From an optimization exercise on the open Yosys and OpenROAD flow, aimed at small area; shortcuts taken in it are not production practice. At most, simulation tests tie the RTL to the original design; equivalence was not proved. Some runs may be left out. An edit can pass the tests and still lose a function that they never use. Function not checked in run 3: the RTL went through the layout flow alone. With no activity given, the tool overestimates toggling in this design, so its power and IR-drop figures are unreliable.

**design/flow/constraint.sdc**
```tcl
create_clock -name core_clock -period 10.0 [get_ports {MCLK}]
set_input_delay 2.0000 -clock core_clock [delete_from_list [all_inputs] [get_ports {MCLK}]]
set_output_delay 2.0000 -clock core_clock [all_outputs]
set_load 0.01 [all_outputs]
```
**design/flow/design.v**
```verilog
module ym3438_sr_bit #(parameter SR_LENGTH = 1)
	(
	input MCLK,
	input c1,
	input c2,
	input bit_in,
	output sr_out
	);
	reg [SR_LENGTH-1:0] v1;
	reg [SR_LENGTH-1:0] v2;
	assign sr_out = v2[SR_LENGTH-1];
	always @(posedge MCLK)
	begin
		if (c1)
		begin
			if (SR_LENGTH == 1)
				v1 <= bit_in;
			else
				v1 <= { v2[SR_LENGTH-2:0], bit_in };
		end
		if (c2)
			v2 <= v1;
	end
endmodule
module ym3438_sr_bit_array #(parameter SR_LENGTH = 1, DATA_WIDTH = 16)
	(
	input MCLK,
	input c1,
	input c2,
	input [DATA_WIDTH-1:0] data_in,
	output [DATA_WIDTH-1:0] data_out
	);
	wire out[0:DATA_WIDTH-1];
	generate
		genvar i;
		for (i = 0; i < DATA_WIDTH; i = i + 1)
		begin : l1
			ym3438_sr_bit #(.SR_LENGTH(SR_LENGTH)) sr (
			.MCLK(MCLK),
			.c1(c1),
			.c2(c2),
			.bit_in(data_in[i]),
			.sr_out(out[i])
			);
			assign data_out[i] = out[i];
		end
	endgenerate
endmodule
module ym3438_cnt_bit #(parameter DATA_WIDTH = 1)
	(
	input MCLK,
	input c1,
	input c2,
	input c_in,
	input reset,
	output [DATA_WIDTH-1:0] val,
	output c_out
	);
	wire [DATA_WIDTH-1:0] data_in;
	wire [DATA_WIDTH-1:0] data_out;
	wire [DATA_WIDTH:0] sum;
	ym3438_sr_bit_array #(.DATA_WIDTH(DATA_WIDTH)) mem
		(
		.MCLK(MCLK),
		.c1(c1),
		.c2(c2),
		.data_in(data_in),
		.data_out(data_out)
		);
	assign sum = data_out + c_in;
	assign val = data_out;
	assign data_in = reset ? {DATA_WIDTH{1'h0}} : sum[DATA_WIDTH-1:0];
	assign c_out = sum[DATA_WIDTH];
endmodule
module ym3438_dlatch_1 #(parameter DATA_WIDTH = 1)
	(
	input MCLK,
	input c1,
	input [DATA_WIDTH-1:0] inp,
	output [DATA_WIDTH-1:0] val,
	output [DATA_WIDTH-1:0] nval
	);
	reg [DATA_WIDTH-1:0] mem;
	always @(posedge MCLK)
	begin
		if (c1)
			mem <= inp;
	end
	assign val = mem;
	assign nval = ~mem;
endmodule
module ym3438_dlatch_2 #(parameter DATA_WIDTH = 1)
	(
	input MCLK,
	input c2,
	input [DATA_WIDTH-1:0] inp,
	output [DATA_WIDTH-1:0] val,
	output [DATA_WIDTH-1:0] nval
	);
	reg [DATA_WIDTH-1:0] mem;
	always @(posedge MCLK)
	begin
		if (c2)
			mem <= inp;
	end
	assign val = mem;
	assign nval = ~mem;
endmodule
module ym3438_edge_detect
	(
	input MCLK,
	input c1,
	input inp,
	output outp
	);
	wire prev_out;
	ym3438_dlatch_1 prev
		(
		.MCLK(MCLK),
		.c1(c1),
		.inp(inp),
		.val(prev_out),
		.nval()
		);
	assign outp = ~(prev_out | ~inp);
endmodule
module ym3438_slatch #(parameter DATA_WIDTH = 1)
	(
	input MCLK,
	input en,
	input [DATA_WIDTH-1:0] inp,
	output [DATA_WIDTH-1:0] val,
	output [DATA_WIDTH-1:0] nval
	);
	reg [DATA_WIDTH-1:0] mem;
	always @(posedge MCLK)
	begin
		if (en)
			mem <= inp;
	end
	assign val = mem;
	assign nval = ~mem;
endmodule
module ym3438_rs_trig
	(
	input MCLK,
	input set,
	input rst,
	output reg q,
	output reg nq
	);
	always @(posedge MCLK)
	begin
		if (rst)
			q <= 0;
		else if (set)
			q <= 1;
		if (set)
			nq <= 0;
		else if (rst)
			nq <= 1;
	end
endmodule
module ym3438_rs_trig_sync
	(
	input MCLK,
	input set,
	input rst,
	input c1,
	output reg q,
	output reg nq
	);
	always @(posedge MCLK)
	begin
		if (c1)
		begin
			if (rst)
				q <= 0;
			else if (set)
				q <= 1;
			if (set)
				nq <= 0;
			else if (rst)
				nq <= 1;
		end
	end
endmodule
module ym3438_cnt_bit_load #(parameter DATA_WIDTH = 1)
	(
	input MCLK,
	input c1,
	input c2,
	input c_in,
	input reset,
	input load,
	input [DATA_WIDTH-1:0] load_val,
	output [DATA_WIDTH-1:0] val,
	output c_out
	);
	wire [DATA_WIDTH-1:0] data_in;
	wire [DATA_WIDTH-1:0] data_out;
	wire [DATA_WIDTH:0] sum;
	ym3438_sr_bit_array #(.DATA_WIDTH(DATA_WIDTH)) mem
		(
		.MCLK(MCLK),
		.c1(c1),
		.c2(c2),
		.data_in(data_in),
		.data_out(data_out)
		);
	wire [DATA_WIDTH-1:0] base_val = load ? load_val : data_out;
	assign sum = base_val + c_in;
	assign data_in = reset ? {DATA_WIDTH{1'h0}} : sum[DATA_WIDTH-1:0];
	assign val = data_out;
	assign c_out = sum[DATA_WIDTH];
endmodule
module ym3438_dbg_read #(parameter DATA_WIDTH = 1)
	(
	input MCLK,
	input c1,
	input c2,
	input prev,
	input load,
	input [DATA_WIDTH-1:0] load_val,
	output next
	);
	wire [DATA_WIDTH-1:0] data_in;
	wire [DATA_WIDTH-1:0] data_out;
	ym3438_sr_bit_array #(.DATA_WIDTH(DATA_WIDTH)) mem
		(
		.MCLK(MCLK),
		.c1(c1),
		.c2(c2),
		.data_in(data_in),
		.data_out(data_out)
		);
	wire [DATA_WIDTH-1:0] chain;
	assign data_in = chain | (load ? load_val : {DATA_WIDTH{1'h0}});
	generate
		if (DATA_WIDTH == 1)
			assign chain = prev;
		else
			assign chain = { prev, data_out[DATA_WIDTH-1:1] };
	endgenerate
	assign next = data_out[0];
endmodule
module ym3438_dbg_read_eg #(parameter DATA_WIDTH = 1)
	(
	input MCLK,
	input c1,
	input c2,
	input prev,
	input load,
	input [DATA_WIDTH-1:0] load_val,
	output next
	);
	wire [DATA_WIDTH-1:0] data_in;
	wire [DATA_WIDTH-1:0] data_out;
	ym3438_sr_bit_array #(.DATA_WIDTH(DATA_WIDTH)) mem
		(
		.MCLK(MCLK),
		.c1(c1),
		.c2(c2),
		.data_in(data_in),
		.data_out(data_out)
		);
	wire [DATA_WIDTH-1:0] chain;
	assign data_in = chain | (load ? load_val : {DATA_WIDTH{1'h0}});
	generate
		if (DATA_WIDTH == 1)
			assign chain = prev;
		else
			assign chain = { data_out[DATA_WIDTH-2:0], prev };
	endgenerate
	assign next = data_out[DATA_WIDTH-1];
endmodule
module ym3438_prescaler(
	input MCLK,
	input PHI,
	input IC,
	output c1, c2,
	output reset_fsm
	);
	wire nIC = ~IC;
	wire pc1 = ~PHI;
	wire pc2 = PHI;
	wire ic_latch_out;
	ym3438_sr_bit #(.SR_LENGTH(12)) ic_latch(
		.MCLK(MCLK),
		.bit_in(nIC),
		.sr_out(ic_latch_out),
		.c1(pc1),
		.c2(pc2)
		);
	wire fsm_reset_and = nIC & ~ic_latch_out;
	wire fsm_res_latch_out;
	ym3438_sr_bit #(.SR_LENGTH(4)) fsm_res_latch(
		.MCLK(MCLK),
		.bit_in(fsm_reset_and),
		.sr_out(fsm_res_latch_out),
		.c1(pc1),
		.c2(pc2)
		);
	assign reset_fsm = fsm_res_latch_out;
	wire [5:0] clkgen_sr_in;
	wire [5:0] clkgen_sr_out;
	genvar i;
	generate
		for (i = 0; i < 6; i=i+1)
		begin : l1
			ym3438_sr_bit clkgen_sr(
				.MCLK(MCLK),
				.bit_in(clkgen_sr_in[i]),
				.sr_out(clkgen_sr_out[i]),
				.c1(pc1),
				.c2(pc2)
				);
			if (i != 0)
				assign clkgen_sr_in[i] = clkgen_sr_out[i-1];
		end
	endgenerate
	wire clkgen_bit = ~(fsm_reset_and | (clkgen_sr_out[4:0] != 4'b0));
	assign clkgen_sr_in[0] = clkgen_bit;
	wire c1_in = clkgen_sr_out[0] | clkgen_sr_out[5];
	wire c2_in = clkgen_sr_out[2] | clkgen_sr_out[3];
	ym3438_sr_bit c1_sr(
		.MCLK(MCLK),
		.bit_in(c1_in),
		.sr_out(c1),
		.c1(pc1),
		.c2(pc2)
		);
	ym3438_sr_bit c2_sr(
		.MCLK(MCLK),
		.bit_in(c2_in),
		.sr_out(c2),
		.c1(pc1),
		.c2(pc2)
		);
endmodule
module ym3438_fsm
	(
	input MCLK,
	input c1,
	input c2,
	input fsm_reset,
	input [2:0] connect,
	output fsm_sel0_o,
	output fsm_sel1_o,
	output fsm_sel2_o,
	output fsm_sel23_o,
	output fsm_timer_ed_o,
	output fsm_op1_sel_o,
	output fsm_op2_sel_o,
	output fsm_ch3_sel_o,
	output alg_fb_sel_o,
	output alg_op2_o,
	output alg_cur1_o,
	output alg_cur2_o,
	output alg_op1_0_o,
	output alg_out_o,
	output fsm_dac_load,
	output fsm_dac_out_sel,
	output fsm_dac_ch6
	);
	wire [1:0] cnt_low_out;
	wire [2:0] cnt_high_out;
	wire [4:0] fsm_cnt;
	wire reset_low_cnt = fsm_reset | cnt_low_out[1];
	ym3438_cnt_bit #(.DATA_WIDTH(2)) cnt_low
		(
		.MCLK(MCLK),
		.c1(c1),
		.c2(c2),
		.c_in(1'h1),
		.reset(reset_low_cnt),
		.val(cnt_low_out),
		.c_out()
		);
	ym3438_cnt_bit #(.DATA_WIDTH(3)) cnt_high
		(
		.MCLK(MCLK),
		.c1(c1),
		.c2(c2),
		.c_in(cnt_low_out[1]),
		.reset(fsm_reset),
		.val(cnt_high_out),
		.c_out()
		);
	assign fsm_cnt = { cnt_high_out, cnt_low_out };
	wire [23:0] fsm_sel;
	genvar i, j;
	generate
		for (i = 0; i < 8; i=i+1)
		begin : l1
			for (j = 0; j < 3; j=j+1)
			begin : l2
				assign fsm_sel[i*3+j] = (cnt_high_out == i) & (cnt_low_out == j);
			end
		end
	endgenerate
	wire fsm_sel0 = fsm_sel[0];
	wire fsm_op4_sel = fsm_sel[0] | fsm_sel[1] | fsm_sel[2] | fsm_sel[3] | fsm_sel[4] | fsm_sel[5];
	wire fsm_op1_sel = fsm_sel[6] | fsm_sel[7] | fsm_sel[8] | fsm_sel[9] | fsm_sel[10] | fsm_sel[11];
	wire fsm_op3_sel = fsm_sel[12] | fsm_sel[13] | fsm_sel[14] | fsm_sel[15] | fsm_sel[16] | fsm_sel[17];
	wire fsm_op2_sel = fsm_sel[18] | fsm_sel[19] | fsm_sel[20] | fsm_sel[21] | fsm_sel[22] | fsm_sel[23];
	wire fsm_sel2 = fsm_sel[2];
	wire fsm_sel23 = fsm_sel[23];
	wire fsm_ch3_sel = fsm_sel[2] | fsm_sel[8] | fsm_sel[14] | fsm_sel[20];
	assign fsm_dac_load = fsm_sel[0] | fsm_sel[4] | fsm_sel[8] | fsm_sel[12] | fsm_sel[16] | fsm_sel[20];
	assign fsm_dac_out_sel = fsm_sel[12] | fsm_sel[13] | fsm_sel[14] | fsm_sel[15] | fsm_sel[16] | fsm_sel[17]
							| fsm_sel[18] | fsm_sel[19] | fsm_sel[20] | fsm_sel[21] | fsm_sel[22] | fsm_sel[23];
	assign fsm_dac_ch6 = fsm_sel[4] | fsm_sel[5] | fsm_sel[6] | fsm_sel[7];
	wire fsm_sel1 = fsm_sel[1];
	wire fsm_timer_ed;
	ym3438_edge_detect ed
		(
		.MCLK(MCLK),
		.c1(c1),
		.inp(fsm_sel[2]),
		.outp(fsm_timer_ed)
		);
	wire alg_fb_sel_sr_out;
	wire alg_fb_sel = ~alg_fb_sel_sr_out;
	ym3438_sr_bit alg_fb_sel_sr
		(
		.MCLK(MCLK),
		.c1(c1),
		.c2(c2),
		.bit_in(fsm_op2_sel),
		.sr_out(alg_fb_sel_sr_out)
		);
	wire [7:0] alg_sel;
	generate
		for (i = 0; i < 8; i=i+1)
		begin : l3
			assign alg_sel[i] = connect == i;
		end
	endgenerate
	wire alg_567 = alg_sel[5] | alg_sel[6] | alg_sel[7];
	wire alg_4567 = alg_sel[4] | alg_sel[5] | alg_sel[6] | alg_sel[7];
	wire alg_25 = alg_sel[2] | alg_sel[5];
	wire alg_15 = alg_sel[1] | alg_sel[5];
	wire alg_03456 = alg_sel[0] | alg_sel[3] | alg_sel[4] | alg_sel[5] | alg_sel[6];
	wire alg_0134 = alg_sel[0] | alg_sel[1] | alg_sel[3] | alg_sel[4];
	wire alg_012 = alg_sel[0] | alg_sel[1] | alg_sel[2];
	wire alg_op2 = (fsm_op4_sel & alg_012) | (fsm_op3_sel & alg_sel[3]);
	wire alg_cur1 = (fsm_op3_sel & alg_sel[2]);
	wire alg_cur2 = (fsm_op1_sel & alg_03456) | (fsm_op3_sel & alg_0134);
	wire alg_op1_0 = (fsm_op4_sel & alg_15) | (fsm_op3_sel & alg_25) | fsm_op2_sel;
	wire alg_out = (fsm_op1_sel & alg_sel[7]) | (fsm_op3_sel & alg_567) | (fsm_op2_sel & alg_4567) | fsm_op4_sel;
	assign fsm_sel0_o = fsm_sel0;
	assign fsm_sel1_o = fsm_sel1;
	assign fsm_sel2_o = fsm_sel2;
	assign fsm_sel23_o = fsm_sel23;
	assign fsm_timer_ed_o = fsm_timer_ed;
	assign fsm_op1_sel_o = fsm_op1_sel;
	assign fsm_op2_sel_o = fsm_op2_sel;
	assign fsm_ch3_sel_o = fsm_ch3_sel;
	assign alg_fb_sel_o = alg_fb_sel;
	assign alg_op2_o = alg_op2;
	assign alg_cur1_o = alg_cur1;
	assign alg_cur2_o = alg_cur2;
	assign alg_op1_0_o = alg_op1_0;
	assign alg_out_o = alg_out;
endmodule
module ym3438_io
	(
	input MCLK,
	input c1,
	input c2,
	input [1:0] address,
	input [7:0] data,
	input CS,
	input WR,
	input RD,
	input IC,
	input timer_a,
	input timer_b,
	input [7:0] reg_21,
	input [7:3] reg_2c,
	input pg_dbg,
	input eg_dbg,
	input eg_dbg_inc,
	input [13:0] op_dbg,
	input [8:0] ch_dbg,
	output write_addr_en,
	output write_data_en,
	output [7:0] data_bus,
	output bank,
	output [7:0] data_o,
	output io_dir,
	output irq
	);
	wire read_en = ~RD & IC & ~CS;
	wire write_addr = (~WR & ~CS & ~address[0]) | ~IC;
	wire write_data = ~WR & ~CS & address[0] & IC;
	wire io_IC = IC;
	wire write_a_tr1_q, write_a_tr1_nq;
	wire write_a_sig;
	ym3438_rs_trig write_a_tr1
		(
		.MCLK(MCLK),
		.set(write_addr),
		.rst(write_a_sig),
		.q(write_a_tr1_q),
		.nq(write_a_tr1_nq)
		);
	wire write_a_tr2_q;
	ym3438_rs_trig_sync write_a_tr2
		(
		.MCLK(MCLK),
		.set(write_a_tr1_q),
		.rst(write_a_tr1_nq),
		.c1(c1),
		.q(write_a_tr2_q),
		.nq()
		);
	ym3438_slatch write_a_sl
		(
		.MCLK(MCLK),
		.en(c2),
		.inp(write_a_tr2_q),
		.val(write_a_sig),
		.nval()
		);
	wire write_a_sig_delay;
	ym3438_sr_bit write_a_sr
		(
		.MCLK(MCLK),
		.c1(c1),
		.c2(c2),
		.bit_in(write_a_sig),
		.sr_out(write_a_sig_delay)
		);
	assign write_addr_en = write_a_sig & ~write_a_sig_delay;
	wire write_d_tr1_q, write_d_tr1_nq;
	wire write_d_sig;
	ym3438_rs_trig write_d_tr1
		(
		.MCLK(MCLK),
		.set(write_data),
		.rst(write_d_sig),
		.q(write_d_tr1_q),
		.nq(write_d_tr1_nq)
		);
	wire write_d_tr2_q;
	ym3438_rs_trig_sync write_d_tr2
		(
		.MCLK(MCLK),
		.set(write_d_tr1_q),
		.rst(write_d_tr1_nq),
		.c1(c1),
		.q(write_d_tr2_q),
		.nq()
		);
	ym3438_slatch write_d_sl
		(
		.MCLK(MCLK),
		.en(c2),
		.inp(write_d_tr2_q),
		.val(write_d_sig),
		.nval()
		);
	wire write_d_sig_delay;
	ym3438_sr_bit write_d_sr
		(
		.MCLK(MCLK),
		.c1(c1),
		.c2(c2),
		.bit_in(write_d_sig),
		.sr_out(write_d_sig_delay)
		);
	assign write_data_en = write_d_sig & ~write_d_sig_delay;
	wire [8:0] data_l_out;
	wire [8:0] data_in = { address[1], data };
	wire data_l_en = ~WR & ~CS;
	ym3438_slatch data_l[0:8]
		(
		.MCLK(MCLK),
		.en(data_l_en),
		.inp(data_in),
		.val(data_l_out),
		.nval()
		);
	wire busy_of;
	wire busy_state_o;
	ym3438_cnt_bit #(.DATA_WIDTH(5)) busy_cnt
		(
		.MCLK(MCLK),
		.c1(c1),
		.c2(c2),
		.c_in(~busy_state_o),
		.reset(~io_IC),
		.val(),
		.c_out(busy_of)
		);
	wire busy_state_i = ~(write_data_en | (~busy_state_o & ~(busy_of | ~io_IC)));
	ym3438_sr_bit busy_sr
		(
		.MCLK(MCLK),
		.c1(c1),
		.c2(c2),
		.bit_in(busy_state_i),
		.sr_out(busy_state_o)
		);
	assign io_dir = ~(IC & ~RD & ~CS);
	assign data_bus = (io_dir & IC) ? data_l_out[7:0] : 8'h00;  
	assign bank = data_l_out[8];
	wire read_status = ~reg_21[6] & read_en;
	wire read_debug = reg_21[6] & read_en;
	wire timer_a_status_sl_out;
	ym3438_slatch timer_a_status_sl
		(
		.MCLK(MCLK),
		.en(~read_en),
		.inp(timer_a),
		.val(),
		.nval(timer_a_status_sl_out)
		);
	wire timer_b_status_sl_out;
	ym3438_slatch timer_b_status_sl
		(
		.MCLK(MCLK),
		.en(~read_en),
		.inp(timer_b),
		.val(),
		.nval(timer_b_status_sl_out)
		);
	assign data_o =
		(read_status ? { ~busy_state_o, 5'h0, timer_b_status_sl_out, timer_a_status_sl_out } : 8'h0) |
		(read_debug ? debug_data : 8'h0);
	assign irq = ~(timer_a_status_sl_out | timer_b_status_sl_out);
	wire [7:0] debug_data;
	wire [15:0] debug_data_w;
	wire [6:0] debug_data1_1;
	wire [6:0] debug_data1_2;
	assign debug_data = reg_21[7] ? debug_data_w[15:8] : debug_data_w[7:0];
	wire [8:0] ch_dbg_sr_o;
	ym3438_sr_bit_array #(.DATA_WIDTH(9)) ch_dbg_sr
		(
		.MCLK(MCLK),
		.c1(c1),
		.c2(c2),
		.data_in(ch_dbg),
		.data_out(ch_dbg_sr_o)
		);
	assign debug_data_w[15] = pg_dbg;
	assign debug_data_w[14] = reg_21[0] ? eg_dbg : eg_dbg_inc;
	assign debug_data_w[13:0] = reg_2c[4] ? { 5'h0, ch_dbg_sr_o } : op_dbg;
endmodule
module ym3438_reg_ctrl
	(
	input MCLK,
	input c1,
	input c2,
	input [7:0] data,
	input bank,
	input write_addr_en,
	input write_data_en,
	input IC,
	input fsm_sel_23,
	input fsm_sel_1,
	input timer_ed,
	input ch3_sel,
	input [1:0] rate_sel,
	input fsm_dac_load,
	input fsm_dac_out_sel,
	output [3:0] multi,
	output [2:0] dt,
	output [6:0] tl,
	output [1:0] ks,
	output [4:0] sl,
	output ssg_enable,
	output ssg_inv,
	output ssg_repeat,
	output ssg_holdup,
	output ssg_type0,
	output ssg_type2,
	output ssg_type3,
	output [4:0] rate,
	output [10:0] fnum,
	output [2:0] block,
	output [1:0] note,
	output [2:0] connect,
	output [2:0] fb,
	output [2:0] pms,
	output [1:0] ams,
	output [1:0] pan_o,
	output [7:0] reg_21,
	output [3:0] lfo,
	output [7:0] dac,
	output dac_en,
	output [7:3] reg_2c,
	output kon,
	output kon_csm,
	output mode_csm,
	output timer_a_status,
	output timer_b_status
	);
	wire fm_addr_write = (data[7:4] != 0) & write_addr_en;
	wire fm_addr_sr_o;
	ym3438_sr_bit fm_addr_sr
		(
		.MCLK(MCLK),
		.c1(c1),
		.c2(c2),
		.bit_in(~((~write_addr_en & ~fm_addr_sr_o) | fm_addr_write)),
		.sr_out(fm_addr_sr_o)
		);
	wire fm_data_write = ~fm_addr_sr_o & write_data_en;
	wire fm_data_sr_o2;
	wire fm_data_sr_o = ~fm_data_sr_o2;
	ym3438_sr_bit fm_data_sr
		(
		.MCLK(MCLK),
		.c1(c1),
		.c2(c2),
		.bit_in(~((~write_addr_en & fm_data_sr_o) | fm_data_write)),
		.sr_out(fm_data_sr_o2)
		);
	wire nIC = ~IC;
	wire [8:0] fm_address_in;
	wire [8:0] fm_address_out;
	assign fm_address_in = nIC ? 9'h000 : (fm_addr_write ? { bank, data } : fm_address_out); 
	ym3438_sr_bit_array #(.DATA_WIDTH(9)) fm_address
		(
		.MCLK(MCLK),
		.c1(c1),
		.c2(c2),
		.data_in(fm_address_in),
		.data_out(fm_address_out)
		);
	wire [7:0] fm_data_in;
	wire [7:0] fm_data_out;
	assign fm_data_in = nIC ? 8'h00 : (fm_data_write ? data : fm_data_out); 
	ym3438_sr_bit_array #(.DATA_WIDTH(8)) fm_data
		(
		.MCLK(MCLK),
		.c1(c1),
		.c2(c2),
		.data_in(fm_data_in),
		.data_out(fm_data_out)
		);
	wire [1:0] cnt_low_out;
	wire [2:0] cnt_high_out;
	wire [4:0] reg_cnt = { cnt_high_out, cnt_low_out };
	wire cnt_reset = nIC | fsm_sel_23;
	wire reset_low_cnt = cnt_reset | cnt_low_out[1];
	ym3438_cnt_bit #(.DATA_WIDTH(2)) cnt_low
		(
		.MCLK(MCLK),
		.c1(c1),
		.c2(c2),
		.c_in(1'h1),
		.reset(reset_low_cnt),
		.val(cnt_low_out),
		.c_out()
		);
	ym3438_cnt_bit #(.DATA_WIDTH(3)) cnt_high
		(
		.MCLK(MCLK),
		.c1(c1),
		.c2(c2),
		.c_in(cnt_low_out[1]),
		.reset(cnt_reset),
		.val(cnt_high_out),
		.c_out()
		);
	wire ch_match = ~((reg_cnt[0] ^ fm_address_out[0]) | (reg_cnt[1] ^ fm_address_out[1]) | (reg_cnt[2] ^ fm_address_out[8]));
	wire ch_write = ch_match & fm_data_sr_o;
	wire ch_writeA0 = ch_write & (fm_address_out[7:2] == 6'h28);
	wire ch_writeA4 = ch_write & (fm_address_out[7:2] == 6'h29);
	wire ch_writeA8 = ch_write & (fm_address_out[7:2] == 6'h2a);
	wire ch_writeAC = ch_write & (fm_address_out[7:2] == 6'h2b);
	wire ch_writeB0 = ch_write & (fm_address_out[7:2] == 6'h2c);
	wire ch_writeB4 = ch_write & (fm_address_out[7:2] == 6'h2d);
	wire op_match = ~((reg_cnt[0] ^ fm_address_out[0]) | (reg_cnt[1] ^ fm_address_out[1]) | (reg_cnt[3] ^ fm_address_out[2]) | (reg_cnt[2] ^ fm_address_out[8]));
	wire op_write = op_match & fm_data_sr_o;
	wire op_write30 = op_write & (fm_address_out[7:4] == 4'h3);
	wire op_write40 = op_write & (fm_address_out[7:4] == 4'h4);
	wire op_write50 = op_write & (fm_address_out[7:4] == 4'h5);
	wire op_write60 = op_write & (fm_address_out[7:4] == 4'h6);
	wire op_write70 = op_write & (fm_address_out[7:4] == 4'h7);
	wire op_write80 = op_write & (fm_address_out[7:4] == 4'h8);
	wire op_write90 = op_write & (fm_address_out[7:4] == 4'h9);
	wire [3:0] reg_multi_o;
	ym3438_sr_bit_array #(.DATA_WIDTH(4), .SR_LENGTH(2)) reg_multi_sr
		(
		.MCLK(MCLK),
		.c1(c1),
		.c2(c2),
		.data_in(reg_multi_o),
		.data_out(multi)
		);
	ym3438_op_register #(.DATA_WIDTH(4)) reg_multi
		(
		.MCLK(MCLK),
		.c1(c1),
		.c2(c2),
		.data(fm_data_out[3:0]),
		.write_en(op_write30),
		.rst(nIC),
		.bank(fm_address_out[3]),
		.obank(reg_cnt[4]),
		.data_o(reg_multi_o)
		);
	ym3438_op_register #(.DATA_WIDTH(3)) reg_dt
		(
		.MCLK(MCLK),
		.c1(c1),
		.c2(c2),
		.data(fm_data_out[6:4]),
		.write_en(op_write30),
		.rst(nIC),
		.bank(fm_address_out[3]),
		.obank(reg_cnt[4]),
		.data_o(dt)
		);
	ym3438_op_register #(.DATA_WIDTH(7)) reg_tl
		(
		.MCLK(MCLK),
		.c1(c1),
		.c2(c2),
		.data(fm_data_out[6:0]),
		.write_en(op_write40),
		.rst(nIC),
		.bank(fm_address_out[3]),
		.obank(reg_cnt[4]),
		.data_o(tl)
		);
	wire [4:0] ar;
	ym3438_op_register #(.DATA_WIDTH(5)) reg_ar
		(
		.MCLK(MCLK),
		.c1(c1),
		.c2(c2),
		.data(fm_data_out[4:0]),
		.write_en(op_write50),
		.rst(nIC),
		.bank(fm_address_out[3]),
		.obank(reg_cnt[4]),
		.data_o(ar)
		);
	ym3438_op_register #(.DATA_WIDTH(2)) reg_ks
		(
		.MCLK(MCLK),
		.c1(c1),
		.c2(c2),
		.data(fm_data_out[7:6]),
		.write_en(op_write50),
		.rst(nIC),
		.bank(fm_address_out[3]),
		.obank(reg_cnt[4]),
		.data_o(ks)
		);
	wire [4:0] dr;
	ym3438_op_register #(.DATA_WIDTH(5)) reg_dr
		(
		.MCLK(MCLK),
		.c1(c1),
		.c2(c2),
		.data(fm_data_out[4:0]),
		.write_en(op_write60),
		.rst(nIC),
		.bank(fm_address_out[3]),
		.obank(reg_cnt[4]),
		.data_o(dr)
		);
	wire am;
	ym3438_op_register #(.DATA_WIDTH(1)) reg_am
		(
		.MCLK(MCLK),
		.c1(c1),
		.c2(c2),
		.data(fm_data_out[7:7]),
		.write_en(op_write60),
		.rst(nIC),
		.bank(fm_address_out[3]),
		.obank(reg_cnt[4]),
		.data_o(am)
		);
	wire [4:0] sr;
	ym3438_op_register #(.DATA_WIDTH(5)) reg_sr
		(
		.MCLK(MCLK),
		.c1(c1),
		.c2(c2),
		.data(fm_data_out[4:0]),
		.write_en(op_write70),
		.rst(nIC),
		.bank(fm_address_out[3]),
		.obank(reg_cnt[4]),
		.data_o(sr)
		);
	wire [3:0] rr;
	ym3438_op_register #(.DATA_WIDTH(4)) reg_rr
		(
		.MCLK(MCLK),
		.c1(c1),
		.c2(c2),
		.data(fm_data_out[3:0]),
		.write_en(op_write80),
		.rst(nIC),
		.bank(fm_address_out[3]),
		.obank(reg_cnt[4]),
		.data_o(rr)
		);
	ym3438_op_register #(.DATA_WIDTH(4)) reg_sl
		(
		.MCLK(MCLK),
		.c1(c1),
		.c2(c2),
		.data(fm_data_out[7:4]),
		.write_en(op_write80),
		.rst(nIC),
		.bank(fm_address_out[3]),
		.obank(reg_cnt[4]),
		.data_o(sl[3:0])
		);
	assign sl[4] = sl[3:0] == 4'hf;
	wire [3:0] ssgeg;
	ym3438_op_register #(.DATA_WIDTH(4)) reg_ssgeg
		(
		.MCLK(MCLK),
		.c1(c1),
		.c2(c2),
		.data(fm_data_out[3:0]),
		.write_en(op_write90),
		.rst(nIC),
		.bank(fm_address_out[3]),
		.obank(reg_cnt[4]),
		.data_o(ssgeg)
		);
	assign ssg_enable = ssgeg[3];
	assign ssg_inv = ssgeg[2] & ssg_enable;
	assign ssg_repeat = ~ssgeg[0];
	assign ssg_holdup = ssgeg[2:0] == 3'h3 | ssgeg[2:0] == 3'h5;
	assign ssg_type0 = ssgeg[1:0] == 2'h0;
	assign ssg_type2 = ssgeg[1:0] == 2'h2;
	assign ssg_type3 = ssgeg[1:0] == 2'h3;
	wire [5:0] reg_a4_in;
	wire [5:0] reg_a4_out;
	ym3438_sr_bit_array #(.DATA_WIDTH(6)) reg_a4
		(
		.MCLK(MCLK),
		.c1(c1),
		.c2(c2),
		.data_in(reg_a4_in),
		.data_out(reg_a4_out)
		);
	assign reg_a4_in = nIC ? 6'h00 : (ch_writeA4 ? fm_data_out[5:0] : reg_a4_out);
	wire [5:0] reg_ac_in;
	wire [5:0] reg_ac_out;
	ym3438_sr_bit_array #(.DATA_WIDTH(6)) reg_ac
		(
		.MCLK(MCLK),
		.c1(c1),
		.c2(c2),
		.data_in(reg_ac_in),
		.data_out(reg_ac_out)
		);
	assign reg_ac_in = nIC ? 6'h00 : (ch_writeAC ? fm_data_out[5:0] : reg_ac_out);
	wire [10:0] reg_fnum_o;
	ym3438_ch_register #(.DATA_WIDTH(11)) reg_fnum
		(
		.MCLK(MCLK),
		.c1(c1),
		.c2(c2),
		.data({reg_a4_out[2:0], fm_data_out}),
		.write_en(ch_writeA0),
		.rst(nIC),
		.data_o_4(reg_fnum_o)
		);
	wire [2:0] reg_block_o;
	ym3438_ch_register #(.DATA_WIDTH(3)) reg_block
		(
		.MCLK(MCLK),
		.c1(c1),
		.c2(c2),
		.data(reg_a4_out[5:3]),
		.write_en(ch_writeA0),
		.rst(nIC),
		.data_o_4(reg_block_o)
		);
	wire [10:0] reg_fnum_ch3_o_0;
	wire [10:0] reg_fnum_ch3_o_4;
	wire [10:0] reg_fnum_ch3_o_5;
	ym3438_ch_register #(.DATA_WIDTH(11)) reg_fnum_ch3
		(
		.MCLK(MCLK),
		.c1(c1),
		.c2(c2),
		.data({reg_ac_out[2:0], fm_data_out}),
		.write_en(ch_writeA8),
		.rst(nIC),
		.data_o_0(reg_fnum_ch3_o_0),
		.data_o_4(reg_fnum_ch3_o_4),
		.data_o_5(reg_fnum_ch3_o_5)
		);
	wire [2:0] reg_block_ch3_o_0;
	wire [2:0] reg_block_ch3_o_4;
	wire [2:0] reg_block_ch3_o_5;
	ym3438_ch_register #(.DATA_WIDTH(3)) reg_block_ch3
		(
		.MCLK(MCLK),
		.c1(c1),
		.c2(c2),
		.data(reg_ac_out[5:3]),
		.write_en(ch_writeA8),
		.rst(nIC),
		.data_o_0(reg_block_ch3_o_0),
		.data_o_4(reg_block_ch3_o_4),
		.data_o_5(reg_block_ch3_o_5)
		);
	ym3438_ch_register #(.DATA_WIDTH(3)) reg_connect
		(
		.MCLK(MCLK),
		.c1(c1),
		.c2(c2),
		.data(fm_data_out[2:0]),
		.write_en(ch_writeB0),
		.rst(nIC),
		.data_o_5(connect)
		);
	ym3438_ch_register #(.DATA_WIDTH(3)) reg_fb
		(
		.MCLK(MCLK),
		.c1(c1),
		.c2(c2),
		.data(fm_data_out[5:3]),
		.write_en(ch_writeB0),
		.rst(nIC),
		.data_o_0(fb)
		);
	ym3438_ch_register #(.DATA_WIDTH(3)) reg_pms
		(
		.MCLK(MCLK),
		.c1(c1),
		.c2(c2),
		.data(fm_data_out[2:0]),
		.write_en(ch_writeB4),
		.rst(nIC),
		.data_o_5(pms)
		);
	wire [1:0] ams_o;
	assign ams = am ? ams_o : 2'h0;
	ym3438_ch_register #(.DATA_WIDTH(2)) reg_ams
		(
		.MCLK(MCLK),
		.c1(c1),
		.c2(c2),
		.data(fm_data_out[5:4]),
		.write_en(ch_writeB4),
		.rst(nIC),
		.data_o_5(ams_o)
		);
	wire [1:0] pan_o1;
	wire [1:0] pan_o2;
	ym3438_ch_register #(.DATA_WIDTH(2)) reg_pan
		(
		.MCLK(MCLK),
		.c1(c1),
		.c2(c2),
		.data(~fm_data_out[7:6]),
		.write_en(ch_writeB4),
		.rst(nIC),
		.data_o_4(pan_o1),
		.data_o_5(pan_o2)
		);
	wire [1:0] pan_sel = fsm_dac_out_sel ? ~pan_o2 : ~pan_o1;
	wire load_ed_o;
	ym3438_edge_detect load_ed
		(
		.MCLK(MCLK),
		.c1(c1),
		.inp(fsm_dac_load),
		.outp(load_ed_o)
		);
	ym3438_slatch #(.DATA_WIDTH(2)) pan_lock
		(
		.MCLK(MCLK),
		.en(load_ed_o),
		.inp(pan_sel),
		.val(pan_o),
		.nval()
		);
	wire reg_21_wr;
	ym3438_reg_wr_ctrl #(.REG_ADDRESS(8'h21)) reg_21_ctrl
		(
		.MCLK(MCLK),
		.c1(c1),
		.c2(c2),
		.data(data),
		.bank(bank),
		.write_addr_en(write_addr_en),
		.write_data_en(write_data_en),
		.reg_wr(reg_21_wr)
		);
	ym3438_reg_data #(.DATA_WIDTH(8)) reg_21_data
		(
		.MCLK(MCLK),
		.c1(c1),
		.c2(c2),
		.data(data[7:0]),
		.reg_wr(reg_21_wr),
		.rst(nIC),
		.data_o(reg_21)
		);
	wire reg_22_wr;
	ym3438_reg_wr_ctrl #(.REG_ADDRESS(8'h22)) reg_22_ctrl
		(
		.MCLK(MCLK),
		.c1(c1),
		.c2(c2),
		.data(data),
		.bank(bank),
		.write_addr_en(write_addr_en),
		.write_data_en(write_data_en),
		.reg_wr(reg_22_wr)
		);
	ym3438_reg_data #(.DATA_WIDTH(4)) reg_22_data
		(
		.MCLK(MCLK),
		.c1(c1),
		.c2(c2),
		.data(data[3:0]),
		.reg_wr(reg_22_wr),
		.rst(nIC),
		.data_o(lfo)
		);
	wire [9:0] reg_timer_a_o;
	wire reg_24_wr;
	ym3438_reg_wr_ctrl #(.REG_ADDRESS(8'h24)) reg_24_ctrl
		(
		.MCLK(MCLK),
		.c1(c1),
		.c2(c2),
		.data(data),
		.bank(bank),
		.write_addr_en(write_addr_en),
		.write_data_en(write_data_en),
		.reg_wr(reg_24_wr)
		);
	ym3438_reg_data #(.DATA_WIDTH(8)) reg_24_data
		(
		.MCLK(MCLK),
		.c1(c1),
		.c2(c2),
		.data(data[7:0]),
		.reg_wr(reg_24_wr),
		.rst(nIC),
		.data_o(reg_timer_a_o[9:2])
		);
	wire reg_25_wr;
	ym3438_reg_wr_ctrl #(.REG_ADDRESS(8'h25)) reg_25_ctrl
		(
		.MCLK(MCLK),
		.c1(c1),
		.c2(c2),
		.data(data),
		.bank(bank),
		.write_addr_en(write_addr_en),
		.write_data_en(write_data_en),
		.reg_wr(reg_25_wr)
		);
	ym3438_reg_data #(.DATA_WIDTH(2)) reg_25_data
		(
		.MCLK(MCLK),
		.c1(c1),
		.c2(c2),
		.data(data[1:0]),
		.reg_wr(reg_25_wr),
		.rst(nIC),
		.data_o(reg_timer_a_o[1:0])
		);
	wire [7:0] reg_timer_b_o;
	wire reg_26_wr;
	ym3438_reg_wr_ctrl #(.REG_ADDRESS(8'h26)) reg_26_ctrl
		(
		.MCLK(MCLK),
		.c1(c1),
		.c2(c2),
		.data(data),
		.bank(bank),
		.write_addr_en(write_addr_en),
		.write_data_en(write_data_en),
		.reg_wr(reg_26_wr)
		);
	ym3438_reg_data #(.DATA_WIDTH(8)) reg_26_data
		(
		.MCLK(MCLK),
		.c1(c1),
		.c2(c2),
		.data(data[7:0]),
		.reg_wr(reg_26_wr),
		.rst(nIC),
		.data_o(reg_timer_b_o)
		);
	wire reg_27_wr;
	ym3438_reg_wr_ctrl #(.REG_ADDRESS(8'h27)) reg_27_ctrl
		(
		.MCLK(MCLK),
		.c1(c1),
		.c2(c2),
		.data(data),
		.bank(bank),
		.write_addr_en(write_addr_en),
		.write_data_en(write_data_en),
		.reg_wr(reg_27_wr)
		);
	wire [3:0] reg_27_timer_ctrl_o;
	ym3438_reg_data #(.DATA_WIDTH(4)) reg_27_timer_ctrl
		(
		.MCLK(MCLK),
		.c1(c1),
		.c2(c2),
		.data(data[3:0]),
		.reg_wr(reg_27_wr),
		.rst(nIC),
		.data_o(reg_27_timer_ctrl_o)
		);
	wire [1:0] reg_27_timer_reset_o;
	ym3438_sr_bit_array #(.DATA_WIDTH(2)) reg_27_timer_reset
		(
		.MCLK(MCLK),
		.c1(c1),
		.c2(c2),
		.data_in(reg_27_wr ? data[5:4] : 2'h0),
		.data_out(reg_27_timer_reset_o)
		);
	wire [1:0] reg_27_mode_o;
	ym3438_reg_data #(.DATA_WIDTH(2)) reg_27_mode
		(
		.MCLK(MCLK),
		.c1(c1),
		.c2(c2),
		.data(data[7:6]),
		.reg_wr(reg_27_wr),
		.rst(nIC),
		.data_o(reg_27_mode_o)
		);
	wire reg_28_wr;
	ym3438_reg_wr_ctrl #(.REG_ADDRESS(8'h28)) reg_28_ctrl
		(
		.MCLK(MCLK),
		.c1(c1),
		.c2(c2),
		.data(data),
		.bank(bank),
		.write_addr_en(write_addr_en),
		.write_data_en(write_data_en),
		.reg_wr(reg_28_wr)
		);
	wire [2:0] reg_28_ch_o;
	wire [3:0] reg_28_slot_o;
	ym3438_reg_data #(.DATA_WIDTH(3)) reg_28_ch
		(
		.MCLK(MCLK),
		.c1(c1),
		.c2(c2),
		.data(data[2:0]),
		.reg_wr(reg_28_wr),
		.rst(nIC),
		.data_o(reg_28_ch_o)
		);
	ym3438_reg_data #(.DATA_WIDTH(4)) reg_28_slot
		(
		.MCLK(MCLK),
		.c1(c1),
		.c2(c2),
		.data(data[7:4]),
		.reg_wr(reg_28_wr),
		.rst(nIC),
		.data_o(reg_28_slot_o)
		);
	wire reg_2a_wr;
	ym3438_reg_wr_ctrl #(.REG_ADDRESS(8'h2a)) reg_2a_ctrl
		(
		.MCLK(MCLK),
		.c1(c1),
		.c2(c2),
		.data(data),
		.bank(bank),
		.write_addr_en(write_addr_en),
		.write_data_en(write_data_en),
		.reg_wr(reg_2a_wr)
		);
	ym3438_reg_data #(.DATA_WIDTH(7)) reg_2a_dac
		(
		.MCLK(MCLK),
		.c1(c1),
		.c2(c2),
		.data(data[6:0]),
		.reg_wr(reg_2a_wr),
		.rst(nIC),
		.data_o(dac[6:0])
		);
	wire reg_dac_msb_in;
	wire reg_dac_msb_out;
	ym3438_sr_bit reg_dac_msb
		(
		.MCLK(MCLK),
		.c1(c1),
		.c2(c2),
		.bit_in(reg_dac_msb_in),
		.sr_out(reg_dac_msb_out)
		);
	assign reg_dac_msb_in = nIC ? 1'h0 : (reg_2a_wr ? ~data[7] : reg_dac_msb_out);
	assign dac[7] = ~reg_dac_msb_out;
	wire reg_2b_wr;
	ym3438_reg_wr_ctrl #(.REG_ADDRESS(8'h2b)) reg_2b_ctrl
		(
		.MCLK(MCLK),
		.c1(c1),
		.c2(c2),
		.data(data),
		.bank(bank),
		.write_addr_en(write_addr_en),
		.write_data_en(write_data_en),
		.reg_wr(reg_2b_wr)
		);
	ym3438_reg_data #(.DATA_WIDTH(1)) reg_2b_dac_en
		(
		.MCLK(MCLK),
		.c1(c1),
		.c2(c2),
		.data(data[7]),
		.reg_wr(reg_2b_wr),
		.rst(nIC),
		.data_o(dac_en)
		);
	wire reg_2c_wr;
	ym3438_reg_wr_ctrl #(.REG_ADDRESS(8'h2c)) reg_2c_ctrl
		(
		.MCLK(MCLK),
		.c1(c1),
		.c2(c2),
		.data(data),
		.bank(bank),
		.write_addr_en(write_addr_en),
		.write_data_en(write_data_en),
		.reg_wr(reg_2c_wr)
		);
	ym3438_reg_data #(.DATA_WIDTH(5)) reg_2c_data
		(
		.MCLK(MCLK),
		.c1(c1),
		.c2(c2),
		.data(data[7:3]),
		.reg_wr(reg_2c_wr),
		.rst(nIC),
		.data_o(reg_2c)
		);
	wire kon_sr1_in;
	wire kon_sr1_out;
	ym3438_sr_bit #(.SR_LENGTH(6)) kon_sr1
		(
		.MCLK(MCLK),
		.c1(c1),
		.c2(c2),
		.bit_in(kon_sr1_in),
		.sr_out(kon_sr1_out)
		);
	wire kon_sr2_in;
	wire kon_sr2_out;
	ym3438_sr_bit #(.SR_LENGTH(6)) kon_sr2
		(
		.MCLK(MCLK),
		.c1(c1),
		.c2(c2),
		.bit_in(kon_sr2_in),
		.sr_out(kon_sr2_out)
		);
	wire kon_sr3_in;
	wire kon_sr3_out;
	ym3438_sr_bit #(.SR_LENGTH(6)) kon_sr3
		(
		.MCLK(MCLK),
		.c1(c1),
		.c2(c2),
		.bit_in(kon_sr3_in),
		.sr_out(kon_sr3_out)
		);
	wire kon_sr4_in;
	wire kon_sr4_out;
	ym3438_sr_bit #(.SR_LENGTH(6)) kon_sr4
		(
		.MCLK(MCLK),
		.c1(c1),
		.c2(c2),
		.bit_in(kon_sr4_in),
		.sr_out(kon_sr4_out)
		);
	wire kon_ch_match = ~nIC & (reg_cnt == { 2'h0, reg_28_ch_o });
	assign kon_sr1_in = kon_ch_match ? reg_28_slot_o[0] : (~nIC & kon_sr4_out);
	assign kon_sr2_in = kon_ch_match ? reg_28_slot_o[3] : kon_sr1_out;
	assign kon_sr3_in = kon_ch_match ? reg_28_slot_o[1] : kon_sr2_out;
	assign kon_sr4_in = kon_ch_match ? reg_28_slot_o[2] : kon_sr3_out;
	assign kon = kon_sr4_out | kon_csm;
	assign mode_csm = reg_27_mode_o == 2'b10;
	wire mode_ch3 = reg_27_mode_o != 2'b00;
	wire timer_test = reg_21[2];
	wire timer_a_inc;
	wire timer_a_load;
	wire timer_a_load_cnt;
	wire timer_a_cout;
	wire timer_a_load_sr_o;
	wire timer_a_of_sr_o;
	wire timer_a_load_cnt_i;
	ym3438_cnt_bit_load #(.DATA_WIDTH(10)) timer_a_cnt
		(
		.MCLK(MCLK),
		.c1(c1),
		.c2(c2),
		.c_in(timer_a_inc),
		.reset(~timer_a_load),
		.load(timer_a_load_cnt),
		.load_val(reg_timer_a_o),
		.val(),
		.c_out(timer_a_cout)
		);
	assign timer_a_inc = (timer_a_load & fsm_sel_1) | timer_test;
	ym3438_slatch timer_a_load_l
		(
		.MCLK(MCLK),
		.en(timer_ed),
		.inp(reg_27_timer_ctrl_o[0]),
		.val(timer_a_load),
		.nval()
		);
	ym3438_sr_bit timer_a_load_sr
		(
		.MCLK(MCLK),
		.c1(c1),
		.c2(c2),
		.bit_in(timer_a_load),
		.sr_out(timer_a_load_sr_o)
		);
	ym3438_sr_bit timer_a_of_sr
		(
		.MCLK(MCLK),
		.c1(c1),
		.c2(c2),
		.bit_in(timer_a_cout),
		.sr_out(timer_a_of_sr_o)
		);
	assign timer_a_load_cnt_i = (~timer_a_load_sr_o & timer_a_load) | timer_a_of_sr_o;
	ym3438_sr_bit timer_a_load_cnt_sr
		(
		.MCLK(MCLK),
		.c1(c1),
		.c2(c2),
		.bit_in(timer_a_load_cnt_i),
		.sr_out(timer_a_load_cnt)
		);
	wire timer_a_status_reset = nIC | reg_27_timer_reset_o[0];
	wire timer_a_status_set = ~timer_a_status_reset & timer_a_of_sr_o & reg_27_timer_ctrl_o[2];
	wire timer_a_status_sr_o2;
	wire timer_a_status_sr_o = ~timer_a_status_sr_o2;
	assign timer_a_status = ~timer_a_status_sr_o;
	ym3438_sr_bit timer_a_status_sr
		(
		.MCLK(MCLK),
		.c1(c1),
		.c2(c2),
		.bit_in(~((timer_a_status_sr_o & ~timer_a_status_reset) | timer_a_status_set)),
		.sr_out(timer_a_status_sr_o2)
		);
	wire timer_b_inc;
	wire timer_b_load;
	wire timer_b_load_cnt;
	wire timer_b_sub_cout;
	wire timer_b_cout;
	wire timer_b_load_sr_o;
	wire timer_b_of_sr_o;
	wire timer_b_load_cnt_i;
	wire timer_b_subcnt_of_sr_o;
	ym3438_cnt_bit #(.DATA_WIDTH(4)) timer_b_subcnt
		(
		.MCLK(MCLK),
		.c1(c1),
		.c2(c2),
		.c_in(fsm_sel_1),
		.reset(nIC),
		.val(),
		.c_out(timer_b_sub_cout)
		);
	ym3438_sr_bit timer_b_subcnt_of_sr
		(
		.MCLK(MCLK),
		.c1(c1),
		.c2(c2),
		.bit_in(timer_b_sub_cout),
		.sr_out(timer_b_subcnt_of_sr_o)
		);
	ym3438_cnt_bit_load #(.DATA_WIDTH(8)) timer_b_cnt
		(
		.MCLK(MCLK),
		.c1(c1),
		.c2(c2),
		.c_in(timer_b_inc),
		.reset(~timer_b_load),
		.load(timer_b_load_cnt),
		.load_val(reg_timer_b_o),
		.val(),
		.c_out(timer_b_cout)
		);
	assign timer_b_inc = (timer_b_load & timer_b_subcnt_of_sr_o) | timer_test;
	ym3438_slatch timer_b_load_l
		(
		.MCLK(MCLK),
		.en(timer_ed),
		.inp(reg_27_timer_ctrl_o[1]),
		.val(timer_b_load),
		.nval()
		);
	ym3438_sr_bit timer_b_load_sr
		(
		.MCLK(MCLK),
		.c1(c1),
		.c2(c2),
		.bit_in(timer_b_load),
		.sr_out(timer_b_load_sr_o)
		);
	ym3438_sr_bit timer_b_of_sr
		(
		.MCLK(MCLK),
		.c1(c1),
		.c2(c2),
		.bit_in(timer_b_cout),
		.sr_out(timer_b_of_sr_o)
		);
	assign timer_b_load_cnt_i = (~timer_b_load_sr_o & timer_b_load) | timer_b_of_sr_o;
	ym3438_sr_bit timer_b_load_cnt_sr
		(
		.MCLK(MCLK),
		.c1(c1),
		.c2(c2),
		.bit_in(timer_b_load_cnt_i),
		.sr_out(timer_b_load_cnt)
		);
	wire timer_b_status_reset = nIC | reg_27_timer_reset_o[1];
	wire timer_b_status_set = ~timer_b_status_reset & timer_b_of_sr_o & reg_27_timer_ctrl_o[3];
	wire timer_b_status_sr_o2;
	wire timer_b_status_sr_o = ~timer_b_status_sr_o2;
	assign timer_b_status = ~timer_b_status_sr_o;
	ym3438_sr_bit timer_b_status_sr
		(
		.MCLK(MCLK),
		.c1(c1),
		.c2(c2),
		.bit_in(~((timer_b_status_sr_o & ~timer_b_status_reset) | timer_b_status_set)),
		.sr_out(timer_b_status_sr_o2)
		);
	wire kon_csm_o;
	ym3438_slatch kon_csm_l
		(
		.MCLK(MCLK),
		.en(timer_ed),
		.inp(mode_csm & timer_a_load_cnt_i),
		.val(kon_csm_o),
		.nval()
		);
	assign kon_csm = kon_csm_o & ch3_sel;
	wire [10:0] fnum_mux;
	ym3438_sr_bit_array #(.DATA_WIDTH(11)) fnum_sr
		(
		.MCLK(MCLK),
		.c1(c1),
		.c2(c2),
		.data_in(fnum_mux),
		.data_out(fnum)
		);
	wire ch3_match = reg_cnt[2:0] == 3'h1;
	wire fnum_sel_ch3_1 = (reg_cnt[4:3] == 2'h0) & ch3_match & mode_ch3;
	wire fnum_sel_ch3_2 = (reg_cnt[4:3] == 2'h2) & ch3_match & mode_ch3;
	wire fnum_sel_ch3_3 = (reg_cnt[4:3] == 2'h1) & ch3_match & mode_ch3;
	wire fnum_sel_normal = ~fnum_sel_ch3_1 & ~fnum_sel_ch3_2 & ~fnum_sel_ch3_3;
	assign fnum_mux = (reg_fnum_o & { 11 {fnum_sel_normal}})
		| (reg_fnum_ch3_o_0 & { 11 {fnum_sel_ch3_3}})
		| (reg_fnum_ch3_o_4 & { 11 {fnum_sel_ch3_2}})
		| (reg_fnum_ch3_o_5 & { 11 {fnum_sel_ch3_1}});
	assign block = (reg_block_o & { 3 {fnum_sel_normal}})
		| (reg_block_ch3_o_0 & { 3 {fnum_sel_ch3_3}})
		| (reg_block_ch3_o_4 & { 3 {fnum_sel_ch3_2}})
		| (reg_block_ch3_o_5 & { 3 {fnum_sel_ch3_1}});
	assign note[1] = fnum_mux[10];
	assign note[0] = fnum_mux[10] ? (fnum_mux[9:7] != 3'h0) : (fnum_mux[9:7] ==3'h7);
	wire rate_sel_a = rate_sel == 2'h0;
	wire rate_sel_d = rate_sel == 2'h1;
	wire rate_sel_s = rate_sel == 2'h2;
	wire rate_sel_r = rate_sel == 2'h3;
	assign rate = (
		({5{rate_sel_a}} & ar)
		| ({5{rate_sel_d}} & dr)
		| ({5{rate_sel_s}} & sr)
		| {({4{rate_sel_r}} & rr), rate_sel_r}
		);
endmodule
module ym3438_op_register #(parameter DATA_WIDTH = 1)
	(
	input MCLK,
	input c1,
	input c2,
	input [DATA_WIDTH-1:0] data,
	input write_en,
	input rst,
	input bank,
	input obank,
	output [DATA_WIDTH-1:0] data_o
	);
	wire [DATA_WIDTH-1:0] sr1_in;
	wire [DATA_WIDTH-1:0] sr1_out;
	ym3438_sr_bit_array #(.DATA_WIDTH(DATA_WIDTH), .SR_LENGTH(12)) sr1
		(
		.MCLK(MCLK),
		.c1(c1),
		.c2(c2),
		.data_in(sr1_in),
		.data_out(sr1_out)
		);
	wire [DATA_WIDTH-1:0] sr2_in;
	wire [DATA_WIDTH-1:0] sr2_out;
	ym3438_sr_bit_array #(.DATA_WIDTH(DATA_WIDTH), .SR_LENGTH(12)) sr2
		(
		.MCLK(MCLK),
		.c1(c1),
		.c2(c2),
		.data_in(sr2_in),
		.data_out(sr2_out)
		);
	wire write1 = write_en & ~bank;
	wire write2 = write_en & bank;
	assign sr1_in = rst ? {DATA_WIDTH{1'h0}} : (write1 ? data : sr1_out);
	assign sr2_in = rst ? {DATA_WIDTH{1'h0}} : (write2 ? data : sr2_out);
	assign data_o = obank ? sr2_out : sr1_out;
endmodule
module ym3438_ch_register #(parameter DATA_WIDTH = 1)
	(
	input MCLK,
	input c1,
	input c2,
	input [DATA_WIDTH-1:0] data,
	input write_en,
	input rst,
	output [DATA_WIDTH-1:0] data_o_0,
	output [DATA_WIDTH-1:0] data_o_1,
	output [DATA_WIDTH-1:0] data_o_2,
	output [DATA_WIDTH-1:0] data_o_3,
	output [DATA_WIDTH-1:0] data_o_4,
	output [DATA_WIDTH-1:0] data_o_5
	);
	wire [DATA_WIDTH-1:0] sr_in[0:5];
	wire [DATA_WIDTH-1:0] sr_out[0:5];
	ym3438_sr_bit_array #(.DATA_WIDTH(DATA_WIDTH)) sr_0
		(
		.MCLK(MCLK),
		.c1(c1),
		.c2(c2),
		.data_in(sr_in[0]),
		.data_out(sr_out[0])
		);
	ym3438_sr_bit_array #(.DATA_WIDTH(DATA_WIDTH)) sr_1
		(
		.MCLK(MCLK),
		.c1(c1),
		.c2(c2),
		.data_in(sr_in[1]),
		.data_out(sr_out[1])
		);
	ym3438_sr_bit_array #(.DATA_WIDTH(DATA_WIDTH)) sr_2
		(
		.MCLK(MCLK),
		.c1(c1),
		.c2(c2),
		.data_in(sr_in[2]),
		.data_out(sr_out[2])
		);
	ym3438_sr_bit_array #(.DATA_WIDTH(DATA_WIDTH)) sr_3
		(
		.MCLK(MCLK),
		.c1(c1),
		.c2(c2),
		.data_in(sr_in[3]),
		.data_out(sr_out[3])
		);
	ym3438_sr_bit_array #(.DATA_WIDTH(DATA_WIDTH)) sr_4
		(
		.MCLK(MCLK),
		.c1(c1),
		.c2(c2),
		.data_in(sr_in[4]),
		.data_out(sr_out[4])
		);
	ym3438_sr_bit_array #(.DATA_WIDTH(DATA_WIDTH)) s_5
		(
		.MCLK(MCLK),
		.c1(c1),
		.c2(c2),
		.data_in(sr_in[5]),
		.data_out(sr_out[5])
		);
	assign sr_in[0] = rst ? {DATA_WIDTH{1'h0}} : (write_en ? data : sr_out[5]);
	assign sr_in[1] = sr_out[0]; 
	assign sr_in[2] = sr_out[1]; 
	assign sr_in[3] = sr_out[2]; 
	assign sr_in[4] = sr_out[3]; 
	assign sr_in[5] = sr_out[4];
	assign data_o_0 = sr_out[0];
	assign data_o_1 = sr_out[1];
	assign data_o_2 = sr_out[2];
	assign data_o_3 = sr_out[3];
	assign data_o_4 = sr_out[4];
	assign data_o_5 = sr_out[5];
endmodule
module ym3438_reg_wr_ctrl #(parameter REG_ADDRESS = 0)
	(
	input MCLK,
	input c1,
	input c2,
	input [7:0] data,
	input bank,
	input write_addr_en,
	input write_data_en,
	output reg_wr
	);
	wire reg_addr_o2;
	wire reg_addr_o = ~reg_addr_o2;
	wire reg_addr_sel = ~bank & data == REG_ADDRESS & write_addr_en;
	ym3438_sr_bit reg_addr_sr
		(
		.MCLK(MCLK),
		.c1(c1),
		.c2(c2),
		.bit_in(~(reg_addr_sel | (reg_addr_o & ~write_addr_en))),
		.sr_out(reg_addr_o2)
		);
	assign reg_wr = reg_addr_o & ~bank & write_data_en;
endmodule
module ym3438_reg_data #(parameter DATA_WIDTH = 1)
	(
	input MCLK,
	input c1,
	input c2,
	input [DATA_WIDTH-1:0] data,
	input reg_wr,
	input rst,
	output [DATA_WIDTH-1:0] data_o
	);
	wire [DATA_WIDTH-1:0] reg_sr_in;
	wire [DATA_WIDTH-1:0] reg_sr_out;
	ym3438_sr_bit_array #(.DATA_WIDTH(DATA_WIDTH)) reg_sr
		(
		.MCLK(MCLK),
		.c1(c1),
		.c2(c2),
		.data_in(reg_sr_in),
		.data_out(reg_sr_out)
		);
	assign reg_sr_in = rst ? {DATA_WIDTH{1'h0}} : (reg_wr ? data : reg_sr_out);
	assign data_o = reg_sr_out;
endmodule
module ym3438_lfo
	(
	input MCLK,
	input c1,
	input c2,
	input [3:0] lfo,
	input fsm_sel23,
	input [7:0] reg_21,
	input IC,
	input [2:0] pms,
	input [10:0] fnum,
	output [5:0] lfo_am,
	output [11:0] fnum_lfo
	);
	wire [6:0] lfo_subcnt_sr_in;
	wire [6:0] lfo_subcnt_sr_out;
	ym3438_sr_bit_array #(.DATA_WIDTH(7)) lfo_subcnt_sr
		(
		.MCLK(MCLK),
		.c1(c1),
		.c2(c2),
		.data_in(lfo_subcnt_sr_in),
		.data_out(lfo_subcnt_sr_out)
		);
	wire lfo_subcnt_inc = reg_21[1] | fsm_sel23;
	wire lfo_subcnt_of;
	wire lfo_subcnt_res = ~(lfo_subcnt_of | ~IC);
	wire [6:0] lfo_subcnt_sum = lfo_subcnt_sr_out + lfo_subcnt_inc;
	assign lfo_subcnt_sr_in = lfo_subcnt_res ? lfo_subcnt_sum : 7'h00;
	wire [7:0] lfo_sel;
	genvar i;
	generate
		for (i = 0; i < 8; i=i+1)
		begin : l1
			assign lfo_sel[i] = lfo[2:0] == i;
		end
	endgenerate
	wire [7:0] lfo_of_check;
	assign lfo_of_check[0] = lfo_sel[0] & lfo_subcnt_sr_out[6] & lfo_subcnt_sr_out[5]
		& lfo_subcnt_sr_out[3] & lfo_subcnt_sr_out[2];
	assign lfo_of_check[1] = lfo_sel[1] & lfo_subcnt_sr_out[6] & lfo_subcnt_sr_out[3]
		& lfo_subcnt_sr_out[2] & lfo_subcnt_sr_out[0];
	assign lfo_of_check[2] = lfo_sel[2] & lfo_subcnt_sr_out[6] & lfo_subcnt_sr_out[2]
		& lfo_subcnt_sr_out[1] & lfo_subcnt_sr_out[0];
	assign lfo_of_check[3] = lfo_sel[3] & lfo_subcnt_sr_out[6] & lfo_subcnt_sr_out[1] & lfo_subcnt_sr_out[0];
	assign lfo_of_check[4] = lfo_sel[4] & lfo_subcnt_sr_out[5] & lfo_subcnt_sr_out[4]
		& lfo_subcnt_sr_out[3] & lfo_subcnt_sr_out[2] & lfo_subcnt_sr_out[1];
	assign lfo_of_check[5] = lfo_sel[5] & lfo_subcnt_sr_out[5] & lfo_subcnt_sr_out[3] & lfo_subcnt_sr_out[2];
	assign lfo_of_check[6] = lfo_sel[6] & lfo_subcnt_sr_out[3];
	assign lfo_of_check[7] = lfo_sel[7] & lfo_subcnt_sr_out[2] & lfo_subcnt_sr_out[0];
	assign lfo_subcnt_of = lfo_of_check != 8'h00;
	wire [6:0] lfo_cnt_sr_in;
	wire [6:0] lfo_cnt_sr_out;
	ym3438_sr_bit_array #(.DATA_WIDTH(7)) lfo_cnt_sr
		(
		.MCLK(MCLK),
		.c1(c1),
		.c2(c2),
		.data_in(lfo_cnt_sr_in),
		.data_out(lfo_cnt_sr_out)
		);
	wire [6:0] lfo_cnt_sum = lfo_cnt_sr_out + { 6'h0, lfo_subcnt_of };
	assign lfo_cnt_sr_in = lfo[3] ? lfo_cnt_sum : 7'h00;
	wire fsm_sel0;
	ym3438_sr_bit fsm_sel0_sr
		(
		.MCLK(MCLK),
		.c1(c1),
		.c2(c2),
		.bit_in(fsm_sel23),
		.sr_out(fsm_sel0)
		);
	wire lfo_cnt_load;
	ym3438_edge_detect lfo_ed
		(
		.MCLK(MCLK),
		.c1(c1),
		.inp(fsm_sel0),
		.outp(lfo_cnt_load)
		);
	wire [6:0] lfo_cnt_lock;
	ym3438_slatch #(.DATA_WIDTH(7)) lfo_cnt_l
		(
		.MCLK(MCLK),
		.en(lfo_cnt_load),
		.inp(lfo_cnt_sr_out),
		.val(lfo_cnt_lock),
		.nval()
		);
	assign lfo_am = ~(lfo_cnt_lock[5:0] ^ {6{lfo_cnt_lock[6]}});
	wire lfo_pm_sign_l_o;
	ym3438_dlatch_1 lfo_pm_sign_l
		(
		.MCLK(MCLK),
		.c1(c1),
		.inp(lfo_cnt_lock[6]),
		.val(lfo_pm_sign_l_o),
		.nval()
		);
	wire [2:0] lfo_pm_val = lfo_cnt_lock[4:2] ^ {3{lfo_cnt_lock[5]}};
	wire [7:0] lfo_pm_val_sel;
	generate
		for (i = 0; i < 8; i=i+1)
		begin : l2
			assign lfo_pm_val_sel[i] = lfo_pm_val == i;
		end
	endgenerate
	wire lfo_pms_1 = pms == 3'h1;
	wire lfo_pms_2 = pms == 3'h2;
	wire lfo_pms_3 = pms == 3'h3;
	wire lfo_pms_4 = pms == 3'h4;
	wire lfo_pms_5 = pms == 3'h5;
	wire lfo_pms_6 = pms == 3'h6;
	wire lfo_pms_7 = pms == 3'h7;
	wire lfo_pms_6_7 = lfo_pms_6 | lfo_pms_7;
	wire lfo_pms_5_6_7 = lfo_pms_5 | lfo_pms_6_7;
	wire lfo_pm_sel_sh2_2 = ((lfo_pm_val_sel[3] | lfo_pm_val_sel[6]) & lfo_pms_5_6_7)
		| ((lfo_pm_val_sel[2] | lfo_pm_val_sel[6]) & lfo_pms_4)
		| ((lfo_pm_val_sel[2] | lfo_pm_val_sel[3] | lfo_pm_val_sel[6] | lfo_pm_val_sel[7]) & lfo_pms_3)
		| ((lfo_pm_val_sel[3] | lfo_pm_val_sel[4] | lfo_pm_val_sel[5]) & lfo_pms_2)
		| ((lfo_pm_val_sel[4] | lfo_pm_val_sel[5] | lfo_pm_val_sel[6] | lfo_pm_val_sel[7]) & lfo_pms_1);
	wire lfo_pm_sel_sh2_1 = lfo_pm_val_sel[7] & lfo_pms_5_6_7;
	wire lfo_pm_sel_sh1_1 = ((lfo_pm_val_sel[2] | lfo_pm_val_sel[3]) & lfo_pms_5_6_7)
		| ((lfo_pm_val_sel[3] | lfo_pm_val_sel[4] | lfo_pm_val_sel[5] | lfo_pm_val_sel[6]) & lfo_pms_4)
		| ((lfo_pm_val_sel[4] | lfo_pm_val_sel[5] | lfo_pm_val_sel[6] | lfo_pm_val_sel[7]) & lfo_pms_3)
		| ((lfo_pm_val_sel[6] | lfo_pm_val_sel[7]) & lfo_pms_2);
	wire lfo_pm_sel_sh1_0 = ((lfo_pm_val_sel[4] | lfo_pm_val_sel[5] | lfo_pm_val_sel[6] | lfo_pm_val_sel[7]) & lfo_pms_5_6_7)
		| (lfo_pm_val_sel[7] & lfo_pms_4);
	wire lfo_pms_5_l_o;
	wire lfo_pms_6_l_o;
	wire lfo_pms_7_l_o;
	ym3438_dlatch_1 lfo_pms_5_l
		(
		.MCLK(MCLK),
		.c1(c1),
		.inp(lfo_pms_6_7),
		.val(),
		.nval(lfo_pms_5_l_o)
		);
	ym3438_dlatch_1 lfo_pms_6_l
		(
		.MCLK(MCLK),
		.c1(c1),
		.inp(~lfo_pms_6),
		.val(),
		.nval(lfo_pms_6_l_o)
		);
	ym3438_dlatch_1 lfo_pms_7_l
		(
		.MCLK(MCLK),
		.c1(c1),
		.inp(~lfo_pms_7),
		.val(),
		.nval(lfo_pms_7_l_o)
		);
	wire [6:0] lfo_pm_add_1_i =
		~((fnum[10:4] & {7{lfo_pm_sel_sh1_0}}) | ({1'h0, fnum[10:5] } & {7{lfo_pm_sel_sh1_1}}));
	wire [6:0] lfo_pm_add_2_i =
		~(({ 1'h0, fnum[10:5] } & {7{lfo_pm_sel_sh2_1}}) | ({2'h0, fnum[10:6] } & {7{lfo_pm_sel_sh2_2}}));
	wire [6:0] lfo_pm_add_1_o;
	wire [6:0] lfo_pm_add_2_o;
	ym3438_dlatch_1 #(.DATA_WIDTH(7)) lfo_pm_add_1_l
		(
		.MCLK(MCLK),
		.c1(c1),
		.inp(lfo_pm_add_1_i),
		.val(),
		.nval(lfo_pm_add_1_o)
		);
	ym3438_dlatch_1 #(.DATA_WIDTH(7)) lfo_pm_add_2_l
		(
		.MCLK(MCLK),
		.c1(c1),
		.inp(lfo_pm_add_2_i),
		.val(),
		.nval(lfo_pm_add_2_o)
		);
	wire [7:0] lfo_pm_sum = lfo_pm_add_1_o + lfo_pm_add_2_o;
	wire [7:0] lfo_pm_sum_sh =
		(lfo_pm_sum & {8{lfo_pms_7_l_o}})
		| ({ 1'h0, lfo_pm_sum[7:1] } & {8{lfo_pms_6_l_o}})
		| ({ 2'h0, lfo_pm_sum[7:2] } & {8{lfo_pms_5_l_o}});
	wire [7:0] lfo_pm_sum_xnor = ~(lfo_pm_sum_sh ^ {8{lfo_pm_sign_l_o}});
	wire [7:0] lfo_pm_sum_o;
	ym3438_dlatch_2 #(.DATA_WIDTH(8)) lfo_pm_sum_l
		(
		.MCLK(MCLK),
		.c2(c2),
		.inp(lfo_pm_sum_xnor),
		.val(),
		.nval(lfo_pm_sum_o)
		);
	wire lfo_pm_sign_l2_o;
	ym3438_dlatch_2 lfo_pm_sign_l2
		(
		.MCLK(MCLK),
		.c2(c2),
		.inp(~lfo_pm_sign_l_o),
		.val(),
		.nval(lfo_pm_sign_l2_o)
		);
	wire lfo_pm_sign_l3_o;
	ym3438_dlatch_2 lfo_pm_sign_l3
		(
		.MCLK(MCLK),
		.c2(c2),
		.inp(lfo_pm_sign_l_o),
		.val(lfo_pm_sign_l3_o),
		.nval()
		);
	wire [10:0] fnum_sr_o;
	ym3438_sr_bit_array #(.DATA_WIDTH(11)) fnum_sr
		(
		.MCLK(MCLK),
		.c1(c1),
		.c2(c2),
		.data_in(fnum),
		.data_out(fnum_sr_o)
		);
	wire [11:0] fnum_lfo_add = {fnum_sr_o, 1'h0} + { {4 {lfo_pm_sign_l2_o}}, lfo_pm_sum_o} + lfo_pm_sign_l3_o;
	ym3438_dlatch_1 #(.DATA_WIDTH(12)) fnum_lfo_l
		(
		.MCLK(MCLK),
		.c1(c1),
		.inp(fnum_lfo_add),
		.val(fnum_lfo),
		.nval()
		);
endmodule
module ym3438_detune
	(
	input MCLK,
	input c1,
	input c2,
	input [2:0] dt,
	input [4:0] kcode,
	output dt_sign_1,
	output dt_sign_2,
	output [4:0] dt_value
	);
	wire [2:0] dt_sr_o;
	ym3438_sr_bit_array #(.DATA_WIDTH(3)) dt_sr
		(
		.MCLK(MCLK),
		.c1(c1),
		.c2(c2),
		.data_in(dt),
		.data_out(dt_sr_o)
		);
	assign dt_sign_1 = dt_sr_o[2];
	ym3438_sr_bit dt_sr2
		(
		.MCLK(MCLK),
		.c1(c1),
		.c2(c2),
		.bit_in(dt_sign_1),
		.sr_out(dt_sign_2)
		);
	wire dt_1_2_3 = dt_sr_o[0] | dt_sr_o[1];
	wire dt_3 = dt_sr_o[0] & dt_sr_o[1];
	wire [6:0] dt_sum;
	assign dt_sum[6:2] = 1'h1 + { dt_1_2_3, 1'h0, dt_sr_o[1], dt_3 } + { 1'h0, kcode[4:2] };
	assign dt_sum[1:0] = kcode[4:2] == 3'h7 ? 2'h0 : kcode[1:0];
	wire dt_shift_5 = dt_sum[6:3] == 4'h5 & dt_1_2_3;
	wire dt_shift_6 = dt_sum[6:3] == 4'h6 & dt_1_2_3;
	wire dt_shift_7 = dt_sum[6:3] == 4'h7 & dt_1_2_3;
	wire dt_shift_8 = dt_sum[6:3] == 4'h8 & dt_1_2_3;
	wire dt_shift_9 = dt_sum[6:3] == 4'h9 & dt_1_2_3;
	wire [7:0] dt_index;
	genvar i;
	generate
		for (i = 0; i < 8; i = i + 1)
		begin : l1
			assign dt_index[i] = dt_sum[2:0] == i;
		end
	endgenerate
	wire [3:0] dt_val1;
	assign dt_val1[0] = dt_index[1] | dt_index[2] | dt_index[6] | dt_index[7];
	assign dt_val1[1] = dt_index[2] | dt_index[4] | dt_index[6];
	assign dt_val1[2] = dt_index[3] | dt_index[4] | dt_index[7];
	assign dt_val1[3] = dt_index[5] | dt_index[6] | dt_index[7];
	assign dt_value[0] = (dt_shift_9 & dt_val1[0]) | (dt_shift_8 & dt_val1[1]) | (dt_shift_7 & dt_val1[2])
		 | (dt_shift_6 & dt_val1[3]) | dt_shift_5;
	assign dt_value[1] = (dt_shift_9 & dt_val1[1]) | (dt_shift_8 & dt_val1[2]) | (dt_shift_7 & dt_val1[3])
		 | dt_shift_6;
	assign dt_value[2] = (dt_shift_9 & dt_val1[2]) | (dt_shift_8 & dt_val1[3]) | dt_shift_7;
	assign dt_value[3] = (dt_shift_9 & dt_val1[3]) | dt_shift_8;
	assign dt_value[4] = dt_shift_9;
endmodule
module ym3438_pg
	(
	input MCLK,
	input c1,
	input c2,
	input [11:0] fnum,
	input [2:0] block,
	input dt_sign_1,
	input dt_sign_2,
	input [4:0] dt_value,
	input [3:0] multi,
	input pg_reset,
	input [7:0] reg_21,
	input fsm_sel2,
	input IC,
	output [9:0] pg_out,
	output pg_dbg_o
	);
	wire [2:0] block_sr_o;
	ym3438_sr_bit_array #(.DATA_WIDTH(3)) block_sr
		(
		.MCLK(MCLK),
		.c1(c1),
		.c2(c2),
		.data_in(block),
		.data_out(block_sr_o)
		);
	wire [2:0] block_l_o;
	ym3438_dlatch_1 #(.DATA_WIDTH(3)) block_l
		(
		.MCLK(MCLK),
		.c1(c1),
		.inp(block_sr_o),
		.val(block_l_o),
		.nval()
		);
	wire block_sh0 = block_l_o[1:0] == 2'h0;
	wire block_sh1 = block_l_o[1:0] == 2'h1;
	wire block_sh2 = block_l_o[1:0] == 2'h2;
	wire block_sh3 = block_l_o[1:0] == 2'h3;
	wire [12:0] freq1 = { fnum, 1'h0 };
	wire [15:0] freq2 = ({16{block_sh0}} & { 3'h0, freq1 })
		| ({16{block_sh1}} & { 2'h0, freq1, 1'h0 })
		| ({16{block_sh2}} & { 1'h0, freq1, 2'h0 })
		| ({16{block_sh3}} & { freq1, 3'h0 });
	wire [16:0] freq3 = ~(
		({17{~block_l_o[2]}} & { 4'h0, freq2[15:3] })
		| ({17{block_l_o[2]}} & { freq2, 1'h0 })
		);
	wire [16:0] freq_l_o;
	ym3438_dlatch_2 #(.DATA_WIDTH(17)) freq_l
		(
		.MCLK(MCLK),
		.c2(c2),
		.inp(freq3),
		.val(),
		.nval(freq_l_o)
		);
	wire [4:0] dt_value_sr_o;
	ym3438_sr_bit_array #(.DATA_WIDTH(5)) dt_value_sr
		(
		.MCLK(MCLK),
		.c1(c1),
		.c2(c2),
		.data_in(dt_value ^ {5{dt_sign_1}}),
		.data_out(dt_value_sr_o)
		);
	wire [16:0] dt_add = { {12{dt_sign_2}}, dt_value_sr_o };
	wire [16:0] freq_dt = freq_l_o + dt_add + dt_sign_2;
	wire [16:0] freq_l2_o;
	ym3438_dlatch_1 #(.DATA_WIDTH(17)) freq_l2
		(
		.MCLK(MCLK),
		.c1(c1),
		.inp(freq_dt),
		.val(freq_l2_o),
		.nval()
		);
	wire [15:0] multi_sel;
	genvar i;
	generate
		for (i = 0; i < 16; i = i + 1)
		begin : l1
			assign multi_sel[i] = multi == i;
		end
	endgenerate
	wire multi_sel_1_l_o;
	ym3438_dlatch_1 multi_sel_1_l
		(
		.MCLK(MCLK),
		.c1(c1),
		.inp(multi_sel[14] | multi_sel[15]),
		.val(multi_sel_1_l_o),
		.nval()
		);
	wire multi_sel_2_l_o;
	ym3438_dlatch_1 multi_sel_2_l
		(
		.MCLK(MCLK),
		.c1(c1),
		.inp(multi_sel[8] | multi_sel[9] | multi_sel[10] | multi_sel[11] | multi_sel[12] | multi_sel[13]),
		.val(multi_sel_2_l_o),
		.nval()
		);
	wire multi_sel_3_l_o;
	ym3438_dlatch_1 multi_sel_3_l
		(
		.MCLK(MCLK),
		.c1(c1),
		.inp(multi_sel[4] | multi_sel[5] | multi_sel[6] | multi_sel[7]),
		.val(multi_sel_3_l_o),
		.nval()
		);
	wire multi_sel_4_l_o;
	ym3438_dlatch_1 multi_sel_4_l
		(
		.MCLK(MCLK),
		.c1(c1),
		.inp(multi_sel[1] | multi_sel[3] | multi_sel[5] | multi_sel[7] | multi_sel[9] | multi_sel[11] | multi_sel[13]),
		.val(multi_sel_4_l_o),
		.nval()
		);
	wire multi_sel_5_l_o;
	ym3438_dlatch_1 multi_sel_5_l
		(
		.MCLK(MCLK),
		.c1(c1),
		.inp(multi_sel[12] | multi_sel[13]),
		.val(multi_sel_5_l_o),
		.nval()
		);
	wire multi_sel_6_l_o;
	ym3438_dlatch_1 multi_sel_6_l
		(
		.MCLK(MCLK),
		.c1(c1),
		.inp(multi_sel[14]),
		.val(multi_sel_6_l_o),
		.nval()
		);
	wire multi_sel_7_l_o;
	ym3438_dlatch_1 multi_sel_7_l
		(
		.MCLK(MCLK),
		.c1(c1),
		.inp(multi_sel[2] | multi_sel[3] | multi_sel[6] | multi_sel[7] | multi_sel[10] | multi_sel[11]),
		.val(multi_sel_7_l_o),
		.nval()
		);
	wire multi_sel_8_l_o;
	ym3438_dlatch_1 multi_sel_8_l
		(
		.MCLK(MCLK),
		.c1(c1),
		.inp(multi_sel[15]),
		.val(multi_sel_8_l_o),
		.nval()
		);
	wire multi_sel_9_l_o;
	ym3438_dlatch_1 multi_sel_9_l
		(
		.MCLK(MCLK),
		.c1(c1),
		.inp(multi_sel[0]),
		.val(multi_sel_9_l_o),
		.nval()
		);
	wire [19:0] freq_multi_add1 = ~(
		({20{multi_sel_5_l_o}} & { 1'h0, freq_l2_o, 2'h0 })
		| ({20{multi_sel_6_l_o}} & { 2'h3, ~freq_l2_o, 1'h1 })
		| ({20{multi_sel_7_l_o}} & { 2'h0, freq_l2_o, 1'h0 })
		| ({20{multi_sel_8_l_o}} & { 3'h7, ~freq_l2_o })
		| ({20{multi_sel_9_l_o}} & { 4'h0, freq_l2_o[16:1] })
		);
	wire [17:0] freq_multi_add2 = ~(
		({18{multi_sel_3_l_o}} & { 1'h0, freq_l2_o })
		| ({18{multi_sel_2_l_o}} & { freq_l2_o, 1'h0 })
		| ({18{multi_sel_1_l_o}} & { freq_l2_o[16:0], 2'h0 })
		);
	wire [19:0] freq_multi_add1_l_o;
	ym3438_dlatch_2 #(.DATA_WIDTH(20)) freq_multi_add1_l
		(
		.MCLK(MCLK),
		.c2(c2),
		.inp(freq_multi_add1),
		.val(),
		.nval(freq_multi_add1_l_o)
		);
	wire [17:0] freq_multi_add2_l_o;
	ym3438_dlatch_2 #(.DATA_WIDTH(18)) freq_multi_add2_l
		(
		.MCLK(MCLK),
		.c2(c2),
		.inp(freq_multi_add2),
		.val(),
		.nval(freq_multi_add2_l_o)
		);
	wire multi_c_in;
	ym3438_dlatch_2 multi_c_in_l
		(
		.MCLK(MCLK),
		.c2(c2),
		.inp(~(multi_sel_6_l_o | multi_sel_8_l_o)),
		.val(),
		.nval(multi_c_in)
		);
	wire [19:0] freq_multi_sum = freq_multi_add1_l_o + { freq_multi_add2_l_o, 2'h0 } + multi_c_in;
	wire [19:0] freq_multi_sum_sr_o;
	ym3438_sr_bit_array #(.DATA_WIDTH(20)) freq_multi_sum_sr
		(
		.MCLK(MCLK),
		.c1(c1),
		.c2(c2),
		.data_in(freq_multi_sum),
		.data_out(freq_multi_sum_sr_o)
		);
	wire [16:0] freq_multi_add3_l_o;
	ym3438_dlatch_2 #(.DATA_WIDTH(17)) freq_multi_add3_l
		(
		.MCLK(MCLK),
		.c2(c2),
		.inp(freq_l2_o),
		.val(freq_multi_add3_l_o),
		.nval()
		);
	wire [19:0] freq_multi_add3_sr_o;
	ym3438_sr_bit_array #(.DATA_WIDTH(20)) freq_multi_add3_sr
		(
		.MCLK(MCLK),
		.c1(c1),
		.c2(c2),
		.data_in({3'h0, freq_multi_add3_l_o}),
		.data_out(freq_multi_add3_sr_o)
		);
	wire multi_sel_4_l2_o;
	ym3438_dlatch_2 multi_sel_4_l2
		(
		.MCLK(MCLK),
		.c2(c2),
		.inp(multi_sel_4_l_o),
		.val(multi_sel_4_l2_o),
		.nval()
		);
	wire multi_sel_4_sr_o;
	ym3438_sr_bit multi_sel_4_sr
		(
		.MCLK(MCLK),
		.c1(c1),
		.c2(c2),
		.bit_in(multi_sel_4_l2_o),
		.sr_out(multi_sel_4_sr_o)
		);
	wire multi_sel_4_sr_o_r = multi_sel_4_sr_o & pg_reset;
	wire [19:0] freq_multi_add3_l2_o;
	ym3438_dlatch_1 #(.DATA_WIDTH(20)) freq_multi_add3_l2
		(
		.MCLK(MCLK),
		.c1(c1),
		.inp(~(multi_sel_4_sr_o_r ? freq_multi_add3_sr_o : 20'h00000)),
		.val(),
		.nval(freq_multi_add3_l2_o)
		);
	wire [19:0] freq_multi_sum_l_o;
	ym3438_dlatch_1 #(.DATA_WIDTH(20)) freq_multi_sum_l
		(
		.MCLK(MCLK),
		.c1(c1),
		.inp(~(pg_reset ? freq_multi_sum_sr_o : 20'h00000)),
		.val(),
		.nval(freq_multi_sum_l_o)
		);
	wire [19:0] freq_inc = freq_multi_sum_l_o + freq_multi_add3_l2_o;
	wire [19:0] freq_inc_l_o;
	ym3438_dlatch_2 #(.DATA_WIDTH(20)) freq_inc_l
		(
		.MCLK(MCLK),
		.c2(c2),
		.inp(freq_inc),
		.val(freq_inc_l_o),
		.nval()
		);
	wire pg_reset_sr_o;
	ym3438_sr_bit pg_reset_sr
		(
		.MCLK(MCLK),
		.c1(c1),
		.c2(c2),
		.bit_in(pg_reset),
		.sr_out(pg_reset_sr_o)
		);
	wire pg_reset2 = pg_reset_sr_o & ~reg_21[3];
	wire [19:0] o_phase;
	wire [19:0] phase_acc = (pg_reset2 ? o_phase : 20'h00000) + freq_inc_l_o;
	wire [19:0] phase = IC ? phase_acc : 20'h00000;
	wire [19:0] pg_values_o;
	ym3438_sr_bit_array #(.DATA_WIDTH(20), .SR_LENGTH(20)) pg_values
		(
		.MCLK(MCLK),
		.c1(c1),
		.c2(c2),
		.data_in(phase),
		.data_out(pg_values_o)
		);
	ym3438_sr_bit_array #(.DATA_WIDTH(20), .SR_LENGTH(4)) pg_values2
		(
		.MCLK(MCLK),
		.c1(c1),
		.c2(c2),
		.data_in(pg_values_o),
		.data_out(o_phase)
		);
	assign pg_out = pg_values_o[19:10];
	ym3438_dbg_read #(.DATA_WIDTH(10)) dbg_read
		(
		.MCLK(MCLK),
		.c1(c1),
		.c2(c2),
		.prev(0),
		.load(fsm_sel2),
		.load_val(o_phase[9:0]),
		.next(pg_dbg_o)
		);
endmodule
module ym3438_eg
	(
	input MCLK,
	input c1,
	input c2,
	input fsm_sel0,
	input IC,
	input TEST_i,
	input [7:0] lsi_21,
	input [7:3] lsi_2c,
	input [4:0] rate,
	input [4:0] kcode,
	input [1:0] ks,
	input [4:0] sl,
	input kon,
	input ssg_enable,
	input ssg_inv,
	input ssg_repeat,
	input ssg_holdup,
	input ssg_type0,
	input ssg_type2,
	input ssg_type3,
	input csm_kon,
	input [6:0] tl,
	input [1:0] ams,
	input [5:0] lfo_am,
	input mode_csm,
	input ch3_sel,
	input fsm_sel2,
	output [1:0] rate_sel,
	output pg_reset,
	output test_inc,
	output [9:0] eg_out,
	output eg_dbg
	);
	wire nIC = ~IC;
	wire fsm_sel1;
	ym3438_sr_bit fsm_sel1_sr
		(
		.MCLK(MCLK),
		.c1(c1),
		.c2(c2),
		.bit_in(fsm_sel0),
		.sr_out(fsm_sel1)
		);
	wire fsm_sel12;
	ym3438_sr_bit #(.SR_LENGTH(12)) fsm_sel12_sr
		(
		.MCLK(MCLK),
		.c1(c1),
		.c2(c2),
		.bit_in(fsm_sel0),
		.sr_out(fsm_sel12)
		);
	wire subcnt_rst;
	wire [1:0] subcnt_o;
	ym3438_cnt_bit #(.DATA_WIDTH(2)) subcnt
		(
		.MCLK(MCLK),
		.c1(c1),
		.c2(c2),
		.c_in(fsm_sel0),
		.reset(subcnt_rst),
		.val(subcnt_o),
		.c_out()
		);
	assign subcnt_rst = nIC | (subcnt_o[1] & fsm_sel0);
	wire subcnt_of_l_o;
	ym3438_dlatch_1 subcnt_of_l
		(
		.MCLK(MCLK),
		.c1(c1),
		.inp(subcnt_o[1]),
		.val(subcnt_of_l_o),
		.nval()
		);
	wire subcnt_of_sr_o;
	ym3438_sr_bit subcnt_of_sr
		(
		.MCLK(MCLK),
		.c1(c1),
		.c2(c2),
		.bit_in(subcnt_o[1]),
		.sr_out(subcnt_of_sr_o)
		);
	wire timer_bit;
	wire mask_bit_sr_o;
	wire mask_bit = ~(fsm_sel0 | fsm_sel12 | nIC) & (mask_bit_sr_o | timer_bit);
	ym3438_sr_bit mask_bit_sr
		(
		.MCLK(MCLK),
		.c1(c1),
		.c2(c2),
		.bit_in(mask_bit),
		.sr_out(mask_bit_sr_o)
		);
	wire eg_timer_i;
	wire eg_timer_o1;
	wire eg_timer_o2;
	ym3438_sr_bit #(.SR_LENGTH(11)) eg_timer_sr
		(
		.MCLK(MCLK),
		.c1(c1),
		.c2(c2),
		.bit_in(eg_timer_i),
		.sr_out(eg_timer_o1)
		);
	ym3438_sr_bit eg_timer_sr2
		(
		.MCLK(MCLK),
		.c1(c1),
		.c2(c2),
		.bit_in(eg_timer_o1),
		.sr_out(eg_timer_o2)
		);
	wire carry_sr_i;
	wire carry_sr_o;
	ym3438_sr_bit carry_sr
		(
		.MCLK(MCLK),
		.c1(c1),
		.c2(c2),
		.bit_in(carry_sr_i),
		.sr_out(carry_sr_o)
		);
	wire timer_add = (fsm_sel1 & subcnt_o[1]) | carry_sr_o;
	wire [1:0] timer_ha = eg_timer_o2 + timer_add;
	assign carry_sr_i = timer_ha[1];
	assign eg_timer_i = ~(nIC | lsi_21[5]) & timer_ha[0];
	wire test_in = (TEST_i & lsi_2c[6]);
	assign timer_bit = test_in | eg_timer_i;
	wire timer_bit_masked = timer_bit & ~mask_bit_sr_o;
	wire [11:0] timer_shift_sel;
	wire [11:0] timer_shift_i;
	genvar i;
	generate
		for (i = 11; i >= 0; i = i - 1)
		begin : l1
			if (i == 11)
				assign timer_shift_i[i] = timer_bit_masked;
			else
				assign timer_shift_i[i] = timer_shift_sel[i+1];
			ym3438_sr_bit timer_shift_sr
				(
				.MCLK(MCLK),
				.c1(c1),
				.c2(c2),
				.bit_in(timer_shift_i[i]),
				.sr_out(timer_shift_sel[i])
				);
		end
	endgenerate
	wire eg_cnt_ed_o;
	ym3438_edge_detect eg_cnt_ed
		(
		.MCLK(MCLK),
		.c1(c1),
		.inp(subcnt_of_sr_o & fsm_sel1),
		.outp(eg_cnt_ed_o)
		);
	wire [1:0] eg_cnt_low_o;
	ym3438_slatch #(.DATA_WIDTH(2)) eg_cnt_low
		(
		.MCLK(MCLK),
		.en(eg_cnt_ed_o),
		.inp({ eg_timer_o1, eg_timer_o2}),
		.val(eg_cnt_low_o),
		.nval()
		);
	wire [3:0] eg_cnt_shift_i;
	assign eg_cnt_shift_i[0] = timer_shift_sel[0] | timer_shift_sel[2] | timer_shift_sel[4]
		| timer_shift_sel[6] | timer_shift_sel[8] | timer_shift_sel[10];
	assign eg_cnt_shift_i[1] = timer_shift_sel[1] | timer_shift_sel[2] | timer_shift_sel[5]
		| timer_shift_sel[6] | timer_shift_sel[9] | timer_shift_sel[10];
	assign eg_cnt_shift_i[2] = timer_shift_sel[3] | timer_shift_sel[4] | timer_shift_sel[5]
		| timer_shift_sel[6] | timer_shift_sel[11];
	assign eg_cnt_shift_i[3] = timer_shift_sel[7] | timer_shift_sel[8] | timer_shift_sel[9]
		| timer_shift_sel[10] | timer_shift_sel[11];
	wire [3:0] eg_cnt_shift_o;
	ym3438_slatch #(.DATA_WIDTH(4)) eg_cnt_shift
		(
		.MCLK(MCLK),
		.en(eg_cnt_ed_o),
		.inp(eg_cnt_shift_i),
		.val(eg_cnt_shift_o),
		.nval()
		);
	wire rate_nz_sr_o;
	ym3438_sr_bit rate_nz_sr
		(
		.MCLK(MCLK),
		.c1(c1),
		.c2(c2),
		.bit_in(rate != 5'h0),
		.sr_out(rate_nz_sr_o)
		);
	wire [4:0] rate_l_o;  
	ym3438_dlatch_1 #(.DATA_WIDTH(5)) rate_l
		(
		.MCLK(MCLK),
		.c1(c1),
		.inp(rate),
		.val(),
		.nval(rate_l_o)
		);
	wire [4:0] rate_ks_add;
	assign rate_ks_add[0] = ((ks == 2'h0) & kcode[3]) | ((ks == 2'h1) & kcode[2]) | ((ks == 2'h2) & kcode[1]) | ((ks == 2'h3) & kcode[0]);
	assign rate_ks_add[1] = ((ks == 2'h0) & kcode[4]) | ((ks == 2'h1) & kcode[3]) | ((ks == 2'h2) & kcode[2]) | ((ks == 2'h3) & kcode[1]);
	assign rate_ks_add[2] = ((ks == 2'h1) & kcode[4]) | ((ks == 2'h2) & kcode[3]) | ((ks == 2'h3) & kcode[2]);
	assign rate_ks_add[3] = ((ks == 2'h2) & kcode[4]) | ((ks == 2'h3) & kcode[3]);
	assign rate_ks_add[4] = ((ks == 2'h3) & kcode[4]);
	wire [4:0] rate_ks_add_l_o;  
	ym3438_dlatch_1 #(.DATA_WIDTH(5)) rate_ks_add_l
		(
		.MCLK(MCLK),
		.c1(c1),
		.inp(rate_ks_add),
		.val(),
		.nval(rate_ks_add_l_o)
		);
	wire [6:0] rate_sum = { 1'h0, rate_l_o, 1'h1 } + { 2'h1, rate_ks_add_l_o } + 7'h1;
	wire [6:0] rate_sum_l_o;  
	ym3438_dlatch_2 #(.DATA_WIDTH(7)) rate_sum_l
		(
		.MCLK(MCLK),
		.c2(c2),
		.inp(rate_sum),
		.val(),
		.nval(rate_sum_l_o)
		);
	wire [5:0] rate_sum_clamp = rate_sum_l_o[5:0] | {6{rate_sum_l_o[6]}};
	wire rate_ls12 = rate_sum_clamp[5:4] != 2'h3;
	wire rate_sum_nz = rate_sum_clamp != 6'h00;
	wire [3:0] rate_shift_sum = rate_sum_clamp[5:2] + eg_cnt_shift_o;
	wire step_12 = rate_shift_sum == 4'hc & rate_sum_nz & rate_nz_sr_o & rate_ls12;
	wire step_13 = rate_shift_sum == 4'hd & rate_sum_clamp[1] & rate_nz_sr_o & rate_ls12;
	wire step_14 = rate_shift_sum == 4'he & rate_sum_clamp[0] & rate_nz_sr_o & rate_ls12;
	wire step_comb = ~(step_12 | step_13 | step_14);
	wire step_low_l_o;  
	ym3438_dlatch_1 step_low_l
		(
		.MCLK(MCLK),
		.c1(c1),
		.inp(step_comb),
		.val(),
		.nval(step_low_l_o)
		);
	wire rate_sum_not_max = rate_sum_clamp[5:1] != 5'h1f;
	wire rate_sum_12 = rate_sum_clamp[5:2] != 4'hc;
	wire rate_sum_13 = rate_sum_clamp[5:2] != 4'hd;
	wire rate_sum_14 = rate_sum_clamp[5:2] != 4'he;
	wire rate_sum_15 = rate_sum_clamp[5:2] != 4'hf;
	wire rate_not_max_sr_o;  
	ym3438_sr_bit rate_not_max_sr
		(
		.MCLK(MCLK),
		.c1(c1),
		.c2(c2),
		.bit_in(rate_sum_not_max),
		.sr_out(rate_not_max_sr_o)
		);
	wire rate_12_l_o;  
	wire rate_13_l_o;  
	wire rate_14_l_o;  
	wire rate_15_l_o;  
	ym3438_dlatch_1 rate_12_l
		(
		.MCLK(MCLK),
		.c1(c1),
		.inp(rate_sum_12),
		.val(),
		.nval(rate_12_l_o)
		);
	ym3438_dlatch_1 rate_13_l
		(
		.MCLK(MCLK),
		.c1(c1),
		.inp(rate_sum_13),
		.val(),
		.nval(rate_13_l_o)
		);
	ym3438_dlatch_1 rate_14_l
		(
		.MCLK(MCLK),
		.c1(c1),
		.inp(rate_sum_14),
		.val(),
		.nval(rate_14_l_o)
		);
	ym3438_dlatch_1 rate_15_l
		(
		.MCLK(MCLK),
		.c1(c1),
		.inp(rate_sum_15),
		.val(),
		.nval(rate_15_l_o)
		);
	wire rate_hi_sel = ~(
		(~eg_cnt_low_o[0] & rate_sum_clamp[1])
		| (eg_cnt_low_o == 2'h0 & rate_sum_clamp[1:0] == 2'h1)
		| (eg_cnt_low_o == 2'h1 & rate_sum_clamp[1:0] == 2'h3)
		);
	wire rate_hi_sel_l_o;  
	ym3438_dlatch_1 rate_hi_sel_l
		(
		.MCLK(MCLK),
		.c1(c1),
		.inp(rate_hi_sel),
		.val(),
		.nval(rate_hi_sel_l_o)
		);
	wire inc1 = subcnt_of_l_o & (step_low_l_o | (~rate_hi_sel_l_o & rate_12_l_o));
	wire inc2 = subcnt_of_l_o & (rate_hi_sel_l_o ? rate_12_l_o : rate_13_l_o);
	wire inc3 = subcnt_of_l_o & (rate_hi_sel_l_o ? rate_13_l_o : rate_14_l_o);
	wire inc4 = subcnt_of_l_o & ((rate_hi_sel_l_o & rate_14_l_o) | rate_15_l_o);
	wire inc1_l_o;
	wire inc2_l_o;
	wire inc3_l_o;
	wire inc4_l_o;
	ym3438_dlatch_2 inc1_l
		(
		.MCLK(MCLK),
		.c2(c2),
		.inp(inc1),
		.val(inc1_l_o),
		.nval()
		);
	ym3438_dlatch_2 inc2_l
		(
		.MCLK(MCLK),
		.c2(c2),
		.inp(inc2),
		.val(inc2_l_o),
		.nval()
		);
	ym3438_dlatch_2 inc3_l
		(
		.MCLK(MCLK),
		.c2(c2),
		.inp(inc3),
		.val(inc3_l_o),
		.nval()
		);
	ym3438_dlatch_2 inc4_l
		(
		.MCLK(MCLK),
		.c2(c2),
		.inp(inc4),
		.val(inc4_l_o),
		.nval()
		);
	wire inc_test_i = inc1_l_o | inc2_l_o | inc3_l_o | inc4_l_o;
	ym3438_sr_bit inc_test_sr
		(
		.MCLK(MCLK),
		.c1(c1),
		.c2(c2),
		.bit_in(inc_test_i),
		.sr_out(test_inc)
		);
	wire [4:0] sl_sr_o;
	ym3438_sr_bit_array #(.DATA_WIDTH(5), .SR_LENGTH(2)) sl_sr
		(
		.MCLK(MCLK),
		.c1(c1),
		.c2(c2),
		.data_in(sl),
		.data_out(sl_sr_o)
		);
	wire ssg_pg_reset;
	wire ssg_pg_reset_o;
	ym3438_sr_bit #(.SR_LENGTH(2)) ssg_pg_reset_sr
		(
		.MCLK(MCLK),
		.c1(c1),
		.c2(c2),
		.bit_in(ssg_pg_reset),
		.sr_out(ssg_pg_reset_o)
		);
	wire ssg_toggle;
	wire ssg_toggle_o;
	ym3438_sr_bit #(.SR_LENGTH(2)) ssg_toggle_sr
		(
		.MCLK(MCLK),
		.c1(c1),
		.c2(c2),
		.bit_in(ssg_toggle),
		.sr_out(ssg_toggle_o)
		);
	wire ssg_enable_o;
	ym3438_sr_bit #(.SR_LENGTH(2)) ssg_enable_sr
		(
		.MCLK(MCLK),
		.c1(c1),
		.c2(c2),
		.bit_in(ssg_enable),
		.sr_out(ssg_enable_o)
		);
	wire ssg_holdup_i = ~(ssg_holdup & ssg_enable & kon);
	wire ssg_holdup_o;
	ym3438_sr_bit #(.SR_LENGTH(2)) ssg_holdup_sr
		(
		.MCLK(MCLK),
		.c1(c1),
		.c2(c2),
		.bit_in(ssg_holdup_i),
		.sr_out(ssg_holdup_o)
		);
	wire ssg_inv_i;
	wire ssg_inv_o;
	ym3438_sr_bit #(.SR_LENGTH(24)) ssg_inv_sr
		(
		.MCLK(MCLK),
		.c1(c1),
		.c2(c2),
		.bit_in(ssg_inv_i),
		.sr_out(ssg_inv_o)
		);
	wire csm_kon_o;
	ym3438_sr_bit #(.SR_LENGTH(2)) csm_kon_sr
		(
		.MCLK(MCLK),
		.c1(c1),
		.c2(c2),
		.bit_in(csm_kon),
		.sr_out(csm_kon_o)
		);
	wire [6:0] tl_o;
	wire [6:0] tl_o1;
	ym3438_sr_bit_array #(.DATA_WIDTH(7)) tl_sr_1
		(
		.MCLK(MCLK),
		.c1(c1),
		.c2(c2),
		.data_in(tl),
		.data_out(tl_o)
		);
	ym3438_sr_bit_array #(.DATA_WIDTH(7)) tl_sr_2
		(
		.MCLK(MCLK),
		.c1(c1),
		.c2(c2),
		.data_in(tl_o),
		.data_out(tl_o1)
		);
	wire pg_reset_i;
	ym3438_sr_bit #(.SR_LENGTH(2)) pg_reset_sr
		(
		.MCLK(MCLK),
		.c1(c1),
		.c2(c2),
		.bit_in(pg_reset_i),
		.sr_out(pg_reset)
		);
	wire kon_sr_o;
	ym3438_sr_bit #(.SR_LENGTH(2)) kon_sr
		(
		.MCLK(MCLK),
		.c1(c1),
		.c2(c2),
		.bit_in(kon),
		.sr_out(kon_sr_o)
		);
	wire okon_sr1_o;  
	wire okon_sr_o;  
	ym3438_sr_bit #(.SR_LENGTH(22)) okon_sr1
		(
		.MCLK(MCLK),
		.c1(c1),
		.c2(c2),
		.bit_in(kon_sr_o),
		.sr_out(okon_sr1_o)
		);
	ym3438_sr_bit #(.SR_LENGTH(2)) okon_sr2
		(
		.MCLK(MCLK),
		.c1(c1),
		.c2(c2),
		.bit_in(okon_sr1_o),
		.sr_out(okon_sr_o)
		);
	wire [1:0] state_sr_i;
	wire [1:0] state_sr1_o;
	wire [1:0] state_sr_o;
	ym3438_sr_bit_array #(.DATA_WIDTH(2), .SR_LENGTH(22)) state_sr1
		(
		.MCLK(MCLK),
		.c1(c1),
		.c2(c2),
		.data_in(state_sr_i),
		.data_out(state_sr1_o)
		);
	ym3438_sr_bit_array #(.DATA_WIDTH(2), .SR_LENGTH(2)) state_sr2
		(
		.MCLK(MCLK),
		.c1(c1),
		.c2(c2),
		.data_in(state_sr1_o),
		.data_out(state_sr_o)
		);
	wire [9:0] eg_level_sr_i;
	wire [9:0] eg_level_sr_o1;
	wire [9:0] eg_level_sr_o;
	wire [9:0] eg_level2;
	wire sl_reach = eg_level2[9:5] == sl_sr_o & eg_level2[4] == 1'h0;
	wire zr_reach = eg_level2 == 10'h0;
	wire eg_quiet = eg_level2[9:4] == 6'h3f;
	wire eg_quiet_ssg = ssg_enable_o ? eg_level2[9] : eg_quiet;
	assign ssg_pg_reset = ssg_enable & eg_level_sr_o1[9] & ssg_type0;
	assign ssg_toggle = ssg_enable & eg_level_sr_o1[9] & ssg_repeat;
	assign ssg_inv_i = ssg_enable & okon_sr1_o
		& ((eg_level_sr_o1[9] & ssg_type3) | ((eg_level_sr_o1[9] & ssg_type2) ^ ssg_inv_o));
	wire kon_toggle = kon_sr_o & ~okon_sr_o;
	wire kon_toggle_off = ~kon_sr_o & okon_sr_o;
	wire kon_event_n = ~(kon_toggle | (okon_sr_o & ssg_toggle_o));
	assign pg_reset_i = ~(kon_toggle | ssg_pg_reset_o);
	wire rate_att = ~(okon_sr1_o ? ssg_toggle : kon);
	assign rate_sel = rate_att ? state_sr1_o : 2'h0;
	wire set_release = state_sr_o == 2'h3 & kon_event_n;
	wire set_release_koff = kon_event_n & ~kon_sr_o;
	wire eg_mute = nIC | (eg_quiet_ssg & state_sr_o != 2'h0 & ssg_holdup_o & kon_event_n);
	assign state_sr_i[0] = nIC
		| (state_sr_o == 2'h0 & zr_reach & kon_event_n)
		| (state_sr_o == 2'h1 & ~sl_reach & kon_event_n)
		| set_release
		| eg_mute
		| set_release_koff;
	assign state_sr_i[1] = nIC
		| (state_sr_o == 2'h1 & sl_reach & kon_event_n)
		| (state_sr_o == 2'h2 & kon_event_n)
		| set_release
		| eg_mute
		| set_release_koff;
	ym3438_sr_bit_array #(.DATA_WIDTH(10), .SR_LENGTH(21)) eg_level_sr1
		(
		.MCLK(MCLK),
		.c1(c1),
		.c2(c2),
		.data_in(eg_level_sr_i),
		.data_out(eg_level_sr_o1)
		);
	ym3438_sr_bit_array #(.DATA_WIDTH(10), .SR_LENGTH(2)) eg_level_sr2
		(
		.MCLK(MCLK),
		.c1(c1),
		.c2(c2),
		.data_in(eg_level_sr_o1),
		.data_out(eg_level_sr_o)
		);
	wire [9:0] eg_level_out_sr2_o;
	assign eg_level2 = kon_toggle_off ? eg_level_out_sr2_o : eg_level_sr_o;
	wire eg_linear_step = (kon_event_n & state_sr_o == 2'h1 & ~sl_reach & ~eg_quiet_ssg)
		| (kon_event_n & state_sr_o[1] & ~eg_quiet_ssg);
	wire eg_exp_step = state_sr_o == 2'h0 & kon_sr_o & ~zr_reach & rate_not_max_sr_o;
	wire eg_instantattack = (~rate_not_max_sr_o & kon_event_n) | rate_not_max_sr_o;
	wire eg_invert;
	ym3438_sr_bit eg_invert_sr
		(
		.MCLK(MCLK),
		.c1(c1),
		.c2(c2),
		.bit_in(okon_sr1_o & (ssg_inv ^ ssg_inv_o)),
		.sr_out(eg_invert)
		);
	wire [3:0] eg_add_linear_normal;
	assign eg_add_linear_normal[0] = eg_linear_step & ~ssg_enable_o & inc1_l_o;
	assign eg_add_linear_normal[1] = eg_linear_step & ~ssg_enable_o & inc2_l_o;
	assign eg_add_linear_normal[2] = eg_linear_step & ~ssg_enable_o & inc3_l_o;
	assign eg_add_linear_normal[3] = eg_linear_step & ~ssg_enable_o & inc4_l_o;
	wire [3:0] eg_add_linear_ssg;
	assign eg_add_linear_ssg[0] = eg_linear_step & ssg_enable_o & inc1_l_o;
	assign eg_add_linear_ssg[1] = eg_linear_step & ssg_enable_o & inc2_l_o;
	assign eg_add_linear_ssg[2] = eg_linear_step & ssg_enable_o & inc3_l_o;
	assign eg_add_linear_ssg[3] = eg_linear_step & ssg_enable_o & inc4_l_o;
	wire [9:0] eg_add_exponent_1 = { 4'hf, ~eg_level2[9:4] };
	wire [9:0] eg_add_exponent_2 = { 3'h7, ~eg_level2[9:3] };
	wire [9:0] eg_add_exponent_3 = { 2'h3, ~eg_level2[9:2] };
	wire [9:0] eg_add_exponent_4 = { 1'h1, ~eg_level2[9:1] };
	wire [9:0] eg_add_comb = { 6'h0, eg_add_linear_normal } | { 4'h0, eg_add_linear_ssg, 2'h0 }
		| ({10{inc1_l_o & eg_exp_step}} & eg_add_exponent_1)
		| ({10{inc2_l_o & eg_exp_step}} & eg_add_exponent_2)
		| ({10{inc3_l_o & eg_exp_step}} & eg_add_exponent_3)
		| ({10{inc4_l_o & eg_exp_step}} & eg_add_exponent_4);
	wire [9:0] eg_add_l_o;
	ym3438_dlatch_1 #(.DATA_WIDTH(10)) eg_add_l
		(
		.MCLK(MCLK),
		.c1(c1),
		.inp(eg_add_comb),
		.val(),
		.nval(eg_add_l_o)
		);
	wire [9:0] eg_level_comb;
	assign eg_level_comb = {10{eg_mute}} | ({10{eg_instantattack}} & eg_level2) | { ({7{csm_kon_o}} & tl_o1), 3'h0};
	wire [9:0] eg_level_comb_o;
	ym3438_dlatch_1 #(.DATA_WIDTH(10)) eg_level_comb_l
		(
		.MCLK(MCLK),
		.c1(c1),
		.inp(eg_level_comb),
		.val(),
		.nval(eg_level_comb_o)
		);
	wire [9:0] eg_level_sum = eg_add_l_o + eg_level_comb_o + 10'h1;
	ym3438_dlatch_2 #(.DATA_WIDTH(10)) eg_level_sum_l
		(
		.MCLK(MCLK),
		.c2(c2),
		.inp(eg_level_sum),
		.val(),
		.nval(eg_level_sr_i)
		);
	wire [9:0] eg_level_out_sr_o;
	ym3438_sr_bit_array #(.DATA_WIDTH(10)) eg_level_out_sr
		(
		.MCLK(MCLK),
		.c1(c1),
		.c2(c2),
		.data_in(eg_level_sr_o1),
		.data_out(eg_level_out_sr_o)
		);
	wire [9:0] eg_level_outinv_l1_o;
	ym3438_dlatch_1 #(.DATA_WIDTH(10)) eg_level_outinv_l1
		(
		.MCLK(MCLK),
		.c1(c1),
		.inp(eg_level_sr_o1),
		.val(),
		.nval(eg_level_outinv_l1_o)
		);
	wire [9:0] eg_level_outinv_l2_i = eg_level_outinv_l1_o + 10'h201;
	wire [9:0] eg_level_outinv_l2_o;
	ym3438_dlatch_2 #(.DATA_WIDTH(10)) eg_level_outinv_l2
		(
		.MCLK(MCLK),
		.c2(c2),
		.inp(eg_level_outinv_l2_i),
		.val(eg_level_outinv_l2_o),
		.nval()
		);
	wire [9:0] eg_level_out = eg_invert ? eg_level_outinv_l2_o : eg_level_out_sr_o;
	ym3438_sr_bit_array #(.DATA_WIDTH(10)) eg_level_out_sr2
		(
		.MCLK(MCLK),
		.c1(c1),
		.c2(c2),
		.data_in(eg_level_out),
		.data_out(eg_level_out_sr2_o)
		);
	wire [9:0] eg_level_out_test = lsi_21[5] ? 10'h0 : eg_level_out;
	wire [6:0] eg_lfo_mux;
	wire [1:0] ams_l_o;
	ym3438_dlatch_1 #(.DATA_WIDTH(2)) ams_l
		(
		.MCLK(MCLK),
		.c1(c1),
		.inp(ams),
		.val(ams_l_o),
		.nval()
		);
	wire [5:0] lfo_am_l_o;
	ym3438_dlatch_1 #(.DATA_WIDTH(6)) lfo_am_l
		(
		.MCLK(MCLK),
		.c1(c1),
		.inp(lfo_am),
		.val(lfo_am_l_o),
		.nval()
		);
	wire [3:0] ams_sel;
	assign ams_sel[0] = ams_l_o == 2'h0;
	assign ams_sel[1] = ams_l_o == 2'h1;
	assign ams_sel[2] = ams_l_o == 2'h2;
	assign ams_sel[3] = ams_l_o == 2'h3;
	wire [6:0] lfo_sh0 = { 3'h0, lfo_am_l_o[5:2] };
	wire [6:0] lfo_sh1 = { 2'h0, lfo_am_l_o[5:1] };
	wire [6:0] lfo_sh2 = { 1'h0, lfo_am_l_o };
	wire [6:0] lfo_sh3 = { lfo_am_l_o, 1'h0 };
	assign eg_lfo_mux = ~(
		({7{ams_sel[1]}} & lfo_sh0)
		| ({7{ams_sel[2]}} & lfo_sh2)
		| ({7{ams_sel[3]}} & lfo_sh3)
		);
	wire [6:0] eg_lfo_mux_l_o;
	ym3438_dlatch_2 #(.DATA_WIDTH(7)) eg_lfo_mux_l
		(
		.MCLK(MCLK),
		.c2(c2),
		.inp(eg_lfo_mux),
		.val(),
		.nval(eg_lfo_mux_l_o)
		);
	wire [10:0] eg_level_lfo = { 4'h0, eg_lfo_mux_l_o } + { 1'h0, eg_level_out_test };
	wire [10:0] eg_level_lfo_l_o;
	ym3438_dlatch_1 #(.DATA_WIDTH(11)) eg_level_lfo_l
		(
		.MCLK(MCLK),
		.c1(c1),
		.inp(eg_level_lfo),
		.val(),
		.nval(eg_level_lfo_l_o)
		);
	wire ch3_sel_sr_o;
	ym3438_sr_bit ch3_sel_sr
		(
		.MCLK(MCLK),
		.c1(c1),
		.c2(c2),
		.bit_in(ch3_sel),
		.sr_out(ch3_sel_sr_o)
		);
	wire not_csm = ~(mode_csm & ch3_sel_sr_o);
	wire [6:0] tl_add_l_i = not_csm ? tl_o : 7'h0;
	wire [6:0] tl_add_l_o;
	ym3438_dlatch_1 #(.DATA_WIDTH(7)) tl_add_l
		(
		.MCLK(MCLK),
		.c1(c1),
		.inp(tl_add_l_i),
		.val(),
		.nval(tl_add_l_o)
		);
	wire [10:0] eg_level_tl = { 1'h0, eg_level_lfo_l_o[9:0] } + { 1'h0, tl_add_l_o, 3'h0 } + 11'h8;
	wire eg_level_of = eg_level_tl[10] & eg_level_lfo_l_o[10];
	wire [9:0] eg_level_tl_clamp = eg_level_of ? eg_level_tl[9:0] : 10'h0;
	ym3438_dlatch_2 #(.DATA_WIDTH(10)) eg_out_l
		(
		.MCLK(MCLK),
		.c2(c2),
		.inp(eg_level_tl_clamp),
		.val(),
		.nval(eg_out)
		);
	ym3438_dbg_read_eg #(.DATA_WIDTH(10)) dbg_read
		(
		.MCLK(MCLK),
		.c1(c1),
		.c2(c2),
		.prev(0),
		.load(fsm_sel2),
		.load_val(eg_out),
		.next(eg_dbg)
		);
endmodule
module ym3438_op
	(
	input MCLK,
	input c1,
	input c2,
	input [9:0] pg_phase,
	input [9:0] eg_att,
	input [7:0] reg_21,
	input is_op1,
	input is_op2,
	input add1_cur,
	input add1_op1_2,
	input add1_op2,
	input add2_cur,
	input add2_op1_1,
	input no_fb,
	input [2:0] fb,
	output [13:0] op_output
	);
	wire [9:0] mod_add;
	wire [9:0] phase_sum = mod_add + pg_phase;
	wire [9:0] phase_sr_o;
	ym3438_sr_bit_array #(.DATA_WIDTH(10)) phase_sr
		(
		.MCLK(MCLK),
		.c1(c1),
		.c2(c2),
		.data_in(phase_sum),
		.data_out(phase_sr_o)
		);
	wire [7:0] sin_index = phase_sr_o[7:0] ^ {8{phase_sr_o[8]}};
	wire [4:0] sin_lut_index = sin_index[5:1];
	reg [45:0] sine_lut_out;
	always @(sin_lut_index)
	begin
		case (sin_lut_index)
			5'h1f: sine_lut_out = 46'b0001100001000100100001000010101010101000100101;
			5'h1e: sine_lut_out = 46'b0001100001010100001000000001001001001100010100;
			5'h1d: sine_lut_out = 46'b0001100001010100001000110000101011001100000110;
			5'h1c: sine_lut_out = 46'b0001110000010000000000110011001001001100100111;
			5'h1b: sine_lut_out = 46'b0001110000010000011000000011101010001110010110;
			5'h1a: sine_lut_out = 46'b0001110000010100010001100000001000101110100111;
			5'h19: sine_lut_out = 46'b0001110000010100011001100001001011001110100101;
			5'h18: sine_lut_out = 46'b0001110000011100001001010011101000101111001111;
			5'h17: sine_lut_out = 46'b0001110001011000000001110010101110001101110111;
			5'h16: sine_lut_out = 46'b0001110001011000101000111001100101011001101010;
			5'h15: sine_lut_out = 46'b0001110001011100110000011011100100001010100111;
			5'h14: sine_lut_out = 46'b0001110001011100111000111110100011001001110111;
			5'h13: sine_lut_out = 46'b0100100010010000100001011100100000111001111011;
			5'h12: sine_lut_out = 46'b0100100010010100100001001111000001111110100010;
			5'h11: sine_lut_out = 46'b0100100010010100101001101111110110100101100100;
			5'h10: sine_lut_out = 46'b0100100111000000010000011101000110101110010111;
			5'h0f: sine_lut_out = 46'b0100100111000100010000101110001101001011111110;
			5'h0e: sine_lut_out = 46'b0100100111001100001011011000001001011000011011;
			5'h0d: sine_lut_out = 46'b0100110110001000001011101000001010111011111011;
			5'h0c: sine_lut_out = 46'b0100110110001100010011011010111110110100011000;
			5'h0b: sine_lut_out = 46'b0100110111001000110010111100101010001100010111;
			5'h0a: sine_lut_out = 46'b0100110111001100110110110111110001010111110000;
			5'h09: sine_lut_out = 46'b0111000100000000101111000101010101010101111001;
			5'h08: sine_lut_out = 46'b0111000100000100101111110111011101010010111011;
			5'h07: sine_lut_out = 46'b0111000101010101010100101000110000010010010001;
			5'h06: sine_lut_out = 46'b0111010100011001001100011010011100010000101001;
			5'h05: sine_lut_out = 46'b0111010101011011001001100100010000110100110010;
			5'h04: sine_lut_out = 46'b1010000100011011011001011110010001110010101001;
			5'h03: sine_lut_out = 46'b1010000101011111111100100101011100010010010011;
			5'h02: sine_lut_out = 46'b1010010111110101100010001011110001010100001010;
			5'h01: sine_lut_out = 46'b1011010110110011110111011000011100110000011010;
			5'h00: sine_lut_out = 46'b1110011111010001110111100110011001110101111010;
		endcase
	end
	wire sin_index_top_sel[3:0];
	assign sin_index_top_sel[0] = sin_index[7:6] == 2'h0;
	assign sin_index_top_sel[1] = sin_index[7:6] == 2'h1;
	assign sin_index_top_sel[2] = sin_index[7:6] == 2'h2;
	assign sin_index_top_sel[3] = sin_index[7:6] == 2'h3;
	wire [18:0] sin_lut_mux;
	assign sin_lut_mux[0] = (sine_lut_out[0] & sin_index_top_sel[0]) | (sine_lut_out[1] & sin_index_top_sel[1])
		| (sine_lut_out[2] & sin_index_top_sel[2]) | (sine_lut_out[3] & sin_index_top_sel[3]);
	assign sin_lut_mux[1] = (sine_lut_out[4] & sin_index_top_sel[0]) | (sine_lut_out[5] & sin_index_top_sel[1])
		| (sine_lut_out[6] & sin_index_top_sel[2]) | (sine_lut_out[7] & sin_index_top_sel[3]);
	assign sin_lut_mux[2] = (sine_lut_out[8] & sin_index_top_sel[0]) | (sine_lut_out[9] & sin_index_top_sel[1])
		| (sine_lut_out[10] & sin_index_top_sel[2]);
	assign sin_lut_mux[3] = (sine_lut_out[11] & sin_index_top_sel[0]) | (sine_lut_out[12] & sin_index_top_sel[1])
		| (sine_lut_out[13] & sin_index_top_sel[2]) | (sine_lut_out[14] & sin_index_top_sel[3]);
	assign sin_lut_mux[4] = (sine_lut_out[15] & sin_index_top_sel[0]) | (sine_lut_out[16] & sin_index_top_sel[1]);
	assign sin_lut_mux[5] = (sine_lut_out[17] & sin_index_top_sel[0]) | (sine_lut_out[18] & sin_index_top_sel[1])
		| (sine_lut_out[19] & sin_index_top_sel[2]) | (sine_lut_out[20] & sin_index_top_sel[3]);
	assign sin_lut_mux[6] = sine_lut_out[21] & sin_index_top_sel[0];
	assign sin_lut_mux[7] = (sine_lut_out[22] & sin_index_top_sel[0]) | (sine_lut_out[23] & sin_index_top_sel[1])
		| (sine_lut_out[24] & sin_index_top_sel[2]) | (sine_lut_out[25] & sin_index_top_sel[3]);
	assign sin_lut_mux[8] = sine_lut_out[26] & sin_index_top_sel[0];
	assign sin_lut_mux[9] = (sine_lut_out[27] & sin_index_top_sel[0]) | (sine_lut_out[28] & sin_index_top_sel[1])
		| (sine_lut_out[29] & sin_index_top_sel[2]) | (sine_lut_out[30] & sin_index_top_sel[3]);
	assign sin_lut_mux[10] = sine_lut_out[31] & sin_index_top_sel[0];
	assign sin_lut_mux[11] = (sine_lut_out[32] & sin_index_top_sel[0]) | (sine_lut_out[33] & sin_index_top_sel[1])
		| (sine_lut_out[34] & sin_index_top_sel[2]);
	assign sin_lut_mux[12] = sine_lut_out[35] & sin_index_top_sel[0];
	assign sin_lut_mux[13] = (sine_lut_out[36] & sin_index_top_sel[0]) | (sine_lut_out[37] & sin_index_top_sel[1])
		| (sine_lut_out[38] & sin_index_top_sel[2]);
	assign sin_lut_mux[14] = sine_lut_out[39] & sin_index_top_sel[0];
	assign sin_lut_mux[15] = (sine_lut_out[40] & sin_index_top_sel[0]) | (sine_lut_out[41] & sin_index_top_sel[1]);
	assign sin_lut_mux[16] = (sine_lut_out[42] & sin_index_top_sel[0]) | (sine_lut_out[43] & sin_index_top_sel[1]);
	assign sin_lut_mux[17] = sine_lut_out[44] & sin_index_top_sel[0];
	assign sin_lut_mux[18] = sine_lut_out[45] & sin_index_top_sel[0];
	wire [18:0] sin_lut_sr_o;
	ym3438_sr_bit_array #(.DATA_WIDTH(19)) sin_lut_sr
		(
		.MCLK(MCLK),
		.c1(c1),
		.c2(c2),
		.data_in(sin_lut_mux),
		.data_out(sin_lut_sr_o)
		);
	wire sin_index_0_sr_o;
	ym3438_sr_bit sin_index_0_sr
		(
		.MCLK(MCLK),
		.c1(c1),
		.c2(c2),
		.bit_in(sin_index[0]),
		.sr_out(sin_index_0_sr_o)
		);
	wire [10:0] sin_base = { sin_lut_sr_o[18:15], sin_lut_sr_o[13], sin_lut_sr_o[11], sin_lut_sr_o[9], sin_lut_sr_o[7], sin_lut_sr_o[5], sin_lut_sr_o[3], sin_lut_sr_o[1] };
	wire [7:0] sin_delta = sin_index_0_sr_o ? 8'h0 : { sin_lut_sr_o[14], sin_lut_sr_o[12], sin_lut_sr_o[10], sin_lut_sr_o[8], sin_lut_sr_o[6], sin_lut_sr_o[4], sin_lut_sr_o[2], sin_lut_sr_o[0] };
	wire [11:0] sin_sum = sin_base + { sin_delta[7], sin_delta };
	wire sign_sr_o;
	ym3438_sr_bit #(.SR_LENGTH(3)) sign_sr
		(
		.MCLK(MCLK),
		.c1(c1),
		.c2(c2),
		.bit_in(phase_sr_o[9]),
		.sr_out(sign_sr_o)
		);
	wire [9:0] eg_att_sr_o;
	ym3438_sr_bit_array #(.DATA_WIDTH(10)) eg_att_sr
		(
		.MCLK(MCLK),
		.c1(c1),
		.c2(c2),
		.data_in(eg_att),
		.data_out(eg_att_sr_o)
		);
	wire [12:0] att_sum = sin_sum + { eg_att_sr_o, 2'h0 };
	wire [12:0] att_sum_sr_o;
	ym3438_sr_bit_array #(.DATA_WIDTH(13)) att_sum_sr
		(
		.MCLK(MCLK),
		.c1(c1),
		.c2(c2),
		.data_in(att_sum),
		.data_out(att_sum_sr_o)
		);
	wire [11:0] att_clamp = ~(att_sum_sr_o[12] ? 12'hfff : att_sum_sr_o[11:0]);
	wire [7:0] pow_index = att_clamp[7:0];
	wire [4:0] pow_lut_index = pow_index[5:1];
	reg [47:0] pow_lut_out;
	always @(pow_lut_index)
	begin
		case (pow_lut_index)
			5'h1f: pow_lut_out = 48'b111011111100011111101000111101000001000110011101;
			5'h1e: pow_lut_out = 48'b111011111100011010011111011000001011100010110011;
			5'h1d: pow_lut_out = 48'b111011111100000011110110111101101001110111011010;
			5'h1c: pow_lut_out = 48'b111011111100000011100001111101100101000001010110;
			5'h1b: pow_lut_out = 48'b111011111100000010000110011100100101000001011011;
			5'h1a: pow_lut_out = 48'b111011101001010101011101111101000001111111011101;
			5'h19: pow_lut_out = 48'b111011001011011101111010011111001000011011000000;
			5'h18: pow_lut_out = 48'b111011001011011100100101111100001001001111011110;
			5'h17: pow_lut_out = 48'b111011001011001101000110111101000001101011011010;
			5'h16: pow_lut_out = 48'b111011001011000001110011011101110001010111010100;
			5'h15: pow_lut_out = 48'b111011000011100010111100111100110001110110010101;
			5'h14: pow_lut_out = 48'b111010000111110011001111011101111001110010011011;
			5'h13: pow_lut_out = 48'b111010000111110011000000111001111011001110111101;
			5'h12: pow_lut_out = 48'b111010000100111110110111111100110101101001010001;
			5'h11: pow_lut_out = 48'b111010000100111110110000011100110001001110010011;
			5'h10: pow_lut_out = 48'b111010000100101101011010111101001001110011010101;
			5'h0f: pow_lut_out = 48'b111010000100101100001101011001001011010110110111;
			5'h0e: pow_lut_out = 48'b111010000100100100101010011000000011111010110001;
			5'h0d: pow_lut_out = 48'b111010000000110001110101111000000011011110110011;
			5'h0c: pow_lut_out = 48'b111010000000110000010110011001011011100011110101;
			5'h0b: pow_lut_out = 48'b111010000000010010001001111101011001000110010101;
			5'h0a: pow_lut_out = 48'b101110100010001011101110111000010011101010110101;
			5'h09: pow_lut_out = 48'b101100110011001111111001011000010011001111110011;
			5'h08: pow_lut_out = 48'b101100110011001110010011111001001011100010110001;
			5'h07: pow_lut_out = 48'b100101110111011111010100111001000011000010101010;
			5'h06: pow_lut_out = 48'b100101110111010111100011011000000011101110111000;
			5'h05: pow_lut_out = 48'b100101110111010100101100111100001001001010011010;
			5'h04: pow_lut_out = 48'b100101110111010000011011011100011001000110010000;
			5'h03: pow_lut_out = 48'b100101110111000001011000011001010011101010110001;
			5'h02: pow_lut_out = 48'b100101110101001000100111111001010011001110111011;
			5'h01: pow_lut_out = 48'b100101110101001000100001011101001001000100000000;
			5'h00: pow_lut_out = 48'b100101110001011001000110011000000011101010110000;
		endcase
	end
	wire pow_index_top_sel[3:0];
	assign pow_index_top_sel[0] = pow_index[7:6] == 2'h0;
	assign pow_index_top_sel[1] = pow_index[7:6] == 2'h1;
	assign pow_index_top_sel[2] = pow_index[7:6] == 2'h2;
	assign pow_index_top_sel[3] = pow_index[7:6] == 2'h3;
	wire [12:0] pow_lut_mux;
	assign pow_lut_mux[0] = (pow_lut_out[0] & pow_index_top_sel[0]) | (pow_lut_out[1] & pow_index_top_sel[1])
		| (pow_lut_out[2] & pow_index_top_sel[2]) | (pow_lut_out[3] & pow_index_top_sel[3]);
	assign pow_lut_mux[1] = (pow_lut_out[4] & pow_index_top_sel[0]) | (pow_lut_out[5] & pow_index_top_sel[1])
		| (pow_lut_out[6] & pow_index_top_sel[2]) | (pow_lut_out[7] & pow_index_top_sel[3]);
	assign pow_lut_mux[2] = (pow_lut_out[8] & pow_index_top_sel[0]) | (pow_lut_out[9] & pow_index_top_sel[1])
		| (pow_lut_out[10] & pow_index_top_sel[2]) | (pow_lut_out[11] & pow_index_top_sel[3]);
	assign pow_lut_mux[3] = (pow_lut_out[12] & pow_index_top_sel[0]) | (pow_lut_out[13] & pow_index_top_sel[1])
		| (pow_lut_out[14] & pow_index_top_sel[3]);
	assign pow_lut_mux[4] = (pow_lut_out[15] & pow_index_top_sel[0]) | (pow_lut_out[16] & pow_index_top_sel[1])
		| (pow_lut_out[17] & pow_index_top_sel[2]) | (pow_lut_out[18] & pow_index_top_sel[3]);
	assign pow_lut_mux[5] = (pow_lut_out[19] & pow_index_top_sel[0]) | (pow_lut_out[20] & pow_index_top_sel[1])
		| (pow_lut_out[21] & pow_index_top_sel[2]) | (pow_lut_out[22] & pow_index_top_sel[3]);
	assign pow_lut_mux[6] = (pow_lut_out[23] & pow_index_top_sel[0]) | (pow_lut_out[24] & pow_index_top_sel[1])
		| (pow_lut_out[25] & pow_index_top_sel[2]) | (pow_lut_out[26] & pow_index_top_sel[3]);
	assign pow_lut_mux[7] = (pow_lut_out[27] & pow_index_top_sel[0]) | (pow_lut_out[28] & pow_index_top_sel[1])
		| (pow_lut_out[29] & pow_index_top_sel[2]) | (pow_lut_out[30] & pow_index_top_sel[3]);
	assign pow_lut_mux[8] = (pow_lut_out[31] & pow_index_top_sel[0]) | (pow_lut_out[32] & pow_index_top_sel[1])
		| (pow_lut_out[33] & pow_index_top_sel[2]) | (pow_lut_out[34] & pow_index_top_sel[3]);
	assign pow_lut_mux[9] = (pow_lut_out[35] & pow_index_top_sel[0]) | (pow_lut_out[36] & pow_index_top_sel[1])
		| (pow_lut_out[37] & pow_index_top_sel[2]) | (pow_lut_out[38] & pow_index_top_sel[3]);
	assign pow_lut_mux[10] = (pow_lut_out[39] & pow_index_top_sel[0]) | (pow_lut_out[40] & pow_index_top_sel[1])
		| (pow_lut_out[41] & pow_index_top_sel[2]) | (pow_lut_out[42] & pow_index_top_sel[3]);
	assign pow_lut_mux[11] = (pow_lut_out[43] & pow_index_top_sel[1])
		| (pow_lut_out[44] & pow_index_top_sel[2]) | (pow_lut_out[45] & pow_index_top_sel[3]);
	assign pow_lut_mux[12] = (pow_lut_out[46] & pow_index_top_sel[2]) | (pow_lut_out[47] & pow_index_top_sel[3]);
	wire [12:0] pow_lut_sr_o;
	ym3438_sr_bit_array #(.DATA_WIDTH(13)) pow_lut_sr
		(
		.MCLK(MCLK),
		.c1(c1),
		.c2(c2),
		.data_in(pow_lut_mux),
		.data_out(pow_lut_sr_o)
		);
	wire pow_index_0_sr_o;
	ym3438_sr_bit pow_index_0_sr
		(
		.MCLK(MCLK),
		.c1(c1),
		.c2(c2),
		.bit_in(pow_index[0]),
		.sr_out(pow_index_0_sr_o)
		);
	wire [9:0] pow_base = { pow_lut_sr_o[12:6], pow_lut_sr_o[4], pow_lut_sr_o[2], pow_lut_sr_o[0] };
	wire [2:0] pow_delta = pow_index_0_sr_o ? { pow_lut_sr_o[5], pow_lut_sr_o[3], pow_lut_sr_o[1] } : 3'h0;
	wire [9:0] pow_sum = pow_base + pow_delta;
	wire [3:0] pow_shift_sr_o;
	ym3438_sr_bit_array #(.DATA_WIDTH(4)) pow_shift_sr
		(
		.MCLK(MCLK),
		.c1(c1),
		.c2(c2),
		.data_in(att_clamp[11:8]),
		.data_out(pow_shift_sr_o)
		);
	wire [3:0] sh_sel1;
	assign sh_sel1[0] = pow_shift_sr_o[1:0] == 2'h0;
	assign sh_sel1[1] = pow_shift_sr_o[1:0] == 2'h1;
	assign sh_sel1[2] = pow_shift_sr_o[1:0] == 2'h2;
	assign sh_sel1[3] = pow_shift_sr_o[1:0] == 2'h3;
	wire [3:0] sh_sel2;
	assign sh_sel2[0] = pow_shift_sr_o[3:2] == 2'h0;
	assign sh_sel2[1] = pow_shift_sr_o[3:2] == 2'h1;
	assign sh_sel2[2] = pow_shift_sr_o[3:2] == 2'h2;
	assign sh_sel2[3] = pow_shift_sr_o[3:2] == 2'h3;
	wire [12:0] pow_shift1 = ({13{sh_sel1[3]}} & { 1'h1, pow_sum, 2'h0 })
		| ({13{sh_sel1[2]}} & { 1'h1, pow_sum, 1'h0 })
		| ({13{sh_sel1[1]}} & { 1'h1, pow_sum })
		| ({13{sh_sel1[0]}} & { 1'h1, pow_sum[9:1] });
	wire [12:0] pow_shift2 = ({13{sh_sel2[3]}} & pow_shift1 )
		| ({13{sh_sel2[2]}} & pow_shift1[12:4] )
		| ({13{sh_sel2[1]}} & pow_shift1[12:8] )
		| ({13{sh_sel2[1]}} & pow_shift1[12:12] );
	wire [13:0] op_value1 = { reg_21[4], pow_shift2 };
	wire [13:0] op_value2 = (op_value1 ^ {14{sign_sr_o}}) + sign_sr_o;
	wire [13:0] op_value_sr_o;
	assign op_output = op_value_sr_o;
	ym3438_sr_bit_array #(.DATA_WIDTH(14)) op_value_sr
		(
		.MCLK(MCLK),
		.c1(c1),
		.c2(c2),
		.data_in(op_value2),
		.data_out(op_value_sr_o)
		);
	wire [13:0] op_op1_1_sr_i;
	wire [13:0] op_op1_1_sr_o;
	ym3438_sr_bit_array #(.DATA_WIDTH(14), .SR_LENGTH(6)) op_op1_1_sr
		(
		.MCLK(MCLK),
		.c1(c1),
		.c2(c2),
		.data_in(op_op1_1_sr_i),
		.data_out(op_op1_1_sr_o)
		);
	assign op_op1_1_sr_i = is_op1 ? op_value_sr_o : op_op1_1_sr_o;
	wire [13:0] op_op1_2_sr_i;
	wire [13:0] op_op1_2_sr_o;
	ym3438_sr_bit_array #(.DATA_WIDTH(14), .SR_LENGTH(6)) op_op1_2_sr
		(
		.MCLK(MCLK),
		.c1(c1),
		.c2(c2),
		.data_in(op_op1_2_sr_i),
		.data_out(op_op1_2_sr_o)
		);
	assign op_op1_2_sr_i = is_op1 ? op_op1_1_sr_o : op_op1_2_sr_o;
	wire [13:0] op_op2_sr_i;
	wire [13:0] op_op2_sr_o;
	ym3438_sr_bit_array #(.DATA_WIDTH(14), .SR_LENGTH(6)) op_op2_sr
		(
		.MCLK(MCLK),
		.c1(c1),
		.c2(c2),
		.data_in(op_op2_sr_i),
		.data_out(op_op2_sr_o)
		);
	assign op_op2_sr_i = is_op2 ? op_value_sr_o : op_op2_sr_o;
	wire [13:0] op_add1;
	wire [13:0] op_add2;
	assign op_add1 = ({14{add1_cur}} & op_value_sr_o)
		| ({14{add1_op1_2}} & op_op1_2_sr_o)
		| ({14{add1_op2}} & op_op2_sr_o);
	assign op_add2 = ({14{add2_cur}} & op_value_sr_o)
		| ({14{add2_op1_1}} & op_op1_1_sr_o);
	wire [14:0] op_sum = { op_add1[13], op_add1 } + { op_add2[13], op_add2 };
	wire [13:0] op_sum_sr_o;
	ym3438_sr_bit_array #(.DATA_WIDTH(14)) op_sum_sr
		(
		.MCLK(MCLK),
		.c1(c1),
		.c2(c2),
		.data_in(op_sum[14:1]),
		.data_out(op_sum_sr_o)
		);
	wire is_fb = ~no_fb;
	wire [7:1] fb_sel;
	genvar i;
	generate
		for (i = 1; i < 8; i = i + 1)
		begin : l1
			assign fb_sel[i] = is_fb & (fb == i);
		end
	endgenerate
	wire [9:0] op_fm_value;
	assign op_fm_value = ({10{no_fb}} & op_sum_sr_o[9:0])
		| ({10{fb_sel[1]}} & {{4{op_sum_sr_o[13]}}, op_sum_sr_o[13:8]})
		| ({10{fb_sel[2]}} & {{3{op_sum_sr_o[13]}}, op_sum_sr_o[13:7]})
		| ({10{fb_sel[3]}} & {{2{op_sum_sr_o[13]}}, op_sum_sr_o[13:6]})
		| ({10{fb_sel[4]}} & {{1{op_sum_sr_o[13]}}, op_sum_sr_o[13:5]})
		| ({10{fb_sel[5]}} & op_sum_sr_o[13:4])
		| ({10{fb_sel[6]}} & op_sum_sr_o[12:3])
		| ({10{fb_sel[7]}} & op_sum_sr_o[11:2]);
	ym3438_sr_bit_array #(.DATA_WIDTH(10), .SR_LENGTH(6)) op_fm_sr
		(
		.MCLK(MCLK),
		.c1(c1),
		.c2(c2),
		.data_in(op_fm_value),
		.data_out(mod_add)
		);
endmodule
module ym3438_ch
	(
	input MCLK,
	input c1,
	input c2,
	input [8:0] op_value,
	input op_out,
	input dac_en,
	input [7:0] dac,
	input [7:3] reg_2c,
	input op1_sel,
	input fsm_dac_load,
	input fsm_dac_out_sel,
	input fsm_dac_ch6,
	input [1:0] pan,
	output [8:0] ch_dbg,
	output [8:0] ch_out,
	output [1:0] ch_pan,
	output [1:0] ch_pan_2612
	);
	wire dac_test = reg_2c[5];
	wire op_out_2 = op_out & ~dac_test;
	wire [8:0] op_value_mask = op_out_2 ? op_value : 9'h000;
	wire [8:0] ch_accm_sr_i;
	wire [8:0] ch_accm_sr_o;
	ym3438_sr_bit_array #(.DATA_WIDTH(9), .SR_LENGTH(6)) ch_accm_sr
		(
		.MCLK(MCLK),
		.c1(c1),
		.c2(c2),
		.data_in(ch_accm_sr_i),
		.data_out(ch_accm_sr_o)
		);
	wire ch_load_accm = ~(dac_test | op1_sel);
	wire accm_clear = ~(dac_test | ch_load_accm);
	wire [8:0] ch_accm_masked = ~(ch_accm_sr_o | {9{accm_clear}});
	wire [8:0] ch_accm_sum = ch_accm_masked + op_value_mask + dac_test;
	wire ch_accm_uf = ch_accm_masked[8] & op_value_mask[8] & ~ch_accm_sum[8];
	wire ch_accm_of = ~ch_accm_masked[8] & ~op_value_mask[8] & ch_accm_sum[8];
	assign ch_accm_sr_i[7:0] = ~((ch_accm_sum[7:0] & {8{~ch_accm_uf}}) | {8{ch_accm_of}});
	assign ch_accm_sr_i[8] = ~((ch_accm_sum[8] & ~ch_accm_of) | ch_accm_uf);
	wire [8:0] ch_value_sr_i;
	wire [8:0] ch_value_sr_o1;
	wire [8:0] ch_value_sr_o2;
	ym3438_sr_bit_array #(.DATA_WIDTH(9), .SR_LENGTH(5)) ch_value_sr1
		(
		.MCLK(MCLK),
		.c1(c1),
		.c2(c2),
		.data_in(ch_value_sr_i),
		.data_out(ch_value_sr_o1)
		);
	ym3438_sr_bit_array #(.DATA_WIDTH(9)) ch_value_sr2
		(
		.MCLK(MCLK),
		.c1(c1),
		.c2(c2),
		.data_in(ch_value_sr_o1),
		.data_out(ch_value_sr_o2)
		);
	wire ch_sel = ~(dac_test | fsm_dac_out_sel);
	wire load_ed_o;
	ym3438_edge_detect load_ed
		(
		.MCLK(MCLK),
		.c1(c1),
		.inp(fsm_dac_load),
		.outp(load_ed_o)
		);
	wire ch_lock = ~(dac_test | load_ed_o);
	wire dac_sel = ~(dac_test | (fsm_dac_ch6 & dac_en));
	assign ch_value_sr_i = ch_load_accm ? ch_value_sr_o2 : ~ch_accm_sr_o;
	wire [8:0] ch_value_o = ch_sel ? ch_value_sr_o1 : ch_value_sr_o2;
	wire [8:0] ch_value_lock_o;
	ym3438_slatch #(.DATA_WIDTH(9)) ch_value_lock
		(
		.MCLK(MCLK),
		.en(~ch_lock),
		.inp(ch_value_o),
		.val(ch_value_lock_o),
		.nval()
		);
	assign ch_dbg = ch_value_lock_o;
	wire [8:0] ch_dac_value = { ~dac[7], dac[6:0], reg_2c[3] };
	wire [8:0] ch_out_i = dac_sel ? ch_value_lock_o : ch_dac_value;
	assign ch_out = { ~ch_out_i[8], ch_out_i[7:0] };
	wire dac_out_enable = dac_test | ~fsm_dac_load;
	assign ch_pan = dac_out_enable ? pan : 2'h0;
	wire dac_out_enable_2612 = dac_test | fsm_dac_load;
	assign ch_pan_2612 = dac_out_enable_2612 ? pan : 2'h0;
endmodule
module ym3438(
	input MCLK,
	input PHI,
	input [7:0] DATA_i,
	output [7:0] DATA_o,
	output DATA_o_z,
	input TEST_i,
	output TEST_o,
	output TEST_o_z,
	input IC, CS, WR, RD,
	input [1:0] ADDRESS,
	output IRQ,
	output [8:0] MOL, MOR,
	output d_c1,
	output d_c2,
	output [9:0] MOL_2612, MOR_2612
	);
	wire c1, c2;
	wire reset_fsm;
	ym3438_prescaler prescaler(
		.MCLK(MCLK),
		.PHI(PHI),
		.IC(IC),
		.c1(c1),
		.c2(c2),
		.reset_fsm(reset_fsm)
		);
	wire fsm_sel0;
	wire fsm_sel1;
	wire fsm_sel2;
	wire fsm_sel23;
	wire fsm_timer_ed;
	wire fsm_op1_sel;
	wire fsm_op2_sel;
	wire fsm_ch3_sel;
	wire alg_fb_sel;
	wire alg_op2;
	wire alg_cur1;
	wire alg_cur2;
	wire alg_op1_0;
	wire alg_out;
	wire fsm_dac_load;
	wire fsm_dac_out_sel;
	wire fsm_dac_ch6;
	wire [2:0] connect;
	ym3438_fsm fsm(
		.MCLK(MCLK),
		.c1(c1),
		.c2(c2),
		.fsm_reset(reset_fsm),
		.connect(connect),
		.fsm_sel0_o(fsm_sel0),
		.fsm_sel1_o(fsm_sel1),
		.fsm_sel2_o(fsm_sel2),
		.fsm_sel23_o(fsm_sel23),
		.fsm_timer_ed_o(fsm_timer_ed),
		.fsm_op1_sel_o(fsm_op1_sel),
		.fsm_op2_sel_o(fsm_op2_sel),
		.fsm_ch3_sel_o(fsm_ch3_sel),
		.alg_fb_sel_o(alg_fb_sel),
		.alg_op2_o(alg_op2),
		.alg_cur1_o(alg_cur1),
		.alg_cur2_o(alg_cur2),
		.alg_op1_0_o(alg_op1_0),
		.alg_out_o(alg_out),
		.fsm_dac_load(fsm_dac_load),
		.fsm_dac_out_sel(fsm_dac_out_sel),
		.fsm_dac_ch6(fsm_dac_ch6)
		);
	wire [7:0] data_bus;
	wire bank;
	wire write_addr_en;
	wire write_data_en;
	wire timer_a_status;
	wire timer_b_status;
	wire [7:0] reg_21;
	wire [7:3] reg_2c;
	wire pg_dbg;
	wire eg_dbg;
	wire eg_dbg_inc;
	wire [13:0] op_dbg;
	wire [8:0] ch_dbg;
	assign TEST_o = fsm_sel23;
	assign TEST_o_z = reg_2c[7];
	ym3438_io io(
		.MCLK(MCLK),
		.c1(c1),
		.c2(c2),
		.address(ADDRESS),
		.data(DATA_i),
		.CS(CS),
		.WR(WR),
		.RD(RD),
		.IC(IC),
		.timer_a(timer_a_status),
		.timer_b(timer_b_status),
		.reg_21(reg_21),
		.reg_2c(reg_2c),
		.pg_dbg(pg_dbg),
		.eg_dbg(eg_dbg),
		.eg_dbg_inc(eg_dbg_inc),
		.op_dbg(op_dbg),
		.ch_dbg(ch_dbg),
		.write_addr_en(write_addr_en),
		.write_data_en(write_data_en),
		.data_bus(data_bus),
		.bank(bank),
		.data_o(DATA_o),
		.io_dir(DATA_o_z),
		.irq(IRQ)
		);
	wire [3:0] reg_lfo;
	wire [2:0] reg_pms;
	wire [10:0] reg_fnum;
	wire [4:0] reg_kcode;
	wire [2:0] reg_dt;
	wire [3:0] reg_multi;
	wire [4:0] reg_rate;
	wire [1:0] reg_ks;
	wire [1:0] rate_sel;
	wire [4:0] reg_sl;
	wire kon;
	wire kon_csm;
	wire ssg_enable;
	wire ssg_inv;
	wire ssg_repeat;
	wire ssg_holdup;
	wire ssg_type0;
	wire ssg_type2;
	wire ssg_type3;
	wire [6:0] reg_tl;
	wire [1:0] reg_ams;
	wire [2:0] reg_fb;
	wire mode_csm;
	wire dac_en;
	wire [7:0] dac;
	wire [1:0] pan;
	ym3438_reg_ctrl reg_ctrl(
		.MCLK(MCLK),
		.c1(c1),
		.c2(c2),
		.data(data_bus),
		.bank(bank),
		.write_addr_en(write_addr_en),
		.write_data_en(write_data_en),
		.IC(IC),
		.fsm_sel_23(fsm_sel23),
		.fsm_sel_1(fsm_sel1),
		.timer_ed(fsm_timer_ed),
		.ch3_sel(fsm_ch3_sel),
		.reg_21(reg_21),
		.reg_2c(reg_2c),
		.lfo(reg_lfo),
		.pms(reg_pms),
		.fnum(reg_fnum),
		.block(reg_kcode[4:2]),
		.note(reg_kcode[1:0]),
		.dt(reg_dt),
		.multi(reg_multi),
		.rate(reg_rate),
		.ks(reg_ks),
		.rate_sel(rate_sel),
		.sl(reg_sl),
		.kon(kon),
		.kon_csm(kon_csm),
		.ssg_enable(ssg_enable),
		.ssg_inv(ssg_inv),
		.ssg_repeat(ssg_repeat),
		.ssg_holdup(ssg_holdup),
		.ssg_type0(ssg_type0),
		.ssg_type2(ssg_type2),
		.ssg_type3(ssg_type3),
		.tl(reg_tl),
		.ams(reg_ams),
		.mode_csm(mode_csm),
		.fb(reg_fb),
		.dac(dac),
		.dac_en(dac_en),
		.fsm_dac_load(fsm_dac_load),
		.fsm_dac_out_sel(fsm_dac_out_sel),
		.pan_o(pan),
		.timer_a_status(timer_a_status),
		.timer_b_status(timer_b_status),
		.connect(connect)
		);
	wire [11:0] fnum_lfo;
	wire [5:0] lfo_am;
	ym3438_lfo lfo
		(
		.MCLK(MCLK),
		.c1(c1),
		.c2(c2),
		.lfo(reg_lfo),
		.fsm_sel23(fsm_sel23),
		.reg_21(reg_21),
		.pms(reg_pms),
		.IC(IC),
		.fnum(reg_fnum),
		.fnum_lfo(fnum_lfo),
		.lfo_am(lfo_am)
		);
	wire [4:0] kcode_sr1_o;
	wire [4:0] kcode_sr2_o;
	ym3438_sr_bit_array #(.DATA_WIDTH(5)) kcode_sr1
		(
		.MCLK(MCLK),
		.c1(c1),
		.c2(c2),
		.data_in(reg_kcode),
		.data_out(kcode_sr1_o)
		);
	ym3438_sr_bit_array #(.DATA_WIDTH(5)) kcode_sr2
		(
		.MCLK(MCLK),
		.c1(c1),
		.c2(c2),
		.data_in(kcode_sr1_o),
		.data_out(kcode_sr2_o)
		);
	wire dt_sign_1;
	wire dt_sign_2;
	wire [4:0] dt_value;
	ym3438_detune detune
		(
		.MCLK(MCLK),
		.c1(c1),
		.c2(c2),
		.dt(reg_dt),
		.kcode(kcode_sr2_o),
		.dt_sign_1(dt_sign_1),
		.dt_sign_2(dt_sign_2),
		.dt_value(dt_value)
		);
	wire [9:0] pg_out;
	wire pg_reset;
	ym3438_pg pg
		(
		.MCLK(MCLK),
		.c1(c1),
		.c2(c2),
		.fnum(fnum_lfo),
		.block(kcode_sr1_o[4:2]),
		.dt_sign_1(dt_sign_1),
		.dt_sign_2(dt_sign_2),
		.dt_value(dt_value),
		.multi(reg_multi),
		.pg_reset(pg_reset),
		.reg_21(reg_21),
		.fsm_sel2(fsm_sel2),
		.IC(IC),
		.pg_out(pg_out),
		.pg_dbg_o(pg_dbg)
		);
	wire [9:0] eg_out;
	ym3438_eg eg
		(
		.MCLK(MCLK),
		.c1(c1),
		.c2(c2),
		.fsm_sel0(fsm_sel0),
		.fsm_sel2(fsm_sel2),
		.IC(IC),
		.TEST_i(TEST_i),
		.lsi_21(reg_21),
		.lsi_2c(reg_2c),
		.rate(reg_rate),
		.ks(reg_ks),
		.kcode(kcode_sr1_o),
		.sl(reg_sl),
		.kon(kon),
		.csm_kon(kon_csm),
		.ssg_enable(ssg_enable),
		.ssg_inv(ssg_inv),
		.ssg_repeat(ssg_repeat),
		.ssg_holdup(ssg_holdup),
		.ssg_type0(ssg_type0),
		.ssg_type2(ssg_type2),
		.ssg_type3(ssg_type3),
		.tl(reg_tl),
		.ams(reg_ams),
		.lfo_am(lfo_am),
		.mode_csm(mode_csm),
		.ch3_sel(fsm_ch3_sel),
		.rate_sel(rate_sel),
		.pg_reset(pg_reset),
		.eg_out(eg_out),
		.test_inc(eg_dbg_inc),
		.eg_dbg(eg_dbg)
		);
	wire [13:0] op_output;
	assign op_dbg = op_output;
	ym3438_op op
		(
		.MCLK(MCLK),
		.c1(c1),
		.c2(c2),
		.pg_phase(pg_out),
		.eg_att(eg_out),
		.reg_21(reg_21),
		.is_op1(fsm_op1_sel),
		.is_op2(fsm_op2_sel),
		.add1_cur(alg_cur1),
		.add1_op1_2(fsm_op2_sel),
		.add1_op2(alg_op2),
		.add2_cur(alg_cur2),
		.add2_op1_1(alg_op1_0),
		.no_fb(alg_fb_sel),
		.fb(reg_fb),
		.op_output(op_output)
		);
	wire [8:0] ch_out;
	wire [1:0] ch_pan;
	wire [1:0] ch_pan_2612;
	ym3438_ch ch
		(
		.MCLK(MCLK),
		.c1(c1),
		.c2(c2),
		.op_value(op_output[13:5]),
		.op_out(alg_out),
		.dac_en(dac_en),
		.dac(dac),
		.reg_2c(reg_2c),
		.op1_sel(fsm_op1_sel),
		.fsm_dac_load(fsm_dac_load),
		.fsm_dac_out_sel(fsm_dac_out_sel),
		.fsm_dac_ch6(fsm_dac_ch6),
		.pan(pan),
		.ch_dbg(ch_dbg),
		.ch_out(ch_out),
		.ch_pan(ch_pan),
		.ch_pan_2612(ch_pan_2612)
		);
	assign MOR = ch_pan[0] ? ch_out : 9'h100;
	assign MOL = ch_pan[1] ? ch_out : 9'h100;
	assign d_c1 = c1;
	assign d_c2 = c2;
	wire DAC_2612_sign = ~ch_out[8];
	wire [9:0] DAC_2612_matrix_out = DAC_2612_sign ? { 2'h3, ch_out[7:0] } : ({ 2'h0, ch_out[7:0] } + 10'h1);
	wire [9:0] DAC_2612_silent = DAC_2612_sign ? 10'h3ff : 10'h1;
	assign MOR_2612 = ch_pan_2612[0] ? DAC_2612_matrix_out : DAC_2612_silent;
	assign MOL_2612 = ch_pan_2612[1] ? DAC_2612_matrix_out : DAC_2612_silent;
endmodule
```
**design/flow/run.sh**
```bash
#!/bin/bash
# synth_recipe.tcl (not shown) runs the flow's synth.tcl, then flattens the netlist and writes it again
# the make line also repeats each setting of config.mk as NAME=value (left out here)
make -C /OpenROAD-flow-scripts/flow DESIGN_CONFIG=/design/flow/config.mk WORK_HOME=/design/flow/orfs CLKGATE_MAP_FILE= SYNTH_SCRIPT=/design/flow/synth_recipe.tcl finish
```
**design/flow/config.mk**
```make
export PLATFORM = sky130hd
export DESIGN_NAME = ym3438
export DESIGN_NICKNAME = ym3438
export VERILOG_FILES = /design/flow/design.v
export SDC_FILE = /design/flow/constraint.sdc
export NUM_CORES = 4
export LEC_CHECK = 0
export CAP_MARGIN = 20
export CORE_MARGIN = 2
export CORE_UTILIZATION = 40
export SLEW_MARGIN = 20
```
Fig. 1: run 1, sequential cells colored by instance or generate block
(1 px per um)
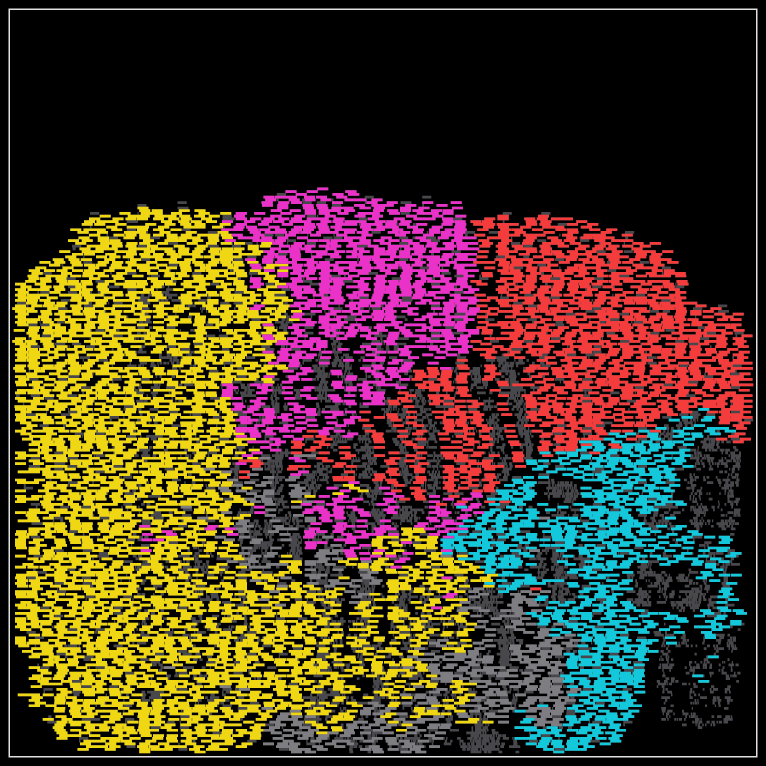
| color | scope | placed flops |
|---|---|---|
| magenta | eg | 976 |
| yellow | reg_ctrl | 2966 |
| cyan | op | 828 |
| red | pg | 1233 |
not colored: 458
Finished Layout Cells: 18.9k
die area: 557000 um^2
fin util: 45.4%

Fig. 2: run 1, static IR drop
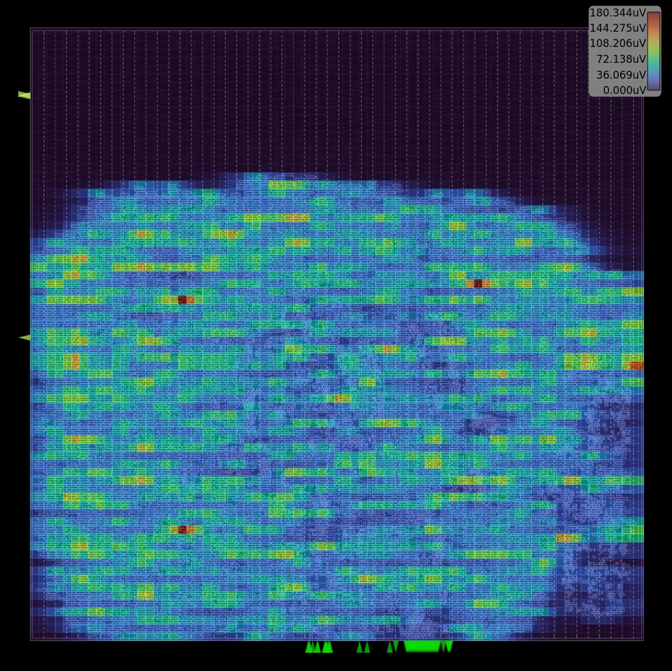

==> reports/qor.yml, run 1 <==
cts:
  clk_path_buf_depth: 4
  cts_sinks: 6461
  cts_resized: 0
  cts_buffers: 594
  clock_latency_ns: 1.06
  cts_hold_buf: 0
  cts_max_level: 6
  clk_pin_slew_ns: 0.06
  cts_tree: "yes"
placed_design:
  placed_cell_area_um2: 230000
  place_hpwl_um: 206000
  gp_congestion: 0.816
yosys:
  synth_area_um2: 220000
  synthCells: 10600
  synth_area_per_cell_um2: 20.7
  ys_seq_area_share_pct: 88.1
  yosysWarnings: 77
  ys.flop_type: "edfxtp_1"
  synth.top_cell.area_share_pct: 88.0
  ys_ff_latch: 6461
  synth_edf_count: 6457
  post_synth_num_cell_types: 95
  synthTopCellsByCount: "edfxtp_1 (6457), nor2_1 (523), nand2_1 (462), inv_1 (338), a21oi_1 (318)"
  synthArstFlopShare_pct: 0
  yosysMostFrequentCell: "edfxtp_1"
  synth_area_leader_cell: "edfxtp_1"
  synth_area_leaders: "edfxtp_1 (88%), ha_1 (1.3%), mux2i_1 (1.1%)"
drt:
  vias: 94200
  drc: 0
  viasPerCell: 4.99
  drtPass1Iterations: 9
layout:
  n_all_inverters: 343
  fillers: 45300
  dominant_cells: "sequential cells"
  seq_area_share_pct: 77.9
  design.seq.count: 6461
  final_common_cell: "edfxtp_1"
  finalNetCount: 11400
  layout_common_cells: "edfxtp_1 (6457), clkbuf_16 (605), nor2_1 (517)"
  drive_above_1_share_pct: 9.57
  clock_buffers: 734
  n_antenna_cell: 7
  area_growth_pct: 13.0
  buf_share_pct: 0.739
  clock_area_share_pct: 7.51
  seq_area_um2: 194000
  multi_input_area_um2: 24000
  stdcell_area_um2: 249000
sta:
  finalHoldViolations: 0
  fmax_mhz: 136
  tns_ns: 0
  tightest_slew_ns: 1.14
  slew_headroom_pct: 24.2
  hold-worst-slack_ns: 0.386
  rsz0062_at_grt: "no"
  slew_violations: 0
  fin_crit_sh_pct: 73.6
  fin_crit_ns: 7.36
floorplan:
  taps: 7261
  die_w_um: 746
  core_area_um2: 549000
  dieHeight_um: 746
flow_run:
  drv_cap: 0
global_routing:
  grt_max_degree: 191
  grt_pass1_wl_um: 571000
  overflow: 0
  antenna_found_initial: 12
status:
  status: "complete, no violations"
setup_path:
  crit_fanout: 23
  cp-start-kind: "register"
  crit_type: "reg2out"
  cp.required_ns: 8.00
  arrival_ns: 5.36
worst_hold_path:
  hold_path.class: "reg2reg"
Fig. 3: run 1, signal wires by layer
(1 px per um) Two of the layers only.
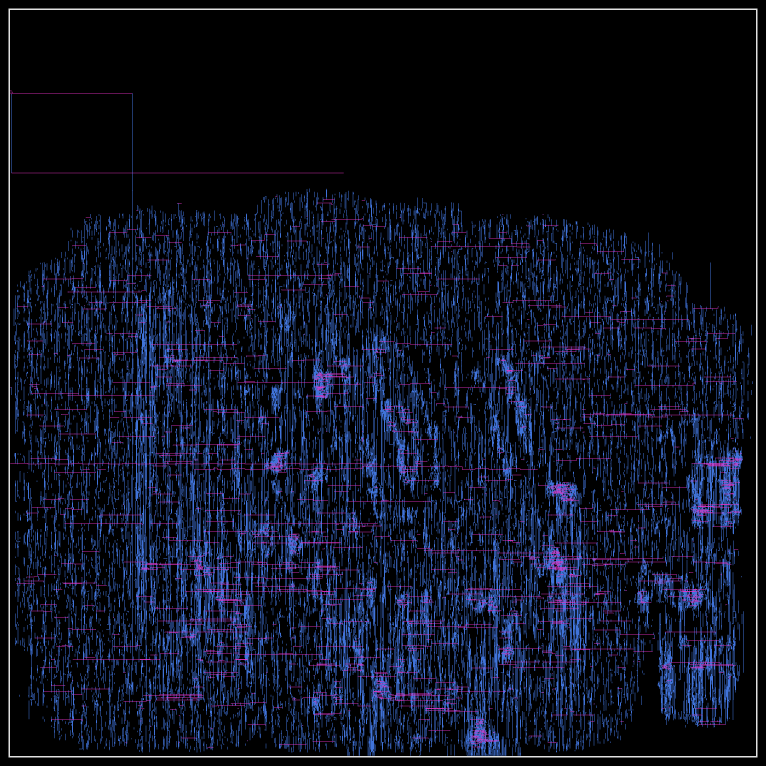
| color | layer | wire length |
|---|---|---|
| blue | metal 2 | 169 mm |
| magenta | metal 3 | 18600 um |
Routed WL: 375000 um
DR WL/cell: 19.9 um
Total GRT Usage: 12.9%

[run 1: critical path, cell delays in order (launching register included)]
cell and delay (ns):
edfxtp_1 0.43, inv_1 0.09, ha_1 0.27, o21ai_0 0.17, o22ai_1 0.10, a31oi_1 0.18
buf_4 0.25, mux2i_1 0.41, inv_1 0.40, nor4_1 0.67, nand2b_1 0.21, nor3_1 0.23
xor2_1 0.14, o21ai_0 0.20, clkdlybuf4s50_1 0.57
[run 1: sequential cells by signal (all words and copies together), names as in the netlist, 210 cells and up]
register                  count
pg.pg_values.l1.sr.v1       400
pg.pg_values.l1.sr.v2       400
eg.eg_level_sr1.l1.sr.v1    210
eg.eg_level_sr1.l1.sr.v2    210
[run 1: per-stage QoR]
step | setup WS, ns | util [%] | cells
2_1_floorplan | -60.15 | - | 10600
3_3_place_gp | 3.67 | 42.0 | 17800
3_5_place_dp | 3.75 | 42.0 | 17800
4_1_cts | 2.60 | 45.4 | 18900
5_1_grt | 2.33 | 45.4 | 18900
6_report | 2.64 | 45.4 | 18900
[run 1: per-layer routing]
layer  vias up  GRT usage (%)  part of all wire (%)
li1      42400              -                     -
met1     48500           19.4                    47
met2      2686           19.5                    45
met3       694           1.91                   5.0
met4         0           3.99                   2.6
met5         -              0                     0
[run 1: cell families (layout without fill, tap and decap cells)]
family	count (synthesis)	after routing	share of synthesized area (%)
AOI/OAI and AO/OA	1140	1140	3.46
xor gates and xnor gates	239	239	0.950
adders and majority gates	253	253	1.52
buffers and inverters	628	1589	1.08
DFF	6461	6461	88.1
muxes	339	339	1.61
other	0	7	0
and+or+nand+nor	1580	1580	3.31
[run 1: path summary, 6_finish.rpt]
| check | start | end | slack, ns | cells past startpoint |
|---|---|---|---|---|
| max | fsm.cnt_low.mem.l1[1].sr.v2 | MOR_2612[7] | 2.64 | 14 |
| max reg2reg | fsm.cnt_low.mem.l1[0].sr.v2 | op.op_sum_sr.l1[13].sr.v1 | 4.82 | 17 |
| min | pg.pg_values.l1[12].sr.v2[0] | pg.pg_values.l1[12].sr.v1[1] | 0.39 | 0 |
| min reg2reg | pg.pg_values.l1[12].sr.v2[0] | pg.pg_values.l1[12].sr.v1[1] | 0.39 | 0 |
==> run 2: too many edits to list; what changed since run 1 <==
design/flow/design.v: 3915 -> 3901 lines; modules unchanged: 4
  ym3438_sr_bit: edited, 24 -> 55 lines
  ym3438_sr_bit_array: edited, 24 -> 25 lines
  ym3438_cnt_bit: edited, 26 -> 27 lines
  ym3438_dlatch_1: edited, 17 -> 26 lines
  ym3438_dlatch_2: edited, 17 -> 18 lines
  ym3438_cnt_bit_load: edited, 29 -> 30 lines
  ym3438_dbg_read: edited, 30 -> 31 lines
  ym3438_dbg_read_eg: edited, 30 -> 31 lines
  ym3438_prescaler: edited, 64 -> 74 lines
  ym3438_fsm: edited, 126 -> 124 lines
  ym3438_io: edited, 185 -> 192 lines
  ym3438_reg_ctrl: edited, 949 -> 923 lines
  ym3438_op_register: edited, 38 -> 37 lines
  ym3438_ch_register: edited, 78 -> 73 lines
  ym3438_reg_wr_ctrl: edited, 24 -> 24 lines
  ym3438_reg_data: edited, 23 -> 23 lines
  ym3438_lfo: edited, 229 -> 227 lines
  ym3438_detune: edited, 60 -> 59 lines
  ym3438_pg: edited, 323 -> 316 lines
  ym3438_eg: edited, 744 -> 714 lines
  ym3438_op: edited, 362 -> 348 lines
  ym3438_ch: edited, 91 -> 89 lines
  ym3438: edited, 343 -> 356 lines
==> module ym3438_dlatch_2 as of run 2 <==
module ym3438_dlatch_2 #(parameter DATA_WIDTH = 1)
	(
	input MCLK,
	input c2,
	input c2f,
	input [DATA_WIDTH-1:0] inp,
	output [DATA_WIDTH-1:0] val,
	output [DATA_WIDTH-1:0] nval
	);
	reg [DATA_WIDTH-1:0] mem;
	always @(posedge MCLK)
	begin
		if (c2f)
			mem <= inp;
	end
	assign val = mem;
	assign nval = ~mem;
endmodule
==> module ym3438_lfo as of run 2 <==
module ym3438_lfo
	(
	input MCLK,
	input c1,
	input c2,
	input c2f,
	input [3:0] lfo,
	input fsm_sel23,
	input [7:0] reg_21,
	input IC,
	input IC_s,
	input [2:0] pms,
	input [10:0] fnum,
	output [5:0] lfo_am,
	output [11:0] fnum_lfo
	);
	wire [6:0] lfo_subcnt_sr_in;
	wire [6:0] lfo_subcnt_sr_out;
	ym3438_sr_bit_array #(.DATA_WIDTH(7), .NOV1(1)) lfo_subcnt_sr (
		.MCLK(MCLK),
		.c1(c1),
		.c2f(c2f), .c2(c2),
		.data_in(lfo_subcnt_sr_in),
		.data_out(lfo_subcnt_sr_out)
		);
	wire lfo_subcnt_inc = reg_21[1] | fsm_sel23;
	wire lfo_subcnt_of;
	wire lfo_subcnt_res = ~(lfo_subcnt_of | ~IC_s);
	wire [6:0] lfo_subcnt_sum = lfo_subcnt_sr_out + lfo_subcnt_inc;
	assign lfo_subcnt_sr_in = lfo_subcnt_res ? lfo_subcnt_sum : 7'h00;
	wire [7:0] lfo_sel;
	genvar i;
	generate
		for (i = 0; i < 8; i=i+1)
		begin : l1
			assign lfo_sel[i] = lfo[2:0] == i;
		end
	endgenerate
	wire [7:0] lfo_of_check;
	assign lfo_of_check[0] = lfo_sel[0] & lfo_subcnt_sr_out[6] & lfo_subcnt_sr_out[5]
		& lfo_subcnt_sr_out[3] & lfo_subcnt_sr_out[2];
	assign lfo_of_check[1] = lfo_sel[1] & lfo_subcnt_sr_out[6] & lfo_subcnt_sr_out[3]
		& lfo_subcnt_sr_out[2] & lfo_subcnt_sr_out[0];
	assign lfo_of_check[2] = lfo_sel[2] & lfo_subcnt_sr_out[6] & lfo_subcnt_sr_out[2]
		& lfo_subcnt_sr_out[1] & lfo_subcnt_sr_out[0];
	assign lfo_of_check[3] = lfo_sel[3] & lfo_subcnt_sr_out[6] & lfo_subcnt_sr_out[1] & lfo_subcnt_sr_out[0];
	assign lfo_of_check[4] = lfo_sel[4] & lfo_subcnt_sr_out[5] & lfo_subcnt_sr_out[4]
		& lfo_subcnt_sr_out[3] & lfo_subcnt_sr_out[2] & lfo_subcnt_sr_out[1];
	assign lfo_of_check[5] = lfo_sel[5] & lfo_subcnt_sr_out[5] & lfo_subcnt_sr_out[3] & lfo_subcnt_sr_out[2];
	assign lfo_of_check[6] = lfo_sel[6] & lfo_subcnt_sr_out[3];
	assign lfo_of_check[7] = lfo_sel[7] & lfo_subcnt_sr_out[2] & lfo_subcnt_sr_out[0];
	assign lfo_subcnt_of = lfo_of_check != 8'h00;
	wire [6:0] lfo_cnt_sr_in;
	wire [6:0] lfo_cnt_sr_out;
	ym3438_sr_bit_array #(.DATA_WIDTH(7), .NOV1(1)) lfo_cnt_sr (
		.MCLK(MCLK),
		.c1(c1),
		.c2f(c2f), .c2(c2),
		.data_in(lfo_cnt_sr_in),
		.data_out(lfo_cnt_sr_out)
		);
	wire [6:0] lfo_cnt_sum = lfo_cnt_sr_out + { 6'h0, lfo_subcnt_of };
	assign lfo_cnt_sr_in = lfo[3] ? lfo_cnt_sum : 7'h00;
	wire fsm_sel0;
	ym3438_sr_bit #(.NOV1(1)) fsm_sel0_sr (
		.MCLK(MCLK),
		.c1(c1),
		.c2f(c2f), .c2(c2),
		.bit_in(fsm_sel23),
		.sr_out(fsm_sel0)
		);
	wire lfo_cnt_load;
	ym3438_edge_detect lfo_ed
		(
		.MCLK(MCLK),
		.c1(c1),
		.inp(fsm_sel0),
		.outp(lfo_cnt_load)
		);
	wire [6:0] lfo_cnt_lock;
	ym3438_slatch #(.DATA_WIDTH(7)) lfo_cnt_l
		(
		.MCLK(MCLK),
		.en(lfo_cnt_load),
		.inp(lfo_cnt_sr_out),
		.val(lfo_cnt_lock),
		.nval()
		);
	assign lfo_am = ~(lfo_cnt_lock[5:0] ^ {6{lfo_cnt_lock[6]}});
	wire lfo_pm_sign_l_o;
	ym3438_dlatch_1 #(.BYP(1)) lfo_pm_sign_l
		(
		.MCLK(MCLK),
		.c1(c1),
		.inp(lfo_cnt_lock[6]),
		.val(lfo_pm_sign_l_o),
		.nval()
		);
	wire [2:0] lfo_pm_val = lfo_cnt_lock[4:2] ^ {3{lfo_cnt_lock[5]}};
	wire [7:0] lfo_pm_val_sel;
	generate
		for (i = 0; i < 8; i=i+1)
		begin : l2
			assign lfo_pm_val_sel[i] = lfo_pm_val == i;
		end
	endgenerate
	wire lfo_pms_1 = pms == 3'h1;
	wire lfo_pms_2 = pms == 3'h2;
	wire lfo_pms_3 = pms == 3'h3;
	wire lfo_pms_4 = pms == 3'h4;
	wire lfo_pms_5 = pms == 3'h5;
	wire lfo_pms_6 = pms == 3'h6;
	wire lfo_pms_7 = pms == 3'h7;
	wire lfo_pms_6_7 = lfo_pms_6 | lfo_pms_7;
	wire lfo_pms_5_6_7 = lfo_pms_5 | lfo_pms_6_7;
	wire lfo_pm_sel_sh2_2 = ((lfo_pm_val_sel[3] | lfo_pm_val_sel[6]) & lfo_pms_5_6_7)
		| ((lfo_pm_val_sel[2] | lfo_pm_val_sel[6]) & lfo_pms_4)
		| ((lfo_pm_val_sel[2] | lfo_pm_val_sel[3] | lfo_pm_val_sel[6] | lfo_pm_val_sel[7]) & lfo_pms_3)
		| ((lfo_pm_val_sel[3] | lfo_pm_val_sel[4] | lfo_pm_val_sel[5]) & lfo_pms_2)
		| ((lfo_pm_val_sel[4] | lfo_pm_val_sel[5] | lfo_pm_val_sel[6] | lfo_pm_val_sel[7]) & lfo_pms_1);
	wire lfo_pm_sel_sh2_1 = lfo_pm_val_sel[7] & lfo_pms_5_6_7;
	wire lfo_pm_sel_sh1_1 = ((lfo_pm_val_sel[2] | lfo_pm_val_sel[3]) & lfo_pms_5_6_7)
		| ((lfo_pm_val_sel[3] | lfo_pm_val_sel[4] | lfo_pm_val_sel[5] | lfo_pm_val_sel[6]) & lfo_pms_4)
		| ((lfo_pm_val_sel[4] | lfo_pm_val_sel[5] | lfo_pm_val_sel[6] | lfo_pm_val_sel[7]) & lfo_pms_3)
		| ((lfo_pm_val_sel[6] | lfo_pm_val_sel[7]) & lfo_pms_2);
	wire lfo_pm_sel_sh1_0 = ((lfo_pm_val_sel[4] | lfo_pm_val_sel[5] | lfo_pm_val_sel[6] | lfo_pm_val_sel[7]) & lfo_pms_5_6_7)
		| (lfo_pm_val_sel[7] & lfo_pms_4);
	wire lfo_pms_5_l_o;
	wire lfo_pms_6_l_o;
	wire lfo_pms_7_l_o;
	ym3438_dlatch_1 #(.BYP(1)) lfo_pms_5_l
		(
		.MCLK(MCLK),
		.c1(c1),
		.inp(lfo_pms_6_7),
		.val(),
		.nval(lfo_pms_5_l_o)
		);
	ym3438_dlatch_1 #(.BYP(1)) lfo_pms_6_l
		(
		.MCLK(MCLK),
		.c1(c1),
		.inp(~lfo_pms_6),
		.val(),
		.nval(lfo_pms_6_l_o)
		);
	ym3438_dlatch_1 #(.BYP(1)) lfo_pms_7_l
		(
		.MCLK(MCLK),
		.c1(c1),
		.inp(~lfo_pms_7),
		.val(),
		.nval(lfo_pms_7_l_o)
		);
	wire [6:0] lfo_pm_add_1_i =
		~((fnum[10:4] & {7{lfo_pm_sel_sh1_0}}) | ({1'h0, fnum[10:5] } & {7{lfo_pm_sel_sh1_1}}));
	wire [6:0] lfo_pm_add_2_i =
		~(({ 1'h0, fnum[10:5] } & {7{lfo_pm_sel_sh2_1}}) | ({2'h0, fnum[10:6] } & {7{lfo_pm_sel_sh2_2}}));
	wire [6:0] lfo_pm_add_1_o;
	wire [6:0] lfo_pm_add_2_o;
	ym3438_dlatch_1 #(.DATA_WIDTH(7), .BYP(1)) lfo_pm_add_1_l
		(
		.MCLK(MCLK),
		.c1(c1),
		.inp(lfo_pm_add_1_i),
		.val(),
		.nval(lfo_pm_add_1_o)
		);
	ym3438_dlatch_1 #(.DATA_WIDTH(7), .BYP(1)) lfo_pm_add_2_l
		(
		.MCLK(MCLK),
		.c1(c1),
		.inp(lfo_pm_add_2_i),
		.val(),
		.nval(lfo_pm_add_2_o)
		);
	wire [7:0] lfo_pm_sum = lfo_pm_add_1_o + lfo_pm_add_2_o;
	wire [7:0] lfo_pm_sum_sh =
		(lfo_pm_sum & {8{lfo_pms_7_l_o}})
		| ({ 1'h0, lfo_pm_sum[7:1] } & {8{lfo_pms_6_l_o}})
		| ({ 2'h0, lfo_pm_sum[7:2] } & {8{lfo_pms_5_l_o}});
	wire [7:0] lfo_pm_sum_xnor = ~(lfo_pm_sum_sh ^ {8{lfo_pm_sign_l_o}});
	wire [7:0] lfo_pm_sum_o;
	ym3438_dlatch_2 #(.DATA_WIDTH(8)) lfo_pm_sum_l
		(
		.MCLK(MCLK),
		.c2f(c2f), .c2(c2),
		.inp(lfo_pm_sum_xnor),
		.val(),
		.nval(lfo_pm_sum_o)
		);
	wire lfo_pm_sign_l2_o;
	ym3438_dlatch_2 lfo_pm_sign_l2
		(
		.MCLK(MCLK),
		.c2f(c2f), .c2(c2),
		.inp(~lfo_pm_sign_l_o),
		.val(),
		.nval(lfo_pm_sign_l2_o)
		);
	wire lfo_pm_sign_l3_o;
	ym3438_dlatch_2 lfo_pm_sign_l3
		(
		.MCLK(MCLK),
		.c2f(c2f), .c2(c2),
		.inp(lfo_pm_sign_l_o),
		.val(lfo_pm_sign_l3_o),
		.nval()
		);
	wire [10:0] fnum_sr_o;
	ym3438_sr_bit_array #(.DATA_WIDTH(11), .NOV1(1)) fnum_sr (
		.MCLK(MCLK),
		.c1(c1),
		.c2f(c2f), .c2(c2),
		.data_in(fnum),
		.data_out(fnum_sr_o)
		);
	wire [11:0] fnum_lfo_add = {fnum_sr_o, 1'h0} + { {4 {lfo_pm_sign_l2_o}}, lfo_pm_sum_o} + lfo_pm_sign_l3_o;
	ym3438_dlatch_1 #(.DATA_WIDTH(12), .BYP(1)) fnum_lfo_l
		(
		.MCLK(MCLK),
		.c1(c1),
		.inp(fnum_lfo_add),
		.val(fnum_lfo),
		.nval()
		);
endmodule
==> module ym3438_sr_bit_array as of run 2 <==
module ym3438_sr_bit_array #(parameter SR_LENGTH = 1, DATA_WIDTH = 16, NOV1 = 0)
	(
	input MCLK,
	input c1,
	input c2,
	input c2f,
	input [DATA_WIDTH-1:0] data_in,
	output [DATA_WIDTH-1:0] data_out
	);
	wire out[0:DATA_WIDTH-1];
	generate
		genvar i;
		for (i = 0; i < DATA_WIDTH; i = i + 1)
		begin : l1
			ym3438_sr_bit #(.SR_LENGTH(SR_LENGTH), .NOV1(NOV1)) sr (
			.MCLK(MCLK),
			.c1(c1),
			.c2f(c2f), .c2(c2),
			.bit_in(data_in[i]),
			.sr_out(out[i])
			);
			assign data_out[i] = out[i];
		end
	endgenerate
endmodule
==> module ym3438_fsm as of run 2 <==
module ym3438_fsm
	(
	input MCLK,
	input c1,
	input c2,
	input c2f,
	input fsm_reset,
	input [2:0] connect,
	output fsm_sel0_o,
	output fsm_sel1_o,
	output fsm_sel2_o,
	output fsm_sel23_o,
	output fsm_timer_ed_o,
	output fsm_op1_sel_o,
	output fsm_op2_sel_o,
	output fsm_ch3_sel_o,
	output alg_fb_sel_o,
	output alg_op2_o,
	output alg_cur1_o,
	output alg_cur2_o,
	output alg_op1_0_o,
	output alg_out_o,
	output fsm_dac_load,
	output fsm_dac_out_sel,
	output fsm_dac_ch6
	);
	wire [1:0] cnt_low_out;
	wire [2:0] cnt_high_out;
	wire [4:0] fsm_cnt;
	wire reset_low_cnt = fsm_reset | cnt_low_out[1];
	ym3438_cnt_bit #(.DATA_WIDTH(2), .NOV1(1)) cnt_low (
		.MCLK(MCLK),
		.c1(c1),
		.c2f(c2f), .c2(c2),
		.c_in(1'h1),
		.reset(reset_low_cnt),
		.val(cnt_low_out),
		.c_out()
		);
	ym3438_cnt_bit #(.DATA_WIDTH(3), .NOV1(1)) cnt_high (
		.MCLK(MCLK),
		.c1(c1),
		.c2f(c2f), .c2(c2),
		.c_in(cnt_low_out[1]),
		.reset(fsm_reset),
		.val(cnt_high_out),
		.c_out()
		);
	assign fsm_cnt = { cnt_high_out, cnt_low_out };
	wire [23:0] fsm_sel;
	genvar i, j;
	generate
		for (i = 0; i < 8; i=i+1)
		begin : l1
			for (j = 0; j < 3; j=j+1)
			begin : l2
				assign fsm_sel[i*3+j] = (cnt_high_out == i) & (cnt_low_out == j);
			end
		end
	endgenerate
	wire fsm_sel0 = fsm_sel[0];
	wire fsm_op4_sel = fsm_sel[0] | fsm_sel[1] | fsm_sel[2] | fsm_sel[3] | fsm_sel[4] | fsm_sel[5];
	wire fsm_op1_sel = fsm_sel[6] | fsm_sel[7] | fsm_sel[8] | fsm_sel[9] | fsm_sel[10] | fsm_sel[11];
	wire fsm_op3_sel = fsm_sel[12] | fsm_sel[13] | fsm_sel[14] | fsm_sel[15] | fsm_sel[16] | fsm_sel[17];
	wire fsm_op2_sel = fsm_sel[18] | fsm_sel[19] | fsm_sel[20] | fsm_sel[21] | fsm_sel[22] | fsm_sel[23];
	wire fsm_sel2 = fsm_sel[2];
	wire fsm_sel23 = fsm_sel[23];
	wire fsm_ch3_sel = fsm_sel[2] | fsm_sel[8] | fsm_sel[14] | fsm_sel[20];
	assign fsm_dac_load = fsm_sel[0] | fsm_sel[4] | fsm_sel[8] | fsm_sel[12] | fsm_sel[16] | fsm_sel[20];
	assign fsm_dac_out_sel = fsm_sel[12] | fsm_sel[13] | fsm_sel[14] | fsm_sel[15] | fsm_sel[16] | fsm_sel[17]
							| fsm_sel[18] | fsm_sel[19] | fsm_sel[20] | fsm_sel[21] | fsm_sel[22] | fsm_sel[23];
	assign fsm_dac_ch6 = fsm_sel[4] | fsm_sel[5] | fsm_sel[6] | fsm_sel[7];
	wire fsm_sel1 = fsm_sel[1];
	wire fsm_timer_ed;
	ym3438_edge_detect ed
		(
		.MCLK(MCLK),
		.c1(c1),
		.inp(fsm_sel[2]),
		.outp(fsm_timer_ed)
		);
	wire alg_fb_sel_sr_out;
	wire alg_fb_sel = ~alg_fb_sel_sr_out;
	ym3438_sr_bit #(.NOV1(1)) alg_fb_sel_sr (
		.MCLK(MCLK),
		.c1(c1),
		.c2f(c2f), .c2(c2),
		.bit_in(fsm_op2_sel),
		.sr_out(alg_fb_sel_sr_out)
		);
	wire [7:0] alg_sel;
	generate
		for (i = 0; i < 8; i=i+1)
		begin : l3
			assign alg_sel[i] = connect == i;
		end
	endgenerate
	wire alg_567 = alg_sel[5] | alg_sel[6] | alg_sel[7];
	wire alg_4567 = alg_sel[4] | alg_sel[5] | alg_sel[6] | alg_sel[7];
	wire alg_25 = alg_sel[2] | alg_sel[5];
	wire alg_15 = alg_sel[1] | alg_sel[5];
	wire alg_03456 = alg_sel[0] | alg_sel[3] | alg_sel[4] | alg_sel[5] | alg_sel[6];
	wire alg_0134 = alg_sel[0] | alg_sel[1] | alg_sel[3] | alg_sel[4];
	wire alg_012 = alg_sel[0] | alg_sel[1] | alg_sel[2];
	wire alg_op2 = (fsm_op4_sel & alg_012) | (fsm_op3_sel & alg_sel[3]);
	wire alg_cur1 = (fsm_op3_sel & alg_sel[2]);
	wire alg_cur2 = (fsm_op1_sel & alg_03456) | (fsm_op3_sel & alg_0134);
	wire alg_op1_0 = (fsm_op4_sel & alg_15) | (fsm_op3_sel & alg_25) | fsm_op2_sel;
	wire alg_out = (fsm_op1_sel & alg_sel[7]) | (fsm_op3_sel & alg_567) | (fsm_op2_sel & alg_4567) | fsm_op4_sel;
	assign fsm_sel0_o = fsm_sel0;
	assign fsm_sel1_o = fsm_sel1;
	assign fsm_sel2_o = fsm_sel2;
	assign fsm_sel23_o = fsm_sel23;
	assign fsm_timer_ed_o = fsm_timer_ed;
	assign fsm_op1_sel_o = fsm_op1_sel;
	assign fsm_op2_sel_o = fsm_op2_sel;
	assign fsm_ch3_sel_o = fsm_ch3_sel;
	assign alg_fb_sel_o = alg_fb_sel;
	assign alg_op2_o = alg_op2;
	assign alg_cur1_o = alg_cur1;
	assign alg_cur2_o = alg_cur2;
	assign alg_op1_0_o = alg_op1_0;
	assign alg_out_o = alg_out;
endmodule
==> module ym3438_dlatch_1 as of run 2 <==
module ym3438_dlatch_1 #(parameter DATA_WIDTH = 1, BYP = 0)
	(
	input MCLK,
	input c1,
	input [DATA_WIDTH-1:0] inp,
	output [DATA_WIDTH-1:0] val,
	output [DATA_WIDTH-1:0] nval
	);
	generate
		if (BYP)
		begin : b
			assign val = inp;
		end
		else
		begin : l
			reg [DATA_WIDTH-1:0] mem;
			always @(posedge MCLK)
			begin
				if (c1)
					mem <= inp;
			end
			assign val = mem;
		end
	endgenerate
	assign nval = ~val;
endmodule
==> module ym3438_reg_wr_ctrl as of run 2 <==
module ym3438_reg_wr_ctrl #(parameter REG_ADDRESS = 0)
	(
	input MCLK,
	input c1,
	input c2,
	input c2f,
	input [7:0] data,
	input bank,
	input write_addr_en,
	input write_data_en,
	output reg_wr
	);
	wire reg_addr_o2;
	wire reg_addr_o = ~reg_addr_o2;
	wire reg_addr_sel = ~bank & data == REG_ADDRESS & write_addr_en;
	ym3438_sr_bit #(.NOV1(1)) reg_addr_sr (
		.MCLK(MCLK),
		.c1(c1),
		.c2f(c2f), .c2(c2),
		.bit_in(~(reg_addr_sel | (reg_addr_o & ~write_addr_en))),
		.sr_out(reg_addr_o2)
		);
	assign reg_wr = reg_addr_o & ~bank & write_data_en;
endmodule
Fig. 4: run 2, signal wires by layer
(1 px per um) Two of the layers only.
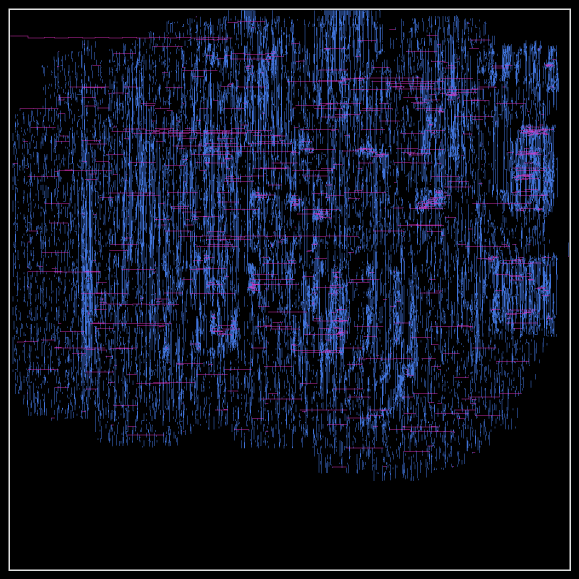
| color | layer | wire length |
|---|---|---|
| magenta | metal 3 | 10100 um |
| blue | metal 2 | 106 mm |
Routed WL: 233000 um
DR WL/cell: 19.8 um
routed vias: 60.3k

==> run 2 against run 1 <==
  * Still clean
  * Utilization grew 0.23 points
  * Die area shrank 44%
  * Count of clock-buffer cells in the layout shrank 340
  * Cell count shrank 38%
  * Non-clock buffer count shrank 35
  * First-iteration DRC count shrank 42%
  * Synthesized cell count shrank 33%
  * Sequential share of layout area shrank 7.6 points
  * Largest cell class unchanged
==> reports/qor.yml, run 2 <==
sta:
  fin_crit_ns: 6.99  # -0.371 ns
  tns_ns: 0  # unchanged
  fmax_mhz: 143  # +5.3%
  rsz0062_at_grt: "no"
  tightest_slew_ns: 1.14  # +0.00166 ns
  slew_violations: 0  # unchanged
  slew_headroom_pct: 23.3  # -0.91 points
  fin_crit_sh_pct: 69.9  # -3.7 points
  finalHoldViolations: 0  # unchanged
  setup_ws_ns: 3.01  # +0.371 ns
layout:
  utilization_pct: 45.6  # +0.23 points
  finalNetCount: 7684  # -33%
  n_all_inverters: 271  # -21%
  largest_register_ff_count: 400
  fillers: 26300  # -42%
  clock_area_share_pct: 7.50  # about the same
  buf_share_pct: 1.03  # +0.29 points
  seq_area_share_pct: 70.4  # -7.6 points
  final_cells: 11800  # -38%
  seq_area_um2: 98300  # -49%
  area_growth_pct: 13.2
  top_regs: "pg.pg_values.l1.sr.n.w2 x400, eg.eg_level_sr1.l1.sr.n.w2 x210"
  stdcell_area_um2: 140000  # -44%
  design.seq.count: 3276  # -49%
  final_common_cell: "edfxtp_1"
  layout_common_cells: "edfxtp_1 (3270), nor2_1 (502), clkbuf_16 (333)"
  clock_buffers: 394  # -46%
placed_design:
  dp.cells: 11200  # -37%
  place_hpwl_um: 142000  # -31%
  pre_cts_ws_ns: 3.62  # -0.128 ns
  placed_cell_area_um2: 129000  # -44%
yosys:
  synth_area_leaders: "edfxtp_1 (80%), ha_1 (2.3%), mux2i_1 (1.9%)"
  synthTopCellsByCount: "edfxtp_1 (3270), nor2_1 (509), nand2_1 (321), a21oi_1 (267), inv_1 (262)"
  ys.flop_type: "edfxtp_1"
  ys_seq_area_share_pct: 79.7  # -8.4 points
  synth.top_cell.area_share_pct: 79.6  # -8.4 points
  synth_area_leader_cell: "edfxtp_1"
  synth_area_um2: 123000  # -44%
  ys_ff_latch: 3276  # -49%
  yosysMostFrequentCell: "edfxtp_1"
  post_synth_num_cell_types: 93  # -2.1%
  yosysWarnings: 73  # -5.2%
cts:
  cts_buffers: 328  # -45%
  cts_hold_buf: 0  # unchanged
  cts_max_level: 5  # -1
  cts_sinks: 3276  # -49%
  clock_latency_ns: 0.86  # -0.20 ns
  clk_pin_slew_ns: 0.06  # about the same
  cts_resized: 0  # unchanged
setup_path:
  arrival_ns: 4.99  # -0.37 ns
  cp.required_ns: 8.00  # about the same
  cp-start-kind: "register"
  crit_fanout: 24  # +4.3%
floorplan:
  dieHeight_um: 559  # -25%
  taps: 4100  # -44%
global_routing:
  grt_max_degree: 202  # +5.8%
  grt_pass1_wl_um: 353000  # -38%
  overflow: 0  # unchanged
status:
  status: "complete, no violations"
drt:
  viasPerCell: 5.12  # +2.6%
flow_run:
  drv_cap: 0  # unchanged
Fig. 5: run 2, the metal 1 layer
(1 px per um)
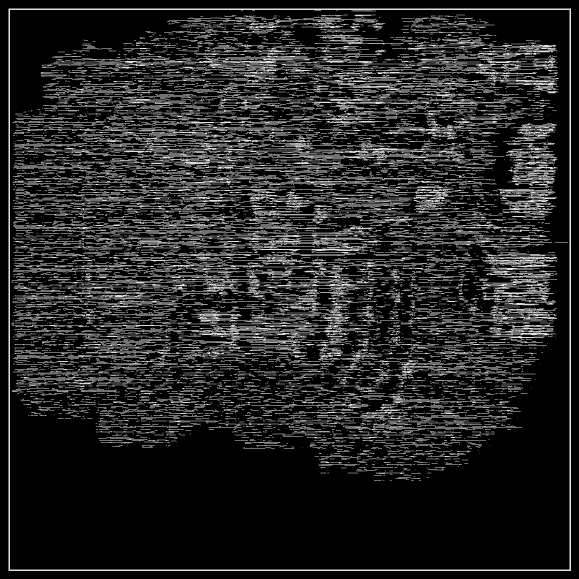
share of all routed wire: 47%
main direction: horizontal
longest straight run: 116 um
GR Util met1: 21.1%

[run 2: cell count changes after synthesis, moves of 14 or more]
| cell | delta |
|---|---|
| a222oi_1 | -23 |
| nand2_1 | -141 |
| edfxtp_1 | -3187 |
| a211oi_1 | +26 |
| clkbuf_1 | -36 |
| nor2_1 | -14 |
| o21ai_0 | +27 |
| a21oi_1 | -51 |
| inv_1 | -76 |
[run 2: path summary, 6_finish.rpt]
check                                            start  slack (ns)                                    to  cells after the start
setup / recovery         fsm.cnt_low.mem.l1[1].sr.n.w2        3.01                           MOL_2612[7]                     14
hold / removal    reg_ctrl.reg_dr.sr2.l1[0].sr.n.w2[7]        0.39  reg_ctrl.reg_dr.sr2.l1[0].sr.n.w2[8]                      0
hold reg to reg   reg_ctrl.reg_dr.sr2.l1[0].sr.n.w2[7]        0.39  reg_ctrl.reg_dr.sr2.l1[0].sr.n.w2[8]                      0
setup reg to reg                     eg.kon_sr.n.w2[1]        4.66              eg.eg_level_sum_l.mem[9]                     20
[run 2: critical path: stages (launching register included)]
cell	delay [ns]
edfxtp_1	0.42
inv_1	0.09
ha_1	0.25
o21ai_0	0.19
o22ai_1	0.11
a31oi_2	0.25
buf_4	0.30
mux2i_1	0.30
inv_1	0.36
nor4_1	0.58
nand2_1	0.17
nor2_1	0.17
xor2_1	0.11
o21ai_0	0.23
clkdlybuf4s50_1	0.58
[run 2: per-layer routing]
layer  global-route usage, %  share of wire, %  vias to the layer above
li1                        -                 -                    28000
met1                    21.1                47                    30400
met2                    22.1                46                     1469
met3                    1.89               4.3                      432
met4                    4.54               2.8                        0
met5                       0                 0                        -
[run 2: cells by family (layout without fill, tap and decap cells)]
family                     count (synthesis)  in the layout  synth area share, %
muxes                                    335            335                 2.86
adders and majority gates                253            253                 2.72
AOI/OAI and AO/OA                       1101           1101                 5.83
DFF                                     3276           3276                 79.7
and+or+nand+nor                         1461           1461                 5.66
xor gates and xnor gates                 239            239                 1.70
buffers and inverters                    506           1002                 1.57
other                                      0              3                    0
==> run 3: changes to the inputs <==
--- a/design/flow/design.v
+++ b/design/flow/design.v
@@ -2145,104 +2145,33 @@
 		);
 	wire [16:0] dt_add = { {12{dt_sign_2}}, dt_value_sr_o };
 	wire [16:0] freq_dt = freq_l_o + dt_add + dt_sign_2;
-	wire [16:0] freq_l2_o;
-	ym3438_dlatch_1 #(.DATA_WIDTH(17), .BYP(1)) freq_l2
-		(
-		.MCLK(MCLK),
-		.c1(c1),
-		.inp(freq_dt),
-		.val(freq_l2_o),
-		.nval()
-		);
+	reg [16:0] freq_l2_o;
+	reg [3:0] multi_l;
+	always @(posedge MCLK)
+	begin
+		if (c2f)
+		begin
+			freq_l2_o <= freq_dt;
+			multi_l <= multi;
+		end
+	end
 	wire [15:0] multi_sel;
 	genvar i;
 	generate
 		for (i = 0; i < 16; i = i + 1)
 		begin : l1
-			assign multi_sel[i] = multi == i;
+			assign multi_sel[i] = multi_l == i;
 		end
 	endgenerate
-	wire multi_sel_1_l_o;
-	ym3438_dlatch_1 #(.BYP(1)) multi_sel_1_l
-		(
-		.MCLK(MCLK),
-		.c1(c1),
-		.inp(multi_sel[14] | multi_sel[15]),
-		.val(multi_sel_1_l_o),
-		.nval()
-		);
-	wire multi_sel_2_l_o;
-	ym3438_dlatch_1 #(.BYP(1)) multi_sel_2_l
-		(
-		.MCLK(MCLK),
-		.c1(c1),
-		.inp(multi_sel[8] | multi_sel[9] | multi_sel[10] | multi_sel[11] | multi_sel[12] | multi_sel[13]),
-		.val(multi_sel_2_l_o),
-		.nval()
-		);
-	wire multi_sel_3_l_o;
-	ym3438_dlatch_1 #(.BYP(1)) multi_sel_3_l
-		(
-		.MCLK(MCLK),
-		.c1(c1),
-		.inp(multi_sel[4] | multi_sel[5] | multi_sel[6] | multi_sel[7]),
-		.val(multi_sel_3_l_o),
-		.nval()
-		);
-	wire multi_sel_4_l_o;
-	ym3438_dlatch_1 #(.BYP(1)) multi_sel_4_l
-		(
-		.MCLK(MCLK),
-		.c1(c1),
-		.inp(multi_sel[1] | multi_sel[3] | multi_sel[5] | multi_sel[7] | multi_sel[9] | multi_sel[11] | multi_sel[13]),
-		.val(multi_sel_4_l_o),
-		.nval()
-		);
-	wire multi_sel_5_l_o;
-	ym3438_dlatch_1 #(.BYP(1)) multi_sel_5_l
-		(
-		.MCLK(MCLK),
-		.c1(c1),
-		.inp(multi_sel[12] | multi_sel[13]),
-		.val(multi_sel_5_l_o),
-		.nval()
-		);
-	wire multi_sel_6_l_o;
-	ym3438_dlatch_1 #(.BYP(1)) multi_sel_6_l
-		(
-		.MCLK(MCLK),
-		.c1(c1),
-		.inp(multi_sel[14]),
-		.val(multi_sel_6_l_o),
-		.nval()
-		);
-	wire multi_sel_7_l_o;
-	ym3438_dlatch_1 #(.BYP(1)) multi_sel_7_l
-		(
-		.MCLK(MCLK),
-		.c1(c1),
-		.inp(multi_sel[2] | multi_sel[3] | multi_sel[6] | multi_sel[7] | multi_sel[10] | multi_sel[11]),
-		.val(multi_sel_7_l_o),
-		.nval()
-		);
-	wire multi_sel_8_l_o;
-	ym3438_dlatch_1 #(.BYP(1)) multi_sel_8_l
-		(
-		.MCLK(MCLK),
-		.c1(c1),
-		.inp(multi_sel[15]),
-		.val(multi_sel_8_l_o),
-		.nval()
-		);
-	wire multi_sel_9_l_o;
-	ym3438_dlatch_1 #(.BYP(1)) multi_sel_9_l
-		(
-		.MCLK(MCLK),
-		.c1(c1),
-		.inp(multi_sel[0]),
-		.val(multi_sel_9_l_o),
-		.nval()
-		);
+	wire multi_sel_1_l_o = multi_sel[14] | multi_sel[15];
+	wire multi_sel_2_l_o = multi_sel[8] | multi_sel[9] | multi_sel[10] | multi_sel[11] | multi_sel[12] | multi_sel[13];
+	wire multi_sel_3_l_o = multi_sel[4] | multi_sel[5] | multi_sel[6] | multi_sel[7];
+	wire multi_sel_4_l_o = multi_sel[1] | multi_sel[3] | multi_sel[5] | multi_sel[7] | multi_sel[9] | multi_sel[11] | multi_sel[13];
+	wire multi_sel_5_l_o = multi_sel[12] | multi_sel[13];
+	wire multi_sel_6_l_o = multi_sel[14];
+	wire multi_sel_7_l_o = multi_sel[2] | multi_sel[3] | multi_sel[6] | multi_sel[7] | multi_sel[10] | multi_sel[11];
+	wire multi_sel_8_l_o = multi_sel[15];
+	wire multi_sel_9_l_o = multi_sel[0];
 	wire [19:0] freq_multi_add1 = ~(
 		({20{multi_sel_5_l_o}} & { 1'h0, freq_l2_o, 2'h0 })
 		| ({20{multi_sel_6_l_o}} & { 2'h3, ~freq_l2_o, 1'h1 })
@@ -2255,96 +2184,18 @@
 		| ({18{multi_sel_2_l_o}} & { freq_l2_o, 1'h0 })
 		| ({18{multi_sel_1_l_o}} & { freq_l2_o[16:0], 2'h0 })
 		);
-	wire [19:0] freq_multi_add1_l_o;
-	ym3438_dlatch_2 #(.DATA_WIDTH(20)) freq_multi_add1_l
-		(
-		.MCLK(MCLK),
-		.c2f(c2f), .c2(c2),
-		.inp(freq_multi_add1),
-		.val(),
-		.nval(freq_multi_add1_l_o)
-		);
-	wire [17:0] freq_multi_add2_l_o;
-	ym3438_dlatch_2 #(.DATA_WIDTH(18)) freq_multi_add2_l
-		(
-		.MCLK(MCLK),
-		.c2f(c2f), .c2(c2),
-		.inp(freq_multi_add2),
-		.val(),
-		.nval(freq_multi_add2_l_o)
-		);
-	wire multi_c_in;
-	ym3438_dlatch_2 multi_c_in_l
-		(
-		.MCLK(MCLK),
-		.c2f(c2f), .c2(c2),
-		.inp(~(multi_sel_6_l_o | multi_sel_8_l_o)),
-		.val(),
-		.nval(multi_c_in)
-		);
+	wire [19:0] freq_multi_add1_l_o = ~freq_multi_add1;
+	wire [17:0] freq_multi_add2_l_o = ~freq_multi_add2;
+	wire multi_c_in = multi_sel_6_l_o | multi_sel_8_l_o;
 	wire [19:0] freq_multi_sum = freq_multi_add1_l_o + { freq_multi_add2_l_o, 2'h0 } + multi_c_in;
-	wire [19:0] freq_multi_sum_sr_o;
-	ym3438_sr_bit_array #(.DATA_WIDTH(20), .NOV1(1)) freq_multi_sum_sr (
-		.MCLK(MCLK),
-		.c1(c1),
-		.c2f(c2f), .c2(c2),
-		.data_in(freq_multi_sum),
-		.data_out(freq_multi_sum_sr_o)
-		);
-	wire [16:0] freq_multi_add3_l_o;
-	ym3438_dlatch_2 #(.DATA_WIDTH(17)) freq_multi_add3_l
-		(
-		.MCLK(MCLK),
-		.c2f(c2f), .c2(c2),
-		.inp(freq_l2_o),
-		.val(freq_multi_add3_l_o),
-		.nval()
-		);
-	wire [19:0] freq_multi_add3_sr_o;
-	ym3438_sr_bit_array #(.DATA_WIDTH(20), .NOV1(1)) freq_multi_add3_sr (
-		.MCLK(MCLK),
-		.c1(c1),
-		.c2f(c2f), .c2(c2),
-		.data_in({3'h0, freq_multi_add3_l_o}),
-		.data_out(freq_multi_add3_sr_o)
-		);
-	wire multi_sel_4_l2_o;
-	ym3438_dlatch_2 multi_sel_4_l2
-		(
-		.MCLK(MCLK),
-		.c2f(c2f), .c2(c2),
-		.inp(multi_sel_4_l_o),
-		.val(multi_sel_4_l2_o),
-		.nval()
-		);
-	wire multi_sel_4_sr_o;
-	ym3438_sr_bit #(.NOV1(1)) multi_sel_4_sr (
-		.MCLK(MCLK),
-		.c1(c1),
-		.c2f(c2f), .c2(c2),
-		.bit_in(multi_sel_4_l2_o),
-		.sr_out(multi_sel_4_sr_o)
-		);
-	wire multi_sel_4_sr_o_r = multi_sel_4_sr_o & pg_reset;
-	wire [19:0] freq_multi_add3_l2_o;
-	ym3438_dlatch_1 #(.DATA_WIDTH(20), .BYP(1)) freq_multi_add3_l2
-		(
-		.MCLK(MCLK),
-		.c1(c1),
-		.inp(~(multi_sel_4_sr_o_r ? freq_multi_add3_sr_o : 20'h00000)),
-		.val(),
-		.nval(freq_multi_add3_l2_o)
-		);
-	wire [19:0] freq_multi_sum_l_o;
-	ym3438_dlatch_1 #(.DATA_WIDTH(20), .BYP(1)) freq_multi_sum_l
-		(
-		.MCLK(MCLK),
-		.c1(c1),
-		.inp(~(pg_reset ? freq_multi_sum_sr_o : 20'h00000)),
-		.val(),
-		.nval(freq_multi_sum_l_o)
-		);
-	wire [19:0] freq_inc = freq_multi_sum_l_o + freq_multi_add3_l2_o;
+	wire [19:0] freq_multi_prod = freq_multi_sum + (multi_sel_4_l_o ? { 3'h0, freq_l2_o } : 20'h00000);
+	reg [19:0] freq_multi_prod_l;
+	always @(posedge MCLK)
+	begin
+		if (c2f)
+			freq_multi_prod_l <= freq_multi_prod;
+	end
+	wire [19:0] freq_inc = pg_reset ? freq_multi_prod_l : 20'h00000;
 	wire [19:0] freq_inc_l_o;
 	ym3438_dlatch_2 #(.DATA_WIDTH(20)) freq_inc_l
 		(
--- a/design/flow/config.mk
+++ b/design/flow/config.mk
@@ -7,5 +7,7 @@
 export LEC_CHECK = 0
 export CAP_MARGIN = 20
 export CORE_MARGIN = 2
-export CORE_UTILIZATION = 40
+export CORE_UTILIZATION = 60
+export CTS_CLUSTER_DIAMETER = 80
+export CTS_CLUSTER_SIZE = 30
 export SLEW_MARGIN = 20
Fig. 6: run 3, signal wires by layer
(1 px per um) Two of the layers only.
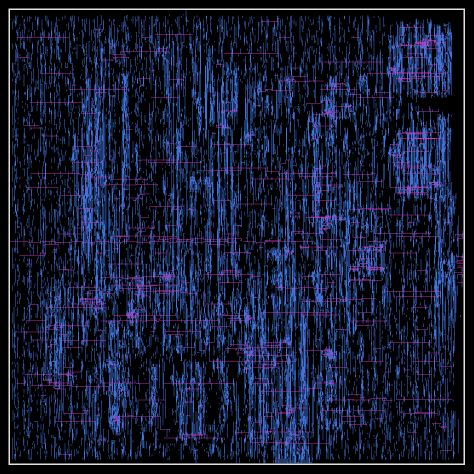
| color | layer | wire length |
|---|---|---|
| blue | metal 2 | 101 mm |
| magenta | metal 3 | 9110 um |
Routed WL: 220000 um
Total GRT Usage: 21.1%
DR WL/cell: 22.5 um
routed vias: 57.6k

==> run 3 against run 2 <==
  * Sequential cell count fell by 53
  * First-iteration DRC count rose by 4.4%
  * Setup slack improved by 0.29 ns
  * Synthesized cell count fell by 2.1%
==> reports/qor.yml, run 3 <==
layout:
  finalNetCount: 7340  # -4.5%
  drive_above_1_share_pct: 6.81
  layout_common_cells: "edfxtp_1 (3217), nor2_1 (434), nand2_1 (396)"
  largest_register_ff_count: 400  # unchanged
  final_common_cell: "edfxtp_1"
  area_growth_pct: 6.99
  largest-register: "pg.pg_values.l1.sr.n.w2"
  utilization_pct: 64.8  # +19 points
  fillers: 13800  # -47%
  top_regs: "pg.pg_values.l1.sr.n.w2 x400, eg.eg_level_sr1.l1.sr.n.w2 x210"
global_routing:
  antenna_found_initial: 6
  grt_max_degree: 201  # -0.50%
  grt_pass1_vias: 54200
  grt.busiest_layer: "met1"
  met2_usage_pct: 32.2  # +10 points
  grt.met3_usage_pct: 2.36  # +0.47 points
  grt_pass1_wl_um: 330000  # -6.6%
  overflow: 0  # unchanged
floorplan:
  die_w_um: 454
  rows: 164
  dieHeight_um: 454  # -19%
  pin_count: 69
  start_util_pct: 60.5
  die_area_um2: 206000
  core_area_um2: 200000
yosys:
  yosys.area_share.simple_pct: 5.68  # +0.019 points
  ys_ff_latch: 3223  # -1.6%
  synth_area_per_cell_um2: 17.3
  synth_fp_nets: 7294
  ys.flop_type: "edfxtp_1"
  yosysMostFrequentCell: "edfxtp_1"
  synthArstFlopShare_pct: 0
  synth.top_cell.area_share_pct: 79.7  # +0.11 points
  yosysWarnings: 72  # -1.4%
  synth_top_family_by_area: "compound AO/OA/AOI/OAI gates"
  synthAdderAreaFrac_pct: 2.88  # +0.16 points
  post_synth_num_cell_types: 92  # -1.1%
  synthCells: 7023
  synth_area_um2: 121000  # -1.8%
  ys_seq_area_share_pct: 79.8  # +0.11 points
  synth_area_leader_cell: "edfxtp_1"
  synthTopCellsByCount: "edfxtp_1 (3217), nor2_1 (437), nand2_1 (396), a21oi_1 (330), inv_1 (233)"
  synthXorXnorAreaFrac_pct: 1.59  # -0.11 points
  synth_edf_count: 3217
  synth_area_leaders: "edfxtp_1 (80%), ha_1 (2.2%), mux2i_1 (1.5%)"
  synth_compound_area_share_pct: 5.83  # about the same
  synth.area.mux_share_pct: 2.69  # -0.17 points
placed_design:
  place_hpwl_um: 141000  # -0.89%
  portBuffers: 68
  gp_congestion: 0.832
sta:
  fin_crit_ns: 6.70  # -0.291 ns
  tightest_slew_ns: 1.14  # +0.00247 ns
  slew_headroom_pct: 23.9  # +0.64 points
  setup_viol: 0
  fin_crit_sh_pct: 67.0  # -2.9 points
  fmax_mhz: 149  # +4.3%
  tns_ns: 0  # unchanged
  finalHoldViolations: 0  # unchanged
  slew_violations: 0  # unchanged
  rsz0062_at_grt: "no"
  fin_skew_ns: 0.0314
drt:
  drtPass1Iterations: 6
  drtIter0Drc: 6101
  wl_met1_um: 105000  # -4.0%
  dr_wl_met3_um: 9110  # -9.6%
  highest_layer: "met4"
  postRouteAntennaNets: 0
  viasPerCell: 5.88  # +15%
  dr_wl_met2_um: 101000  # -4.9%
  drc: 0
cts:
  clock_latency_ns: 0.85  # about the same
  cts_resized: 0  # unchanged
  root_buffer: "clkbuf_16"
  cts_tree: "yes"
  cts_buffers: 141  # -57%
  clk_pin_slew_ns: 0.11  # +0.05 ns
  post-cts-setup-buffers: 0
  cts_max_level: 4  # -1
  cts_sinks: 3223  # -1.6%
  clk_path_buf_depth: 3
  cts_hold_buf: 0  # unchanged
setup_path:
  arrival_ns: 4.70  # -0.29 ns
  critical_path.max_stage_delay_ns: 0.60  # +0.02 ns
  cp.required_ns: 8.00  # about the same
  cp-end-kind: "primary output"
  worstPathCellList: "inv_1 -> ha_1 -> o21ai_0 -> o22ai_1 -> a31oi_2 -> buf_4 -> mux2i_1 -> inv_1 -> nor4_1 -> nand2_1 -> xnor2_1 -> o21ai_0 -> clkdlybuf4s50_1"
  cp-start-kind: "register"
  crit_fanout: 15  # -38%
  crit_type: "reg2out"
  crit_path_top_delay_cell: "nor4_1"
flow_run:
  drv_cap: 0  # unchanged
status:
  status: "complete, no violations"
Fig. 7: run 3, the metal 1 layer
(1 px per um)
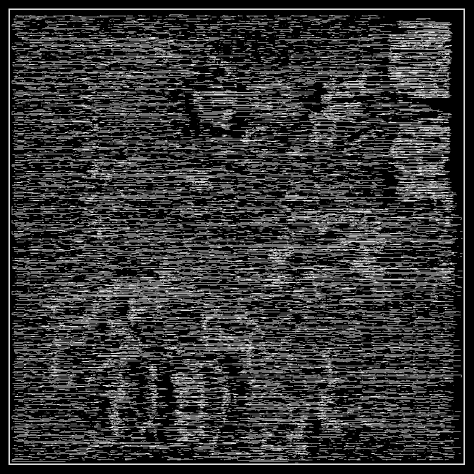
main direction: horizontal
longest straight run: 127 um
wire length on this layer: 105 mm
nets with wire on the layer: 7154
GR Util met1: 33.1%

-- run 3: cell count changes after synthesis, sizes merged, moves of 28 or more --
| cell | before | now |
|---|---|---|
| nor2 | 509 | 437 |
| clkbuf | 201 | 229 |
| inv | 266 | 234 |
| a21oi | 267 | 330 |
| nand2 | 321 | 396 |
| o21ai | 250 | 203 |
| mux2i | 235 | 176 |
| edfxtp | 3270 | 3217 |
-- run 3: metrics by stage --
step | hold WS (ns) | cells | instance area [um^2] | setup slack [ns]
3_5_place_dp | 0.405 | 9582 | 125000 | 3.38
2_1_floorplan | 0.400 | 7023 | 121000 | -37.90
3_3_place_gp | 0.400 | 9581 | 125000 | 3.50
6_report | 0.404 | 9797 | 130000 | 3.30
4_1_cts | 0.405 | 9793 | 130000 | 3.29
5_1_grt | 0.408 | 9795 | 130000 | 2.89
-- run 3: critical path: cells and delay by family, from the launching register on --
kind | cells | cell delay, ns
flops | 1 | 0.45
compound gates | 4 | 0.66
mux | 1 | 0.32
simple gates | 2 | 0.75
buf+inv | 4 | 1.20
xor+xnor | 1 | 0.18
fa+ha+maj | 1 | 0.27
-- run 3: layout make-up --
type | instances | area (um^2) | area share [%]
well taps | 2656 | 3320 | 2.56
repair buffers | 161 | 1480 | 1.14
multi-input cells | 3304 | 22800 | 17.5
clock inverters | 61 | 872 | 0.672
flip-flops and latches | 3223 | 96700 | 74.6
diodes | 4 | 10.0 | 0.00772
clock buffers | 150 | 3650 | 2.81
inverters | 238 | 902 | 0.695
-- run 3: worst paths after layout --
path / end / depth (start not counted) / start / slack (ns)
worst max-delay path: MOL_2612[7] / 13 / fsm.cnt_low.mem.l1[1].sr.n.w2 / 3.30
worst min-delay path: pg.pg_values.l1[0].sr.n.w2[2] / 0 / pg.pg_values.l1[0].sr.n.w2[1] / 0.40
worst max register to register: pg.freq_multi_prod_l[18] / 17 / pg.multi_l[3] / 4.16
worst min register to register: pg.pg_values.l1[0].sr.n.w2[2] / 0 / pg.pg_values.l1[0].sr.n.w2[1] / 0.40
==> run 4: changes to the inputs <==
--- a/design/flow/design.v
+++ b/design/flow/design.v
@@ -329,70 +329,42 @@
 	output reset_fsm
 	);
 	wire nIC = ~IC;
-	wire pc1 = ~PHI;
-	wire pc2 = PHI;
 	reg phi_d;
 	reg c2_d;
+	reg nic_l;
 	always @(posedge MCLK)
 	begin
 		phi_d <= PHI;
 		c2_d <= c2;
+		if (~PHI)
+			nic_l <= nIC;
 	end
 	wire pc2f = PHI & ~phi_d;
 	assign c2f = c2 & ~c2_d;
-	wire ic_latch_out;
-	ym3438_sr_bit #(.SR_LENGTH(12)) ic_latch(
-		.MCLK(MCLK),
-		.bit_in(nIC),
-		.sr_out(ic_latch_out),
-		.c1(pc1),
-		.c2f(pc2f), .c2(pc2)
-		);
-	wire fsm_reset_and = nIC & ~ic_latch_out;
-	wire fsm_res_latch_out;
-	ym3438_sr_bit #(.SR_LENGTH(4)) fsm_res_latch(
-		.MCLK(MCLK),
-		.bit_in(fsm_reset_and),
-		.sr_out(fsm_res_latch_out),
-		.c1(pc1),
-		.c2f(pc2f), .c2(pc2)
-		);
-	assign reset_fsm = fsm_res_latch_out;
-	wire [5:0] clkgen_sr_in;
-	wire [5:0] clkgen_sr_out;
-	genvar i;
-	generate
-		for (i = 0; i < 6; i=i+1)
-		begin : l1
-			ym3438_sr_bit clkgen_sr(
-				.MCLK(MCLK),
-				.bit_in(clkgen_sr_in[i]),
-				.sr_out(clkgen_sr_out[i]),
-				.c1(pc1),
-				.c2f(pc2f), .c2(pc2)
-				);
-			if (i != 0)
-				assign clkgen_sr_in[i] = clkgen_sr_out[i-1];
+	reg [11:0] ic_latch;
+	reg [3:0] fsm_res_latch;
+	reg [5:0] clkgen_sr;
+	reg c1_sr;
+	reg c2_sr;
+	wire ic_latch_out = ic_latch[11];
+	wire fsm_reset_and = nic_l & ~ic_latch_out;
+	assign reset_fsm = fsm_res_latch[3];
+	wire clkgen_bit = ~(fsm_reset_and | (clkgen_sr[4:0] != 5'b0));
+	wire c1_in = clkgen_sr[0] | clkgen_sr[5];
+	wire c2_in = clkgen_sr[2] | clkgen_sr[3];
+	always @(posedge MCLK)
+	begin
+		if (pc2f)
+		begin
+			ic_latch <= { ic_latch[10:0], nic_l };
+			fsm_res_latch <= { fsm_res_latch[2:0], fsm_reset_and };
+			clkgen_sr <= { clkgen_sr[4:0], clkgen_bit };
+			c1_sr <= c1_in;
+			c2_sr <= c2_in;
 		end
-	endgenerate
-	wire clkgen_bit = ~(fsm_reset_and | (clkgen_sr_out[4:0] != 4'b0));
-	assign clkgen_sr_in[0] = clkgen_bit;
-	wire c1_in = clkgen_sr_out[0] | clkgen_sr_out[5];
-	wire c2_in = clkgen_sr_out[2] | clkgen_sr_out[3];
-	ym3438_sr_bit c1_sr(
-		.MCLK(MCLK),
-		.bit_in(c1_in),
-		.sr_out(c1),
-		.c1(pc1),
-		.c2f(pc2f), .c2(pc2)
-		);
-	ym3438_sr_bit c2_sr(
-		.MCLK(MCLK),
-		.bit_in(c2_in),
-		.sr_out(c2),
-		.c1(pc1),
-		.c2f(pc2f), .c2(pc2)
-		);
+	end
+	assign c1 = c1_sr;
+	assign c2 = c2_sr;
 endmodule
 module ym3438_fsm
 	(
@@ -2837,25 +2809,7 @@
 		.data_in(eg_level_sr_o1),
 		.data_out(eg_level_out_sr_o)
 		);
-	wire [9:0] eg_level_outinv_l1_o;
-	ym3438_dlatch_1 #(.DATA_WIDTH(10), .BYP(1)) eg_level_outinv_l1
-		(
-		.MCLK(MCLK),
-		.c1(c1),
-		.inp(eg_level_sr_o1),
-		.val(),
-		.nval(eg_level_outinv_l1_o)
-		);
-	wire [9:0] eg_level_outinv_l2_i = eg_level_outinv_l1_o + 10'h201;
-	wire [9:0] eg_level_outinv_l2_o;
-	ym3438_dlatch_2 #(.DATA_WIDTH(10)) eg_level_outinv_l2
-		(
-		.MCLK(MCLK),
-		.c2f(c2f), .c2(c2),
-		.inp(eg_level_outinv_l2_i),
-		.val(eg_level_outinv_l2_o),
-		.nval()
-		);
+	wire [9:0] eg_level_outinv_l2_o = ~eg_level_out_sr_o + 10'h201;
 	wire [9:0] eg_level_out = eg_invert ? eg_level_outinv_l2_o : eg_level_out_sr_o;
 	ym3438_sr_bit_array #(.DATA_WIDTH(10), .NOV1(1)) eg_level_out_sr2 (
 		.MCLK(MCLK),
@@ -2987,7 +2941,13 @@
 		.data_in(phase_sum),
 		.data_out(phase_sr_o)
 		);
-	wire [7:0] sin_index = phase_sr_o[7:0] ^ {8{phase_sr_o[8]}};
+	reg [8:0] phase_l;
+	always @(posedge MCLK)
+	begin
+		if (c2f)
+			phase_l <= phase_sr_o[8:0];
+	end
+	wire [7:0] sin_index = phase_l[7:0] ^ {8{phase_l[8]}};
 	wire [4:0] sin_lut_index = sin_index[5:1];
 	reg [45:0] sine_lut_out;
 	always @(sin_lut_index)
@@ -3061,22 +3021,8 @@
 	assign sin_lut_mux[16] = (sine_lut_out[42] & sin_index_top_sel[0]) | (sine_lut_out[43] & sin_index_top_sel[1]);
 	assign sin_lut_mux[17] = sine_lut_out[44] & sin_index_top_sel[0];
 	assign sin_lut_mux[18] = sine_lut_out[45] & sin_index_top_sel[0];
-	wire [18:0] sin_lut_sr_o;
-	ym3438_sr_bit_array #(.DATA_WIDTH(19), .NOV1(1)) sin_lut_sr (
-		.MCLK(MCLK),
-		.c1(c1),
-		.c2f(c2f), .c2(c2),
-		.data_in(sin_lut_mux),
-		.data_out(sin_lut_sr_o)
-		);
-	wire sin_index_0_sr_o;
-	ym3438_sr_bit #(.NOV1(1)) sin_index_0_sr (
-		.MCLK(MCLK),
-		.c1(c1),
-		.c2f(c2f), .c2(c2),
-		.bit_in(sin_index[0]),
-		.sr_out(sin_index_0_sr_o)
-		);
+	wire [18:0] sin_lut_sr_o = sin_lut_mux;
+	wire sin_index_0_sr_o = sin_index[0];
 	wire [10:0] sin_base = { sin_lut_sr_o[18:15], sin_lut_sr_o[13], sin_lut_sr_o[11], sin_lut_sr_o[9], sin_lut_sr_o[7], sin_lut_sr_o[5], sin_lut_sr_o[3], sin_lut_sr_o[1] };
 	wire [7:0] sin_delta = sin_index_0_sr_o ? 8'h0 : { sin_lut_sr_o[14], sin_lut_sr_o[12], sin_lut_sr_o[10], sin_lut_sr_o[8], sin_lut_sr_o[6], sin_lut_sr_o[4], sin_lut_sr_o[2], sin_lut_sr_o[0] };
 	wire [11:0] sin_sum = sin_base + { sin_delta[7], sin_delta };
@@ -3106,7 +3052,14 @@
 		.data_out(att_sum_sr_o)
 		);
 	wire [11:0] att_clamp = ~(att_sum_sr_o[12] ? 12'hfff : att_sum_sr_o[11:0]);
-	wire [7:0] pow_index = att_clamp[7:0];
+	reg [12:0] att_sum_l;
+	always @(posedge MCLK)
+	begin
+		if (c2f)
+			att_sum_l <= att_sum_sr_o;
+	end
+	wire [11:0] att_clamp_l = ~(att_sum_l[12] ? 12'hfff : att_sum_l[11:0]);
+	wire [7:0] pow_index = att_clamp_l[7:0];
 	wire [4:0] pow_lut_index = pow_index[5:1];
 	reg [47:0] pow_lut_out;
 	always @(pow_lut_index)
@@ -3177,33 +3130,12 @@
 	assign pow_lut_mux[11] = (pow_lut_out[43] & pow_index_top_sel[1])
 		| (pow_lut_out[44] & pow_index_top_sel[2]) | (pow_lut_out[45] & pow_index_top_sel[3]);
 	assign pow_lut_mux[12] = (pow_lut_out[46] & pow_index_top_sel[2]) | (pow_lut_out[47] & pow_index_top_sel[3]);
-	wire [12:0] pow_lut_sr_o;
-	ym3438_sr_bit_array #(.DATA_WIDTH(13), .NOV1(1)) pow_lut_sr (
-		.MCLK(MCLK),
-		.c1(c1),
-		.c2f(c2f), .c2(c2),
-		.data_in(pow_lut_mux),
-		.data_out(pow_lut_sr_o)
-		);
-	wire pow_index_0_sr_o;
-	ym3438_sr_bit #(.NOV1(1)) pow_index_0_sr (
-		.MCLK(MCLK),
-		.c1(c1),
-		.c2f(c2f), .c2(c2),
-		.bit_in(pow_index[0]),
-		.sr_out(pow_index_0_sr_o)
-		);
+	wire [12:0] pow_lut_sr_o = pow_lut_mux;
+	wire pow_index_0_sr_o = pow_index[0];
 	wire [9:0] pow_base = { pow_lut_sr_o[12:6], pow_lut_sr_o[4], pow_lut_sr_o[2], pow_lut_sr_o[0] };
 	wire [2:0] pow_delta = pow_index_0_sr_o ? { pow_lut_sr_o[5], pow_lut_sr_o[3], pow_lut_sr_o[1] } : 3'h0;
 	wire [9:0] pow_sum = pow_base + pow_delta;
-	wire [3:0] pow_shift_sr_o;
-	ym3438_sr_bit_array #(.DATA_WIDTH(4), .NOV1(1)) pow_shift_sr (
-		.MCLK(MCLK),
-		.c1(c1),
-		.c2f(c2f), .c2(c2),
-		.data_in(att_clamp[11:8]),
-		.data_out(pow_shift_sr_o)
-		);
+	wire [3:0] pow_shift_sr_o = att_clamp_l[11:8];
 	wire [3:0] sh_sel1;
 	assign sh_sel1[0] = pow_shift_sr_o[1:0] == 2'h0;
 	assign sh_sel1[1] = pow_shift_sr_o[1:0] == 2'h1;
--- a/design/flow/config.mk
+++ b/design/flow/config.mk
@@ -5,6 +5,7 @@
 export SDC_FILE = /design/flow/constraint.sdc
 export NUM_CORES = 4
 export LEC_CHECK = 0
+export ABC_AREA = 1
 export CAP_MARGIN = 20
 export CORE_MARGIN = 2
 export CORE_UTILIZATION = 60
Fig. 8: run 4, signal wires by layer
(1 px per um) Two of the layers only.
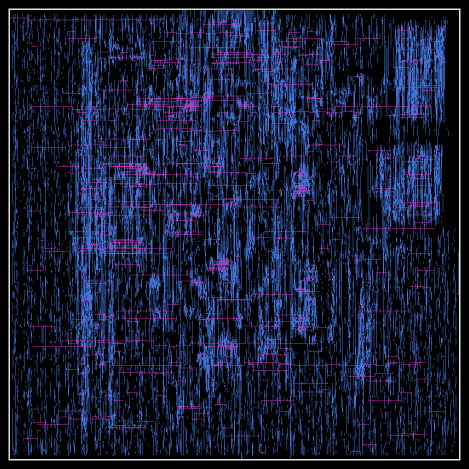
| color | layer | wire length |
|---|---|---|
| blue | metal 2 | 102 mm |
| magenta | metal 3 | 9950 um |
Total GRT Usage: 21.4%
DR WL/cell: 20.9 um
routed vias: 58.4k

==> run 4 against run 3 <==
  * Critical path type unchanged
  * Global-route usage is 0.24 points higher
  * Wire length is 1.1% lower
  * Count of clock-buffer cells in the layout increased by 10
  * Utilization fell by 0.087 points
==> reports/qor.yml, run 4 <==
cts:
  cts_buffers: 140  # -0.71%
  clock_latency_ns: 0.83  # -0.02 ns
  clk_path_buf_depth: 3  # unchanged
  root_buffer: "clkbuf_16"
  clk_pin_slew_ns: 0.11  # about the same
  cts_resized: 0  # unchanged
  cts_hold_buf: 0  # unchanged
  cts_sinks: 3188  # -1.1%
  cts_max_level: 4  # unchanged
  post-cts-setup-buffers: 0  # unchanged
  cts_tree: "yes"
placed_design:
  place_hpwl_um: 145000  # +2.6%
  portBuffers: 68  # unchanged
  gp_congestion: 0.886  # +6.5%
  placed_cell_area_um2: 123000  # -1.7%
floorplan:
  die_w_um: 449  # -1.0%
  pin_count: 69  # unchanged
  core_area_um2: 197000  # -1.6%
  die_area_um2: 202000  # -2.0%
  start_util_pct: 60.3  # -0.26 points
  rows: 163  # -0.61%
drt:
  viasPerCell: 5.61  # -4.5%
  drc: 0  # unchanged
  drtPass1Iterations: 6  # unchanged
  postRouteAntennaNets: 0  # unchanged
  drtIter0Drc: 6457  # +5.8%
  drt-total-wl_um: 218000  # -1.1%
sta:
  slew_violations: 0  # unchanged
  fin_skew_ns: 0.0458  # +0.0144 ns
  fin_crit_sh_pct: 71.2  # +4.2 points
  tns_ns: 0  # unchanged
  fin_crit_ns: 7.12  # +0.421 ns
  finalHoldViolations: 0  # unchanged
  setup_viol: 0  # unchanged
  fmax_mhz: 141  # -5.9%
  slew_headroom_pct: 29.8  # +5.9 points
  hold-worst-slack_ns: 0.375  # -0.0283 ns
  rsz0062_at_grt: "no"
setup_path:
  crit_type: "reg2out"
  cp-start-kind: "register"
  worst-path-buf-inv: 4  # unchanged
  crit_fanout: 13  # -2
  critical_path.max_stage_delay_ns: 0.58  # -0.02 ns
  worstReg2RegEnd: "op.op_value_sr.l1[6].sr.n.w2"
  crit_path_top_delay_cell: "o21ai_0"
  r2r-start: "op.att_sum_l[12]"
  cp-end-kind: "primary output"
  worstPathCellList: "inv_1 -> ha_1 -> o21ai_0 -> o22ai_1 -> nand2_1 -> nand2_1 -> o21ai_0 -> clkinv_1 -> nor4_1 -> nand2_1 -> nor3_1 -> xnor2_1 -> inv_1 -> o21ai_0 -> clkdlybuf4s50_1"
  cp.required_ns: 8.00  # about the same
  arrival_ns: 5.12  # +0.42 ns
  critical-path-top-delay-family: "simple AND/OR/NAND/NOR gates"
  rr_worst_depth: 30  # +13
  rrSetupSlack_ns: 4.00  # -0.16 ns
global_routing:
  grt.met3_usage_pct: 2.64  # +0.28 points
  antenna_found_initial: 3  # -3
  grt_pass1_wl_um: 330000  # about the same
  met2_usage_pct: 33.6  # +1.4 points
  grt_max_degree: 204  # +1.5%
  use_met1_pct: 31.9  # -1.2 points
  grt_pass1_vias: 55600  # +2.5%
  overflow: 0  # unchanged
  grt.busiest_layer: "met2"
yosys:
  synthTopCellsByCount: "edfxtp_1 (3182), nand2_1 (962), inv_1 (805), nor2_1 (419), a21oi_1 (409)"
  synthCells: 7546  # +7.4%
  synth_area_leader_cell: "edfxtp_1"
  ys.flop_type: "edfxtp_1"
  ys_ff_latch: 3188  # -1.1%
  yosysWarnings: 68  # -5.6%
  post_synth_num_cell_types: 65  # -29%
  synthArstFlopShare_pct: 0  # unchanged
  synth_area_um2: 119000  # -2.0%
  ys_seq_area_share_pct: 80.6  # +0.78 points
  synth.top_cell.area_share_pct: 80.5  # +0.78 points
  synth_area_per_cell_um2: 15.7  # -8.8%
  yosysMostFrequentCell: "edfxtp_1"
  synth_fp_nets: 7813  # +7.1%
status:
  status: "complete, no violations"
layout:
  stdcell_area_um2: 127000  # -1.8%
  top_regs: "pg.pg_values.l1.sr.n.w2 x400, eg.eg_level_sr1.l1.sr.n.w2 x210"
  final_common_cell: "edfxtp_1"
  layout_common_cells: "edfxtp_1 (3182), nand2_1 (962), inv_1 (804)"
  seq_area_um2: 95700  # -1.1%
  fillers: 13900  # +0.56%
  drive_above_1_share_pct: 4.79  # -2.0 points
  largest_register_ff_count: 400  # unchanged
  largest-register: "pg.pg_values.l1.sr.n.w2"
  area_growth_pct: 7.30
  utilization_pct: 64.7  # -0.087 points
  finalNetCount: 7967  # +8.5%
  n_antenna_cell: 0  # -4
flow_run:
  drv_cap: 0  # unchanged
worst_hold_path:
  hold_end: "op.op_op1_2_sr.l1[9].sr.n.w2[3]"
  hold_path.startpoint: "op.op_op1_2_sr.l1[9].sr.n.w2[2]"
  min_path_cells: 0  # unchanged
  hold_path.class: "reg2reg"
Fig. 9: run 4, the metal 1 layer
(1 px per um)
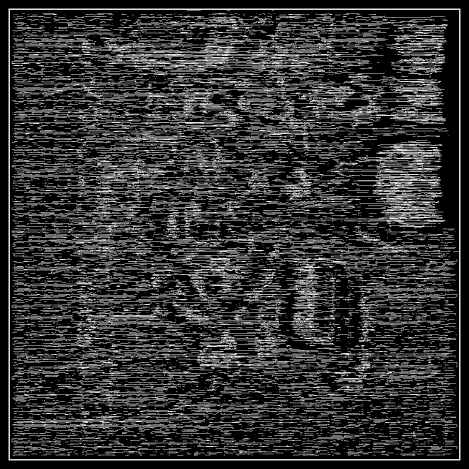
nets with wire on the layer: 7783
share of all routed wire: 46%

## run 4: cell count changes in the layout (fill, tap and decap cells not counted), moves of 79 or more
cell and change:
nand2_1 +566, and2_1 -116, o21ai_0 +216, a21oi_1 +79, nand3_1 +87, mux2i_1 -157
mux2_2 -105, inv_1 +572, xnor2_1 -100
## run 4: worst max-delay path by stage
stage                                              from                                         to  slack (ns)  depth (start not counted)
after floorplan                         prescaler.c2_sr  reg_ctrl.reg_21_data.reg_sr.l1[0].sr.n.w2      -50.16                          4
after global placement    fsm.cnt_low.mem.l1[1].sr.n.w2                                MOR_2612[7]        3.83                         15
after detailed placement  fsm.cnt_low.mem.l1[1].sr.n.w2                                MOL_2612[7]        3.86                         15
after CTS                 fsm.cnt_low.mem.l1[1].sr.n.w2                                MOL_2612[7]        2.91                         15
after global routing      fsm.cnt_low.mem.l1[1].sr.n.w2                                MOL_2612[7]        2.38                         15
final                     fsm.cnt_low.mem.l1[1].sr.n.w2                                MOL_2612[7]        2.88                         15
## run 4: logic make-up (layout without fill, tap and decap cells)
logic type	Yosys count	after routing	synth area share [%]
flip-flops	3188	3188	80.6
AND/OR/NAND/NOR	1788	1788	6.35
AO/OA/AOI/OAI	1158	1158	5.59
buffers and inverters	963	1184	3.08
adder cells (fa/ha/maj)	250	250	2.89
XOR/XNOR	166	166	1.23
multiplexers	33	33	0.293
## run 4: final cells by class
| type | count | share of cell area, % |
|---|---|---|
| timing repair buffer | 146 | 1.10 |
| clock buffer | 160 | 2.88 |
| tap | 2640 | 2.59 |
| inverter | 829 | 2.44 |
| sequential | 3188 | 75.1 |
| clock inverter | 49 | 0.593 |
| multi-input combinational | 3395 | 15.3 |
## run 4: per-layer routing
layer / part of all wire [%] / vias to the layer above
li1: - / 27600
met2: 47 / 1488
met4: 2.9 / 2
met5: 0.0060 / -
met1: 46 / 29000
met3: 4.6 / 328
## run 4: worst register-to-register path, delay by kind of cell, from the launching register on
family / cells / cell delay (ns)
simple gates: 17 / 2.50
fa+ha+maj: 4 / 1.08
compound gates: 4 / 1.00
buf+inv: 4 / 0.69
flops: 1 / 0.37
xor+xnor: 1 / 0.15
## run 4: metrics by stage
stage / instances / worst slack (ns)
floorplan: 7546 / -50.16
global placement: 10200 / 3.83
detailed placement: 10200 / 3.86
CTS: 10400 / 2.91
global route: 10400 / 2.38
finish: 10400 / 2.88
==> run 5: changes to the inputs <==
--- a/design/flow/design.v
+++ b/design/flow/design.v
@@ -131,7 +131,7 @@
 	endgenerate
 	assign nval = ~val;
 endmodule
-module ym3438_dlatch_2 #(parameter DATA_WIDTH = 1)
+module ym3438_dlatch_2 #(parameter DATA_WIDTH = 1, INV = 0)
 	(
 	input MCLK,
 	input c2,
@@ -144,10 +144,10 @@
 	always @(posedge MCLK)
 	begin
 		if (c2f)
-			mem <= inp;
+			mem <= INV ? ~inp : inp;
 	end
-	assign val = mem;
-	assign nval = ~mem;
+	assign val = INV ? ~mem : mem;
+	assign nval = INV ? mem : ~mem;
 endmodule
 module ym3438_edge_detect
 	(
@@ -1945,7 +1945,7 @@
 		| ({ 2'h0, lfo_pm_sum[7:2] } & {8{lfo_pms_5_l_o}});
 	wire [7:0] lfo_pm_sum_xnor = ~(lfo_pm_sum_sh ^ {8{lfo_pm_sign_l_o}});
 	wire [7:0] lfo_pm_sum_o;
-	ym3438_dlatch_2 #(.DATA_WIDTH(8)) lfo_pm_sum_l
+	ym3438_dlatch_2 #(.DATA_WIDTH(8), .INV(1)) lfo_pm_sum_l
 		(
 		.MCLK(MCLK),
 		.c2f(c2f), .c2(c2),
@@ -1954,7 +1954,7 @@
 		.nval(lfo_pm_sum_o)
 		);
 	wire lfo_pm_sign_l2_o;
-	ym3438_dlatch_2 lfo_pm_sign_l2
+	ym3438_dlatch_2 #(.DATA_WIDTH(1), .INV(1)) lfo_pm_sign_l2
 		(
 		.MCLK(MCLK),
 		.c2f(c2f), .c2(c2),
@@ -2068,14 +2068,7 @@
 	output [9:0] pg_out,
 	output pg_dbg_o
 	);
-	wire [2:0] block_sr_o;
-	ym3438_sr_bit_array #(.DATA_WIDTH(3), .NOV1(1)) block_sr (
-		.MCLK(MCLK),
-		.c1(c1),
-		.c2f(c2f), .c2(c2),
-		.data_in(block),
-		.data_out(block_sr_o)
-		);
+	wire [2:0] block_sr_o = block;
 	wire [2:0] block_l_o;
 	ym3438_dlatch_1 #(.DATA_WIDTH(3), .BYP(1)) block_l
 		(
@@ -2099,7 +2092,7 @@
 		| ({17{block_l_o[2]}} & { freq2, 1'h0 })
 		);
 	wire [16:0] freq_l_o;
-	ym3438_dlatch_2 #(.DATA_WIDTH(17)) freq_l
+	ym3438_dlatch_2 #(.DATA_WIDTH(17), .INV(1)) freq_l
 		(
 		.MCLK(MCLK),
 		.c2f(c2f), .c2(c2),
@@ -2430,7 +2423,7 @@
 		);
 	wire [6:0] rate_sum = { 1'h0, rate_l_o, 1'h1 } + { 2'h1, rate_ks_add_l_o } + 7'h1;
 	wire [6:0] rate_sum_l_o;  
-	ym3438_dlatch_2 #(.DATA_WIDTH(7)) rate_sum_l
+	ym3438_dlatch_2 #(.DATA_WIDTH(7), .INV(1)) rate_sum_l
 		(
 		.MCLK(MCLK),
 		.c2f(c2f), .c2(c2),
@@ -2732,11 +2725,12 @@
 		.data_in(eg_level_sr_i),
 		.data_out(eg_level_sr_o1)
 		);
-	ym3438_sr_bit_array #(.DATA_WIDTH(10), .SR_LENGTH(2), .NOV1(1)) eg_level_sr2 (
+	wire [9:0] eg_level_out_sr_o;
+	ym3438_sr_bit_array #(.DATA_WIDTH(10), .NOV1(1)) eg_level_sr2 (
 		.MCLK(MCLK),
 		.c1(c1),
 		.c2f(c2f), .c2(c2),
-		.data_in(eg_level_sr_o1),
+		.data_in(eg_level_out_sr_o),
 		.data_out(eg_level_sr_o)
 		);
 	wire [9:0] eg_level_out_sr2_o;
@@ -2793,7 +2787,7 @@
 		.nval(eg_level_comb_o)
 		);
 	wire [9:0] eg_level_sum = eg_add_l_o + eg_level_comb_o + 10'h1;
-	ym3438_dlatch_2 #(.DATA_WIDTH(10)) eg_level_sum_l
+	ym3438_dlatch_2 #(.DATA_WIDTH(10), .INV(1)) eg_level_sum_l
 		(
 		.MCLK(MCLK),
 		.c2f(c2f), .c2(c2),
@@ -2801,7 +2795,6 @@
 		.val(),
 		.nval(eg_level_sr_i)
 		);
-	wire [9:0] eg_level_out_sr_o;
 	ym3438_sr_bit_array #(.DATA_WIDTH(10), .NOV1(1)) eg_level_out_sr (
 		.MCLK(MCLK),
 		.c1(c1),
@@ -2811,13 +2804,15 @@
 		);
 	wire [9:0] eg_level_outinv_l2_o = ~eg_level_out_sr_o + 10'h201;
 	wire [9:0] eg_level_out = eg_invert ? eg_level_outinv_l2_o : eg_level_out_sr_o;
-	ym3438_sr_bit_array #(.DATA_WIDTH(10), .NOV1(1)) eg_level_out_sr2 (
+	wire eg_invert_d;
+	ym3438_sr_bit #(.NOV1(1)) eg_invert_d_sr (
 		.MCLK(MCLK),
 		.c1(c1),
 		.c2f(c2f), .c2(c2),
-		.data_in(eg_level_out),
-		.data_out(eg_level_out_sr2_o)
+		.bit_in(eg_invert),
+		.sr_out(eg_invert_d)
 		);
+	assign eg_level_out_sr2_o = eg_invert_d ? (~eg_level_sr_o + 10'h201) : eg_level_sr_o;
 	wire [9:0] eg_level_out_test = lsi_21[5] ? 10'h0 : eg_level_out;
 	wire [6:0] eg_lfo_mux;
 	wire [1:0] ams_l_o;
@@ -2853,7 +2848,7 @@
 		| ({7{ams_sel[3]}} & lfo_sh3)
 		);
 	wire [6:0] eg_lfo_mux_l_o;
-	ym3438_dlatch_2 #(.DATA_WIDTH(7)) eg_lfo_mux_l
+	ym3438_dlatch_2 #(.DATA_WIDTH(7), .INV(1)) eg_lfo_mux_l
 		(
 		.MCLK(MCLK),
 		.c2f(c2f), .c2(c2),
@@ -2893,7 +2888,7 @@
 	wire [10:0] eg_level_tl = { 1'h0, eg_level_lfo_l_o[9:0] } + { 1'h0, tl_add_l_o, 3'h0 } + 11'h8;
 	wire eg_level_of = eg_level_tl[10] & eg_level_lfo_l_o[10];
 	wire [9:0] eg_level_tl_clamp = eg_level_of ? eg_level_tl[9:0] : 10'h0;
-	ym3438_dlatch_2 #(.DATA_WIDTH(10)) eg_out_l
+	ym3438_dlatch_2 #(.DATA_WIDTH(10), .INV(1)) eg_out_l
 		(
 		.MCLK(MCLK),
 		.c2f(c2f), .c2(c2),
@@ -3578,7 +3573,7 @@
 		.c1(c1),
 		.c2f(c2f), .c2(c2),
 		.fnum(fnum_lfo),
-		.block(kcode_sr1_o[4:2]),
+		.block(kcode_sr2_o[4:2]),
 		.dt_sign_1(dt_sign_1),
 		.dt_sign_2(dt_sign_2),
 		.dt_value(dt_value),
--- a/design/flow/config.mk
+++ b/design/flow/config.mk
@@ -6,9 +6,9 @@
 export NUM_CORES = 4
 export LEC_CHECK = 0
 export ABC_AREA = 1
-export CAP_MARGIN = 20
+export CAP_MARGIN = 5
 export CORE_MARGIN = 2
 export CORE_UTILIZATION = 60
 export CTS_CLUSTER_DIAMETER = 80
 export CTS_CLUSTER_SIZE = 30
-export SLEW_MARGIN = 20
+export SLEW_MARGIN = 5
Fig. 10: run 5, static IR drop
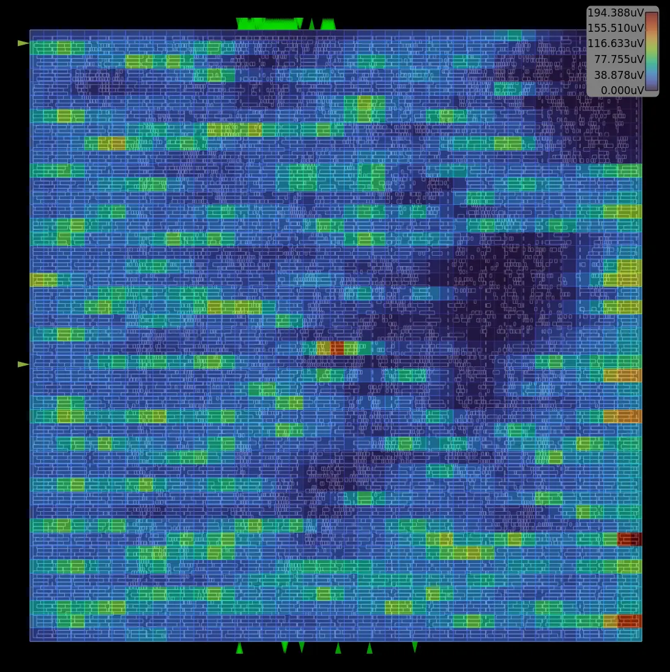

==> run 5 against run 4 <==
  * Sequential cell count shrank 9
  * Area after synthesis shrank 0.42%
  * Register-to-register slack gained 0.18 ns
  * Setup slack lost 0.57 ns
  * Cell count shrank 0.90%
==> reports/qor.yml, run 5 <==
status:
  status: "complete, no violations"
global_routing:
  grt_pass1_wl_um: 328000  # -0.53%
  grt_use_total_pct: 21.7  # +0.31 points
  grt_max_degree: 213  # +4.4%
  grt_pass1_vias: 55600  # +0.13%
  overflow: 0  # unchanged
  antenna_found_initial: 9  # +6
sta:
  fin_skew_ns: 0.0491  # +0.00328 ns
  rsz0062_at_grt: "no"
  finalHoldViolations: 0  # unchanged
  fin_crit_sh_pct: 76.8  # +5.7 points
  slew_headroom_pct: 20.4  # -9.4 points
  fmax_mhz: 130  # -7.4%
  slew_violations: 0  # unchanged
  fin_crit_ns: 7.68  # +0.567 ns
  setup_viol: 0  # unchanged
  tns_ns: 0  # unchanged
layout:
  top_regs: "pg.pg_values.l1.sr.n.w2 x400, eg.eg_level_sr1.l1.sr.n.w2 x210"
  final_common_cell: "edfxtp_1"
  largest-register: "pg.pg_values.l1.sr.n.w2"
  largest_register_ff_count: 400  # unchanged
  finalNetCount: 7897  # -0.88%
  area_growth_pct: 7.26  # about the same
  drive_above_1_share_pct: 4.77  # -0.015 points
  layout_common_cells: "edfxtp_1 (3173), nand2_1 (954), inv_1 (712)"
drt:
  drtPass1Iterations: 5  # -1
  wire_per_inst_um: 21.3  # +1.9%
  drtIter0Drc: 6091  # -5.7%
  vias: 58500  # +0.21%
  postRouteAntennaNets: 0  # unchanged
  drc: 0  # unchanged
  drt-total-wl_um: 220000  # +1.0%
  viasPerCell: 5.68  # +1.1%
yosys:
  yosysWarnings: 68  # unchanged
  synthCells: 7472  # -0.98%
  ys.flop_type: "edfxtp_1"
  synth_area_leader_cell: "edfxtp_1"
  yosysMostFrequentCell: "edfxtp_1"
  synthArstFlopShare_pct: 0  # unchanged
  post_synth_num_cell_types: 65  # unchanged
  synth_area_per_cell_um2: 15.8  # +0.56%
  synthTopCellsByCount: "edfxtp_1 (3173), nand2_1 (954), inv_1 (713), nor2_1 (462), a21oi_1 (412)"
  ys_ff_latch: 3179  # -0.28%
  synth_area_leaders: "edfxtp_1 (81%), nand2_1 (3.0%), inv_1 (2.3%)"
  synth_fp_nets: 7740  # -0.93%
  ys_seq_area_share_pct: 80.7  # +0.11 points
  synth_area_um2: 118000  # -0.42%
  synth.top_cell.area_share_pct: 80.6  # +0.11 points
setup_path:
  worstPathCellList: "nor2_1 -> inv_1 -> nor2_1 -> inv_1 -> nor2_1 -> o21ai_0 -> nand2_1 -> nand2_1 -> o21ai_1 -> clkinv_1 -> nor4_1 -> nand3_1 -> xor2_1 -> inv_1 -> o21ai_0 -> clkdlybuf4s50_1"
  arrival_ns: 5.68  # +0.56 ns
  cp.required_ns: 8.00  # about the same
  crit_type: "reg2out"
  crit_fanout: 12  # -1
  r2r-start: "op.phase_l[8]"
  cp-start-kind: "register"
  rr_worst_depth: 23  # -23%
  worst-path-buf-inv: 5  # +1
  critical_path.max_stage_delay_ns: 0.74  # +0.16 ns
  cp-end-kind: "primary output"
  crit_path_top_delay_cell: "nor2_1"
  worstReg2RegEnd: "op.att_sum_sr.l1[12].sr.n.w2"
  rrSetupSlack_ns: 4.18  # +0.18 ns
  critical-path-top-delay-family: "simple AND/OR/NAND/NOR gates"
cts:
  cts_buffers: 138  # -1.4%
  root_buffer: "clkbuf_16"
  clk_pin_slew_ns: 0.11  # about the same
  cts_tree: "yes"
  cts_max_level: 4  # unchanged
  clock_latency_ns: 0.84  # about the same
  cts_resized: 0  # unchanged
  cts_hold_buf: 0  # unchanged
  clk_path_buf_depth: 3  # unchanged
  cts_sinks: 3179  # -0.28%
  post-cts-setup-buffers: 0  # unchanged
floorplan:
  rows: 162  # -0.61%
  dieHeight_um: 448
  die_w_um: 448  # -0.21%
  die_area_um2: 201000  # -0.42%
  core_area_um2: 195000  # -0.82%
  pin_count: 69  # unchanged
  start_util_pct: 60.5  # +0.24 points
worst_hold_path:
  hold_path.startpoint: "pg.pg_values.l1[0].sr.n.w2[1]"
  hold_path.class: "reg2reg"
  min_path_cells: 0  # unchanged
  hold_end: "pg.pg_values.l1[0].sr.n.w2[2]"
placed_design:
  gp_congestion: 0.856  # -3.4%
  portBuffers: 68  # unchanged
  place_hpwl_um: 145000  # +0.26%
flow_run:
  drv_cap: 0  # unchanged
Fig. 11: run 5, zoomed window
Region (311, 311) to (361, 361) um. Cells in gray, sequential cells in the stronger gray; small squares are vias.
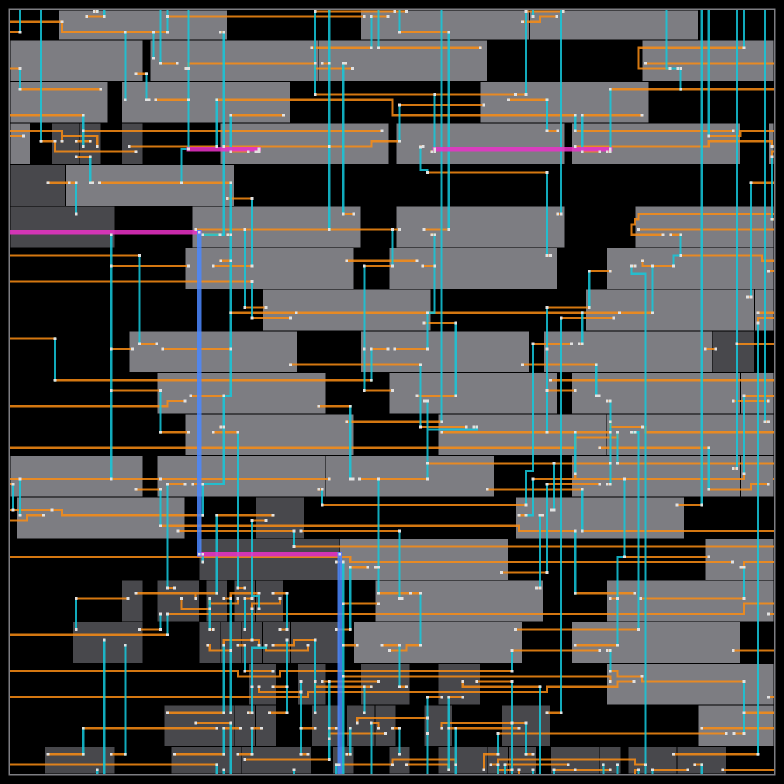
| color | layer |
|---|---|
| cyan | metal 2 |
| orange | metal 1 |
| blue | metal 4 |
| magenta | metal 3 |
netlist names of flops here include: op.op_fm_sr.l1.sr.n.w2 (13), op.op_op2_sr.l1.sr.n.w2 (8), op.att_sum_sr.l1.sr.n.w2 (7)
sequential cells in the window: 43
cells with their middle in the window: 86
most frequent: edfxtp_1 (43), xor2_1 (7)

run 5: cell type report:
type,instances,area [um^2]
multi-input cells,3433,19700
diodes,3,7.51
clock inverters,50,719
repair buffers,150,1430
well taps,2624,3280
fillers,13700,68600
inverters,727,2730
clock buffers,147,3590
flip-flops and latches,3179,95400
run 5: cells by family (layout without fill, tap and decap cells):
logic type	Yosys count	after routing	synth area share, %
flip-flops	3179	3179	80.7
AND/OR/NAND/NOR	1819	1819	6.43
AO/OA/AOI/OAI	1168	1168	5.72
buffers and inverters	860	1074	2.76
adder cells (fa/ha/maj)	251	251	2.92
XOR/XNOR	162	162	1.20
multiplexers	33	33	0.294
other	0	3	0
run 5: how the worst max path moves through the flow:
stage	startpoint	slack (ns)	cells past startpoint	to
after floorplan	prescaler.c2_sr	-49.99	4	reg_ctrl.reg_21_data.reg_sr.l1[0].sr.n.w2
after global placement	fsm.cnt_high.mem.l1[2].sr.n.w2	3.12	16	MOR_2612[7]
after detailed placement	fsm.cnt_high.mem.l1[2].sr.n.w2	3.24	16	MOL_2612[7]
after CTS	fsm.cnt_high.mem.l1[2].sr.n.w2	2.30	16	MOL_2612[7]
after global routing	fsm.cnt_high.mem.l1[2].sr.n.w2	1.74	16	MOL_2612[7]
final	fsm.cnt_high.mem.l1[2].sr.n.w2	2.32	16	MOL_2612[7]
run 5: through the flow:
stage | hold slack (ns) | worst slack (ns) | std cells | utilization [%] | instance area (um^2)
final | 0.401 | 2.32 | 10300 | 64.9 | 127000
after global routing | 0.398 | 1.74 | 10300 | 64.9 | 127000
after CTS | 0.409 | 2.30 | 10300 | 64.9 | 127000
after detailed placement | 0.405 | 3.24 | 10100 | 62.7 | 123000
after global placement | 0.400 | 3.12 | 10100 | 62.7 | 123000
after floorplan | 0.400 | -49.99 | 7472 | - | 118000
run 5: per-layer routing:
metal | vias to the layer above | global-route usage [%] | wire length, um
li1 | 27500 | - | -
met3 | 313 | 2.81 | 10200
met1 | 29200 | 32.4 | 101000
met4 | 4 | 7.18 | 6800
met2 | 1472 | 33.6 | 102000
met5 | - | 0 | 27
==> run 6: changes to the inputs <==
--- a/design/flow/config.mk
+++ b/design/flow/config.mk
@@ -6,9 +6,9 @@
 export NUM_CORES = 4
 export LEC_CHECK = 0
 export ABC_AREA = 1
-export CAP_MARGIN = 5
+export CAP_MARGIN = 20
 export CORE_MARGIN = 2
 export CORE_UTILIZATION = 60
 export CTS_CLUSTER_DIAMETER = 80
 export CTS_CLUSTER_SIZE = 30
-export SLEW_MARGIN = 5
+export SLEW_MARGIN = 20
Fig. 12: run 6, static IR drop
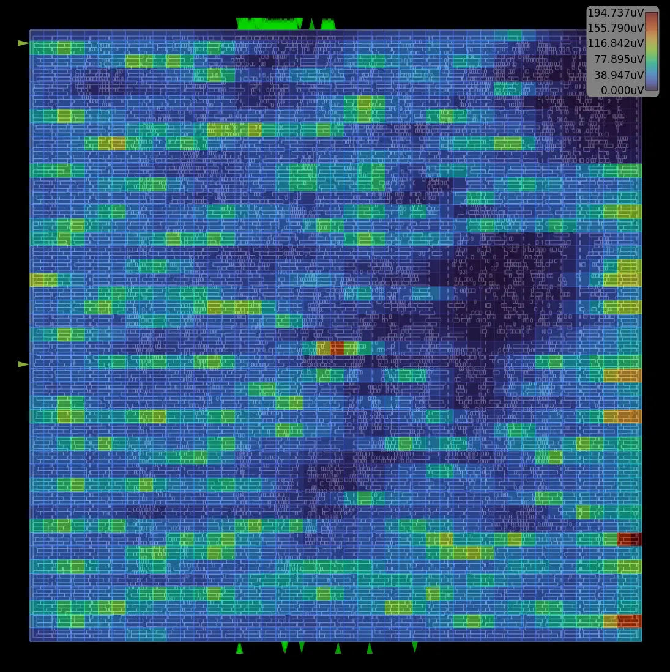

==> run 6 against run 5 <==
  * Still clean
  * Clock skew about the same
  * Synthesized cell count unchanged
  * Sequential cell count unchanged
  * Sequential share of layout area about the same
  * Count of clock-buffer cells in the layout unchanged
  * Area after synthesis unchanged
==> reports/qor.yml, run 6 <==
worst_hold_path:
  hold_path.class: "reg2reg"
placed_design:
  dp.cells: 10100  # unchanged
  place_hpwl_um: 145000  # unchanged
  portBuffers: 68  # unchanged
  gp_congestion: 0.856  # unchanged
  pre_cts_ws_ns: 3.24  # unchanged
drt:
  drtIter0Drc: 6110  # +0.31%
  drt-total-wl_um: 220000  # about the same
  drtPass1Iterations: 6  # +1
  viasPerCell: 5.67  # -0.12%
  postRouteAntennaNets: 0  # unchanged
  wire_per_inst_um: 21.3  # about the same
  vias: 58500  # -0.094%
  drc: 0  # unchanged
yosys:
  ys.flop_type: "edfxtp_1"
  synth.top_cell.area_share_pct: 80.6  # unchanged
  synthTopCellsByCount: "edfxtp_1 (3173), nand2_1 (954), inv_1 (713), nor2_1 (462), a21oi_1 (412)"
  yosysMostFrequentCell: "edfxtp_1"
  synth_area_um2: 118000  # unchanged
  synth_area_leaders: "edfxtp_1 (81%), nand2_1 (3.0%), inv_1 (2.3%)"
  yosysWarnings: 68  # unchanged
  synthCells: 7472  # unchanged
  ys_ff_latch: 3179  # unchanged
  synth_area_leader_cell: "edfxtp_1"
  post_synth_num_cell_types: 65  # unchanged
  ys_seq_area_share_pct: 80.7  # unchanged
  synthArstFlopShare_pct: 0  # unchanged
  synth_fp_nets: 7740  # unchanged
  synth_edf_count: 3173
  synth_area_per_cell_um2: 15.8  # unchanged
global_routing:
  overflow: 0  # unchanged
  grt_use_total_pct: 21.7  # unchanged
  antenna_found_initial: 9  # unchanged
  grt_max_degree: 213  # unchanged
  grt_pass1_vias: 55600  # unchanged
  grt_pass1_wl_um: 328000  # unchanged
status:
  status: "complete, no violations"
setup_path:
  critical-path-top-delay-family: "simple AND/OR/NAND/NOR gates"
  arrival_ns: 5.63  # -0.05 ns
  cp-start-kind: "register"
  cp.required_ns: 8.00  # about the same
  crit_path_top_delay_cell: "nor2_1"
  cp-end-kind: "primary output"
  critical_path.max_stage_delay_ns: 0.74  # about the same
  crit_fanout: 12  # unchanged
  worstPathCellList: "nor2_1 -> inv_1 -> nor2_1 -> inv_1 -> nor2_1 -> o21ai_0 -> nand2_1 -> nand2_1 -> o21ai_1 -> clkinv_1 -> nor4_1 -> nand3_1 -> xor2_1 -> inv_1 -> o21ai_0 -> clkdlybuf4s50_1"
  crit_type: "reg2out"
  worst-path-buf-inv: 5  # unchanged
floorplan:
  pin_count: 69  # unchanged
  dieHeight_um: 448  # unchanged
  die_w_um: 448  # unchanged
  core_area_um2: 195000  # unchanged
  rows: 162  # unchanged
  start_util_pct: 60.5  # unchanged
  die_area_um2: 201000  # unchanged
layout:
  largest_register_ff_count: 400  # unchanged
  drive_above_1_share_pct: 4.80  # +0.025 points
  largest-register: "pg.pg_values.l1.sr.n.w2"
  utilization_pct: 64.9  # about the same
  top_regs: "pg.pg_values.l1.sr.n.w2 x400, eg.eg_level_sr1.l1.sr.n.w2 x210"
  final_cells: 10300  # +0.029%
  layout_common_cells: "edfxtp_1 (3173), nand2_1 (954), inv_1 (712)"
  final_common_cell: "edfxtp_1"
  finalNetCount: 7899  # +0.025%
  area_growth_pct: 7.31  # about the same
  fillers: 13700  # -0.066%
cts:
  cts_buffers: 138  # unchanged
  root_buffer: "clkbuf_16"
  clk_path_buf_depth: 3  # unchanged
  cts_hold_buf: 0  # unchanged
  clk_pin_slew_ns: 0.10  # about the same
  clock_latency_ns: 0.84  # about the same
  cts_sinks: 3179  # unchanged
  cts_resized: 0  # unchanged
  cts_tree: "yes"
  cts_max_level: 4  # unchanged
  post-cts-setup-buffers: 0  # unchanged
sta:
  fin_crit_sh_pct: 76.3  # -0.50 points
  fin_skew_ns: 0.0489  # -0.000194 ns
  fmax_mhz: 131  # +0.66%
  fin_crit_ns: 7.63  # -0.0505 ns
  hold-worst-slack_ns: 0.400  # -0.000233 ns
  setup_ws_ns: 2.37  # +0.0505 ns
  tns_ns: 0  # unchanged
  finalHoldViolations: 0  # unchanged
  setup_viol: 0  # unchanged
  slew_violations: 0  # unchanged
  tightest_slew_ns: 1.21
  rsz0062_at_grt: "no"
  slew_headroom_pct: 19.1  # -1.3 points
flow_run:
  drv_cap: 0  # unchanged
Fig. 13: run 6, zoomed window
Region (311, 311) to (361, 361) um. Cells in gray, sequential cells in the stronger gray; small squares are vias.
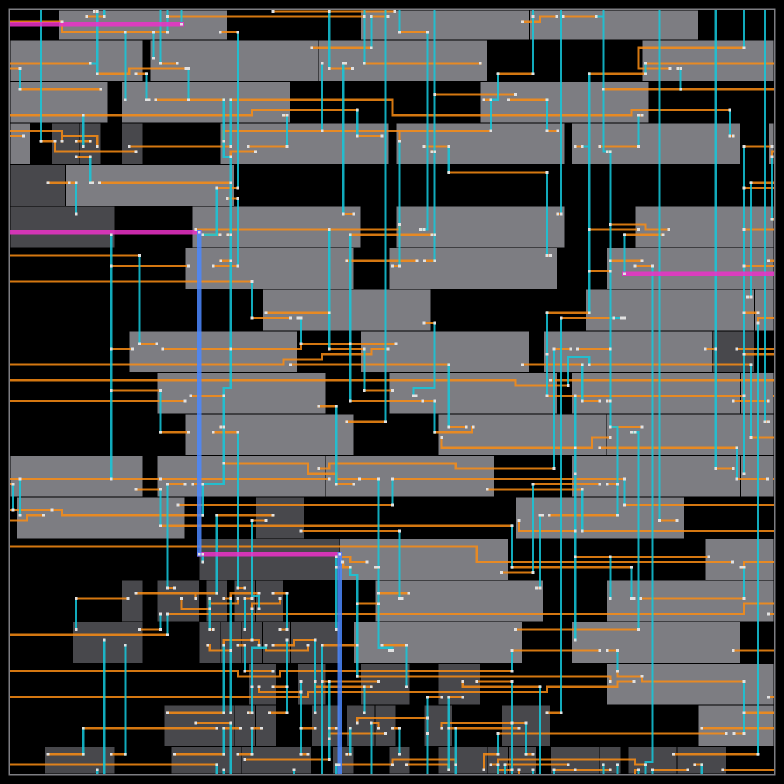
| color | layer |
|---|---|
| orange | metal 1 |
| cyan | metal 2 |
| magenta | metal 3 |
| blue | metal 4 |
most frequent: edfxtp_1 (43), xor2_1 (7)
netlist names of flops here include: op.op_fm_sr.l1.sr.n.w2 (13), op.op_op2_sr.l1.sr.n.w2 (8), op.att_sum_sr.l1.sr.n.w2 (7)
cells with their middle in the window: 86
sequential cells in the window: 43

run 6: changes by cell type in the layout (fill, tap and decap cells not counted):
cell / change
buf_16: +1
diode_2: +1
buf_12: +1
buf_4: -2
buf_6: +2
run 6: through the flow:
step / area (um^2)
finish: 127000
global route: 127000
CTS: 127000
detailed placement: 123000
global placement: 123000
floorplan: 118000
run 6: cell type report:
cell class	count	area, um^2	area share, %
well taps	2624	3280	2.59
clock inverters	50	719	0.567
clock buffers	147	3590	2.83
diodes	4	10.0	0.00789
flip-flops and latches	3179	95400	75.2
multi-input cells	3433	19700	15.5
repair buffers	152	1490	1.17
inverters	727	2730	2.15
run 6: cell families after synthesis:
family / Yosys count / synth area share [%]
flops: 3179 / 80.7
simple gates: 1819 / 6.43
compound gates: 1168 / 5.72
buf+inv: 860 / 2.76
fa+ha+maj: 251 / 2.92
xor+xnor: 162 / 1.20
mux: 33 / 0.294
run 6: final timing paths:
kind / start / to / slack, ns / depth (start not counted)
hold reg to reg: pg.pg_values.l1[0].sr.n.w2[1] / pg.pg_values.l1[0].sr.n.w2[2] / 0.40 / 0
hold / removal: pg.pg_values.l1[0].sr.n.w2[1] / pg.pg_values.l1[0].sr.n.w2[2] / 0.40 / 0
setup reg to reg: op.phase_l[8] / op.att_sum_sr.l1[12].sr.n.w2 / 4.23 / 23
setup / recovery: fsm.cnt_high.mem.l1[2].sr.n.w2 / MOL_2612[7] / 2.37 / 16
run 6: layer usage:
layer	GRT usage, %	vias to the layer above	routed length, um
li1	-	27500	-
met1	32.4	29100	101000
met2	33.6	1501	102000
met3	2.81	325	10400
met4	7.18	4	6860
met5	0	-	27
==> run 7: changes to the inputs <==
--- a/design/flow/config.mk
+++ b/design/flow/config.mk
@@ -9,6 +9,7 @@
 export CAP_MARGIN = 20
 export CORE_MARGIN = 2
 export CORE_UTILIZATION = 60
-export CTS_CLUSTER_DIAMETER = 80
-export CTS_CLUSTER_SIZE = 30
+export CTS_BUF_LIST = sky130_fd_sc_hd__clkbuf_8 sky130_fd_sc_hd__clkbuf_16
+export CTS_CLUSTER_DIAMETER = 70
+export CTS_CLUSTER_SIZE = 24
 export SLEW_MARGIN = 20
Fig. 14: run 7, zoomed window
Region (311, 311) to (361, 361) um. Cells in gray, sequential cells in the stronger gray; small squares are vias.
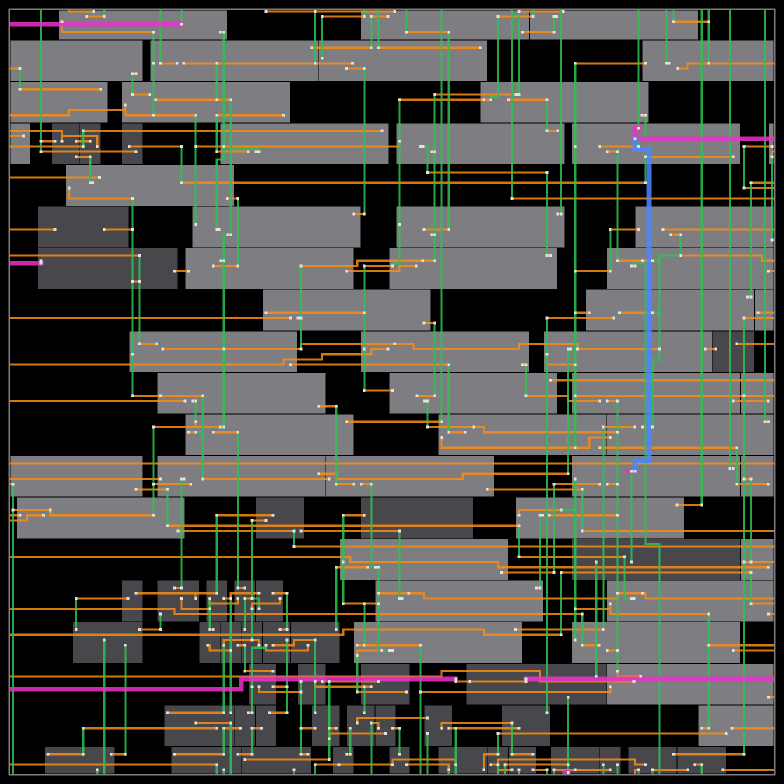
| color | layer |
|---|---|
| blue | metal 4 |
| green | metal 2 |
| orange | metal 1 |
| magenta | metal 3 |
sequential cells in the window: 43
netlist names of flops here include: op.op_fm_sr.l1.sr.n.w2 (13), op.op_op2_sr.l1.sr.n.w2 (8), op.att_sum_sr.l1.sr.n.w2 (7)
most frequent: edfxtp_1 (43), xor2_1 (7)
cells with their middle in the window: 87

==> run 7 against run 6 <==
  * Still clean on timing, DRC and antenna
  * Final area increased by 0.83%
  * Cell count increased by 0.48%
  * Register-to-register slack about the same
  * Critical path type unchanged
  * Largest cell class unchanged
==> reports/qor.yml, run 7 <==
global_routing:
  grt_use_total_pct: 21.7  # +0.055 points
  antenna_found_initial: 5  # -4
  overflow: 0  # unchanged
sta:
  fin_skew_ns: 0.0617  # +0.0128 ns
  slew_violations: 0  # unchanged
  setup_viol: 0  # unchanged
  tns_ns: 0  # unchanged
  slew_headroom_pct: 27.9  # +8.8 points
  finalHoldViolations: 0  # unchanged
setup_path:
  cp-end-kind: "primary output"
  critical_path.max_stage_delay_ns: 0.76  # +0.02 ns
  r2r-start: "op.phase_l[8]"
  worst-path-buf-inv: 5  # unchanged
  cp-start-kind: "register"
  rr_worst_depth: 23  # unchanged
yosys:
  ys_ff_latch: 3179  # unchanged
  synth.top_cell.area_share_pct: 80.6  # unchanged
  synthArstFlopShare_pct: 0  # unchanged
  ys_seq_area_share_pct: 80.7  # unchanged
  yosysWarnings: 68  # unchanged
  synthCells: 7472  # unchanged
  post_synth_num_cell_types: 65  # unchanged
  synth_area_leaders: "edfxtp_1 (81%), nand2_1 (3.0%), inv_1 (2.3%)"
status:
  status: "complete, no violations"
floorplan:
  start_util_pct: 60.5  # unchanged
  core_area_um2: 195000  # unchanged
  rows: 162  # unchanged
cts:
  clock_latency_ns: 0.82  # -0.02 ns
  cts_resized: 0  # unchanged
  post-cts-setup-buffers: 0  # unchanged
  root_buffer: "clkbuf_16"
  cts_tree: "yes"
  cts_buffers: 171  # +24%
placed_design:
  place_hpwl_um: 145000  # unchanged
  pre_cts_ws_ns: 3.24  # unchanged
layout:
  drive_above_1_share_pct: 5.36  # +0.56 points
  largest-register: "pg.pg_values.l1.sr.n.w2"
worst_hold_path:
  min_path_cells: 0  # unchanged
Fig. 15: run 7, the metal 1 layer
(1 px per um)
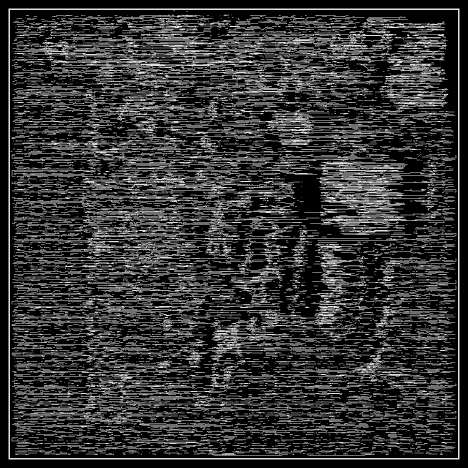
longest straight run: 137 um
share of all routed wire: 46%
wire length on this layer: 102 mm
nets with wire on the layer: 7739
main direction: horizontal

-- run 7: cell count changes in the layout (fill, tap and decap cells not counted), sizes merged --
cell / delta
clkinv: -8
clkinvlp: +8
bufinv: +1
clkbuf: +28
inv: +24
diode: -3
-- run 7: metrics by stage --
stage               utilization (%)  std cells  area [um^2]  hold WS [ns]
finish                         65.5      10400       128000         0.379
global route                   65.5      10400       128000         0.384
CTS                            65.4      10400       128000         0.382
detailed placement             62.7      10100       123000         0.405
global placement               62.7      10100       123000         0.400
floorplan                         -       7472       118000         0.400
-- run 7: layout make-up --
cell class | count | share of cell area (%)
Timing Repair Buffer | 152 | 1.17
Sequential cell | 3179 | 74.6
Tap cell | 2624 | 2.57
Multi-Input combinational cell | 3433 | 15.4
Inverter | 727 | 2.13
Antenna cell | 1 | 0.00196
Clock buffer | 175 | 3.42
Clock inverter | 75 | 0.769
-- run 7: worst register-to-register path, stage by stage (launching register included) --
cell       delay [ns]
edfxtp_1         0.58
or2_2            0.37
nand2_1          0.06
buf_4            0.34
inv_1            0.48
nor2_1           0.62
nand2_1          0.15
a21oi_1          0.25
a2bb2oi_1        0.29
o311ai_0         0.26
fa_1             0.44
ha_1             0.33
a21oi_1          0.16
inv_1            0.05
a31oi_1          0.22
o21ai_0          0.17
a21oi_1          0.14
o21ai_0          0.12
a21oi_1          0.14
o21ai_0          0.10
nand2_1          0.07
inv_1            0.04
nor2_1           0.08
o21bai_1         0.06
-- run 7: cells by family after synthesis --
group	count (synthesis)	synth area share, %
simple gates	1819	6.43
mux	33	0.294
xor+xnor	162	1.20
flops	3179	80.7
compound gates	1168	5.72
buf+inv	860	2.76
fa+ha+maj	251	2.92
-- run 7: metal layers --
metal	vias up	track usage [%]	routed length, um
li1	27600	-	-
met1	29200	32.7	102000
met2	1537	33.9	103000
met3	324	2.53	9940
met4	0	6.76	6650
met5	-	0	0
==> run 8: changes to the inputs <==
--- a/design/flow/config.mk
+++ b/design/flow/config.mk
@@ -9,7 +9,7 @@
 export CAP_MARGIN = 20
 export CORE_MARGIN = 2
 export CORE_UTILIZATION = 60
-export CTS_BUF_LIST = sky130_fd_sc_hd__clkbuf_8 sky130_fd_sc_hd__clkbuf_16
-export CTS_CLUSTER_DIAMETER = 70
-export CTS_CLUSTER_SIZE = 24
+export CTS_BUF_LIST = sky130_fd_sc_hd__clkbuf_8
+export CTS_CLUSTER_DIAMETER = 60
+export CTS_CLUSTER_SIZE = 18
 export SLEW_MARGIN = 20
Fig. 16: run 8, zoomed window
Region (311, 311) to (361, 361) um. Cells in gray, sequential cells in the stronger gray; small squares are vias.
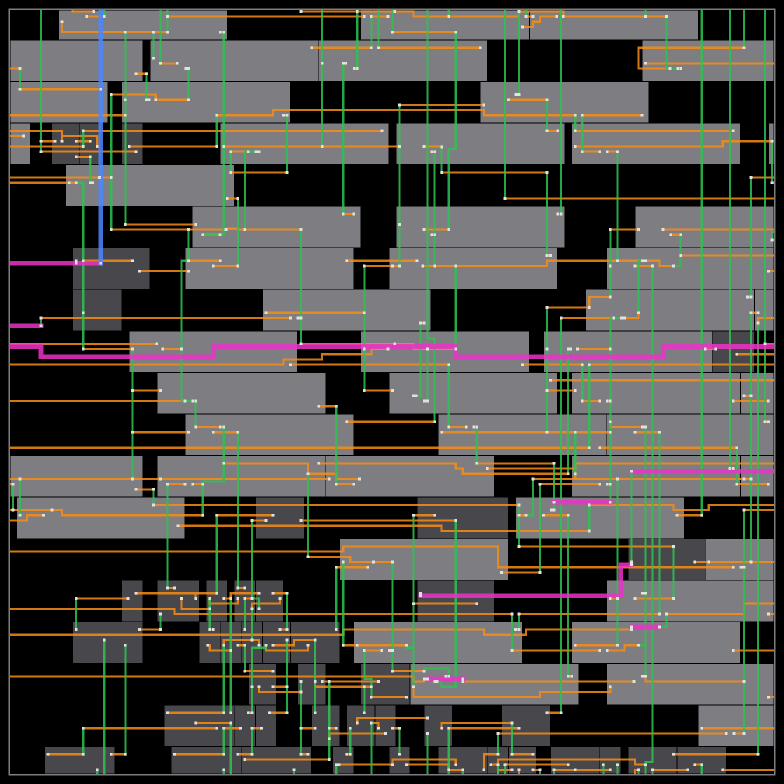
| color | layer |
|---|---|
| orange | metal 1 |
| blue | metal 4 |
| green | metal 2 |
| magenta | metal 3 |
cells with their middle in the window: 87
most frequent: edfxtp_1 (43), xor2_1 (7)
netlist names of flops here include: op.op_fm_sr.l1.sr.n.w2 (13), op.op_op2_sr.l1.sr.n.w2 (8), op.att_sum_sr.l1.sr.n.w2 (7)
sequential cells in the window: 43

==> run 8 against run 7 <==
  * Count of clock-buffer cells in the layout rose by 40
  * Sequential share of layout area increased by 1.0 points
  * Hold slack better by 0.016 ns
  * Synthesized cell count unchanged
  * Highest routed layer unchanged
  * Sequential cell count unchanged
  * Critical path type unchanged
  * Utilization down 0.87 points
==> reports/qor.yml, run 8 <==
status:
  status: "complete, no violations"
cts:
  cts_hold_buf: 0
  cts_sinks: 3179
  clk_path_buf_depth: 3
  clk_pin_slew_ns: 0.10
  post-cts-setup-buffers: 0  # unchanged
  clock_latency_ns: 0.98  # +0.16 ns
  cts_tree: "yes"
  cts_resized: 0  # unchanged
  root_buffer: "clkbuf_8"
  cts_buffers: 211  # +23%
yosys:
  synth.top_cell.area_share_pct: 80.6  # unchanged
  yosysWarnings: 68  # unchanged
  post_synth_num_cell_types: 65  # unchanged
  ys_seq_area_share_pct: 80.7  # unchanged
  synthArstFlopShare_pct: 0  # unchanged
  synthCells: 7472  # unchanged
  ys_ff_latch: 3179  # unchanged
  synth_edf_count: 3173
  synth_area_leaders: "edfxtp_1 (81%), nand2_1 (3.0%), inv_1 (2.3%)"
setup_path:
  crit_path_end: "MOL_2612[7]"
  cp-start-kind: "register"
  rr_worst_depth: 23  # unchanged
  r2r-start: "op.phase_l[8]"
  critPathLaunch: "fsm.cnt_high.mem.l1[2].sr.n.w2"
  cp-end-kind: "primary output"
sta:
  setup_viol: 0  # unchanged
  slew_headroom_pct: 25.3  # -2.6 points
  tns_ns: 0  # unchanged
  finalHoldViolations: 0  # unchanged
  fin_skew_ns: 0.0702  # +0.00857 ns
  slew_violations: 0  # unchanged
layout:
  largest_register_ff_count: 400
  drive_above_1_share_pct: 5.72  # +0.36 points
  final_cells: 10400  # +0.45%
  layout_common_cells: "edfxtp_1 (3173), nand2_1 (954), inv_1 (736)"
  largest-register: "pg.pg_values.l1.sr.n.w2"
  utilization_pct: 64.6  # -0.87 points
  area_growth_pct: 6.76
global_routing:
  grt.met3_usage_pct: 2.91  # +0.38 points
  use_met1_pct: 32.5  # -0.20 points
  antenna_found_initial: 6  # +1
  grt.busiest_layer: "met2"
  grt_pass1_wl_um: 330000
  grt_use_total_pct: 21.7  # about the same
  met2_usage_pct: 33.7  # -0.26 points
  overflow: 0  # unchanged
placed_design:
  portBuffers: 68
  pre_cts_ws_ns: 3.24  # unchanged
  place_hpwl_um: 145000  # unchanged
  dp.cells: 10100  # unchanged
drt:
  drtIter0Drc: 6161
  dr_wl_met2_um: 102000  # about the same
  wl_met1_um: 102000  # -0.30%
  dr_wl_met3_um: 10400  # +4.5%
  highest_layer: "met4"
floorplan:
  rows: 162  # unchanged
  dieHeight_um: 448
  start_util_pct: 60.5  # unchanged
  core_area_um2: 195000  # unchanged
flow_run:
  drv_cap: 0
Fig. 17: run 8, the metal 1 layer
(1 px per um)
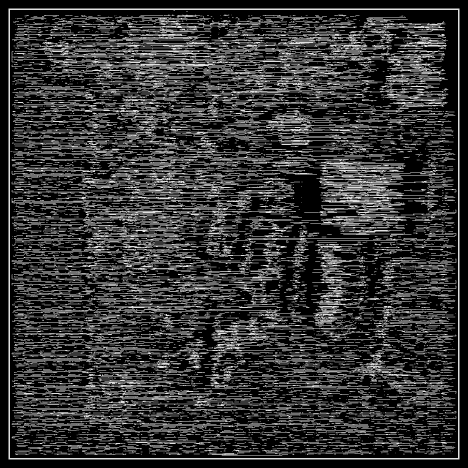
share of all routed wire: 46%
main direction: horizontal
nets with wire on the layer: 7784
Routed WL: 221000 um
routed vias: 58.8k

run 8: cell counts after synthesis:
Identical to the previous run, type by type.
run 8: area by class of cell:
cell class              instances  area, um^2  share of cell area, %
clock inverters                78         696                  0.551
inverters                     727        2730                   2.16
multi-input cells            3433       19700                   15.6
diodes                          5        12.5                0.00991
flip-flops and latches       3179       95400                   75.6
repair buffers                152        1500                   1.19
well taps                    2624        3280                   2.60
clock buffers                 215        2960                   2.34
run 8: per-stage QoR:
stage | hold slack [ns] | area, um^2
3_3_place_gp | 0.400 | 123000
5_1_grt | 0.390 | 126000
3_5_place_dp | 0.405 | 123000
4_1_cts | 0.378 | 126000
6_report | 0.395 | 126000
2_1_floorplan | 0.400 | 118000
run 8: worst min path at each step:
| stage | start | slack [ns] | to | depth (start not counted) |
|---|---|---|---|---|
| 2_1_floorplan | ch.ch_accm_sr.l1[0].sr.n.w2[0] | 0.40 | ch.ch_accm_sr.l1[0].sr.n.w2[1] | 0 |
| 3_3_place_gp | ch.ch_value_sr1.l1[7].sr.n.w2[2] | 0.40 | ch.ch_value_sr1.l1[7].sr.n.w2[3] | 0 |
| 3_5_place_dp | ch.ch_accm_sr.l1[0].sr.n.w2[2] | 0.40 | ch.ch_accm_sr.l1[0].sr.n.w2[3] | 0 |
| 4_1_cts | pg.pg_values.l1[14].sr.n.w2[9] | 0.38 | pg.pg_values.l1[14].sr.n.w2[10] | 0 |
| 5_1_grt | pg.pg_values.l1[15].sr.n.w2[9] | 0.39 | pg.pg_values.l1[15].sr.n.w2[10] | 0 |
| 6_report | pg.pg_values.l1[15].sr.n.w2[9] | 0.40 | pg.pg_values.l1[15].sr.n.w2[10] | 0 |
run 8: worst max-delay path, stage by stage, from the launching register on:
cell and delay, ns:
edfxtp_1 0.55, nor2_1 0.76, inv_1 0.19, nor2_1 0.13, inv_1 0.07, nor2_1 0.09
o21ai_0 0.17, nand2_1 0.41, nand2_1 0.11, o21ai_1 0.29, clkinv_1 0.37, nor4_1 0.59
nand3_1 0.17, xor2_1 0.19, inv_1 0.06, o21ai_0 0.14, clkdlybuf4s50_1 0.56
run 8: cells by family after synthesis:
| family | synth area share, % |
|---|---|
| compound gates | 5.72 |
| xor+xnor | 1.20 |
| fa+ha+maj | 2.92 |
| buf+inv | 2.76 |
| flops | 80.7 |
| mux | 0.294 |
| simple gates | 6.43 |

## afterwards: timing with drivers on the ports
No port has a modelled driver above. Below, the same layouts with a new extraction and two added sets of constraints.
Step 1, drivers: a clkbuf_16 drives MCLK and a buf_2 each remaining input, both assumed.
Step 2 moves the port delays by t, midway between the first and last clock arrival at a register: inputs arrive t later, outputs are due t later. That takes back most of the time a late clock gives input paths.
Three values: ideal ports, drivers, drivers and shift; two values: the first two.
run | t (ns) | slack for setup (ns) | hold WS [ns]
run 1 | 1.146 | 2.642 / 2.520 / 3.666 | 0.386 / 0.386 / 0.386
run 2 | 0.941 | 3.013 / 2.917 / 3.553 | 0.388 / 0.388 / 0.388
run 3 | 0.917 | 3.304 / 3.216 / 3.334 | 0.404 / 0.404 / 0.404
run 4 | 0.903 | 2.883 / 2.788 / 3.691 | 0.375 / 0.375 / 0.375
run 5 | 0.903 | 2.316 / 2.228 / 3.131 | 0.401 / 0.401 / 0.401
run 6 | 0.904 | 2.367 / 2.278 / 3.182 | 0.400 / 0.400 / 0.400
run 7 | 0.881 | 2.313 / 2.226 / 3.106 | 0.379 / 0.379 / 0.379
run 8 | 1.026 | 2.176 / 2.090 / 3.116 | 0.395 / 0.395 / 0.395
After both steps setup and hold are still met in every run listed.
